What follows belongs to an exercise in optimizing a design on an open flow for small area, a short achievable clock period and few clock cycles per item; a production flow would make more cautious choices.
Not every run is shown, and edits may drop behaviour that the tests do not exercise.
No functional check of the RTL was part of any run shown here.
Power is estimated from default activity; no workload was simulated.

### M3 wires, run 1

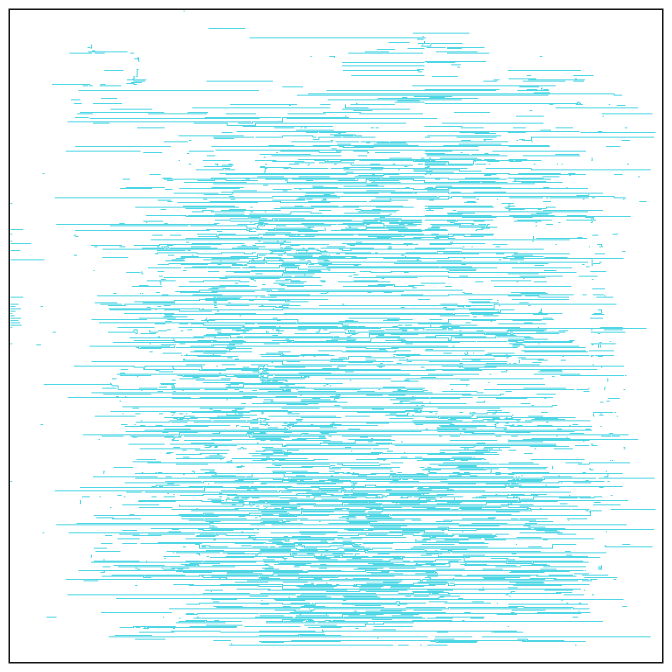
### Sequential cells grouped by signal name, run 1

Scale bar: 100 um. Other sequential cells in the stronger grey, the rest of the logic in the fainter grey.
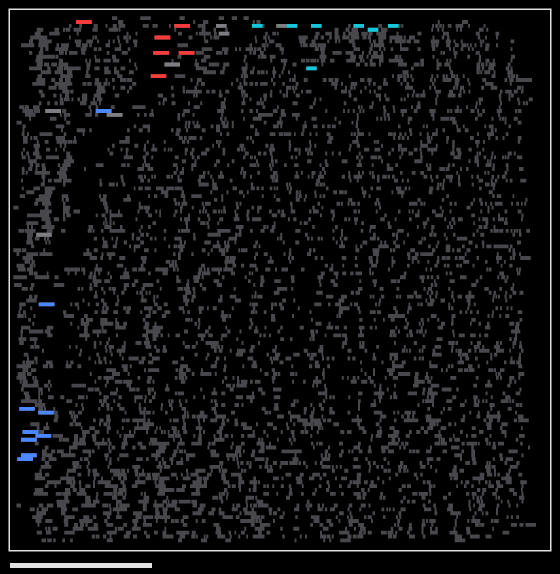
### Wires at chosen ports, followed through buffers, run 1

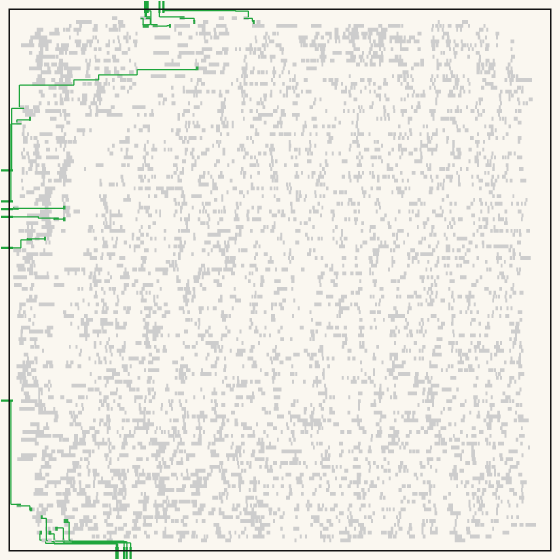
### Clock network drawn from the DEF, run 1

Scale bar: 100 um.
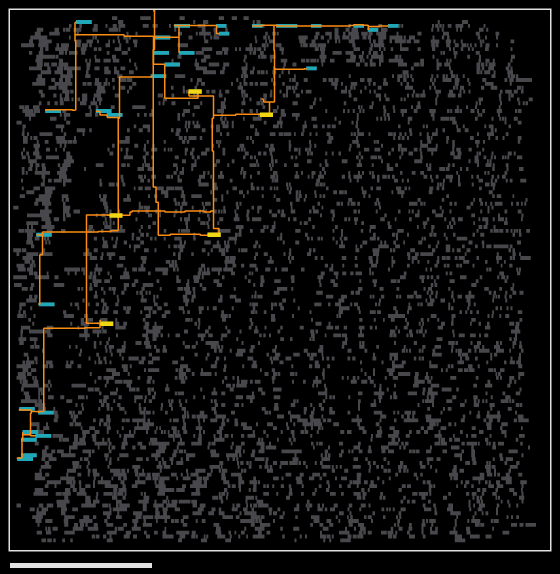
==> design/flow/design.v <==
module prime_finder(
	input              clk,
	input              rst,
	input              start,
	input      [15:0]  n,
	output             done,
	output             is_prime,
	output     [15:0]  prime
);
wire [3:0] h2 = n[15:12];
wire [3:0] h1 = n[11:8];
wire [3:0] h0 = n[7:4];
wire [4:0] t01 = {1'b0, h0} + {1'b0, h1};
wire [5:0] tt = {1'b0, t01} + {2'b0, h2};
wire [1:0] tu;     
wire [3:0] mh;     
tab_t15 t_t15(.a(tt), .d({tu, mh}));
wire [8:0] nb = {1'b0, h2, 4'd0} + {5'd0, h2} + {5'd0, h1};    
wire [2:0] alo = {1'b0, nb[1:0]} + {1'b0, tu};
wire [6:0] abh = nb[8:2] + 7'd1;
wire [8:0] a_c = {alo[2] ? abh : nb[8:2], alo[1:0]};     
wire [5:0] p_c;    
wire       rc_c;   
tab_pos t_pos(.a({mh, n[3:0]}), .d({rc_c, p_c}));
wire       n_small = (n < 16'd6);
wire       n_wrap  = (n > 16'd65521);
wire [1:0] sp_c  = n_wrap ? 2'd1 : !n_small ? 2'd0 : (n <= 16'd2) ? 2'd1 : (n == 16'd3) ? 2'd2 : 2'd3;
wire       spp_c = (n == 16'd2) | (n == 16'd3) | (n == 16'd5);
reg [8:0]  A;
reg [5:0]  p;
reg        rc;
reg [1:0]  sp;
reg        spp;
reg        busy;
reg        done_q, isp_q;
reg [7:0]  c_q;      
wire [63:0] v;
prime_rom rom(.a(A), .d(v));
wire [63:0] vm = v & ({64{1'b1}} << p);    
wire [31:0] e1a; wire [31:0] e1i;
wire [15:0] e2a; wire [31:0] e2i;
wire [7:0]  e3a; wire [23:0] e3i;
wire [3:0]  e4a; wire [15:0] e4i;
wire [1:0]  e5a; wire [9:0]  e5i;
genvar g;
generate
	for (g = 0; g < 32; g = g + 1) begin : l1
		assign e1a[g] = vm[2*g] | vm[2*g+1];
		assign e1i[g] = ~vm[2*g];
	end
	for (g = 0; g < 16; g = g + 1) begin : l2
		assign e2a[g] = e1a[2*g] | e1a[2*g+1];
		assign e2i[2*g+1:2*g] = e1a[2*g] ? {1'b0, e1i[2*g]} : {1'b1, e1i[2*g+1]};
	end
	for (g = 0; g < 8; g = g + 1) begin : l3
		assign e3a[g] = e2a[2*g] | e2a[2*g+1];
		assign e3i[3*g+2:3*g] = e2a[2*g] ? {1'b0, e2i[4*g+1:4*g]} : {1'b1, e2i[4*g+3:4*g+2]};
	end
	for (g = 0; g < 4; g = g + 1) begin : l4
		assign e4a[g] = e3a[2*g] | e3a[2*g+1];
		assign e4i[4*g+3:4*g] = e3a[2*g] ? {1'b0, e3i[6*g+2:6*g]} : {1'b1, e3i[6*g+5:6*g+3]};
	end
	for (g = 0; g < 2; g = g + 1) begin : l5
		assign e5a[g] = e4a[2*g] | e4a[2*g+1];
		assign e5i[5*g+4:5*g] = e4a[2*g] ? {1'b0, e4i[8*g+3:8*g]} : {1'b1, e4i[8*g+7:8*g+4]};
	end
endgenerate
wire       fany = e5a[0] | e5a[1];
wire [5:0] fk = e5a[0] ? {1'b0, e5i[4:0]} : {1'b1, e5i[9:5]};
wire       found = fany | (sp != 2'd0);
wire [7:0] c;                                
tab_off t_off(.a(fk), .d(c));
wire        isp_c = (sp == 2'd0) ? (rc & fany & (fk == p)) : spp;
wire [12:0] phi = {A, c_q[7:4]} - {4'd0, A};    
wire [15:0] prime_o = (sp == 2'd0) ? {phi[11:0], c_q[3:0]} : (sp == 2'd1) ? 16'd2 : (sp == 2'd2) ? 16'd3 : 16'd5;
always @(posedge clk) begin
	if (start) begin
		A   <= a_c;
		p   <= p_c;
		rc  <= rc_c;
		sp  <= sp_c;
		spp <= spp_c;
	end else if (busy & ~found) begin    
		A   <= A + 9'd1;
		p   <= 6'd0;
		rc  <= 1'b0;
	end
	busy    <= ~rst & (start | (busy & ~found));
	done_q  <= ~rst & ~start & (done_q | (busy & found));
	c_q     <= c;
	isp_q   <= isp_c;
end
assign done = done_q;
assign is_prime = isp_q;
assign prime = prime_o;
endmodule
module prime_rom(input [8:0] a, output [63:0] d);
wire r0 = a[8];
wire r1 = ~a[7] & r0;
wire r2 = ~a[8];
wire r3 = ~a[7] & r2;
wire r4 = a[6] ? r3 : r1;
wire r5 = a[5] ? r3 : r4;
wire r6 = a[7] & r2;
wire r7 = a[6] & r6;
wire r8 = a[6] & r2;
wire r9 = a[5] ? r8 : r7;
wire r10 = a[4] ? r9 : r5;
wire r11 = ~a[6] & r1;
wire r12 = a[6] ? r6 : r3;
wire r13 = a[5] ? r12 : r11;
wire r14 = a[6] & r3;
wire r15 = ~a[6] & r3;
wire r16 = a[5] ? r15 : r14;
wire r17 = a[4] ? r16 : r13;
wire r18 = a[3] ? r17 : r10;
wire r19 = a[6] ? r6 : r1;
wire r20 = a[6] ? r2 : r3;
wire r21 = a[5] ? r20 : r19;
wire r22 = a[6] ? r3 : r2;
wire r23 = ~a[6] & r6;
wire r24 = a[5] ? r23 : r22;
wire r25 = a[4] ? r24 : r21;
wire r26 = a[5] ? r22 : r23;
wire r27 = a[4] ? r26 : r23;
wire r28 = a[3] ? r27 : r25;
wire r29 = a[2] ? r28 : r18;
wire r30 = a[5] & r15;
wire r31 = a[4] ? r14 : r30;
wire r32 = a[6] ? r2 : r1;
wire r33 = a[5] ? r23 : r32;
wire r34 = ~a[6] & r2;
wire r35 = a[5] ? r34 : r8;
wire r36 = a[4] ? r35 : r33;
wire r37 = a[3] ? r36 : r31;
wire r38 = a[6] ? r2 : r6;
wire r39 = a[5] ? r38 : r7;
wire r40 = ~a[5] & r20;
wire r41 = a[4] ? r40 : r39;
wire r42 = a[5] ? r23 : r15;
wire r43 = a[4] ? r9 : r42;
wire r44 = a[3] ? r43 : r41;
wire r45 = a[2] ? r44 : r37;
wire r46 = a[1] ? r45 : r29;
wire r47 = ~a[7];
wire r48 = a[6] ? r3 : r47;
wire r49 = a[5] ? r7 : r48;
wire r50 = ~a[5] & r4;
wire r51 = a[4] ? r50 : r49;
wire r52 = ~a[6] & r47;
wire r53 = a[5] ? r7 : r52;
wire r54 = a[5] ? r15 : r6;
wire r55 = a[4] ? r54 : r53;
wire r56 = a[3] ? r55 : r51;
wire r57 = ~a[5] & r3;
wire r58 = a[5] & r22;
wire r59 = a[4] ? r58 : r57;
wire r60 = a[6] ? r3 : r6;
wire r61 = a[5] ? r60 : r20;
wire r62 = a[4] ? r42 : r61;
wire r63 = a[3] ? r62 : r59;
wire r64 = a[2] ? r63 : r56;
wire r65 = a[5] & r14;
wire r66 = a[6] ? r6 : r2;
wire r67 = a[5] ? r66 : r34;
wire r68 = a[4] ? r67 : r65;
wire r69 = ~a[5] & r2;
wire r70 = a[4] ? r69 : r13;
wire r71 = a[3] ? r70 : r68;
wire r72 = a[5] ? r7 : r60;
wire r73 = a[5] ? r7 : r34;
wire r74 = a[4] ? r73 : r72;
wire r75 = a[5] ? r14 : r7;
wire r76 = a[5] & r34;
wire r77 = a[4] ? r76 : r75;
wire r78 = a[3] ? r77 : r74;
wire r79 = a[2] ? r78 : r71;
wire r80 = a[1] ? r79 : r64;
wire r81 = a[0] ? r80 : r46;
wire r82 = a[5] ? r15 : r34;
wire r83 = a[6] ? r2 : r47;
wire r84 = a[5] ? r15 : r83;
wire r85 = a[4] ? r84 : r82;
wire r86 = a[7] ? r2 : r0;
wire r87 = ~a[6] & r86;
wire r88 = a[5] ? r14 : r87;
wire r89 = a[4] ? r65 : r88;
wire r90 = a[3] ? r89 : r85;
wire r91 = a[5] ? r2 : r34;
wire r92 = a[5] ? r2 : r23;
wire r93 = a[4] ? r92 : r91;
wire r94 = a[5] ? r15 : r52;
wire r95 = a[5] ? r34 : r6;
wire r96 = a[4] ? r95 : r94;
wire r97 = a[3] ? r96 : r93;
wire r98 = a[2] ? r97 : r90;
wire r99 = a[6] ? r6 : r47;
wire r100 = a[5] ? r15 : r99;
wire r101 = a[5] ? r22 : r3;
wire r102 = a[4] ? r101 : r100;
wire r103 = a[5] ? r60 : r15;
wire r104 = a[4] ? r103 : r9;
wire r105 = a[3] ? r104 : r102;
wire r106 = a[5] ? r66 : r12;
wire r107 = a[5] ? r15 : r23;
wire r108 = a[4] ? r107 : r106;
wire r109 = a[5] & r3;
wire r110 = a[5] ? r15 : r3;
wire r111 = a[4] ? r110 : r109;
wire r112 = a[3] ? r111 : r108;
wire r113 = a[2] ? r112 : r105;
wire r114 = a[1] ? r113 : r98;
wire r115 = a[5] ? r15 : r32;
wire r116 = a[5] ? r38 : r60;
wire r117 = a[4] ? r116 : r115;
wire r118 = a[6] ? r6 : r86;
wire r119 = a[5] ? r7 : r118;
wire r120 = a[4] ? r15 : r119;
wire r121 = a[3] ? r120 : r117;
wire r122 = a[5] ? r22 : r8;
wire r123 = a[4] ? r14 : r122;
wire r124 = ~a[5] & r19;
wire r125 = a[5] ? r7 : r12;
wire r126 = a[4] ? r125 : r124;
wire r127 = a[3] ? r126 : r123;
wire r128 = a[2] ? r127 : r121;
wire r129 = a[5] ? r14 : r20;
wire r130 = a[5] ? r23 : r20;
wire r131 = a[4] ? r130 : r129;
wire r132 = a[5] ? r60 : r7;
wire r133 = a[4] ? r132 : r42;
wire r134 = a[3] ? r133 : r131;
wire r135 = a[5] ? r23 : r4;
wire r136 = a[4] ? r40 : r135;
wire r137 = a[5] ? r20 : r34;
wire r138 = ~a[5] & r38;
wire r139 = a[4] ? r138 : r137;
wire r140 = a[3] ? r139 : r136;
wire r141 = a[2] ? r140 : r134;
wire r142 = a[1] ? r141 : r128;
wire r143 = a[0] ? r142 : r114;
wire r144 = a[5] ? r15 : r12;
wire r145 = a[5] ? r14 : r3;
wire r146 = a[4] ? r145 : r144;
wire r147 = a[5] ? r8 : r3;
wire r148 = a[4] ? r76 : r147;
wire r149 = a[3] ? r148 : r146;
wire r150 = a[5] ? r23 : r12;
wire r151 = a[5] ? r3 : r6;
wire r152 = a[4] ? r151 : r150;
wire r153 = a[5] ? r34 : r14;
wire r154 = a[4] ? r153 : r14;
wire r155 = a[3] ? r154 : r152;
wire r156 = a[2] ? r155 : r149;
wire r157 = a[5] ? r2 : r15;
wire r158 = a[4] ? r54 : r157;
wire r159 = a[4] ? r153 : r12;
wire r160 = a[3] ? r159 : r158;
wire r161 = a[5] ? r6 : r23;
wire r162 = a[4] ? r161 : r57;
wire r163 = a[5] ? r6 : r83;
wire r164 = a[4] ? r110 : r163;
wire r165 = a[3] ? r164 : r162;
wire r166 = a[2] ? r165 : r160;
wire r167 = a[1] ? r166 : r156;
wire r168 = a[5] ? r38 : r34;
wire r169 = a[4] ? r42 : r168;
wire r170 = a[5] ? r12 : r15;
wire r171 = a[4] ? r170 : r13;
wire r172 = a[3] ? r171 : r169;
wire r173 = a[5] ? r23 : r2;
wire r174 = a[4] ? r173 : r65;
wire r175 = a[5] ? r8 : r6;
wire r176 = a[5] ? r14 : r66;
wire r177 = a[4] ? r176 : r175;
wire r178 = a[3] ? r177 : r174;
wire r179 = a[2] ? r178 : r172;
wire r180 = ~a[5] & r32;
wire r181 = a[4] ? r151 : r180;
wire r182 = a[5] ? r34 : r19;
wire r183 = a[5] ? r8 : r20;
wire r184 = a[4] ? r183 : r182;
wire r185 = a[3] ? r184 : r181;
wire r186 = a[5] ? r15 : r87;
wire r187 = a[5] ? r14 : r34;
wire r188 = a[4] ? r187 : r186;
wire r189 = a[5] ? r20 : r3;
wire r190 = a[4] & r189;
wire r191 = a[3] ? r190 : r188;
wire r192 = a[2] ? r191 : r185;
wire r193 = a[1] ? r192 : r179;
wire r194 = a[0] ? r193 : r167;
wire r195 = a[5] ? r14 : r48;
wire r196 = a[4] ? r195 : r183;
wire r197 = a[5] ? r15 : r22;
wire r198 = a[5] ? r14 : r6;
wire r199 = a[4] ? r198 : r197;
wire r200 = a[3] ? r199 : r196;
wire r201 = a[5] ? r23 : r14;
wire r202 = a[5] ? r7 : r2;
wire r203 = a[4] ? r202 : r201;
wire r204 = a[6] ? r2 : r86;
wire r205 = a[5] ? r14 : r204;
wire r206 = a[5] ? r7 : r20;
wire r207 = a[4] ? r206 : r205;
wire r208 = a[3] ? r207 : r203;
wire r209 = a[2] ? r208 : r200;
wire r210 = ~a[5] & r23;
wire r211 = a[4] ? r210 : r124;
wire r212 = a[5] ? r22 : r11;
wire r213 = a[5] ? r12 : r60;
wire r214 = a[4] ? r213 : r212;
wire r215 = a[3] ? r214 : r211;
wire r216 = a[5] ? r12 : r66;
wire r217 = a[5] ? r12 : r23;
wire r218 = a[4] ? r217 : r216;
wire r219 = ~a[5] & r15;
wire r220 = a[5] ? r60 : r3;
wire r221 = a[4] ? r220 : r219;
wire r222 = a[3] ? r221 : r218;
wire r223 = a[2] ? r222 : r215;
wire r224 = a[1] ? r223 : r209;
wire r225 = a[5] & r2;
wire r226 = a[5] ? r7 : r15;
wire r227 = a[4] ? r226 : r225;
wire r228 = a[5] & r7;
wire r229 = a[4] ? r30 : r228;
wire r230 = a[3] ? r229 : r227;
wire r231 = a[5] ? r12 : r83;
wire r232 = ~a[5] & r7;
wire r233 = a[4] ? r232 : r231;
wire r234 = a[5] ? r7 : r14;
wire r235 = a[5] ? r20 : r23;
wire r236 = a[4] ? r235 : r234;
wire r237 = a[3] ? r236 : r233;
wire r238 = a[2] ? r237 : r230;
wire r239 = a[5] ? r38 : r15;
wire r240 = a[4] ? r30 : r239;
wire r241 = a[5] ? r3 : r8;
wire r242 = a[4] ? r76 : r241;
wire r243 = a[3] ? r242 : r240;
wire r244 = a[5] ? r60 : r22;
wire r245 = a[4] ? r132 : r244;
wire r246 = a[5] ? r6 : r48;
wire r247 = a[5] & r60;
wire r248 = a[4] ? r247 : r246;
wire r249 = a[3] ? r248 : r245;
wire r250 = a[2] ? r249 : r243;
wire r251 = a[1] ? r250 : r238;
wire r252 = a[0] ? r251 : r224;
wire r253 = a[5] ? r23 : r7;
wire r254 = a[4] ? r253 : r147;
wire r255 = a[5] ? r8 : r19;
wire r256 = a[5] ? r3 : r23;
wire r257 = a[4] ? r256 : r255;
wire r258 = a[3] ? r257 : r254;
wire r259 = ~a[5] & r99;
wire r260 = a[4] ? r197 : r259;
wire r261 = ~a[5] & r22;
wire r262 = a[5] ? r6 : r12;
wire r263 = a[4] ? r262 : r261;
wire r264 = a[3] ? r263 : r260;
wire r265 = a[2] ? r264 : r258;
wire r266 = a[4] ? r130 : r65;
wire r267 = a[5] ? r14 : r99;
wire r268 = a[5] ? r38 : r3;
wire r269 = a[4] ? r268 : r267;
wire r270 = a[3] ? r269 : r266;
wire r271 = a[5] ? r66 : r11;
wire r272 = ~a[5] & r34;
wire r273 = a[4] ? r272 : r271;
wire r274 = a[4] ? r30 : r212;
wire r275 = a[3] ? r274 : r273;
wire r276 = a[2] ? r275 : r270;
wire r277 = a[1] ? r276 : r265;
wire r278 = a[5] ? r3 : r66;
wire r279 = a[5] ? r15 : r8;
wire r280 = a[4] ? r279 : r278;
wire r281 = a[5] ? r34 : r11;
wire r282 = a[4] ? r153 : r281;
wire r283 = a[3] ? r282 : r280;
wire r284 = ~a[5] & r12;
wire r285 = a[4] ? r132 : r284;
wire r286 = ~a[7] | r2;
wire r287 = ~a[6] & r286;
wire r288 = a[5] ? r8 : r287;
wire r289 = a[5] ? r66 : r15;
wire r290 = a[4] ? r289 : r288;
wire r291 = a[3] ? r290 : r285;
wire r292 = a[2] ? r291 : r283;
wire r293 = a[5] ? r7 : r8;
wire r294 = a[5] ? r8 : r14;
wire r295 = a[4] ? r294 : r293;
wire r296 = a[4] ? r235 : r67;
wire r297 = a[3] ? r296 : r295;
wire r298 = a[4] ? r16 : r12;
wire r299 = a[5] ? r23 : r66;
wire r300 = a[5] ? r3 : r22;
wire r301 = a[4] ? r300 : r299;
wire r302 = a[3] ? r301 : r298;
wire r303 = a[2] ? r302 : r297;
wire r304 = a[1] ? r303 : r292;
wire r305 = a[0] ? r304 : r277;
wire r306 = a[5] ? r3 : r12;
wire r307 = ~a[5] & r8;
wire r308 = a[4] ? r307 : r306;
wire r309 = a[5] ? r3 : r14;
wire r310 = a[5] ? r6 : r20;
wire r311 = a[4] ? r310 : r309;
wire r312 = a[3] ? r311 : r308;
wire r313 = a[5] ? r14 : r38;
wire r314 = a[4] ? r228 : r313;
wire r315 = a[5] ? r38 : r23;
wire r316 = a[4] ? r76 : r315;
wire r317 = a[3] ? r316 : r314;
wire r318 = a[2] ? r317 : r312;
wire r319 = a[5] ? r7 : r22;
wire r320 = a[4] ? r319 : r300;
wire r321 = a[5] & r66;
wire r322 = a[4] ? r210 : r321;
wire r323 = a[3] ? r322 : r320;
wire r324 = a[5] ? r8 : r15;
wire r325 = a[4] ? r30 : r324;
wire r326 = a[5] ? r12 : r7;
wire r327 = a[5] ? r14 : r12;
wire r328 = a[4] ? r327 : r326;
wire r329 = a[3] ? r328 : r325;
wire r330 = a[2] ? r329 : r323;
wire r331 = a[1] ? r330 : r318;
wire r332 = ~a[5] & r14;
wire r333 = a[4] ? r67 : r332;
wire r334 = a[5] ? r3 : r20;
wire r335 = a[5] ? r8 : r60;
wire r336 = a[4] ? r335 : r334;
wire r337 = a[3] ? r336 : r333;
wire r338 = a[5] ? r6 : r11;
wire r339 = a[5] ? r3 : r15;
wire r340 = a[4] ? r339 : r338;
wire r341 = a[5] ? r23 : r11;
wire r342 = a[4] ? r210 : r341;
wire r343 = a[3] ? r342 : r340;
wire r344 = a[2] ? r343 : r337;
wire r345 = a[5] & r23;
wire r346 = a[4] ? r345 : r106;
wire r347 = a[4] ? r293 : r219;
wire r348 = a[3] ? r347 : r346;
wire r349 = a[4] ? r309 : r150;
wire r350 = a[4] ? r15 : r153;
wire r351 = a[3] ? r350 : r349;
wire r352 = a[2] ? r351 : r348;
wire r353 = a[1] ? r352 : r344;
wire r354 = a[0] ? r353 : r331;
wire r355 = a[5] ? r20 : r83;
wire r356 = a[4] ? r176 : r355;
wire r357 = a[5] ? r34 : r7;
wire r358 = a[4] ? r110 : r357;
wire r359 = a[3] ? r358 : r356;
wire r360 = a[5] ? r22 : r52;
wire r361 = a[5] ? r34 : r60;
wire r362 = a[4] ? r361 : r360;
wire r363 = a[5] ? r8 : r34;
wire r364 = a[4] ? r107 : r363;
wire r365 = a[3] ? r364 : r362;
wire r366 = a[2] ? r365 : r359;
wire r367 = a[5] ? r23 : r34;
wire r368 = a[4] ? r253 : r367;
wire r369 = a[5] ? r22 : r48;
wire r370 = a[5] ? r14 : r15;
wire r371 = a[4] ? r370 : r369;
wire r372 = a[3] ? r371 : r368;
wire r373 = a[5] ? r23 : r204;
wire r374 = a[5] ? r12 : r20;
wire r375 = a[4] ? r374 : r373;
wire r376 = ~a[4] & r8;
wire r377 = a[3] ? r376 : r375;
wire r378 = a[2] ? r377 : r372;
wire r379 = a[1] ? r378 : r366;
wire r380 = ~a[5] & r287;
wire r381 = a[4] ? r309 : r380;
wire r382 = a[5] ? r14 : r8;
wire r383 = a[4] ? r382 : r345;
wire r384 = a[3] ? r383 : r381;
wire r385 = a[4] ? r30 : r262;
wire r386 = a[5] ? r60 : r38;
wire r387 = a[4] ? r57 : r386;
wire r388 = a[3] ? r387 : r385;
wire r389 = a[2] ? r388 : r384;
wire r390 = a[5] ? r12 : r3;
wire r391 = a[4] ? r15 : r390;
wire r392 = a[4] ? r138 : r339;
wire r393 = a[3] ? r392 : r391;
wire r394 = a[5] ? r23 : r60;
wire r395 = a[4] ? r394 : r210;
wire r396 = a[5] ? r6 : r52;
wire r397 = a[4] ? r161 : r396;
wire r398 = a[3] ? r397 : r395;
wire r399 = a[2] ? r398 : r393;
wire r400 = a[1] ? r399 : r389;
wire r401 = a[0] ? r400 : r379;
wire r402 = ~a[5] & r52;
wire r403 = a[4] ? r186 : r402;
wire r404 = a[5] ? r3 : r99;
wire r405 = a[4] ? r35 : r404;
wire r406 = a[3] ? r405 : r403;
wire r407 = a[4] ? r232 : r309;
wire r408 = a[5] ? r15 : r2;
wire r409 = a[4] ? r294 : r408;
wire r410 = a[3] ? r409 : r407;
wire r411 = a[2] ? r410 : r406;
wire r412 = a[5] ? r8 : r99;
wire r413 = a[4] ? r319 : r412;
wire r414 = a[4] ? r226 : r60;
wire r415 = a[3] ? r414 : r413;
wire r416 = a[4] ? r324 : r116;
wire r417 = a[4] ? r327 : r390;
wire r418 = a[3] ? r417 : r416;
wire r419 = a[2] ? r418 : r415;
wire r420 = a[1] ? r419 : r411;
wire r421 = a[5] ? r34 : r20;
wire r422 = a[4] ? r153 : r421;
wire r423 = a[5] ? r8 : r87;
wire r424 = a[4] ? r82 : r423;
wire r425 = a[3] ? r424 : r422;
wire r426 = a[4] ? r65 : r284;
wire r427 = a[5] & r38;
wire r428 = a[4] ? r122 : r427;
wire r429 = a[3] ? r428 : r426;
wire r430 = a[2] ? r429 : r425;
wire r431 = a[5] ? r3 : r118;
wire r432 = a[4] ? r153 : r431;
wire r433 = ~a[5] & r11;
wire r434 = a[4] ? r345 : r433;
wire r435 = a[3] ? r434 : r432;
wire r436 = a[4] ? r107 : r288;
wire r437 = a[5] & r8;
wire r438 = a[5] ? r22 : r6;
wire r439 = a[4] ? r438 : r437;
wire r440 = a[3] ? r439 : r436;
wire r441 = a[2] ? r440 : r435;
wire r442 = a[1] ? r441 : r430;
wire r443 = a[0] ? r442 : r420;
wire r444 = a[5] ? r38 : r48;
wire r445 = a[5] ? r15 : r60;
wire r446 = a[4] ? r445 : r444;
wire r447 = a[5] ? r66 : r52;
wire r448 = a[4] ? r284 : r447;
wire r449 = a[3] ? r448 : r446;
wire r450 = a[4] ? r15 : r226;
wire r451 = a[4] ? r16 : r9;
wire r452 = a[3] ? r451 : r450;
wire r453 = a[2] ? r452 : r449;
wire r454 = a[5] & r6;
wire r455 = a[4] ? r454 : r54;
wire r456 = a[5] ? r3 : r60;
wire r457 = a[4] ? r370 : r456;
wire r458 = a[3] ? r457 : r455;
wire r459 = a[4] ? r247 : r197;
wire r460 = a[5] ? r60 : r23;
wire r461 = a[4] ? r460 : r339;
wire r462 = a[3] ? r461 : r459;
wire r463 = a[2] ? r462 : r458;
wire r464 = a[1] ? r463 : r453;
wire r465 = a[5] ? r22 : r12;
wire r466 = a[4] ? r57 : r465;
wire r467 = a[5] ? r34 : r38;
wire r468 = a[5] ? r12 : r14;
wire r469 = a[4] ? r468 : r467;
wire r470 = a[3] ? r469 : r466;
wire r471 = a[4] ? r8 : r42;
wire r472 = a[5] ? r12 : r87;
wire r473 = a[4] ? r219 : r472;
wire r474 = a[3] ? r473 : r471;
wire r475 = a[2] ? r474 : r470;
wire r476 = a[4] ? r176 : r84;
wire r477 = a[5] ? r7 : r66;
wire r478 = a[4] ? r234 : r477;
wire r479 = a[3] ? r478 : r476;
wire r480 = a[4] ? r132 : r357;
wire r481 = a[6] ? r6 : r286;
wire r482 = a[5] ? r15 : r481;
wire r483 = a[4] ? r7 : r482;
wire r484 = a[3] ? r483 : r480;
wire r485 = a[2] ? r484 : r479;
wire r486 = a[1] ? r485 : r475;
wire r487 = a[0] ? r486 : r464;
wire r488 = a[4] ? r206 : r82;
wire r489 = a[5] ? r6 : r4;
wire r490 = a[5] ? r20 : r14;
wire r491 = a[4] ? r490 : r489;
wire r492 = a[3] ? r491 : r488;
wire r493 = a[5] ? r34 : r15;
wire r494 = a[4] ? r76 : r493;
wire r495 = a[5] ? r15 : r7;
wire r496 = a[4] ? r495 : r82;
wire r497 = a[3] ? r496 : r494;
wire r498 = a[2] ? r497 : r492;
wire r499 = a[4] ? r3 : r116;
wire r500 = a[4] ? r73 : r226;
wire r501 = a[3] ? r500 : r499;
wire r502 = a[4] ? r161 : r58;
wire r503 = a[4] ? r272 : r382;
wire r504 = a[3] ? r503 : r502;
wire r505 = a[2] ? r504 : r501;
wire r506 = a[1] ? r505 : r498;
wire r507 = a[4] ? r332 : r396;
wire r508 = a[4] ? r147 : r460;
wire r509 = a[3] ? r508 : r507;
wire r510 = ~a[5] & r66;
wire r511 = a[5] ? r15 : r66;
wire r512 = a[4] ? r511 : r510;
wire r513 = a[4] ? r477 : r16;
wire r514 = a[3] ? r513 : r512;
wire r515 = a[2] ? r514 : r509;
wire r516 = a[5] ? r6 : r34;
wire r517 = a[4] ? r82 : r516;
wire r518 = a[5] ? r2 : r12;
wire r519 = a[4] ? r76 : r518;
wire r520 = a[3] ? r519 : r517;
wire r521 = a[4] ? r176 : r279;
wire r522 = a[4] ? r187 : r170;
wire r523 = a[3] ? r522 : r521;
wire r524 = a[2] ? r523 : r520;
wire r525 = a[1] ? r524 : r515;
wire r526 = a[0] ? r525 : r506;
wire r527 = a[4] ? r239 : r145;
wire r528 = a[5] ? r6 : r14;
wire r529 = a[5] ? r6 : r15;
wire r530 = a[4] ? r529 : r528;
wire r531 = a[3] ? r530 : r527;
wire r532 = a[4] ? r234 : r445;
wire r533 = a[4] ? r529 : r217;
wire r534 = a[3] ? r533 : r532;
wire r535 = a[2] ? r534 : r531;
wire r536 = a[5] ? r60 : r83;
wire r537 = a[4] ? r54 : r536;
wire r538 = a[4] ? r7 : r367;
wire r539 = a[3] ? r538 : r537;
wire r540 = a[4] ? r153 : r94;
wire r541 = a[4] ? r454 : r253;
wire r542 = a[3] ? r541 : r540;
wire r543 = a[2] ? r542 : r539;
wire r544 = a[1] ? r543 : r535;
wire r545 = a[4] ? r217 : r145;
wire r546 = a[5] ? r15 : r38;
wire r547 = a[4] ? r546 : r232;
wire r548 = a[3] ? r547 : r545;
wire r549 = a[4] ? r24 : r437;
wire r550 = a[5] ? r7 : r4;
wire r551 = a[4] ? r226 : r550;
wire r552 = a[3] ? r551 : r549;
wire r553 = a[2] ? r552 : r548;
wire r554 = a[5] ? r38 : r287;
wire r555 = a[4] ? r16 : r554;
wire r556 = a[5] ? r23 : r8;
wire r557 = a[4] ? r57 : r556;
wire r558 = a[3] ? r557 : r555;
wire r559 = a[4] ? r153 : r272;
wire r560 = a[4] ? r82 : r456;
wire r561 = a[3] ? r560 : r559;
wire r562 = a[2] ? r561 : r558;
wire r563 = a[1] ? r562 : r553;
wire r564 = a[0] ? r563 : r544;
wire r565 = a[5] ? r15 : r287;
wire r566 = a[5] ? r23 : r87;
wire r567 = a[4] ? r566 : r565;
wire r568 = a[4] ? r60 : r30;
wire r569 = a[3] ? r568 : r567;
wire r570 = a[5] ? r14 : r60;
wire r571 = a[4] ? r9 : r570;
wire r572 = a[5] ? r14 : r22;
wire r573 = a[4] ? r572 : r232;
wire r574 = a[3] ? r573 : r571;
wire r575 = a[2] ? r574 : r569;
wire r576 = a[4] ? r82 : r103;
wire r577 = a[4] ? r95 : r232;
wire r578 = a[3] ? r577 : r576;
wire r579 = a[5] ? r6 : r2;
wire r580 = a[4] ? r170 : r579;
wire r581 = a[4] ? r511 : r217;
wire r582 = a[3] ? r581 : r580;
wire r583 = a[2] ? r582 : r578;
wire r584 = a[1] ? r583 : r575;
wire r585 = a[5] ? r15 : r48;
wire r586 = ~a[5] & r60;
wire r587 = a[4] ? r586 : r585;
wire r588 = a[4] ? r15 : r339;
wire r589 = a[3] ? r588 : r587;
wire r590 = a[6] ? r3 : r86;
wire r591 = a[5] ? r15 : r590;
wire r592 = a[4] ? r456 : r591;
wire r593 = a[4] ? r321 : r147;
wire r594 = a[3] ? r593 : r592;
wire r595 = a[2] ? r594 : r589;
wire r596 = a[4] ? r579 : r76;
wire r597 = a[6] ? r3 : r286;
wire r598 = a[5] ? r7 : r597;
wire r599 = a[4] ? r210 : r598;
wire r600 = a[3] ? r599 : r596;
wire r601 = a[5] ? r22 : r34;
wire r602 = a[4] ? r103 : r601;
wire r603 = ~a[4] & r103;
wire r604 = a[3] ? r603 : r602;
wire r605 = a[2] ? r604 : r600;
wire r606 = a[1] ? r605 : r595;
wire r607 = a[0] ? r606 : r584;
wire r608 = a[4] ? r88 : r360;
wire r609 = a[4] ? r67 : r586;
wire r610 = a[3] ? r609 : r608;
wire r611 = a[5] ? r7 : r6;
wire r612 = a[4] ? r30 : r611;
wire r613 = a[5] ? r12 : r22;
wire r614 = a[5] & r12;
wire r615 = a[4] ? r614 : r613;
wire r616 = a[3] ? r615 : r612;
wire r617 = a[2] ? r616 : r610;
wire r618 = a[5] ? r8 : r590;
wire r619 = a[5] ? r60 : r14;
wire r620 = a[4] ? r619 : r618;
wire r621 = a[4] ? r101 : r310;
wire r622 = a[3] ? r621 : r620;
wire r623 = a[5] ? r60 : r52;
wire r624 = a[4] ? r495 : r623;
wire r625 = a[4] ? r477 : r82;
wire r626 = a[3] ? r625 : r624;
wire r627 = a[2] ? r626 : r622;
wire r628 = a[1] ? r627 : r617;
wire r629 = a[4] ? r511 : r14;
wire r630 = a[5] ? r20 : r52;
wire r631 = a[4] ? r69 : r630;
wire r632 = a[3] ? r631 : r629;
wire r633 = a[4] ? r42 : r50;
wire r634 = a[4] ? r382 : r15;
wire r635 = a[3] ? r634 : r633;
wire r636 = a[2] ? r635 : r632;
wire r637 = a[5] ? r15 : r4;
wire r638 = a[5] ? r8 : r23;
wire r639 = a[4] ? r638 : r637;
wire r640 = a[4] ? r58 : r40;
wire r641 = a[3] ? r640 : r639;
wire r642 = a[4] ? r75 : r39;
wire r643 = a[4] ? r42 : r198;
wire r644 = a[3] ? r643 : r642;
wire r645 = a[2] ? r644 : r641;
wire r646 = a[1] ? r645 : r636;
wire r647 = a[0] ? r646 : r628;
wire r648 = a[5] ? r7 : r3;
wire r649 = a[4] ? r648 : r345;
wire r650 = a[5] ? r15 : r19;
wire r651 = a[4] ? r586 : r650;
wire r652 = a[3] ? r651 : r649;
wire r653 = ~a[5] & r6;
wire r654 = a[4] ? r653 : r22;
wire r655 = a[4] ? r445 : r382;
wire r656 = a[3] ? r655 : r654;
wire r657 = a[2] ? r656 : r652;
wire r658 = a[4] ? r235 : r445;
wire r659 = a[4] ? r307 : r454;
wire r660 = a[3] ? r659 : r658;
wire r661 = a[5] ? r7 : r99;
wire r662 = a[4] ? r30 : r661;
wire r663 = a[5] ? r60 : r87;
wire r664 = a[4] ? r30 : r663;
wire r665 = a[3] ? r664 : r662;
wire r666 = a[2] ? r665 : r660;
wire r667 = a[1] ? r666 : r657;
wire r668 = a[4] ? r261 : r550;
wire r669 = a[4] ? r321 : r135;
wire r670 = a[3] ? r669 : r668;
wire r671 = a[4] ? r653 : r170;
wire r672 = a[4] ? r307 : r288;
wire r673 = a[3] ? r672 : r671;
wire r674 = a[2] ? r673 : r670;
wire r675 = a[4] ? r614 : r272;
wire r676 = a[5] ? r8 : r12;
wire r677 = a[4] ? r676 : r197;
wire r678 = a[3] ? r677 : r675;
wire r679 = a[5] ? r34 : r3;
wire r680 = a[4] ? r679 : r253;
wire r681 = a[4] ? r327 : r591;
wire r682 = a[3] ? r681 : r680;
wire r683 = a[2] ? r682 : r678;
wire r684 = a[1] ? r683 : r674;
wire r685 = a[0] ? r684 : r667;
wire r686 = a[6] ? r2 : r286;
wire r687 = a[5] ? r6 : r686;
wire r688 = a[4] ? r161 : r687;
wire r689 = a[5] ? r8 : r22;
wire r690 = a[4] ? r284 : r689;
wire r691 = a[3] ? r690 : r688;
wire r692 = a[4] ? r638 : r12;
wire r693 = a[4] ? r586 : r281;
wire r694 = a[3] ? r693 : r692;
wire r695 = a[2] ? r694 : r691;
wire r696 = a[4] ? r42 : r161;
wire r697 = a[5] ? r14 : r23;
wire r698 = a[4] ? r697 : r357;
wire r699 = a[3] ? r698 : r696;
wire r700 = a[5] ? r3 : r34;
wire r701 = a[4] ? r206 : r700;
wire r702 = a[5] ? r66 : r48;
wire r703 = a[4] ? r145 : r702;
wire r704 = a[3] ? r703 : r701;
wire r705 = a[2] ? r704 : r699;
wire r706 = a[1] ? r705 : r695;
wire r707 = a[5] ? r60 : r34;
wire r708 = a[4] ? r493 : r707;
wire r709 = a[4] ? r42 : r572;
wire r710 = a[3] ? r709 : r708;
wire r711 = ~a[4] & r107;
wire r712 = a[5] ? r15 : r118;
wire r713 = a[4] ? r262 : r712;
wire r714 = a[3] ? r713 : r711;
wire r715 = a[2] ? r714 : r710;
wire r716 = a[4] ? r619 : r267;
wire r717 = a[4] ? r335 : r363;
wire r718 = a[3] ? r717 : r716;
wire r719 = a[4] ? r516 : r110;
wire r720 = a[5] ? r66 : r14;
wire r721 = a[4] ? r720 : r294;
wire r722 = a[3] ? r721 : r719;
wire r723 = a[2] ? r722 : r718;
wire r724 = a[1] ? r723 : r715;
wire r725 = a[0] ? r724 : r706;
wire r726 = a[4] ? r153 : r239;
wire r727 = a[4] ? r241 : r402;
wire r728 = a[3] ? r727 : r726;
wire r729 = a[4] ? r16 : r447;
wire r730 = a[5] ? r38 : r12;
wire r731 = a[4] ? r730 : r284;
wire r732 = a[3] ? r731 : r729;
wire r733 = a[2] ? r732 : r728;
wire r734 = a[4] ? r138 : r712;
wire r735 = a[5] ? r60 : r66;
wire r736 = a[4] ? r735 : r511;
wire r737 = a[3] ? r736 : r734;
wire r738 = a[4] ? r232 : r53;
wire r739 = a[4] ? r153 : r9;
wire r740 = a[3] ? r739 : r738;
wire r741 = a[2] ? r740 : r737;
wire r742 = a[1] ? r741 : r733;
wire r743 = a[4] ? r324 : r315;
wire r744 = ~a[5] & r204;
wire r745 = a[4] ? r586 : r744;
wire r746 = a[3] ? r745 : r743;
wire r747 = a[4] ? r42 : r130;
wire r748 = a[5] ? r20 : r15;
wire r749 = a[4] ? r748 : r153;
wire r750 = a[3] ? r749 : r747;
wire r751 = a[2] ? r750 : r746;
wire r752 = a[5] ? r8 : r4;
wire r753 = a[5] ? r6 : r60;
wire r754 = a[4] ? r753 : r752;
wire r755 = a[4] ? r345 : r40;
wire r756 = a[3] ? r755 : r754;
wire r757 = a[5] ? r3 : r38;
wire r758 = a[4] ? r757 : r115;
wire r759 = a[4] ? r572 : r267;
wire r760 = a[3] ? r759 : r758;
wire r761 = a[2] ? r760 : r756;
wire r762 = a[1] ? r761 : r751;
wire r763 = a[0] ? r762 : r742;
wire r764 = a[5] ? r34 : r66;
wire r765 = ~a[4] & r764;
wire r766 = a[4] ? r516 : r637;
wire r767 = a[3] ? r766 : r765;
wire r768 = a[5] ? r22 : r15;
wire r769 = a[4] ? r768 : r572;
wire r770 = a[5] ? r38 : r4;
wire r771 = a[4] ? r764 : r770;
wire r772 = a[3] ? r771 : r769;
wire r773 = a[2] ? r772 : r767;
wire r774 = a[5] ? r3 : r48;
wire r775 = a[4] ? r232 : r774;
wire r776 = a[4] ? r24 : r712;
wire r777 = a[3] ? r776 : r775;
wire r778 = a[4] ? r653 : r357;
wire r779 = a[4] ? r332 : r210;
wire r780 = a[3] ? r779 : r778;
wire r781 = a[2] ? r780 : r777;
wire r782 = a[1] ? r781 : r773;
wire r783 = a[5] ? r12 : r8;
wire r784 = a[4] ? r783 : r307;
wire r785 = a[4] ? r697 : r300;
wire r786 = a[3] ? r785 : r784;
wire r787 = a[4] ? r15 : r472;
wire r788 = a[4] ? r307 : r231;
wire r789 = a[3] ? r788 : r787;
wire r790 = a[2] ? r789 : r786;
wire r791 = a[5] ? r66 : r8;
wire r792 = a[4] ? r15 : r791;
wire r793 = a[4] ? r109 : r382;
wire r794 = a[3] ? r793 : r792;
wire r795 = a[4] ? r324 : r748;
wire r796 = a[5] ? r60 : r118;
wire r797 = a[4] ? r234 : r796;
wire r798 = a[3] ? r797 : r795;
wire r799 = a[2] ? r798 : r794;
wire r800 = a[1] ? r799 : r790;
wire r801 = a[0] ? r800 : r782;
wire r802 = ~a[5] & r83;
wire r803 = a[5] ? r2 : r3;
wire r804 = a[4] ? r803 : r802;
wire r805 = a[4] ? r129 : r367;
wire r806 = a[3] ? r805 : r804;
wire r807 = a[4] ? r30 : r13;
wire r808 = a[4] ? r586 : r16;
wire r809 = a[3] ? r808 : r807;
wire r810 = a[2] ? r809 : r806;
wire r811 = ~a[5] & r597;
wire r812 = a[4] ? r315 : r811;
wire r813 = a[5] ? r23 : r48;
wire r814 = a[4] ? r75 : r813;
wire r815 = a[3] ? r814 : r812;
wire r816 = a[5] ? r8 : r2;
wire r817 = a[4] ? r816 : r109;
wire r818 = a[4] ? r92 : r586;
wire r819 = a[3] ? r818 : r817;
wire r820 = a[2] ? r819 : r815;
wire r821 = a[1] ? r820 : r810;
wire r822 = a[5] ? r23 : r3;
wire r823 = a[4] ? r279 : r822;
wire r824 = a[4] ? r510 : r271;
wire r825 = a[3] ? r824 : r823;
wire r826 = a[4] ? r219 : r345;
wire r827 = a[5] ? r3 : r52;
wire r828 = a[4] ? r367 : r827;
wire r829 = a[3] ? r828 : r826;
wire r830 = a[2] ? r829 : r825;
wire r831 = a[5] ? r20 : r12;
wire r832 = a[4] ? r232 : r831;
wire r833 = a[5] ? r8 : r66;
wire r834 = a[4] ? r327 : r833;
wire r835 = a[3] ? r834 : r832;
wire r836 = a[5] ? r22 : r60;
wire r837 = a[4] ? r836 : r261;
wire r838 = a[4] ? r15 : r7;
wire r839 = a[3] ? r838 : r837;
wire r840 = a[2] ? r839 : r835;
wire r841 = a[1] ? r840 : r830;
wire r842 = a[0] ? r841 : r821;
wire r843 = a[4] ? r176 : r53;
wire r844 = a[4] ? r570 : r14;
wire r845 = a[3] ? r844 : r843;
wire r846 = a[4] ? r579 : r176;
wire r847 = a[4] ? r367 : r791;
wire r848 = a[3] ? r847 : r846;
wire r849 = a[2] ? r848 : r845;
wire r850 = a[5] ? r20 : r22;
wire r851 = a[4] ? r850 : r472;
wire r852 = a[4] ? r150 : r107;
wire r853 = a[3] ? r852 : r851;
wire r854 = a[4] ? r284 : r129;
wire r855 = a[5] ? r7 : r11;
wire r856 = a[4] ? r217 : r855;
wire r857 = a[3] ? r856 : r854;
wire r858 = a[2] ? r857 : r853;
wire r859 = a[1] ? r858 : r849;
wire r860 = a[4] ? r151 : r813;
wire r861 = a[4] ? r107 : r124;
wire r862 = a[3] ? r861 : r860;
wire r863 = a[4] ? r256 : r467;
wire r864 = a[4] ? r14 : r73;
wire r865 = a[3] ? r864 : r863;
wire r866 = a[2] ? r865 : r862;
wire r867 = a[4] ? r234 : r460;
wire r868 = a[4] ? r40 : r94;
wire r869 = a[3] ? r868 : r867;
wire r870 = a[4] ? r239 : r321;
wire r871 = a[4] ? r138 : r369;
wire r872 = a[3] ? r871 : r870;
wire r873 = a[2] ? r872 : r869;
wire r874 = a[1] ? r873 : r866;
wire r875 = a[0] ? r874 : r859;
wire r876 = a[5] ? r3 : r32;
wire r877 = a[4] ? r876 : r144;
wire r878 = a[4] ? r279 : r176;
wire r879 = a[3] ? r878 : r877;
wire r880 = a[4] ? r445 : r94;
wire r881 = a[4] ? r145 : r206;
wire r882 = a[3] ? r881 : r880;
wire r883 = a[2] ? r882 : r879;
wire r884 = a[4] ? r720 : r122;
wire r885 = a[4] ? r332 : r402;
wire r886 = a[3] ? r885 : r884;
wire r887 = a[4] ? r92 : r210;
wire r888 = a[5] ? r60 : r6;
wire r889 = a[4] ? r888 : r390;
wire r890 = a[3] ? r889 : r887;
wire r891 = a[2] ? r890 : r886;
wire r892 = a[1] ? r891 : r883;
wire r893 = a[4] ? r15 : r34;
wire r894 = a[4] ? r202 : r232;
wire r895 = a[3] ? r894 : r893;
wire r896 = a[4] ? r284 : r307;
wire r897 = a[5] ? r66 : r7;
wire r898 = a[4] ? r897 : r135;
wire r899 = a[3] ? r898 : r896;
wire r900 = a[2] ? r899 : r895;
wire r901 = a[4] ? r335 : r88;
wire r902 = a[4] ? r367 : r396;
wire r903 = a[3] ? r902 : r901;
wire r904 = a[4] ? r653 : r768;
wire r905 = a[5] ? r3 : r7;
wire r906 = a[4] ? r905 : r768;
wire r907 = a[3] ? r906 : r904;
wire r908 = a[2] ? r907 : r903;
wire r909 = a[1] ? r908 : r900;
wire r910 = a[0] ? r909 : r892;
wire r911 = a[4] ? r94 : r109;
wire r912 = ~a[4] & r700;
wire r913 = a[3] ? r912 : r911;
wire r914 = a[5] ? r14 : r11;
wire r915 = a[4] ? r176 : r914;
wire r916 = a[5] ? r60 : r12;
wire r917 = a[4] ? r60 : r916;
wire r918 = a[3] ? r917 : r915;
wire r919 = a[2] ? r918 : r913;
wire r920 = a[4] ? r707 : r82;
wire r921 = a[4] ? r170 : r648;
wire r922 = a[3] ? r921 : r920;
wire r923 = a[4] ? r279 : r210;
wire r924 = a[4] ? r361 : r591;
wire r925 = a[3] ? r924 : r923;
wire r926 = a[2] ? r925 : r922;
wire r927 = a[1] ? r926 : r919;
wire r928 = a[5] ? r14 : r52;
wire r929 = a[4] ? r168 : r928;
wire r930 = a[5] ? r6 : r22;
wire r931 = a[4] ? r30 : r930;
wire r932 = a[3] ? r931 : r929;
wire r933 = a[5] ? r23 : r38;
wire r934 = a[4] ? r933 : r370;
wire r935 = a[4] ? r279 : r39;
wire r936 = a[3] ? r935 : r934;
wire r937 = a[2] ? r936 : r932;
wire r938 = a[4] ? r822 : r510;
wire r939 = a[5] ? r7 : r23;
wire r940 = a[4] ? r939 : r489;
wire r941 = a[3] ? r940 : r938;
wire r942 = a[4] ? r454 : r115;
wire r943 = a[5] ? r14 : r2;
wire r944 = a[4] ? r943 : r129;
wire r945 = a[3] ? r944 : r942;
wire r946 = a[2] ? r945 : r941;
wire r947 = a[1] ? r946 : r937;
wire r948 = a[0] ? r947 : r927;
wire r949 = a[4] ? r676 : r585;
wire r950 = a[5] ? r15 : r686;
wire r951 = a[4] ? r187 : r950;
wire r952 = a[3] ? r951 : r949;
wire r953 = a[4] ? r65 : r106;
wire r954 = a[5] ? r3 : r87;
wire r955 = a[4] ? r279 : r954;
wire r956 = a[3] ? r955 : r953;
wire r957 = a[2] ? r956 : r952;
wire r958 = a[5] ? r38 : r8;
wire r959 = a[4] ? r332 : r958;
wire r960 = a[5] ? r66 : r60;
wire r961 = a[4] ? r107 : r960;
wire r962 = a[3] ? r961 : r959;
wire r963 = a[5] ? r6 : r8;
wire r964 = a[4] ? r963 : r279;
wire r965 = a[4] ? r382 : r954;
wire r966 = a[3] ? r965 : r964;
wire r967 = a[2] ? r966 : r962;
wire r968 = a[1] ? r967 : r957;
wire r969 = a[4] ? r15 : r138;
wire r970 = a[4] ? r15 : r822;
wire r971 = a[3] ? r970 : r969;
wire r972 = a[4] ? r408 : r42;
wire r973 = a[4] ? r42 : r232;
wire r974 = a[3] ? r973 : r972;
wire r975 = a[2] ? r974 : r971;
wire r976 = a[4] ? r219 : r454;
wire r977 = a[4] ? r132 : r831;
wire r978 = a[3] ? r977 : r976;
wire r979 = a[5] ? r3 : r287;
wire r980 = a[5] ? r7 : r38;
wire r981 = a[4] ? r980 : r979;
wire r982 = a[4] ? r256 : r433;
wire r983 = a[3] ? r982 : r981;
wire r984 = a[2] ? r983 : r978;
wire r985 = a[1] ? r984 : r975;
wire r986 = a[0] ? r985 : r968;
wire r987 = a[4] ? r42 : r261;
wire r988 = a[4] ? r82 : r53;
wire r989 = a[3] ? r988 : r987;
wire r990 = a[5] ? r60 : r19;
wire r991 = a[4] ? r23 : r990;
wire r992 = a[4] ? r284 : r267;
wire r993 = a[3] ? r992 : r991;
wire r994 = a[2] ? r993 : r989;
wire r995 = a[4] ? r332 : r355;
wire r996 = a[4] ? r147 : r438;
wire r997 = a[3] ? r996 : r995;
wire r998 = a[4] ? r235 : r110;
wire r999 = a[4] ? r147 : r963;
wire r1000 = a[3] ? r999 : r998;
wire r1001 = a[2] ? r1000 : r997;
wire r1002 = a[1] ? r1001 : r994;
wire r1003 = a[4] ? r939 : r528;
wire r1004 = a[5] ? r22 : r7;
wire r1005 = a[4] ? r1004 : r170;
wire r1006 = a[3] ? r1005 : r1003;
wire r1007 = a[4] ? r382 : r482;
wire r1008 = a[4] ? r15 : r67;
wire r1009 = a[3] ? r1008 : r1007;
wire r1010 = a[2] ? r1009 : r1006;
wire r1011 = a[4] ? r216 : r228;
wire r1012 = a[4] ? r493 : r65;
wire r1013 = a[3] ? r1012 : r1011;
wire r1014 = a[4] ? r382 : r556;
wire r1015 = a[4] ? r226 : r663;
wire r1016 = a[3] ? r1015 : r1014;
wire r1017 = a[2] ? r1016 : r1013;
wire r1018 = a[1] ? r1017 : r1010;
wire r1019 = a[0] ? r1018 : r1002;
wire r1020 = a[4] ? r319 : r73;
wire r1021 = a[4] ? r150 : r30;
wire r1022 = a[3] ? r1021 : r1020;
wire r1023 = a[5] ? r15 : r20;
wire r1024 = a[4] ? r1023 : r510;
wire r1025 = a[4] ? r54 : r57;
wire r1026 = a[3] ? r1025 : r1024;
wire r1027 = a[2] ? r1026 : r1022;
wire r1028 = a[4] ? r363 : r327;
wire r1029 = a[4] ? r67 : r13;
wire r1030 = a[3] ? r1029 : r1028;
wire r1031 = a[5] ? r34 : r32;
wire r1032 = a[4] ? r905 : r1031;
wire r1033 = a[4] ? r30 : r916;
wire r1034 = a[3] ? r1033 : r1032;
wire r1035 = a[2] ? r1034 : r1030;
wire r1036 = a[1] ? r1035 : r1027;
wire r1037 = a[4] ? r345 : r58;
wire r1038 = a[5] ? r12 : r590;
wire r1039 = a[4] ? r187 : r1038;
wire r1040 = a[3] ? r1039 : r1037;
wire r1041 = a[4] ? r614 : r850;
wire r1042 = a[4] ? r382 : r768;
wire r1043 = a[3] ? r1042 : r1041;
wire r1044 = a[2] ? r1043 : r1040;
wire r1045 = a[4] ? r768 : r150;
wire r1046 = a[4] ? r110 : r206;
wire r1047 = a[3] ? r1046 : r1045;
wire r1048 = a[4] ? r437 : r427;
wire r1049 = a[4] ? r284 : r212;
wire r1050 = a[3] ? r1049 : r1048;
wire r1051 = a[2] ? r1050 : r1047;
wire r1052 = a[1] ? r1051 : r1044;
wire r1053 = a[0] ? r1052 : r1036;
wire r1054 = a[5] ? r23 : r287;
wire r1055 = a[4] ? r1054 : r382;
wire r1056 = a[4] ? r319 : r284;
wire r1057 = a[3] ? r1056 : r1055;
wire r1058 = a[4] ? r253 : r22;
wire r1059 = a[4] ? r14 : r170;
wire r1060 = a[3] ? r1059 : r1058;
wire r1061 = a[2] ? r1060 : r1057;
wire r1062 = a[4] ? r228 : r396;
wire r1063 = a[4] ? r614 : r138;
wire r1064 = a[3] ? r1063 : r1062;
wire r1065 = a[4] ? r14 : r288;
wire r1066 = a[5] ? r34 : r118;
wire r1067 = a[4] ? r753 : r1066;
wire r1068 = a[3] ? r1067 : r1065;
wire r1069 = a[2] ? r1068 : r1064;
wire r1070 = a[1] ? r1069 : r1061;
wire r1071 = a[5] ? r20 : r66;
wire r1072 = a[4] ? r619 : r1071;
wire r1073 = a[4] ? r103 : r565;
wire r1074 = a[3] ? r1073 : r1072;
wire r1075 = a[5] ? r12 : r48;
wire r1076 = a[4] ? r210 : r1075;
wire r1077 = a[5] & r20;
wire r1078 = a[4] ? r1077 : r26;
wire r1079 = a[3] ? r1078 : r1076;
wire r1080 = a[2] ? r1079 : r1074;
wire r1081 = a[4] ? r268 : r272;
wire r1082 = a[4] ? r157 : r623;
wire r1083 = a[3] ? r1082 : r1081;
wire r1084 = ~a[5] & r87;
wire r1085 = a[4] ? r495 : r1084;
wire r1086 = a[4] ? r7 : r145;
wire r1087 = a[3] ? r1086 : r1085;
wire r1088 = a[2] ? r1087 : r1083;
wire r1089 = a[1] ? r1088 : r1080;
wire r1090 = a[0] ? r1089 : r1070;
wire r1091 = a[4] ? r321 : r73;
wire r1092 = a[4] ? r289 : r3;
wire r1093 = a[3] ? r1092 : r1091;
wire r1094 = a[4] ? r217 : r876;
wire r1095 = a[5] ? r20 : r7;
wire r1096 = a[4] ? r210 : r1095;
wire r1097 = a[3] ? r1096 : r1094;
wire r1098 = a[2] ? r1097 : r1093;
wire r1099 = a[4] ? r241 : r813;
wire r1100 = a[4] ? r272 : r58;
wire r1101 = a[3] ? r1100 : r1099;
wire r1102 = a[4] ? r262 : r327;
wire r1103 = a[3] ? r1102 : r23;
wire r1104 = a[2] ? r1103 : r1101;
wire r1105 = a[1] ? r1104 : r1098;
wire r1106 = a[4] ? r367 : r493;
wire r1107 = a[4] ? r132 : r124;
wire r1108 = a[3] ? r1107 : r1106;
wire r1109 = a[4] ? r7 : r147;
wire r1110 = a[4] ? r339 : r299;
wire r1111 = a[3] ? r1110 : r1109;
wire r1112 = a[2] ? r1111 : r1108;
wire r1113 = a[4] ? r324 : r427;
wire r1114 = a[4] ? r648 : r138;
wire r1115 = a[3] ? r1114 : r1113;
wire r1116 = a[4] ? r225 : r173;
wire r1117 = a[4] ? r831 : r324;
wire r1118 = a[3] ? r1117 : r1116;
wire r1119 = a[2] ? r1118 : r1115;
wire r1120 = a[1] ? r1119 : r1112;
wire r1121 = a[0] ? r1120 : r1105;
wire r1122 = a[4] ? r876 : r310;
wire r1123 = a[4] & r183;
wire r1124 = a[3] ? r1123 : r1122;
wire r1125 = a[5] ? r34 : r48;
wire r1126 = a[4] ? r294 : r1125;
wire r1127 = a[4] ? r232 : r619;
wire r1128 = a[3] ? r1127 : r1126;
wire r1129 = a[2] ? r1128 : r1124;
wire r1130 = a[4] & r34;
wire r1131 = a[4] ? r753 : r109;
wire r1132 = a[3] ? r1131 : r1130;
wire r1133 = a[4] ? r262 : r591;
wire r1134 = a[5] ? r8 : r52;
wire r1135 = a[4] ? r75 : r1134;
wire r1136 = a[3] ? r1135 : r1133;
wire r1137 = a[2] ? r1136 : r1132;
wire r1138 = a[1] ? r1137 : r1129;
wire r1139 = a[4] ? r307 : r855;
wire r1140 = a[4] ? r764 : r905;
wire r1141 = a[3] ? r1140 : r1139;
wire r1142 = a[4] ? r225 : r206;
wire r1143 = a[5] ? r60 : r287;
wire r1144 = a[4] ? r217 : r1143;
wire r1145 = a[3] ? r1144 : r1142;
wire r1146 = a[2] ? r1145 : r1141;
wire r1147 = a[4] ? r313 : r216;
wire r1148 = a[5] ? r6 : r66;
wire r1149 = a[4] ? r219 : r1148;
wire r1150 = a[3] ? r1149 : r1147;
wire r1151 = a[4] ? r60 : r1077;
wire r1152 = a[4] ? r261 : r1054;
wire r1153 = a[3] ? r1152 : r1151;
wire r1154 = a[2] ? r1153 : r1150;
wire r1155 = a[1] ? r1154 : r1146;
wire r1156 = a[0] ? r1155 : r1138;
wire r1157 = a[4] ? r23 : r135;
wire r1158 = a[3] ? r1157 : r992;
wire r1159 = a[4] ? r339 : r327;
wire r1160 = a[4] ? r306 : r107;
wire r1161 = a[3] ? r1160 : r1159;
wire r1162 = a[2] ? r1161 : r1158;
wire r1163 = a[4] ? r284 : r905;
wire r1164 = a[4] ? r324 : r930;
wire r1165 = a[3] ? r1164 : r1163;
wire r1166 = a[4] ? r153 : r802;
wire r1167 = a[4] ? r30 : r516;
wire r1168 = a[3] ? r1167 : r1166;
wire r1169 = a[2] ? r1168 : r1165;
wire r1170 = a[1] ? r1169 : r1162;
wire r1171 = a[4] ? r783 : r210;
wire r1172 = a[5] ? r14 : r590;
wire r1173 = a[4] ? r7 : r1172;
wire r1174 = a[3] ? r1173 : r1171;
wire r1175 = a[5] ? r23 : r52;
wire r1176 = a[4] ? r26 : r1175;
wire r1177 = a[5] ? r20 : r4;
wire r1178 = a[4] ? r697 : r1177;
wire r1179 = a[3] ? r1178 : r1176;
wire r1180 = a[2] ? r1179 : r1174;
wire r1181 = a[4] ? r679 : r319;
wire r1182 = a[5] ? r6 : r7;
wire r1183 = a[4] ? r528 : r1182;
wire r1184 = a[3] ? r1183 : r1181;
wire r1185 = a[4] ? r572 : r82;
wire r1186 = a[4] ? r253 : r495;
wire r1187 = a[3] ? r1186 : r1185;
wire r1188 = a[2] ? r1187 : r1184;
wire r1189 = a[1] ? r1188 : r1180;
wire r1190 = a[0] ? r1189 : r1170;
wire r1191 = a[4] ? r187 : r802;
wire r1192 = a[4] ? r930 : r246;
wire r1193 = a[3] ? r1192 : r1191;
wire r1194 = a[4] ? r65 : r876;
wire r1195 = a[4] ? r187 : r321;
wire r1196 = a[3] ? r1195 : r1194;
wire r1197 = a[2] ? r1196 : r1193;
wire r1198 = a[4] ? r30 : r363;
wire r1199 = a[4] ? r437 : r228;
wire r1200 = a[3] ? r1199 : r1198;
wire r1201 = a[5] ? r15 : r11;
wire r1202 = a[4] ? r24 : r1201;
wire r1203 = a[4] ? r103 : r284;
wire r1204 = a[3] ? r1203 : r1202;
wire r1205 = a[2] ? r1204 : r1200;
wire r1206 = a[1] ? r1205 : r1197;
wire r1207 = a[4] ? r614 : r42;
wire r1208 = a[4] ? r619 : r572;
wire r1209 = a[3] ? r1208 : r1207;
wire r1210 = a[4] ? r648 : r510;
wire r1211 = a[5] ? r60 : r32;
wire r1212 = a[4] ? r495 : r1211;
wire r1213 = a[3] ? r1212 : r1210;
wire r1214 = a[2] ? r1213 : r1209;
wire r1215 = a[4] ? r321 : r24;
wire r1216 = a[5] ? r23 : r6;
wire r1217 = a[4] ? r1216 : r1201;
wire r1218 = a[3] ? r1217 : r1215;
wire r1219 = a[5] ? r12 : r34;
wire r1220 = a[4] ? r454 : r1219;
wire r1221 = a[5] ? r7 : r19;
wire r1222 = a[4] ? r110 : r1221;
wire r1223 = a[3] ? r1222 : r1220;
wire r1224 = a[2] ? r1223 : r1218;
wire r1225 = a[1] ? r1224 : r1214;
wire r1226 = a[0] ? r1225 : r1206;
wire r1227 = a[4] ? r528 : r82;
wire r1228 = a[4] ? r730 : r173;
wire r1229 = a[3] ? r1228 : r1227;
wire r1230 = a[4] ? r1023 : r676;
wire r1231 = a[4] ? r319 : r132;
wire r1232 = a[3] ? r1231 : r1230;
wire r1233 = a[2] ? r1232 : r1229;
wire r1234 = a[5] ? r66 : r23;
wire r1235 = a[4] ? r1234 : r109;
wire r1236 = a[4] ? r109 : r1221;
wire r1237 = a[3] ? r1236 : r1235;
wire r1238 = a[4] ? r116 : r259;
wire r1239 = a[4] ? r57 : r144;
wire r1240 = a[3] ? r1239 : r1238;
wire r1241 = a[2] ? r1240 : r1237;
wire r1242 = a[1] ? r1241 : r1233;
wire r1243 = a[4] ? r345 : r367;
wire r1244 = a[4] ? r495 : r827;
wire r1245 = a[3] ? r1244 : r1243;
wire r1246 = a[5] ? r12 : r38;
wire r1247 = a[4] ? r1246 : r1216;
wire r1248 = a[4] ? r327 : r170;
wire r1249 = a[3] ? r1248 : r1247;
wire r1250 = a[2] ? r1249 : r1245;
wire r1251 = a[4] ? r332 : r220;
wire r1252 = a[5] ? r66 : r287;
wire r1253 = a[4] ? r697 : r1252;
wire r1254 = a[3] ? r1253 : r1251;
wire r1255 = a[4] ? r58 : r150;
wire r1256 = a[4] ? r150 : r69;
wire r1257 = a[3] ? r1256 : r1255;
wire r1258 = a[2] ? r1257 : r1254;
wire r1259 = a[1] ? r1258 : r1250;
wire r1260 = a[0] ? r1259 : r1242;
wire r1261 = a[5] ? r20 : r118;
wire r1262 = a[4] ? r1261 : r585;
wire r1263 = a[4] ? r76 : r770;
wire r1264 = a[3] ? r1263 : r1262;
wire r1265 = a[5] ? r20 : r60;
wire r1266 = a[4] ? r132 : r1265;
wire r1267 = ~a[5] & r590;
wire r1268 = a[4] ? r220 : r1267;
wire r1269 = a[3] ? r1268 : r1266;
wire r1270 = a[2] ? r1269 : r1264;
wire r1271 = a[4] ? r1246 : r768;
wire r1272 = a[4] ? r421 : r495;
wire r1273 = a[3] ? r1272 : r1271;
wire r1274 = a[4] ? r61 : r239;
wire r1275 = ~a[4] & r65;
wire r1276 = a[3] ? r1275 : r1274;
wire r1277 = a[2] ? r1276 : r1273;
wire r1278 = a[1] ? r1277 : r1270;
wire r1279 = a[4] ? r138 : r219;
wire r1280 = a[4] ? r187 : r510;
wire r1281 = a[3] ? r1280 : r1279;
wire r1282 = a[4] ? r309 : r234;
wire r1283 = a[3] ? r1282 : r551;
wire r1284 = a[2] ? r1283 : r1281;
wire r1285 = a[5] ? r22 : r4;
wire r1286 = a[4] ? r510 : r1285;
wire r1287 = a[4] ? r175 : r339;
wire r1288 = a[3] ? r1287 : r1286;
wire r1289 = a[5] ? r12 : r6;
wire r1290 = a[4] ? r1289 : r76;
wire r1291 = a[4] ? r438 : r16;
wire r1292 = a[3] ? r1291 : r1290;
wire r1293 = a[2] ? r1292 : r1288;
wire r1294 = a[1] ? r1293 : r1284;
wire r1295 = a[0] ? r1294 : r1278;
wire r1296 = a[5] ? r14 : r118;
wire r1297 = a[4] ? r753 : r1296;
wire r1298 = a[4] ? r367 : r12;
wire r1299 = a[3] ? r1298 : r1297;
wire r1300 = a[4] ? r529 : r210;
wire r1301 = a[4] ? r905 : r1175;
wire r1302 = a[3] ? r1301 : r1300;
wire r1303 = a[2] ? r1302 : r1299;
wire r1304 = ~a[5] & r686;
wire r1305 = a[4] ? r92 : r1304;
wire r1306 = a[4] & r370;
wire r1307 = a[3] ? r1306 : r1305;
wire r1308 = a[4] ? r183 : r144;
wire r1309 = a[4] ? r586 : r1031;
wire r1310 = a[3] ? r1309 : r1308;
wire r1311 = a[2] ? r1310 : r1307;
wire r1312 = a[1] ? r1311 : r1303;
wire r1313 = a[4] ? r570 : r278;
wire r1314 = a[5] ? r7 : r87;
wire r1315 = a[4] ? r321 : r1314;
wire r1316 = a[3] ? r1315 : r1313;
wire r1317 = a[4] ? r653 : r157;
wire r1318 = a[4] ? r700 : r855;
wire r1319 = a[3] ? r1318 : r1317;
wire r1320 = a[2] ? r1319 : r1316;
wire r1321 = a[4] ? r226 : r916;
wire r1322 = a[4] ? r219 : r335;
wire r1323 = a[3] ? r1322 : r1321;
wire r1324 = a[4] ? r125 : r16;
wire r1325 = a[4] ? r150 : r300;
wire r1326 = a[3] ? r1325 : r1324;
wire r1327 = a[2] ? r1326 : r1323;
wire r1328 = a[1] ? r1327 : r1320;
wire r1329 = a[0] ? r1328 : r1312;
wire r1330 = ~a[4] & r1314;
wire r1331 = a[4] ? r103 : r279;
wire r1332 = a[3] ? r1331 : r1330;
wire r1333 = a[4] ? r1004 : r905;
wire r1334 = a[4] ? r363 : r176;
wire r1335 = a[3] ? r1334 : r1333;
wire r1336 = a[2] ? r1335 : r1332;
wire r1337 = a[4] ? r220 : r477;
wire r1338 = a[4] ? r370 : r145;
wire r1339 = a[3] ? r1338 : r1337;
wire r1340 = a[4] ? r253 : r16;
wire r1341 = a[4] ? r284 : r13;
wire r1342 = a[3] ? r1341 : r1340;
wire r1343 = a[2] ? r1342 : r1339;
wire r1344 = a[1] ? r1343 : r1336;
wire r1345 = a[4] ? r370 : r611;
wire r1346 = a[4] ? r40 : r324;
wire r1347 = a[3] ? r1346 : r1345;
wire r1348 = a[5] ? r20 : r8;
wire r1349 = a[4] ? r1348 : r94;
wire r1350 = a[4] ? r556 : r23;
wire r1351 = a[3] ? r1350 : r1349;
wire r1352 = a[2] ? r1351 : r1347;
wire r1353 = a[4] ? r939 : r321;
wire r1354 = a[4] ? r456 : r619;
wire r1355 = a[3] ? r1354 : r1353;
wire r1356 = a[4] ? r130 : r267;
wire r1357 = a[4] ? r197 : r307;
wire r1358 = a[3] ? r1357 : r1356;
wire r1359 = a[2] ? r1358 : r1355;
wire r1360 = a[1] ? r1359 : r1352;
wire r1361 = a[0] ? r1360 : r1344;
wire r1362 = a[5] ? r7 : r481;
wire r1363 = a[4] ? r1362 : r324;
wire r1364 = a[5] ? r8 : r11;
wire r1365 = a[4] ? r456 : r1364;
wire r1366 = a[3] ? r1365 : r1363;
wire r1367 = a[4] ? r294 : r57;
wire r1368 = a[4] ? r161 : r468;
wire r1369 = a[3] ? r1368 : r1367;
wire r1370 = a[2] ? r1369 : r1366;
wire r1371 = a[5] ? r12 : r481;
wire r1372 = a[4] ? r676 : r1371;
wire r1373 = a[4] ? r319 : r23;
wire r1374 = a[3] ? r1373 : r1372;
wire r1375 = a[4] ? r676 : r57;
wire r1376 = a[4] ? r198 : r341;
wire r1377 = a[3] ? r1376 : r1375;
wire r1378 = a[2] ? r1377 : r1374;
wire r1379 = a[1] ? r1378 : r1370;
wire r1380 = a[4] ? r495 : r130;
wire r1381 = a[4] ? r1265 : r94;
wire r1382 = a[3] ? r1381 : r1380;
wire r1383 = a[5] ? r34 : r12;
wire r1384 = a[4] ? r219 : r1383;
wire r1385 = a[4] ? r16 : r23;
wire r1386 = a[3] ? r1385 : r1384;
wire r1387 = a[2] ? r1386 : r1382;
wire r1388 = a[4] ? r138 : r256;
wire r1389 = a[4] ? r42 : r202;
wire r1390 = a[3] ? r1389 : r1388;
wire r1391 = a[5] ? r14 : r4;
wire r1392 = a[4] ? r748 : r1391;
wire r1393 = a[5] ? r7 : r83;
wire r1394 = a[4] ? r210 : r1393;
wire r1395 = a[3] ? r1394 : r1392;
wire r1396 = a[2] ? r1395 : r1390;
wire r1397 = a[1] ? r1396 : r1387;
wire r1398 = a[0] ? r1397 : r1379;
wire r1399 = a[4] ? r9 : r73;
wire r1400 = a[4] ? r7 : r653;
wire r1401 = a[3] ? r1400 : r1399;
wire r1402 = a[4] ? r493 : r648;
wire r1403 = a[4] ? r939 : r1125;
wire r1404 = a[3] ? r1403 : r1402;
wire r1405 = a[2] ? r1404 : r1401;
wire r1406 = a[4] ? r73 : r783;
wire r1407 = a[4] ? r58 : r1023;
wire r1408 = a[3] ? r1407 : r1406;
wire r1409 = a[4] ? r586 : r268;
wire r1410 = a[4] ? r206 : r1219;
wire r1411 = a[3] ? r1410 : r1409;
wire r1412 = a[2] ? r1411 : r1408;
wire r1413 = a[1] ? r1412 : r1405;
wire r1414 = a[4] ? r130 : r138;
wire r1415 = a[4] ? r822 : r232;
wire r1416 = a[3] ? r1415 : r1414;
wire r1417 = a[4] ? r95 : r150;
wire r1418 = a[3] ? r1417 : r457;
wire r1419 = a[2] ? r1418 : r1416;
wire r1420 = a[4] ? r232 : r234;
wire r1421 = a[3] ? r1420 : r649;
wire r1422 = a[4] ? r110 : r700;
wire r1423 = a[4] ? r454 : r182;
wire r1424 = a[3] ? r1423 : r1422;
wire r1425 = a[2] ? r1424 : r1421;
wire r1426 = a[1] ? r1425 : r1419;
wire r1427 = a[0] ? r1426 : r1413;
wire r1428 = a[4] ? r373 : r570;
wire r1429 = a[5] ? r12 : r52;
wire r1430 = a[4] ? r132 : r1429;
wire r1431 = a[3] ? r1430 : r1428;
wire r1432 = a[4] ? r170 : r195;
wire r1433 = a[5] ? r38 : r11;
wire r1434 = a[4] ? r107 : r1433;
wire r1435 = a[3] ? r1434 : r1432;
wire r1436 = a[2] ? r1435 : r1431;
wire r1437 = a[5] ? r15 : r597;
wire r1438 = a[4] ? r201 : r1437;
wire r1439 = a[4] ? r262 : r345;
wire r1440 = a[3] ? r1439 : r1438;
wire r1441 = a[4] ? r110 : r7;
wire r1442 = a[5] ? r34 : r23;
wire r1443 = a[4] ? r82 : r1442;
wire r1444 = a[3] ? r1443 : r1441;
wire r1445 = a[2] ? r1444 : r1440;
wire r1446 = a[1] ? r1445 : r1436;
wire r1447 = a[4] ? r437 : r1075;
wire r1448 = a[4] ? r220 : r67;
wire r1449 = a[3] ? r1448 : r1447;
wire r1450 = a[4] ? r153 : r1285;
wire r1451 = a[4] ? r313 : r267;
wire r1452 = a[3] ? r1451 : r1450;
wire r1453 = a[2] ? r1452 : r1449;
wire r1454 = a[5] ? r2 : r7;
wire r1455 = a[4] ? r1454 : r176;
wire r1456 = a[4] ? r321 : r213;
wire r1457 = a[3] ? r1456 : r1455;
wire r1458 = a[4] ? r24 : r23;
wire r1459 = a[4] ? r125 : r53;
wire r1460 = a[3] ? r1459 : r1458;
wire r1461 = a[2] ? r1460 : r1457;
wire r1462 = a[1] ? r1461 : r1453;
wire r1463 = a[0] ? r1462 : r1446;
wire r1464 = a[4] ? r1077 : r390;
wire r1465 = a[4] ? r144 : r294;
wire r1466 = a[3] ? r1465 : r1464;
wire r1467 = a[4] ? r57 : r187;
wire r1468 = a[4] & r12;
wire r1469 = a[3] ? r1468 : r1467;
wire r1470 = a[2] ? r1469 : r1466;
wire r1471 = a[5] ? r12 : r287;
wire r1472 = a[4] ? r226 : r1471;
wire r1473 = a[4] ? r467 : r914;
wire r1474 = a[3] ? r1473 : r1472;
wire r1475 = a[4] ? r272 : r1246;
wire r1476 = a[5] ? r34 : r87;
wire r1477 = a[4] ? r153 : r1476;
wire r1478 = a[3] ? r1477 : r1475;
wire r1479 = a[2] ? r1478 : r1474;
wire r1480 = a[1] ? r1479 : r1470;
wire r1481 = a[4] ? r390 : r382;
wire r1482 = a[4] ? r23 : r813;
wire r1483 = a[3] ? r1482 : r1481;
wire r1484 = a[4] ? r6 : r653;
wire r1485 = a[4] ? r247 : r3;
wire r1486 = a[3] ? r1485 : r1484;
wire r1487 = a[2] ? r1486 : r1483;
wire r1488 = a[4] ? r905 : r1075;
wire r1489 = a[5] ? r34 : r99;
wire r1490 = a[4] ? r138 : r1489;
wire r1491 = a[3] ? r1490 : r1488;
wire r1492 = a[4] ? r189 : r107;
wire r1493 = a[4] ? r40 : r697;
wire r1494 = a[3] ? r1493 : r1492;
wire r1495 = a[2] ? r1494 : r1491;
wire r1496 = a[1] ? r1495 : r1487;
wire r1497 = a[0] ? r1496 : r1480;
wire r1498 = a[4] ? r341 : r477;
wire r1499 = a[5] ? r66 : r590;
wire r1500 = a[4] ? r228 : r1499;
wire r1501 = a[3] ? r1500 : r1498;
wire r1502 = a[4] ? r614 : r281;
wire r1503 = a[4] ? r23 : r319;
wire r1504 = a[3] ? r1503 : r1502;
wire r1505 = a[2] ? r1504 : r1501;
wire r1506 = a[4] ? r556 : r42;
wire r1507 = a[4] ? r648 : r730;
wire r1508 = a[3] ? r1507 : r1506;
wire r1509 = a[4] ? r15 : r1148;
wire r1510 = a[4] ? r293 : r147;
wire r1511 = a[3] ? r1510 : r1509;
wire r1512 = a[2] ? r1511 : r1508;
wire r1513 = a[1] ? r1512 : r1505;
wire r1514 = a[4] ? r187 : r1075;
wire r1515 = a[4] ? r14 : r619;
wire r1516 = a[3] ? r1515 : r1514;
wire r1517 = a[4] ? r707 : r313;
wire r1518 = a[4] ? r1077 : r1383;
wire r1519 = a[3] ? r1518 : r1517;
wire r1520 = a[2] ? r1519 : r1516;
wire r1521 = a[4] ? r256 : r827;
wire r1522 = a[4] ? r272 : r1004;
wire r1523 = a[3] ? r1522 : r1521;
wire r1524 = a[5] ? r66 : r3;
wire r1525 = a[4] ? r1524 : r437;
wire r1526 = a[4] ? r1234 : r1175;
wire r1527 = a[3] ? r1526 : r1525;
wire r1528 = a[2] ? r1527 : r1523;
wire r1529 = a[1] ? r1528 : r1520;
wire r1530 = a[0] ? r1529 : r1513;
wire r1531 = a[4] ? r1084 : r281;
wire r1532 = a[4] ? r226 : r1219;
wire r1533 = a[3] ? r1532 : r1531;
wire r1534 = a[4] ? r370 : r493;
wire r1535 = a[4] ? r289 : r125;
wire r1536 = a[3] ? r1535 : r1534;
wire r1537 = a[2] ? r1536 : r1533;
wire r1538 = a[4] ? r1383 : r132;
wire r1539 = a[4] ? r65 : r334;
wire r1540 = a[3] ? r1539 : r1538;
wire r1541 = a[5] ? r38 : r22;
wire r1542 = a[4] ? r1095 : r1541;
wire r1543 = ~a[4] & r345;
wire r1544 = a[3] ? r1543 : r1542;
wire r1545 = a[2] ? r1544 : r1540;
wire r1546 = a[1] ? r1545 : r1537;
wire r1547 = a[4] ? r16 : r42;
wire r1548 = a[4] ? r130 : r1296;
wire r1549 = a[3] ? r1548 : r1547;
wire r1550 = a[4] ? r293 : r72;
wire r1551 = a[4] & r493;
wire r1552 = a[3] ? r1551 : r1550;
wire r1553 = a[2] ? r1552 : r1549;
wire r1554 = a[5] ? r12 : r597;
wire r1555 = a[4] ? r244 : r1554;
wire r1556 = a[4] ? r1077 : r1499;
wire r1557 = a[3] ? r1556 : r1555;
wire r1558 = a[4] ? r570 : r40;
wire r1559 = a[4] ? r613 : r21;
wire r1560 = a[3] ? r1559 : r1558;
wire r1561 = a[2] ? r1560 : r1557;
wire r1562 = a[1] ? r1561 : r1553;
wire r1563 = a[0] ? r1562 : r1546;
wire r1564 = a[4] ? r284 : r278;
wire r1565 = a[4] ? r335 : r1219;
wire r1566 = a[3] ? r1565 : r1564;
wire r1567 = a[5] ? r6 : r99;
wire r1568 = ~a[4] & r1567;
wire r1569 = a[4] ? r197 : r54;
wire r1570 = a[3] ? r1569 : r1568;
wire r1571 = a[2] ? r1570 : r1566;
wire r1572 = a[4] ? r1095 : r65;
wire r1573 = a[4] ? r239 : r220;
wire r1574 = a[3] ? r1573 : r1572;
wire r1575 = a[4] ? r16 : r566;
wire r1576 = a[4] ? r572 : r234;
wire r1577 = a[3] ? r1576 : r1575;
wire r1578 = a[2] ? r1577 : r1574;
wire r1579 = a[1] ? r1578 : r1571;
wire r1580 = a[4] ? r82 : r110;
wire r1581 = a[4] ? r76 : r244;
wire r1582 = a[3] ? r1581 : r1580;
wire r1583 = a[4] ? r145 : r1234;
wire r1584 = a[4] ? r206 : r212;
wire r1585 = a[3] ? r1584 : r1583;
wire r1586 = a[2] ? r1585 : r1582;
wire r1587 = a[4] ? r75 : r294;
wire r1588 = a[4] ? r75 : r130;
wire r1589 = a[3] ? r1588 : r1587;
wire r1590 = a[4] ? r510 : r234;
wire r1591 = a[4] ? r493 : r210;
wire r1592 = a[3] ? r1591 : r1590;
wire r1593 = a[2] ? r1592 : r1589;
wire r1594 = a[1] ? r1593 : r1586;
wire r1595 = a[0] ? r1594 : r1579;
wire r1596 = a[4] ? r427 : r261;
wire r1597 = a[4] ? r326 : r619;
wire r1598 = a[3] ? r1597 : r1596;
wire r1599 = a[4] ? r477 : r247;
wire r1600 = a[4] ? r216 : r107;
wire r1601 = a[3] ? r1600 : r1599;
wire r1602 = a[2] ? r1601 : r1598;
wire r1603 = a[4] ? r7 : r774;
wire r1604 = a[4] ? r16 : r648;
wire r1605 = a[3] ? r1604 : r1603;
wire r1606 = a[4] ? r510 : r1364;
wire r1607 = a[5] ? r6 : r287;
wire r1608 = a[4] ? r768 : r1607;
wire r1609 = a[3] ? r1608 : r1606;
wire r1610 = a[2] ? r1609 : r1605;
wire r1611 = a[1] ? r1610 : r1602;
wire r1612 = a[4] ? r676 : r39;
wire r1613 = a[4] ? r700 : r219;
wire r1614 = a[3] ? r1613 : r1612;
wire r1615 = a[5] ? r14 : r19;
wire r1616 = a[4] ? r394 : r1615;
wire r1617 = a[4] ? r210 : r219;
wire r1618 = a[3] ? r1617 : r1616;
wire r1619 = a[2] ? r1618 : r1614;
wire r1620 = a[4] ? r309 : r752;
wire r1621 = a[4] ? r382 : r259;
wire r1622 = a[3] ? r1621 : r1620;
wire r1623 = a[4] ? r619 : r421;
wire r1624 = a[4] ? r339 : r653;
wire r1625 = a[3] ? r1624 : r1623;
wire r1626 = a[2] ? r1625 : r1622;
wire r1627 = a[1] ? r1626 : r1619;
wire r1628 = a[0] ? r1627 : r1611;
wire r1629 = a[4] ? r182 : r730;
wire r1630 = a[4] ? r445 : r175;
wire r1631 = a[3] ? r1630 : r1629;
wire r1632 = a[4] ? r700 : r648;
wire r1633 = a[4] ? r1095 : r69;
wire r1634 = a[3] ? r1633 : r1632;
wire r1635 = a[2] ? r1634 : r1631;
wire r1636 = a[4] ? r614 : r256;
wire r1637 = a[4] ? r244 : r402;
wire r1638 = a[3] ? r1637 : r1636;
wire r1639 = a[4] ? r676 : r15;
wire r1640 = a[4] ? r556 : r306;
wire r1641 = a[3] ? r1640 : r1639;
wire r1642 = a[2] ? r1641 : r1638;
wire r1643 = a[1] ? r1642 : r1635;
wire r1644 = a[4] ? r14 : r259;
wire r1645 = a[4] ? r138 : r198;
wire r1646 = a[3] ? r1645 : r1644;
wire r1647 = a[4] ? r42 : r939;
wire r1648 = a[5] ? r20 : r590;
wire r1649 = a[4] ? r495 : r1648;
wire r1650 = a[3] ? r1649 : r1647;
wire r1651 = a[2] ? r1650 : r1646;
wire r1652 = a[4] ? r161 : r327;
wire r1653 = a[4] ? r319 : r94;
wire r1654 = a[3] ? r1653 : r1652;
wire r1655 = ~a[4] & r990;
wire r1656 = a[4] ? r235 : r76;
wire r1657 = a[3] ? r1656 : r1655;
wire r1658 = a[2] ? r1657 : r1654;
wire r1659 = a[1] ? r1658 : r1651;
wire r1660 = a[0] ? r1659 : r1643;
wire r1661 = a[4] ? r82 : r26;
wire r1662 = a[5] ? r14 : r287;
wire r1663 = a[4] ? r65 : r1662;
wire r1664 = a[3] ? r1663 : r1661;
wire r1665 = a[4] ? r109 : r528;
wire r1666 = a[3] ? r640 : r1665;
wire r1667 = a[2] ? r1666 : r1664;
wire r1668 = a[4] ? r197 : r246;
wire r1669 = a[4] ? r614 : r619;
wire r1670 = a[3] ? r1669 : r1668;
wire r1671 = a[4] ? r293 : r65;
wire r1672 = a[3] ? r1671 : r511;
wire r1673 = a[2] ? r1672 : r1670;
wire r1674 = a[1] ? r1673 : r1667;
wire r1675 = a[4] ? r735 : r197;
wire r1676 = a[4] ? r490 : r550;
wire r1677 = a[3] ? r1676 : r1675;
wire r1678 = ~a[4] & r1489;
wire r1679 = a[4] ? r129 : r427;
wire r1680 = a[3] ? r1679 : r1678;
wire r1681 = a[2] ? r1680 : r1677;
wire r1682 = a[4] ? r170 : r272;
wire r1683 = a[4] ? r54 : r707;
wire r1684 = a[3] ? r1683 : r1682;
wire r1685 = a[4] ? r228 : r1476;
wire r1686 = a[4] ? r138 : r145;
wire r1687 = a[3] ? r1686 : r1685;
wire r1688 = a[2] ? r1687 : r1684;
wire r1689 = a[1] ? r1688 : r1681;
wire r1690 = a[0] ? r1689 : r1674;
wire r1691 = a[4] ? r103 : r1134;
wire r1692 = a[4] ? r261 : r579;
wire r1693 = a[3] ? r1692 : r1691;
wire r1694 = a[4] ? r307 : r94;
wire r1695 = a[5] ? r22 : r19;
wire r1696 = a[4] ? r144 : r1695;
wire r1697 = a[3] ? r1696 : r1694;
wire r1698 = a[2] ? r1697 : r1693;
wire r1699 = a[4] ? r390 : r262;
wire r1700 = a[4] ? r256 : r309;
wire r1701 = a[3] ? r1700 : r1699;
wire r1702 = a[4] ? r219 : r445;
wire r1703 = a[4] ? r460 : r7;
wire r1704 = a[3] ? r1703 : r1702;
wire r1705 = a[2] ? r1704 : r1701;
wire r1706 = a[1] ? r1705 : r1698;
wire r1707 = a[5] ? r6 : r87;
wire r1708 = a[4] ? r22 : r1707;
wire r1709 = a[4] ? r822 : r332;
wire r1710 = a[3] ? r1709 : r1708;
wire r1711 = a[4] ? r980 : r107;
wire r1712 = a[4] ? r201 : r232;
wire r1713 = a[3] ? r1712 : r1711;
wire r1714 = a[2] ? r1713 : r1710;
wire r1715 = a[4] ? r370 : r94;
wire r1716 = a[4] ? r456 : r150;
wire r1717 = a[3] ? r1716 : r1715;
wire r1718 = a[4] ? r324 : r72;
wire r1719 = a[4] ? r147 : r712;
wire r1720 = a[3] ? r1719 : r1718;
wire r1721 = a[2] ? r1720 : r1717;
wire r1722 = a[1] ? r1721 : r1714;
wire r1723 = a[0] ? r1722 : r1706;
wire r1724 = a[5] ? r6 : r3;
wire r1725 = a[5] ? r23 : r99;
wire r1726 = a[4] ? r1725 : r1724;
wire r1727 = a[4] ? r219 : r360;
wire r1728 = a[3] ? r1727 : r1726;
wire r1729 = a[4] ? r374 : r546;
wire r1730 = a[5] ? r8 : r38;
wire r1731 = a[4] ? r1730 : r939;
wire r1732 = a[3] ? r1731 : r1729;
wire r1733 = a[2] ? r1732 : r1728;
wire r1734 = a[4] ? r65 : r61;
wire r1735 = a[4] ? r468 : r712;
wire r1736 = a[3] ? r1735 : r1734;
wire r1737 = a[4] ? r468 : r272;
wire r1738 = a[4] ? r201 : r529;
wire r1739 = a[3] ? r1738 : r1737;
wire r1740 = a[2] ? r1739 : r1736;
wire r1741 = a[1] ? r1740 : r1733;
wire r1742 = a[4] ? r30 : r490;
wire r1743 = a[4] ? r697 : r1095;
wire r1744 = a[3] ? r1743 : r1742;
wire r1745 = a[4] ? r1182 : r324;
wire r1746 = a[4] ? r73 : r1182;
wire r1747 = a[3] ? r1746 : r1745;
wire r1748 = a[2] ? r1747 : r1744;
wire r1749 = a[5] ? r7 : r287;
wire r1750 = a[4] ? r697 : r1749;
wire r1751 = a[4] ? r495 : r109;
wire r1752 = a[3] ? r1751 : r1750;
wire r1753 = a[4] ? r897 : r57;
wire r1754 = a[4] ? r82 : r1219;
wire r1755 = a[3] ? r1754 : r1753;
wire r1756 = a[2] ? r1755 : r1752;
wire r1757 = a[1] ? r1756 : r1748;
wire r1758 = a[0] ? r1757 : r1741;
wire r1759 = a[5] ? r60 : r11;
wire r1760 = a[4] ? r1476 : r1759;
wire r1761 = a[4] ? r232 : r390;
wire r1762 = a[3] ? r1761 : r1760;
wire r1763 = a[4] ? r219 : r187;
wire r1764 = a[4] ? r454 : r1471;
wire r1765 = a[3] ? r1764 : r1763;
wire r1766 = a[2] ? r1765 : r1762;
wire r1767 = a[4] ? r65 : r1077;
wire r1768 = a[4] ? r1182 : r313;
wire r1769 = a[3] ? r1768 : r1767;
wire r1770 = a[4] ? r648 : r42;
wire r1771 = a[4] ? r226 : r402;
wire r1772 = a[3] ? r1771 : r1770;
wire r1773 = a[2] ? r1772 : r1769;
wire r1774 = a[1] ? r1773 : r1766;
wire r1775 = a[4] ? r556 : r144;
wire r1776 = a[4] ? r8 : r54;
wire r1777 = a[3] ? r1776 : r1775;
wire r1778 = a[4] ? r493 : r361;
wire r1779 = a[4] ? r324 : r232;
wire r1780 = a[3] ? r1779 : r1778;
wire r1781 = a[2] ? r1780 : r1777;
wire r1782 = a[4] ? r197 : r14;
wire r1783 = a[4] ? r210 : r1730;
wire r1784 = a[3] ? r1783 : r1782;
wire r1785 = a[4] ? r916 : r335;
wire r1786 = a[4] ? r256 : r529;
wire r1787 = a[3] ? r1786 : r1785;
wire r1788 = a[2] ? r1787 : r1784;
wire r1789 = a[1] ? r1788 : r1781;
wire r1790 = a[0] ? r1789 : r1774;
wire r1791 = a[4] ? r206 : r565;
wire r1792 = a[4] ? r217 : r341;
wire r1793 = a[3] ? r1792 : r1791;
wire r1794 = a[4] ? r390 : r332;
wire r1795 = a[4] ? r253 : r960;
wire r1796 = a[3] ? r1795 : r1794;
wire r1797 = a[2] ? r1796 : r1793;
wire r1798 = a[4] ? r57 : r226;
wire r1799 = a[4] ? r14 : r271;
wire r1800 = a[3] ? r1799 : r1798;
wire r1801 = a[4] ? r247 : r289;
wire r1802 = a[4] ? r495 : r278;
wire r1803 = a[3] ? r1802 : r1801;
wire r1804 = a[2] ? r1803 : r1800;
wire r1805 = a[1] ? r1804 : r1797;
wire r1806 = a[4] ? r12 : r16;
wire r1807 = a[5] ? r8 : r481;
wire r1808 = a[4] ? r284 : r1807;
wire r1809 = a[3] ? r1808 : r1806;
wire r1810 = a[4] ? r1442 : r370;
wire r1811 = a[4] ? r1442 : r30;
wire r1812 = a[3] ? r1811 : r1810;
wire r1813 = a[2] ? r1812 : r1809;
wire r1814 = a[4] ? r768 : r153;
wire r1815 = a[4] ? r310 : r23;
wire r1816 = a[3] ? r1815 : r1814;
wire r1817 = a[4] ? r226 : r95;
wire r1818 = a[4] ? r138 : r1615;
wire r1819 = a[3] ? r1818 : r1817;
wire r1820 = a[2] ? r1819 : r1816;
wire r1821 = a[1] ? r1820 : r1813;
wire r1822 = a[0] ? r1821 : r1805;
wire r1823 = a[4] ? r300 : r226;
wire r1824 = a[4] ? r748 : r150;
wire r1825 = a[3] ? r1824 : r1823;
wire r1826 = a[4] ? r905 : r256;
wire r1827 = a[5] ? r3 : r19;
wire r1828 = a[4] ? r319 : r1827;
wire r1829 = a[3] ? r1828 : r1826;
wire r1830 = a[2] ? r1829 : r1825;
wire r1831 = a[4] ? r247 : r1749;
wire r1832 = a[4] ? r23 : r585;
wire r1833 = a[3] ? r1832 : r1831;
wire r1834 = a[5] ? r14 : r83;
wire r1835 = a[4] ? r9 : r1834;
wire r1836 = a[4] ? r201 : r261;
wire r1837 = a[3] ? r1836 : r1835;
wire r1838 = a[2] ? r1837 : r1833;
wire r1839 = a[1] ? r1838 : r1830;
wire r1840 = a[4] ? r339 : r176;
wire r1841 = a[4] ? r95 : r529;
wire r1842 = a[3] ? r1841 : r1840;
wire r1843 = a[5] ? r22 : r118;
wire r1844 = a[4] ? r614 : r1843;
wire r1845 = a[4] ? r228 : r137;
wire r1846 = a[3] ? r1845 : r1844;
wire r1847 = a[2] ? r1846 : r1842;
wire r1848 = a[4] & r65;
wire r1849 = a[4] ? r272 : r15;
wire r1850 = a[3] ? r1849 : r1848;
wire r1851 = a[5] ? r12 : r118;
wire r1852 = a[4] ? r332 : r1851;
wire r1853 = a[4] ? r326 : r24;
wire r1854 = a[3] ? r1853 : r1852;
wire r1855 = a[2] ? r1854 : r1850;
wire r1856 = a[1] ? r1855 : r1847;
wire r1857 = a[0] ? r1856 : r1839;
wire r1858 = a[4] ? r20 : r40;
wire r1859 = a[4] ? r232 : r1201;
wire r1860 = a[3] ? r1859 : r1858;
wire r1861 = a[4] ? r293 : r1695;
wire r1862 = a[4] ? r7 : r226;
wire r1863 = a[3] ? r1862 : r1861;
wire r1864 = a[2] ? r1863 : r1860;
wire r1865 = a[4] ? r386 : r226;
wire r1866 = a[4] ? r284 : r198;
wire r1867 = a[3] ? r1866 : r1865;
wire r1868 = a[4] ? r228 : r202;
wire r1869 = a[4] ? r468 : r516;
wire r1870 = a[3] ? r1869 : r1868;
wire r1871 = a[2] ? r1870 : r1867;
wire r1872 = a[1] ? r1871 : r1864;
wire r1873 = a[4] ? r511 : r447;
wire r1874 = a[4] ? r697 : r53;
wire r1875 = a[3] ? r1874 : r1873;
wire r1876 = ~a[4] & r145;
wire r1877 = a[5] ? r2 : r60;
wire r1878 = a[4] ? r1877 : r57;
wire r1879 = a[3] ? r1878 : r1876;
wire r1880 = a[2] ? r1879 : r1875;
wire r1881 = a[4] ? r546 : r76;
wire r1882 = a[4] ? r493 : r153;
wire r1883 = a[3] ? r1882 : r1881;
wire r1884 = a[4] ? r679 : r226;
wire r1885 = a[4] ? r239 : r60;
wire r1886 = a[3] ? r1885 : r1884;
wire r1887 = a[2] ? r1886 : r1883;
wire r1888 = a[1] ? r1887 : r1880;
wire r1889 = a[0] ? r1888 : r1872;
wire r1890 = a[5] ? r3 : r11;
wire r1891 = a[4] ? r689 : r1890;
wire r1892 = a[4] ? r326 : r122;
wire r1893 = a[3] ? r1892 : r1891;
wire r1894 = a[4] ? r145 : r228;
wire r1895 = a[4] ? r103 : r268;
wire r1896 = a[3] ? r1895 : r1894;
wire r1897 = a[2] ? r1896 : r1893;
wire r1898 = a[4] ? r69 : r653;
wire r1899 = a[4] ? r110 : r30;
wire r1900 = a[3] ? r1899 : r1898;
wire r1901 = ~a[5] & r48;
wire r1902 = a[4] ? r1442 : r1901;
wire r1903 = a[4] ? r65 : r299;
wire r1904 = a[3] ? r1903 : r1902;
wire r1905 = a[2] ? r1904 : r1900;
wire r1906 = a[1] ? r1905 : r1897;
wire r1907 = a[4] ? r454 : r138;
wire r1908 = a[4] ? r253 : r57;
wire r1909 = a[3] ? r1908 : r1907;
wire r1910 = a[5] ? r12 : r4;
wire r1911 = a[4] ? r1383 : r1910;
wire r1912 = a[4] ? r109 : r827;
wire r1913 = a[3] ? r1912 : r1911;
wire r1914 = a[2] ? r1913 : r1909;
wire r1915 = a[4] ? r332 : r598;
wire r1916 = a[4] ? r783 : r888;
wire r1917 = a[3] ? r1916 : r1915;
wire r1918 = a[4] ? r293 : r278;
wire r1919 = a[3] ? r76 : r1918;
wire r1920 = a[2] ? r1919 : r1917;
wire r1921 = a[1] ? r1920 : r1914;
wire r1922 = a[0] ? r1921 : r1906;
wire r1923 = a[5] ? r7 : r686;
wire r1924 = a[4] ? r293 : r1923;
wire r1925 = a[4] ? r23 : r613;
wire r1926 = a[3] ? r1925 : r1924;
wire r1927 = a[5] ? r34 : r52;
wire r1928 = a[4] ? r1004 : r1927;
wire r1929 = a[4] ? r110 : r697;
wire r1930 = a[3] ? r1929 : r1928;
wire r1931 = a[2] ? r1930 : r1926;
wire r1932 = a[4] ? r9 : r653;
wire r1933 = a[4] ? r232 : r82;
wire r1934 = a[3] ? r1933 : r1932;
wire r1935 = a[4] ? r511 : r1004;
wire r1936 = a[4] ? r294 : r14;
wire r1937 = a[3] ? r1936 : r1935;
wire r1938 = a[2] ? r1937 : r1934;
wire r1939 = a[1] ? r1938 : r1931;
wire r1940 = a[4] ? r226 : r950;
wire r1941 = a[4] ? r437 : r707;
wire r1942 = a[3] ? r1941 : r1940;
wire r1943 = a[4] ? r1219 : r345;
wire r1944 = a[4] ? r408 : r138;
wire r1945 = a[3] ? r1944 : r1943;
wire r1946 = a[2] ? r1945 : r1942;
wire r1947 = a[4] ? r239 : r402;
wire r1948 = a[4] ? r332 : r489;
wire r1949 = a[3] ? r1948 : r1947;
wire r1950 = a[4] ? r239 : r231;
wire r1951 = a[4] ? r697 : r54;
wire r1952 = a[3] ? r1951 : r1950;
wire r1953 = a[2] ? r1952 : r1949;
wire r1954 = a[1] ? r1953 : r1946;
wire r1955 = a[0] ? r1954 : r1939;
wire r1956 = a[4] ? r427 : r1383;
wire r1957 = a[4] ? r110 : r176;
wire r1958 = a[3] ? r1957 : r1956;
wire r1959 = a[4] ? r57 : r272;
wire r1960 = a[4] ? r445 : r5;
wire r1961 = a[3] ? r1960 : r1959;
wire r1962 = a[2] ? r1961 : r1958;
wire r1963 = a[4] ? r284 : r197;
wire r1964 = a[5] ? r22 : r99;
wire r1965 = a[4] ? r65 : r1964;
wire r1966 = a[3] ? r1965 : r1963;
wire r1967 = a[4] ? r437 : r744;
wire r1968 = a[4] ? r1219 : r933;
wire r1969 = a[3] ? r1968 : r1967;
wire r1970 = a[2] ? r1969 : r1966;
wire r1971 = a[1] ? r1970 : r1962;
wire r1972 = a[4] ? r15 : r168;
wire r1973 = a[5] ? r7 : r590;
wire r1974 = a[4] ? r107 : r1973;
wire r1975 = a[3] ? r1974 : r1972;
wire r1976 = a[4] & r822;
wire r1977 = a[4] ? r1182 : r216;
wire r1978 = a[3] ? r1977 : r1976;
wire r1979 = a[2] ? r1978 : r1975;
wire r1980 = a[4] ? r241 : r963;
wire r1981 = a[4] ? r219 : r768;
wire r1982 = a[3] ? r1981 : r1980;
wire r1983 = a[4] ? r638 : r53;
wire r1984 = a[4] ? r16 : r707;
wire r1985 = a[3] ? r1984 : r1983;
wire r1986 = a[2] ? r1985 : r1982;
wire r1987 = a[1] ? r1986 : r1979;
wire r1988 = a[0] ? r1987 : r1971;
wire r1989 = a[4] ? r26 : r94;
wire r1990 = a[4] ? r394 : r307;
wire r1991 = a[3] ? r1990 : r1989;
wire r1992 = a[4] ? r528 : r21;
wire r1993 = a[4] ? r822 : r653;
wire r1994 = a[3] ? r1993 : r1992;
wire r1995 = a[2] ? r1994 : r1991;
wire r1996 = a[4] ? r15 : r477;
wire r1997 = a[4] ? r232 : r744;
wire r1998 = a[3] ? r1997 : r1996;
wire r1999 = a[4] ? r370 : r916;
wire r2000 = a[5] ? r60 : r48;
wire r2001 = a[4] ? r30 : r2000;
wire r2002 = a[3] ? r2001 : r1999;
wire r2003 = a[2] ? r2002 : r1998;
wire r2004 = a[1] ? r2003 : r1995;
wire r2005 = a[4] ? r345 : r16;
wire r2006 = a[4] ? r390 : r144;
wire r2007 = a[3] ? r2006 : r2005;
wire r2008 = a[4] ? r748 : r210;
wire r2009 = a[4] ? r427 : r437;
wire r2010 = a[3] ? r2009 : r2008;
wire r2011 = a[2] ? r2010 : r2007;
wire r2012 = a[4] ? r16 : r1004;
wire r2013 = a[3] ? r1865 : r2012;
wire r2014 = a[4] ? r144 : r623;
wire r2015 = a[4] ? r75 : r310;
wire r2016 = a[3] ? r2015 : r2014;
wire r2017 = a[2] ? r2016 : r2013;
wire r2018 = a[1] ? r2017 : r2011;
wire r2019 = a[0] ? r2018 : r2004;
wire r2020 = a[4] ? r712 : r374;
wire r2021 = a[4] ? r332 : r566;
wire r2022 = a[3] ? r2021 : r2020;
wire r2023 = a[4] ? r822 : r468;
wire r2024 = a[4] ? r958 : r220;
wire r2025 = a[3] ? r2024 : r2023;
wire r2026 = a[2] ? r2025 : r2022;
wire r2027 = a[4] ? r284 : r1759;
wire r2028 = a[4] ? r394 : r8;
wire r2029 = a[3] ? r2028 : r2027;
wire r2030 = a[5] ? r66 : r87;
wire r2031 = a[4] ? r170 : r2030;
wire r2032 = a[4] ? r653 : r421;
wire r2033 = a[3] ? r2032 : r2031;
wire r2034 = a[2] ? r2033 : r2029;
wire r2035 = a[1] ? r2034 : r2026;
wire r2036 = a[4] ? r495 : r1054;
wire r2037 = a[4] ? r197 : r281;
wire r2038 = a[3] ? r2037 : r2036;
wire r2039 = a[4] ? r309 : r244;
wire r2040 = a[4] ? r477 : r24;
wire r2041 = a[3] ? r2040 : r2039;
wire r2042 = a[2] ? r2041 : r2038;
wire r2043 = a[4] ? r916 : r170;
wire r2044 = a[4] ? r57 : r550;
wire r2045 = a[3] ? r2044 : r2043;
wire r2046 = a[4] ? r58 : r147;
wire r2047 = a[4] ? r144 : r423;
wire r2048 = a[3] ? r2047 : r2046;
wire r2049 = a[2] ? r2048 : r2045;
wire r2050 = a[1] ? r2049 : r2042;
wire r2051 = a[0] ? r2050 : r2035;
wire r2052 = a[5] ? r6 : r38;
wire r2053 = a[4] ? r2052 : r281;
wire r2054 = a[4] ? r72 : r456;
wire r2055 = a[3] ? r2054 : r2053;
wire r2056 = a[4] ? r529 : r1143;
wire r2057 = a[4] ? r138 : r648;
wire r2058 = a[3] ? r2057 : r2056;
wire r2059 = a[2] ? r2058 : r2055;
wire r2060 = a[4] ? r493 : r170;
wire r2061 = a[4] ? r619 : r65;
wire r2062 = a[3] ? r2061 : r2060;
wire r2063 = a[4] ? r12 : r256;
wire r2064 = a[4] ? r30 : r186;
wire r2065 = a[3] ? r2064 : r2063;
wire r2066 = a[2] ? r2065 : r2062;
wire r2067 = a[1] ? r2066 : r2059;
wire r2068 = a[4] ? r262 : r1023;
wire r2069 = a[4] ? r300 : r1707;
wire r2070 = a[3] ? r2069 : r2068;
wire r2071 = a[4] ? r256 : r294;
wire r2072 = a[4] ? r1077 : r94;
wire r2073 = a[3] ? r2072 : r2071;
wire r2074 = a[2] ? r2073 : r2070;
wire r2075 = a[4] ? r14 : r23;
wire r2076 = a[4] ? r427 : r1054;
wire r2077 = a[3] ? r2076 : r2075;
wire r2078 = a[4] ? r253 : r888;
wire r2079 = a[4] ? r648 : r110;
wire r2080 = a[3] ? r2079 : r2078;
wire r2081 = a[2] ? r2080 : r2077;
wire r2082 = a[1] ? r2081 : r2074;
wire r2083 = a[0] ? r2082 : r2067;
wire r2084 = a[4] ? r125 : r201;
wire r2085 = a[4] ? r1077 : r268;
wire r2086 = a[3] ? r2085 : r2084;
wire r2087 = a[4] ? r197 : r153;
wire r2088 = a[4] ? r161 : r510;
wire r2089 = a[3] ? r2088 : r2087;
wire r2090 = a[2] ? r2089 : r2086;
wire r2091 = a[5] ? r66 : r19;
wire r2092 = a[4] ? r201 : r2091;
wire r2093 = a[4] ? r125 : r1219;
wire r2094 = a[3] ? r2093 : r2092;
wire r2095 = a[4] ? r294 : r454;
wire r2096 = a[3] ? r2095 : r395;
wire r2097 = a[2] ? r2096 : r2094;
wire r2098 = a[1] ? r2097 : r2090;
wire r2099 = a[4] ? r157 : r57;
wire r2100 = a[5] ? r14 : r32;
wire r2101 = a[4] ? r138 : r2100;
wire r2102 = a[3] ? r2101 : r2099;
wire r2103 = a[5] ? r38 : r6;
wire r2104 = a[4] ? r2103 : r219;
wire r2105 = a[4] ? r23 : r262;
wire r2106 = a[3] ? r2105 : r2104;
wire r2107 = a[2] ? r2106 : r2102;
wire r2108 = a[4] ? r382 : r82;
wire r2109 = a[4] ? r216 : r256;
wire r2110 = a[3] ? r2109 : r2108;
wire r2111 = a[4] ? r201 : r299;
wire r2112 = a[4] ? r157 : r58;
wire r2113 = a[3] ? r2112 : r2111;
wire r2114 = a[2] ? r2113 : r2110;
wire r2115 = a[1] ? r2114 : r2107;
wire r2116 = a[0] ? r2115 : r2098;
wire r2117 = a[4] ? r465 : r1143;
wire r2118 = a[4] ? r1216 : r101;
wire r2119 = a[3] ? r2118 : r2117;
wire r2120 = a[4] ? r168 : r510;
wire r2121 = a[4] ? r332 : r467;
wire r2122 = a[3] ? r2121 : r2120;
wire r2123 = a[2] ? r2122 : r2119;
wire r2124 = a[4] ? r445 : r259;
wire r2125 = a[4] ? r367 : r394;
wire r2126 = a[3] ? r2125 : r2124;
wire r2127 = a[4] ? r76 : r335;
wire r2128 = a[4] ? r15 : r1429;
wire r2129 = a[3] ? r2128 : r2127;
wire r2130 = a[2] ? r2129 : r2126;
wire r2131 = a[1] ? r2130 : r2123;
wire r2132 = a[4] ? r30 : r345;
wire r2133 = a[4] ? r833 : r168;
wire r2134 = a[3] ? r2133 : r2132;
wire r2135 = a[5] ? r12 : r19;
wire r2136 = a[4] ? r528 : r2135;
wire r2137 = a[4] ? r309 : r129;
wire r2138 = a[3] ? r2137 : r2136;
wire r2139 = a[2] ? r2138 : r2134;
wire r2140 = a[4] ? r107 : r65;
wire r2141 = a[4] ? r57 : r390;
wire r2142 = a[3] ? r2141 : r2140;
wire r2143 = a[4] ? r26 : r1084;
wire r2144 = a[4] ? r467 : r326;
wire r2145 = a[3] ? r2144 : r2143;
wire r2146 = a[2] ? r2145 : r2142;
wire r2147 = a[1] ? r2146 : r2139;
wire r2148 = a[0] ? r2147 : r2131;
wire r2149 = a[4] ? r813 : r1084;
wire r2150 = a[4] ? r198 : r1075;
wire r2151 = a[3] ? r2150 : r2149;
wire r2152 = a[4] ? r109 : r433;
wire r2153 = a[4] ? r1216 : r293;
wire r2154 = a[3] ? r2153 : r2152;
wire r2155 = a[2] ? r2154 : r2151;
wire r2156 = a[5] ? r34 : r4;
wire r2157 = a[4] ? r23 : r2156;
wire r2158 = a[4] ? r234 : r268;
wire r2159 = a[3] ? r2158 : r2157;
wire r2160 = a[5] ? r3 : r481;
wire r2161 = a[4] ? r757 : r2160;
wire r2162 = a[4] ? r822 : r107;
wire r2163 = a[3] ? r2162 : r2161;
wire r2164 = a[2] ? r2163 : r2159;
wire r2165 = a[1] ? r2164 : r2155;
wire r2166 = a[4] ? r730 : r689;
wire r2167 = a[4] ? r822 : r57;
wire r2168 = a[3] ? r2167 : r2166;
wire r2169 = a[4] ? r697 : r232;
wire r2170 = a[4] ? r73 : r6;
wire r2171 = a[3] ? r2170 : r2169;
wire r2172 = a[2] ? r2171 : r2168;
wire r2173 = a[4] ? r228 : r24;
wire r2174 = a[3] ? r2173 : r1455;
wire r2175 = a[4] ? r216 : r180;
wire r2176 = a[4] ? r335 : r186;
wire r2177 = a[3] ? r2176 : r2175;
wire r2178 = a[2] ? r2177 : r2174;
wire r2179 = a[1] ? r2178 : r2172;
wire r2180 = a[0] ? r2179 : r2165;
wire r2181 = a[4] ? r394 : r546;
wire r2182 = a[4] ? r220 : r125;
wire r2183 = a[3] ? r2182 : r2181;
wire r2184 = a[4] ? r219 : r289;
wire r2185 = a[4] ? r76 : r309;
wire r2186 = a[3] ? r2185 : r2184;
wire r2187 = a[2] ? r2186 : r2183;
wire r2188 = a[4] ? r65 : r195;
wire r2189 = a[4] ? r313 : r110;
wire r2190 = a[3] ? r2189 : r2188;
wire r2191 = a[4] ? r327 : r546;
wire r2192 = a[4] ? r76 : r34;
wire r2193 = a[3] ? r2192 : r2191;
wire r2194 = a[2] ? r2193 : r2190;
wire r2195 = a[1] ? r2194 : r2187;
wire r2196 = a[4] ? r720 : r367;
wire r2197 = a[4] ? r106 : r15;
wire r2198 = a[3] ? r2197 : r2196;
wire r2199 = a[5] ? r23 : r118;
wire r2200 = a[4] ? r106 : r2199;
wire r2201 = a[4] ? r332 : r1267;
wire r2202 = a[3] ? r2201 : r2200;
wire r2203 = a[2] ? r2202 : r2198;
wire r2204 = ~a[4] & r220;
wire r2205 = a[4] ? r370 : r380;
wire r2206 = a[3] ? r2205 : r2204;
wire r2207 = a[4] ? r110 : r477;
wire r2208 = a[4] ? r201 : r220;
wire r2209 = a[3] ? r2208 : r2207;
wire r2210 = a[2] ? r2209 : r2206;
wire r2211 = a[1] ? r2210 : r2203;
wire r2212 = a[0] ? r2211 : r2195;
wire r2213 = a[5] ? r22 : r14;
wire r2214 = a[4] ? r2213 : r57;
wire r2215 = a[4] ? r427 : r239;
wire r2216 = a[3] ? r2215 : r2214;
wire r2217 = a[4] ? r15 : r109;
wire r2218 = a[4] & r116;
wire r2219 = a[3] ? r2218 : r2217;
wire r2220 = a[2] ? r2219 : r2216;
wire r2221 = a[5] ? r60 : r4;
wire r2222 = a[4] ? r247 : r2221;
wire r2223 = a[4] ? r326 : r2030;
wire r2224 = a[3] ? r2223 : r2222;
wire r2225 = a[4] ? r170 : r1489;
wire r2226 = a[4] ? r556 : r299;
wire r2227 = a[3] ? r2226 : r2225;
wire r2228 = a[2] ? r2227 : r2224;
wire r2229 = a[1] ? r2228 : r2220;
wire r2230 = a[4] ? r1216 : r261;
wire r2231 = a[4] ? r1442 : r267;
wire r2232 = a[3] ? r2231 : r2230;
wire r2233 = a[4] ? r611 : r82;
wire r2234 = a[4] ? r294 : r402;
wire r2235 = a[3] ? r2234 : r2233;
wire r2236 = a[2] ? r2235 : r2232;
wire r2237 = a[4] ? r147 : r1476;
wire r2238 = a[4] ? r69 : r2221;
wire r2239 = a[3] ? r2238 : r2237;
wire r2240 = a[4] ? r219 : r437;
wire r2241 = a[4] ? r65 : r22;
wire r2242 = a[3] ? r2241 : r2240;
wire r2243 = a[2] ? r2242 : r2239;
wire r2244 = a[1] ? r2243 : r2236;
wire r2245 = a[0] ? r2244 : r2229;
wire r2246 = a[5] ? r12 : r99;
wire r2247 = a[5] ? r60 : r8;
wire r2248 = a[4] ? r2247 : r2246;
wire r2249 = a[4] ? r183 : r433;
wire r2250 = a[3] ? r2249 : r2248;
wire r2251 = a[4] ? r161 : r1437;
wire r2252 = a[4] ? r110 : r23;
wire r2253 = a[3] ? r2252 : r2251;
wire r2254 = a[2] ? r2253 : r2250;
wire r2255 = a[4] ? r511 : r2213;
wire r2256 = a[4] ? r345 : r1172;
wire r2257 = a[3] ? r2256 : r2255;
wire r2258 = a[4] ? r339 : r57;
wire r2259 = a[5] ? r8 : r32;
wire r2260 = a[4] ? r122 : r2259;
wire r2261 = a[3] ? r2260 : r2258;
wire r2262 = a[2] ? r2261 : r2257;
wire r2263 = a[1] ? r2262 : r2254;
wire r2264 = a[4] ? r1289 : r493;
wire r2265 = a[4] ? r445 : r361;
wire r2266 = a[3] ? r2265 : r2264;
wire r2267 = a[4] ? r382 : r130;
wire r2268 = a[4] ? r764 : r748;
wire r2269 = a[3] ? r2268 : r2267;
wire r2270 = a[2] ? r2269 : r2266;
wire r2271 = a[4] ? r943 : r82;
wire r2272 = a[4] ? r16 : r653;
wire r2273 = a[3] ? r2272 : r2271;
wire r2274 = a[4] ? r138 : r1429;
wire r2275 = a[4] ? r14 : r338;
wire r2276 = a[3] ? r2275 : r2274;
wire r2277 = a[2] ? r2276 : r2273;
wire r2278 = a[1] ? r2277 : r2270;
wire r2279 = a[0] ? r2278 : r2263;
wire r2280 = a[4] ? r294 : r735;
wire r2281 = a[5] ? r3 : r590;
wire r2282 = a[4] ? r95 : r2281;
wire r2283 = a[3] ? r2282 : r2280;
wire r2284 = a[4] ? r8 : r9;
wire r2285 = a[4] ? r339 : r82;
wire r2286 = a[3] ? r2285 : r2284;
wire r2287 = a[2] ? r2286 : r2283;
wire r2288 = a[4] ? r226 : r390;
wire r2289 = a[4] ? r82 : r586;
wire r2290 = a[3] ? r2289 : r2288;
wire r2291 = a[4] ? r697 : r3;
wire r2292 = a[4] ? r697 : r1221;
wire r2293 = a[3] ? r2292 : r2291;
wire r2294 = a[2] ? r2293 : r2290;
wire r2295 = a[1] ? r2294 : r2287;
wire r2296 = a[4] ? r345 : r1296;
wire r2297 = a[4] ? r145 : r390;
wire r2298 = a[3] ? r2297 : r2296;
wire r2299 = a[4] ? r39 : r360;
wire r2300 = a[4] ? r35 : r232;
wire r2301 = a[3] ? r2300 : r2299;
wire r2302 = a[2] ? r2301 : r2298;
wire r2303 = a[4] ? r930 : r614;
wire r2304 = a[4] ? r15 : r753;
wire r2305 = a[3] ? r2304 : r2303;
wire r2306 = a[4] & r833;
wire r2307 = a[4] ? r110 : r1084;
wire r2308 = a[3] ? r2307 : r2306;
wire r2309 = a[2] ? r2308 : r2305;
wire r2310 = a[1] ? r2309 : r2302;
wire r2311 = a[0] ? r2310 : r2295;
wire r2312 = a[4] ? r130 : r53;
wire r2313 = a[4] ? r638 : r15;
wire r2314 = a[3] ? r2313 : r2312;
wire r2315 = a[4] ? r445 : r1901;
wire r2316 = a[5] ? r38 : r19;
wire r2317 = a[4] ? r30 : r2316;
wire r2318 = a[3] ? r2317 : r2315;
wire r2319 = a[2] ? r2318 : r2314;
wire r2320 = a[4] ? r528 : r619;
wire r2321 = a[4] ? r144 : r137;
wire r2322 = a[3] ? r2321 : r2320;
wire r2323 = a[4] ? r963 : r50;
wire r2324 = a[4] ? r367 : r979;
wire r2325 = a[3] ? r2324 : r2323;
wire r2326 = a[2] ? r2325 : r2322;
wire r2327 = a[1] ? r2326 : r2319;
wire r2328 = a[4] ? r228 : r23;
wire r2329 = a[4] ? r357 : r510;
wire r2330 = a[3] ? r2329 : r2328;
wire r2331 = a[4] ? r82 : r267;
wire r2332 = a[4] ? r226 : r2100;
wire r2333 = a[3] ? r2332 : r2331;
wire r2334 = a[2] ? r2333 : r2330;
wire r2335 = a[4] ? r144 : r324;
wire r2336 = a[4] ? r14 : r8;
wire r2337 = a[3] ? r2336 : r2335;
wire r2338 = a[4] ? r638 : r288;
wire r2339 = a[4] ? r707 : r226;
wire r2340 = a[3] ? r2339 : r2338;
wire r2341 = a[2] ? r2340 : r2337;
wire r2342 = a[1] ? r2341 : r2334;
wire r2343 = a[0] ? r2342 : r2327;
wire r2344 = a[4] ? r661 : r768;
wire r2345 = a[4] ? r30 : r1031;
wire r2346 = a[3] ? r2345 : r2344;
wire r2347 = a[4] ? r261 : r255;
wire r2348 = a[4] ? r170 : r1383;
wire r2349 = a[3] ? r2348 : r2347;
wire r2350 = a[2] ? r2349 : r2346;
wire r2351 = a[4] ? r445 : r42;
wire r2352 = a[4] ? r361 : r460;
wire r2353 = a[3] ? r2352 : r2351;
wire r2354 = a[4] ? r129 : r228;
wire r2355 = ~a[4] & r361;
wire r2356 = a[3] ? r2355 : r2354;
wire r2357 = a[2] ? r2356 : r2353;
wire r2358 = a[1] ? r2357 : r2350;
wire r2359 = a[4] ? r345 : r284;
wire r2360 = a[4] ? r234 : r2160;
wire r2361 = a[3] ? r2360 : r2359;
wire r2362 = a[4] ? r300 : r367;
wire r2363 = a[4] ? r357 : r268;
wire r2364 = a[3] ? r2363 : r2362;
wire r2365 = a[2] ? r2364 : r2361;
wire r2366 = a[4] ? r15 : r201;
wire r2367 = a[4] ? r220 : r979;
wire r2368 = a[3] ? r2367 : r2366;
wire r2369 = a[4] & r1216;
wire r2370 = a[4] ? r279 : r1004;
wire r2371 = a[3] ? r2370 : r2369;
wire r2372 = a[2] ? r2371 : r2368;
wire r2373 = a[1] ? r2372 : r2365;
wire r2374 = a[0] ? r2373 : r2358;
assign d[0] = r81;
assign d[1] = r143;
assign d[2] = r194;
assign d[3] = r252;
assign d[4] = r305;
assign d[5] = r354;
assign d[6] = r401;
assign d[7] = r443;
assign d[8] = r487;
assign d[9] = r526;
assign d[10] = r564;
assign d[11] = r607;
assign d[12] = r647;
assign d[13] = r685;
assign d[14] = r725;
assign d[15] = r763;
assign d[16] = r801;
assign d[17] = r842;
assign d[18] = r875;
assign d[19] = r910;
assign d[20] = r948;
assign d[21] = r986;
assign d[22] = r1019;
assign d[23] = r1053;
assign d[24] = r1090;
assign d[25] = r1121;
assign d[26] = r1156;
assign d[27] = r1190;
assign d[28] = r1226;
assign d[29] = r1260;
assign d[30] = r1295;
assign d[31] = r1329;
assign d[32] = r1361;
assign d[33] = r1398;
assign d[34] = r1427;
assign d[35] = r1463;
assign d[36] = r1497;
assign d[37] = r1530;
assign d[38] = r1563;
assign d[39] = r1595;
assign d[40] = r1628;
assign d[41] = r1660;
assign d[42] = r1690;
assign d[43] = r1723;
assign d[44] = r1758;
assign d[45] = r1790;
assign d[46] = r1822;
assign d[47] = r1857;
assign d[48] = r1889;
assign d[49] = r1922;
assign d[50] = r1955;
assign d[51] = r1988;
assign d[52] = r2019;
assign d[53] = r2051;
assign d[54] = r2083;
assign d[55] = r2116;
assign d[56] = r2148;
assign d[57] = r2180;
assign d[58] = r2212;
assign d[59] = r2245;
assign d[60] = r2279;
assign d[61] = r2311;
assign d[62] = r2343;
assign d[63] = r2374;
endmodule
module tab_t15(input [5:0] a, output [5:0] d);
wire t0 = a[4];
wire t1 = ~a[5];
wire t2 = a[4] & t1;
wire t3 = a[3] ? t2 : t0;
wire t4 = a[2] ? t3 : t0;
wire t5 = a[5];
wire t6 = ~a[4] & t5;
wire t7 = a[3] ? t6 : t0;
wire t8 = a[2] ? t7 : t0;
wire t9 = a[1] ? t8 : t4;
wire t10 = ~a[4];
wire t11 = a[4] ? t5 : t1;
wire t12 = a[3] ? t11 : t10;
wire t13 = a[2] ? t12 : t10;
wire t14 = a[3] ? t0 : t10;
wire t15 = a[2] ? t14 : t10;
wire t16 = a[1] ? t15 : t13;
wire t17 = a[0] ? t16 : t9;
wire t18 = a[3] ? t6 : t5;
wire t19 = a[2] ? t18 : t5;
wire t20 = a[3] ? t11 : t1;
wire t21 = a[2] ? t20 : t1;
wire t22 = a[1] ? t21 : t19;
wire t23 = a[4] ? t1 : t5;
wire t24 = a[3] ? t2 : t23;
wire t25 = a[2] ? t24 : t23;
wire t26 = a[3] ? t5 : t11;
wire t27 = a[2] ? t26 : t11;
wire t28 = a[1] ? t27 : t25;
wire t29 = a[0] ? t28 : t22;
wire t30 = ~a[4] | t1;
wire t31 = ~a[3] | t30;
wire t32 = a[2] & t31;
wire t33 = ~a[4] & t1;
wire t34 = a[3] ? t33 : t1;
wire t35 = a[2] ? t34 : t5;
wire t36 = a[1] ? t35 : t32;
wire t37 = a[4] & t5;
wire t38 = a[3] ? t1 : t30;
wire t39 = a[2] ? t38 : t37;
wire t40 = a[4] | t5;
wire t41 = ~a[3] & t33;
wire t42 = a[2] ? t41 : t40;
wire t43 = a[1] ? t42 : t39;
wire t44 = a[0] ? t43 : t36;
wire t45 = a[3];
wire t46 = a[3] & t30;
wire t47 = a[2] ? t46 : t45;
wire t48 = a[3] ? t33 : t5;
wire t49 = a[2] ? t48 : t45;
wire t50 = a[1] ? t49 : t47;
wire t51 = a[3] ? t1 : t37;
wire t52 = a[2] ? t51 : t45;
wire t53 = ~a[3] & t40;
wire t54 = a[2] ? t53 : t45;
wire t55 = a[1] ? t54 : t52;
wire t56 = a[0] ? t55 : t50;
wire t57 = a[3] ? t23 : t0;
wire t58 = a[2] ? t57 : t0;
wire t59 = a[3] ? t10 : t0;
wire t60 = a[2] ? t59 : t0;
wire t61 = a[1] ? t60 : t58;
wire t62 = a[0] ? t61 : t9;
wire t63 = a[3] ? t23 : t5;
wire t64 = a[2] ? t63 : t5;
wire t65 = a[1] ? t64 : t19;
assign d[0] = t17;
assign d[1] = t29;
assign d[2] = t44;
assign d[3] = t56;
assign d[4] = t62;
assign d[5] = t65;
endmodule
module tab_pos(input [7:0] a, output [6:0] d);
wire p0 = a[6];
wire p1 = ~a[7];
wire p2 = a[5] ? p1 : p0;
wire p3 = a[7];
wire p4 = ~a[6];
wire p5 = a[5] ? p4 : p3;
wire p6 = a[4] ? p5 : p2;
wire p7 = a[6] & p1;
wire p8 = ~a[6] & p3;
wire p9 = a[5] ? p8 : p7;
wire p10 = ~a[5] | p4;
wire p11 = a[4] ? p10 : p9;
wire p12 = a[3] ? p11 : p6;
wire p13 = a[6] ? p3 : p1;
wire p14 = a[5] ? p13 : p4;
wire p15 = a[6] | p3;
wire p16 = a[5] ? p7 : p15;
wire p17 = a[4] ? p16 : p14;
wire p18 = a[5] ? p0 : p13;
wire p19 = ~a[6] | p1;
wire p20 = a[5] ? p7 : p19;
wire p21 = a[4] ? p20 : p18;
wire p22 = a[3] ? p21 : p17;
wire p23 = a[2] ? p22 : p12;
wire p24 = a[5] ? p4 : p1;
wire p25 = a[6] ? p1 : p3;
wire p26 = a[5] ? p25 : p4;
wire p27 = a[4] ? p26 : p24;
wire p28 = a[5] ? p13 : p8;
wire p29 = a[5] ? p19 : p4;
wire p30 = a[4] ? p29 : p28;
wire p31 = a[3] ? p30 : p27;
wire p32 = a[5] ? p7 : p13;
wire p33 = a[5] ? p19 : p0;
wire p34 = a[4] ? p33 : p32;
wire p35 = a[5] ? p3 : p0;
wire p36 = a[4] ? p2 : p35;
wire p37 = a[3] ? p36 : p34;
wire p38 = a[2] ? p37 : p31;
wire p39 = a[1] ? p38 : p23;
wire p40 = a[5] ? p8 : p3;
wire p41 = a[5] ? p25 : p15;
wire p42 = a[4] ? p41 : p40;
wire p43 = a[6] | p1;
wire p44 = a[5] ? p13 : p43;
wire p45 = ~a[6] & p1;
wire p46 = a[5] ? p45 : p1;
wire p47 = a[4] ? p46 : p44;
wire p48 = a[3] ? p47 : p42;
wire p49 = a[5] ? p7 : p25;
wire p50 = a[5] ? p1 : p19;
wire p51 = a[4] ? p50 : p49;
wire p52 = ~a[6] | p3;
wire p53 = a[5] ? p3 : p52;
wire p54 = a[5] ? p8 : p13;
wire p55 = a[4] ? p54 : p53;
wire p56 = a[3] ? p55 : p51;
wire p57 = a[2] ? p56 : p48;
wire p58 = a[5] ? p25 : p8;
wire p59 = a[5] ? p19 : p25;
wire p60 = a[4] ? p59 : p58;
wire p61 = a[5] ? p52 : p13;
wire p62 = a[5] ? p45 : p13;
wire p63 = a[4] ? p62 : p61;
wire p64 = a[3] ? p63 : p60;
wire p65 = a[5] ? p43 : p7;
wire p66 = a[4] ? p1 : p65;
wire p67 = a[5] ? p15 : p3;
wire p68 = a[4] ? p40 : p67;
wire p69 = a[3] ? p68 : p66;
wire p70 = a[2] ? p69 : p64;
wire p71 = a[1] ? p70 : p57;
wire p72 = a[6] & p3;
wire p73 = a[5] & p72;
wire p74 = ~a[5] | p19;
wire p75 = a[4] ? p74 : p73;
wire p76 = a[4] ? p46 : p67;
wire p77 = a[3] ? p76 : p75;
wire p78 = a[5] ? p3 : p72;
wire p79 = a[4] ? p50 : p78;
wire p80 = a[5] | p15;
wire p81 = ~a[5] & p45;
wire p82 = a[4] ? p81 : p80;
wire p83 = a[3] ? p82 : p79;
wire p84 = a[2] ? p83 : p77;
wire p85 = a[4] ? p19 : p72;
wire p86 = a[4] ? p45 : p15;
wire p87 = a[3] ? p86 : p85;
wire p88 = a[4] ? p1 : p3;
wire p89 = ~a[4];
wire p90 = a[3] ? p89 : p88;
wire p91 = a[2] ? p90 : p87;
wire p92 = a[1] ? p91 : p84;
wire p93 = a[5];
wire p94 = a[5] & p19;
wire p95 = a[4] ? p94 : p93;
wire p96 = a[5] ? p45 : p3;
wire p97 = a[4] ? p96 : p93;
wire p98 = a[3] ? p97 : p95;
wire p99 = a[5] ? p1 : p72;
wire p100 = a[4] ? p99 : p93;
wire p101 = ~a[5] & p15;
wire p102 = a[4] ? p101 : p93;
wire p103 = a[3] ? p102 : p100;
wire p104 = a[2] ? p103 : p98;
wire p105 = a[5] ? p19 : p72;
wire p106 = a[4] ? p105 : p93;
wire p107 = a[5] ? p45 : p15;
wire p108 = a[4] ? p107 : p93;
wire p109 = a[3] ? p108 : p106;
wire p110 = a[5] ? p1 : p3;
wire p111 = a[4] ? p110 : p93;
wire p112 = ~a[5];
wire p113 = a[4] ? p112 : p93;
wire p114 = a[3] ? p113 : p111;
wire p115 = a[2] ? p114 : p109;
wire p116 = a[1] ? p115 : p104;
wire p117 = a[5] ? p7 : p0;
wire p118 = a[4] ? p117 : p0;
wire p119 = a[5] ? p8 : p0;
wire p120 = a[4] ? p119 : p0;
wire p121 = a[3] ? p120 : p118;
wire p122 = a[5] ? p25 : p0;
wire p123 = a[4] ? p122 : p0;
wire p124 = a[5] ? p4 : p0;
wire p125 = a[4] ? p124 : p0;
wire p126 = a[3] ? p125 : p123;
wire p127 = a[2] ? p126 : p121;
wire p128 = a[4] ? p40 : p3;
wire p129 = a[5] ? p25 : p3;
wire p130 = a[4] ? p129 : p3;
wire p131 = a[3] ? p130 : p128;
wire p132 = a[5] ? p25 : p13;
wire p133 = a[5] ? p1 : p13;
wire p134 = a[4] ? p133 : p132;
wire p135 = a[5] ? p52 : p25;
wire p136 = a[4] ? p117 : p135;
wire p137 = a[3] ? p136 : p134;
wire p138 = a[5] ? p43 : p3;
wire p139 = a[5] ? p4 : p8;
wire p140 = a[4] ? p139 : p138;
wire p141 = a[5] ? p25 : p1;
wire p142 = a[5] ? p45 : p52;
wire p143 = a[4] ? p142 : p141;
wire p144 = a[3] ? p143 : p140;
wire p145 = a[2] ? p144 : p137;
wire p146 = a[5] ? p3 : p25;
wire p147 = a[5] ? p8 : p43;
wire p148 = a[4] ? p147 : p146;
wire p149 = a[5] ? p1 : p52;
wire p150 = a[5] ? p4 : p7;
wire p151 = a[4] ? p150 : p149;
wire p152 = a[3] ? p151 : p148;
wire p153 = a[5] ? p25 : p43;
wire p154 = a[5] ? p7 : p4;
wire p155 = a[4] ? p154 : p153;
wire p156 = a[5] ? p13 : p25;
wire p157 = a[4] ? p132 : p156;
wire p158 = a[3] ? p157 : p155;
wire p159 = a[2] ? p158 : p152;
wire p160 = a[1] ? p159 : p145;
wire p161 = a[0] & p160;
assign d[0] = p39;
assign d[1] = p71;
assign d[2] = p92;
assign d[3] = p116;
assign d[4] = p127;
assign d[5] = p131;
assign d[6] = p161;
endmodule
module tab_off(input [5:0] a, output [7:0] d);
wire c0 = a[3];
wire c1 = ~a[3];
wire c2 = a[1] ? c1 : c0;
wire c3 = a[1] ? c0 : c1;
wire c4 = a[0] ? c3 : c2;
wire c5 = a[4];
wire c6 = ~a[4];
wire c7 = a[3] ? c6 : c5;
wire c8 = a[2] ? c6 : c5;
wire c9 = a[1] ? c8 : c7;
wire c10 = a[2] ? c5 : c6;
wire c11 = a[3] ? c5 : c6;
wire c12 = a[1] ? c11 : c10;
wire c13 = a[0] ? c12 : c9;
wire c14 = a[5];
wire c15 = ~a[5];
wire c16 = a[4] ? c15 : c14;
wire c17 = a[3] ? c15 : c16;
wire c18 = a[4] ? c14 : c15;
wire c19 = a[2] ? c14 : c18;
wire c20 = a[1] ? c19 : c17;
wire c21 = a[2] ? c16 : c14;
wire c22 = a[3] ? c18 : c15;
wire c23 = a[1] ? c22 : c21;
wire c24 = a[0] ? c23 : c20;
wire c25 = a[4] | c14;
wire c26 = a[3] | c25;
wire c27 = ~a[4] & c15;
wire c28 = ~a[3] & c27;
wire c29 = a[2] ? c28 : c26;
wire c30 = a[4] & c14;
wire c31 = a[2] ? c15 : c30;
wire c32 = a[1] ? c31 : c29;
wire c33 = a[2] ? c27 : c14;
wire c34 = a[3] & c30;
wire c35 = ~a[4] | c15;
wire c36 = ~a[3] | c35;
wire c37 = a[2] ? c36 : c34;
wire c38 = a[1] ? c37 : c33;
wire c39 = a[0] ? c38 : c32;
wire c40 = ~a[3] & c25;
wire c41 = a[2] ? c0 : c40;
wire c42 = a[3] ? c35 : c30;
wire c43 = a[2] ? c0 : c42;
wire c44 = a[1] ? c43 : c41;
wire c45 = a[3] ? c15 : c14;
wire c46 = a[2] ? c0 : c45;
wire c47 = a[3] & c35;
wire c48 = a[2] ? c0 : c47;
wire c49 = a[1] ? c48 : c46;
wire c50 = a[0] ? c49 : c44;
wire c51 = ~a[4] & c14;
wire c52 = a[3] ? c5 : c51;
wire c53 = a[2] ? c5 : c52;
wire c54 = a[4] & c15;
wire c55 = a[3] ? c5 : c54;
wire c56 = a[2] ? c5 : c55;
wire c57 = a[1] ? c56 : c53;
wire c58 = a[3] ? c5 : c16;
wire c59 = a[2] ? c5 : c58;
wire c60 = a[1] ? c5 : c59;
wire c61 = a[0] ? c60 : c57;
wire c62 = a[3] ? c14 : c30;
wire c63 = a[2] ? c14 : c62;
wire c64 = a[1] ? c14 : c63;
assign d[0] = 1'b1;
assign d[1] = c4;
assign d[2] = c13;
assign d[3] = c24;
assign d[4] = c39;
assign d[5] = c50;
assign d[6] = c61;
assign d[7] = c64;
endmodule
==> design/flow/run.sh <==
#!/bin/bash
# synth_recipe.tcl (not shown) runs the flow's synth.tcl, then flattens the netlist and writes it again
# the make line also repeats each setting of config.mk as NAME=value (left out here)
make -C /OpenROAD-flow-scripts/flow DESIGN_CONFIG=/design/flow/config.mk WORK_HOME=/design/flow/orfs CLKGATE_MAP_FILE= SYNTH_SCRIPT=/design/flow/synth_recipe.tcl finish
==> design/flow/config.mk <==
export PLATFORM = sky130hd
export DESIGN_NAME = prime_finder
export DESIGN_NICKNAME = prime_finder
export VERILOG_FILES = /design/flow/design.v
export SDC_FILE = /design/flow/constraint.sdc
export NUM_CORES = 4
export LEC_CHECK = 0
export ABC_AREA = 1
export CAP_MARGIN = 20
export CORE_MARGIN = 2
export CORE_UTILIZATION = 15
export GPL_ROUTABILITY_DRIVEN = 1
export PLACE_DENSITY = 0.22
export SETUP_SLACK_MARGIN = 3.0
export SLEW_MARGIN = 20
==> design/flow/constraint.sdc <==
create_clock -name core_clock -period 8.0 [get_ports {clk}]
set_input_delay 1.6000 -clock core_clock [delete_from_list [all_inputs] [get_ports {clk}]]
set_output_delay 1.6000 -clock core_clock [all_outputs]
set_load 0.01 [all_outputs]
==> results by group, run 1 <==
Status
  – Outcome: no timing/DRC/antenna violations

Route
  – Met3 wire length: 51300 um
  – DR DRC count: 0
  – DR WL met2: 137000 um
  – Initial DRC Count: 7562
  – Detailed Routing Iterations Pass 1: 7

Logic synthesis
  – Post-synth top flop: edfxtp_1
  – Synthesis Warnings: 1
  – Main combinational cell family by area after synthesis: simple AND/OR/NAND/NOR gates
  – Synth top area share: 30.6%
  – Distinct cells, synth: 56
  – Post-Synth XOR/XNOR Area: 0.414%
  – Ys async rst share: 0%
  – Post-synth EDFFs: 19
  – Compound-Gate Fraction of Synth Area: 12.2%
  – Synth area leaders: nand2_1 31%, nand3_1 21%, nor2_1 10%, a21oi_1 6.0%, inv_1 5.3%
  – Post-synthesis sequential area ratio: 3.64%
  – Syn Area/Cell: 4.67 um2
  – Synthesized instance count: 4536
  – Cell taking the most area after synthesis: nand2_1
  – Mapped Nets: 4615
  – Simple logic cell fraction of the synthesized area: 68.5%

Final layout
  – Top cell category: multi-input gates
  – Inverter count: 310
  – Clkbuf count: 7
  – Cell area after layout: 31700 um2
  – Signal buffers: 593
  – Clock tree cell share of total cell area: 0.545%
  – Commonest non-fill, non-tap cell in the layout: nand2_1
  – Layout fillers: 16800
  – Layout cells sized above 1: 25.3%

Timing
  – Final hold viol count: 0
  – Worst Hold Margin: 538 ps
  – Worst setup margin: 2850 ps
  – Fin crit period: 5150 ps
  – RSZ-0062 raised after global routing: true
  – Max-slew violations: 0

Global route
  – Met2 usage: 63.2%
  – First-pass GRT wire length: 448000 um
  – Met1 GRT Util: 57.5%
  – GRT Util Overall: 48.5%
  – Gr busiest metal: met2

Worst hold path
  – Min-delay src: done_q$_DFF_P_
  – Worst min-delay path category: reg -> reg

Floorplan
  – Die Wd: 380 um
  – Core box area: 140000 um2
  – Starting Density: 15.1%
  – Tap cells: 1876
  – Die area: 144000 um2
  – Row cnt: 137

Clocking
  – Cts hold-fix bufs: 0
  – Clock Tree Buf Depth: 2
  – Post-CTS setup buffer count: 93
  – Total CTS buffers: 5
  – CTS tree: yes
  – Clock transition at path regs: 80 ps
  – # H-tree levels: 2

Setup path
  – Family with the most delay on the worst path: adder cells
  – Worst stage delay on the critical path: 540 ps
  – Crit Path Class: in -> reg
  – Buf+Inv Stages, Crit Path: 7
  – Startpoint Class: input port
  – Critical R2R Launch: A[2]$_DFFE_PP_
  – Crit path DAT: 5350 ps
  – Most frequent CP cell: inv_2

Pwr
  – Leak Pwr: 16.1 nW
  – Pwr Density: 348 nW/um2
  – Max IR drop VDD: 0.167 mV
  – Total power: 11.0 mW

Place
  – Dpl hpwl: 284000 um
  – Dpl cell area: 25600 um2
  – Inst Count DP: 6530
  – Pre-CTS setup slack: 1230 ps
  – Final RePlAce weighted congestion: 1.18

Run
  – Max-Cap Viols: 0
-- 'M3 wires' (at the start) --
longest straight run: 260 um
main direction: horizontal
nets with wire on the layer: 1044
WL final: 369000 um
met3 Resource Use GR: 24.1%
Vias: 41800

-- 'Sequential cells grouped by signal name' (at the start) --
legend:
  red:
    netlist_name: p
    flops: 6
    where: top left
  blue:
    netlist_name: A
    flops: 9
    where: bottom left
  cyan:
    netlist_name: c_q
    flops: 7
    where: top middle
not coloured: 7
Register Area: 771 um2
sequential cell area share: 2.43%
post-layout util: 22.6%

-- 'Wires at chosen ports, followed through buffers' (at the start) --
legend:
  green:
    port: prime
    bits: 16
    direction: output
    edge: 6 left, 5 bottom, 5 top
    end_cells: 16
    buffers: 16
    wire: 973 um
Ports: 37
PortBufs: 36

-- 'Clock network drawn from the DEF' (at the start) --
legend:
  orange:
    item: clock wires
    length: 1480 um
  cyan:
    item: flip-flops
    count: 29
  yellow:
    item: cells driving clock nets
    count: 5
routed clock nets: 6
worst skew pair latency: 360 ps
Clk pwr share: 2.6%
Worst Skew: 16.0 ps
Clk. pwr: 0.282 mW

## run 1: power by group
group          internal (mW)  total, mW  switching (mW)
logic                   2.65       10.5            7.84
registers              0.208      0.262          0.0541
clock network          0.157      0.282           0.125
## run 1: cells in the mapped netlist (all sizes together) (3+ instances only)
library cell / instances
nor3: 23
fa: 8
nor4: 4
o21a: 5
o211ai: 18
a32o: 6
buf: 184
nand4: 63
or2: 7
o21ai: 155
a21oi: 257
nand3b: 4
o21bai: 3
a31oi: 12
nand3: 924
inv: 307
xor2: 7
ha: 52
dfxtp: 10
edfxtp: 19
and3: 4
nand2: 1765
nor2: 607
clkinv: 3
xnor2: 3
a211oi: 3
clkbuf: 64
## run 1: sequential cells by signal (all words and copies together) (netlist names), 2 cells and up
signal  flops
c_q         7
A           9
p           6
sp          2
## run 1: final timing paths
| check | end | slack (ps) | depth (start not counted) |
|---|---|---|---|
| setup / recovery | A[8]$_DFFE_PP_ | 2850 | 24 |
| hold / removal | done_q$_DFF_P_ | 540 | 2 |
| setup reg to reg | c_q[4]$_DFF_P_ | 2860 | 25 |
| hold reg to reg | done_q$_DFF_P_ | 540 | 2 |
### Supply voltage drop heat map, run 1

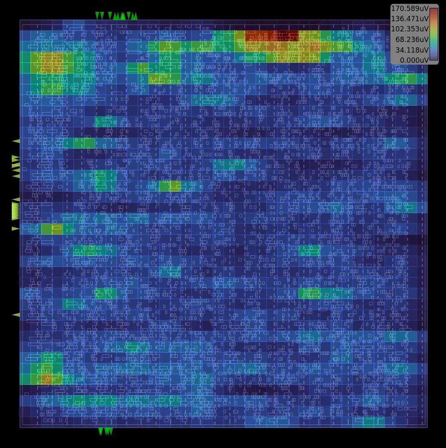

==> run 2, diff against run 1 <==
--- a/design/flow/design.v
+++ b/design/flow/design.v
@@ -16,9 +16,10 @@
 wire [3:0] mh;     
 tab_t15 t_t15(.a(tt), .d({tu, mh}));
 wire [8:0] nb = {1'b0, h2, 4'd0} + {5'd0, h2} + {5'd0, h1};    
-wire [2:0] alo = {1'b0, nb[1:0]} + {1'b0, tu};
-wire [6:0] abh = nb[8:2] + 7'd1;
-wire [8:0] a_c = {alo[2] ? abh : nb[8:2], alo[1:0]};     
+wire [8:0] nb1 = nb + 9'd1;
+wire [8:0] nb2 = nb + 9'd2;
+wire [8:0] nb3 = nb + 9'd3;
+wire [8:0] a_c = tu[1] ? (tu[0] ? nb3 : nb2) : (tu[0] ? nb1 : nb);     
 wire [5:0] p_c;    
 wire       rc_c;   
 tab_pos t_pos(.a({mh, n[3:0]}), .d({rc_c, p_c}));
### Supply voltage drop heat map, run 2

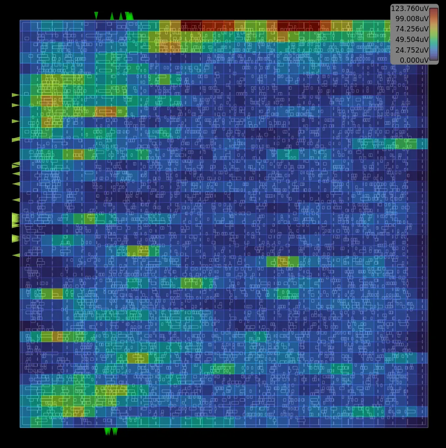
P_int: 2.90 mW
net switching power figure: 7.66 mW
total power: 10.6 mW
Pwr Density: 342 nW/um2

### Clock network drawn from the DEF, run 2

Scale bar: 100 um.
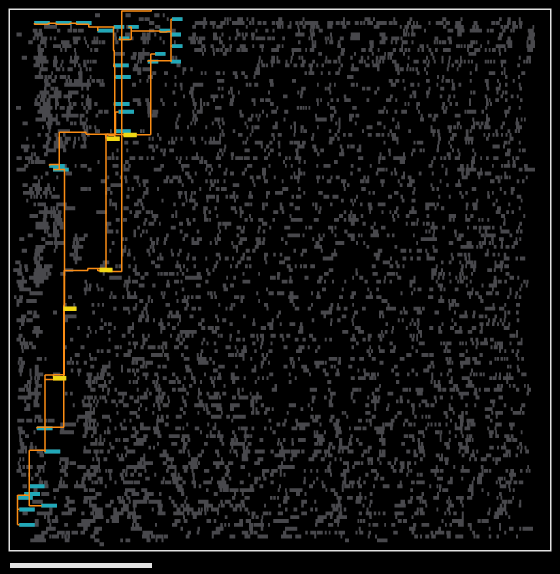
legend:
  orange:
    item: clock wires
    length: 1250 um
  cyan:
    item: flip-flops
    count: 29
  yellow:
    item: cells driving clock nets
    count: 5
routed clock nets: 6
Clk. pwr: 0.244 mW
Worst Skew: 22.8 ps
Clk pwr share: 2.3%
worst skew pair latency: 330 ps

==> results by group, run 2 <==
Setup path
  – Buf+Inv Stages, Crit Path: 7
  – Startpoint Class: input port
  – Crit. path cell count: 19
  – R2R depth: 26
  – R2r setup slk: 2900 ps
  – Critical R2R Launch: A[6]$_DFFE_PP_
  – Crit Path Class: in -> reg
  – Family with the most delay on the worst path: adder cells
  – Most frequent CP cell: buf_4
  – Crit Reg-Reg Endpoint: c_q[6]$_DFF_P_
  – Crit path DAT: 5240 ps
  – Worst stage delay on the critical path: 520 ps

Worst hold path
  – Hold endpoint: isp_q$_DFF_P_
  – Worst min-delay path category: reg -> reg
  – Min-delay src: spp$_DFFE_PP_
  – Hold depth: 2

Final layout
  – Largest register by flop count: A
  – Top Registers: A (9), c_q (7), p (6)
  – Clkbuf count: 8
  – Clock tree cell share of total cell area: 0.543%
  – Layout cells sized above 1: 23.8%
  – Max reg flops: 9
  – Register Area: 771 um2
  – Sequential cell area share: 2.49%
  – Inverter count: 351
  – Nets@finish: 4981
  – Top cell category: multi-input gates
  – Layout fillers: 16900
  – Signal buffers: 587
  – Multi-input gates: 3927
  – Commonest non-fill, non-tap cell in the layout: nand2_1

Logic synthesis
  – Post-synth EDFFs: 19
  – Synthesized instance count: 4564
  – Distinct cells, synth: 55
  – Commonest cells in the synthesized netlist: 1764 x nand2_1, 971 x nand3_1, 482 x nor2_1, 299 x inv_1, 257 x a21oi_1
  – Cell taking the most area after synthesis: nand2_1
  – Post-synthesis sequential area ratio: 3.63%
  – Ys async rst share: 0%
  – Mapped Nets: 4644
  – Post-synth top flop: edfxtp_1
  – Synth top area share: 31.2%
  – Syn Area/Cell: 4.66 um2
  – Synth area leaders: nand2_1 31%, nand3_1 23%, nor2_1 8.5%, a21oi_1 6.1%, inv_1 5.3%
  – Synthesis Warnings: 1
  – Top-count cell post-synth: nand2_1

Timing
  – Fin crit period: 5190 ps
  – Final hold viol count: 0
  – RSZ-0062 raised after global routing: true
  – Worst Hold Margin: 452 ps
  – Max-slew violations: 0

Global route
  – Met1 GRT Util: 57.0%
  – Gr busiest metal: met2
  – Met2 usage: 65.2%
  – Vias in the first global route: 37800
  – Largest net degree at the start of global routing: 87

Pwr
  – Max IR drop VDD: 0.155 mV
  – Comb group: 10.1 mW
  – Leak Pwr: 15.8 nW
  – Dominant power group: combinational cells
  – Combinational power share: 95.3%
  – Sw Share: 72.6%
  – P_seq: 0.250 mW
  – Sequential share of power: 2.4%

Place
  – Inst Count DP: 6621
  – Dpl hpwl: 286000 um
  – Final RePlAce weighted congestion: 1.14
  – PortBufs: 36

Floorplan
  – Die Wd: 380 um
  – Die Y: 380 um
  – Die area: 145000 um2
  – Core box area: 141000 um2
  – Tap cells: 1890
  – Ports: 37
  – Starting Density: 15.1%
  – Row cnt: 138

Route
  – Met3 wire length: 49900 um
  – Initial DRC Count: 6908
  – Via density: 6.09
  – DR DRC count: 0
  – Detailed Routing Iterations Pass 1: 8
  – DR WL met2: 139000 um

Clocking
  – # H-tree levels: 2
  – Cts hold-fix bufs: 0
  – CTS tree: yes
  – Total CTS buffers: 5
  – Post-CTS setup buffer count: 72
  – Clock transition at path regs: 60 ps
  – Clock Tree Buf Depth: 2

Run
  – Max-Cap Viols: 0

Status
  – Outcome: no timing/DRC/antenna violations
### M3 wires, run 2

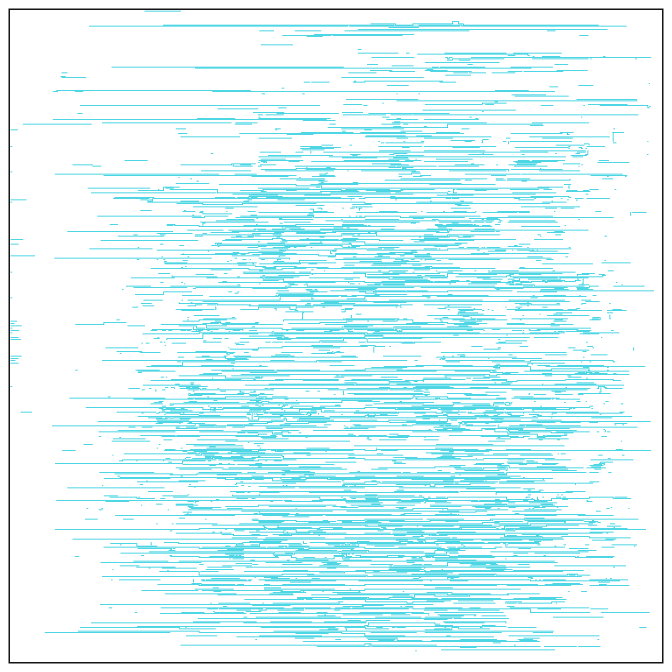
share of all routed wire: 13%
wire length on this layer: 49.9 mm
met3 Resource Use GR: 23.4%
Vias: 41600
WL final: 371000 um

[run 2: cell families (layout without fill, tap and decap cells)]
family          count (synthesis)  after routing  synth area share, %
flops                          29             29                 3.63
other cells                     0             45                    0
compound gates                505            505                 12.8
fa+ha+maj                      61             61                 3.84
buf+inv                       608            946                 12.3
xor+xnor                        8              8                0.330
simple gates                 3353           3353                 67.1
[run 2: worst max path at each step]
stage	end	slack, ps	from
after global routing	rc$_SDFFCE_PN0P_	2640	n[13]
after global placement	p[1]$_SDFFCE_PN0P_	1210	n[13]
after detailed placement	rc$_SDFFCE_PN0P_	1370	n[13]
after CTS	rc$_SDFFCE_PN0P_	2840	n[13]
final	p[4]$_SDFFCE_PN0P_	2810	n[11]
after floorplan	p[2]$_SDFFCE_PN0P_	2730	n[13]
[run 2: per-stage QoR]
step / setup WS (ps) / instance area [um2] / utilization (%)
after global routing: 2640 / 30800 / 21.8
after global placement: 1210 / 26100 / 18.5
after floorplan: 2730 / 21400 / -
after CTS: 2840 / 28500 / 20.2
after detailed placement: 1370 / 26100 / 18.5
final: 2810 / 30900 / 21.9

re-timing with driven ports:
In the flow no input, the clock included, has a driving cell. The finished layouts below were timed again as built, in two steps.
Step 1 (the two cells are an assumption about what drives the block):
set clk [get_ports {clk}]
set_driving_cell -lib_cell sky130_fd_sc_hd__clkbuf_16 $clk
set_driving_cell -lib_cell sky130_fd_sc_hd__buf_2 [delete_from_list [all_inputs] $clk]
Step 2 adds t to the input delays and takes it off the output delays; t is the mean of the earliest and latest rising clock arrival at the registers after step 1. Input paths then give back, and output paths get back, about the clock's delay inside the block.
a / b / c = ideal / step 1 / step 2; a / b = the first two.
| run | shift t [ns] | setup slack, ns | worst setup path after step 2 | worst slew at a driven data input, ns |
|---|---|---|---|---|
| run 1 | 0.405 | 2.853 / 2.855 / 2.455 | input to register | 0.08 |
| run 2 | 0.378 | 2.806 / 2.823 / 2.445 | input to register | 0.06 |
After both steps every run listed still meets setup and hold. The setup slack of run 1, which loses most, moves by +0.002 ns with the drivers and by -0.398 ns with both steps.
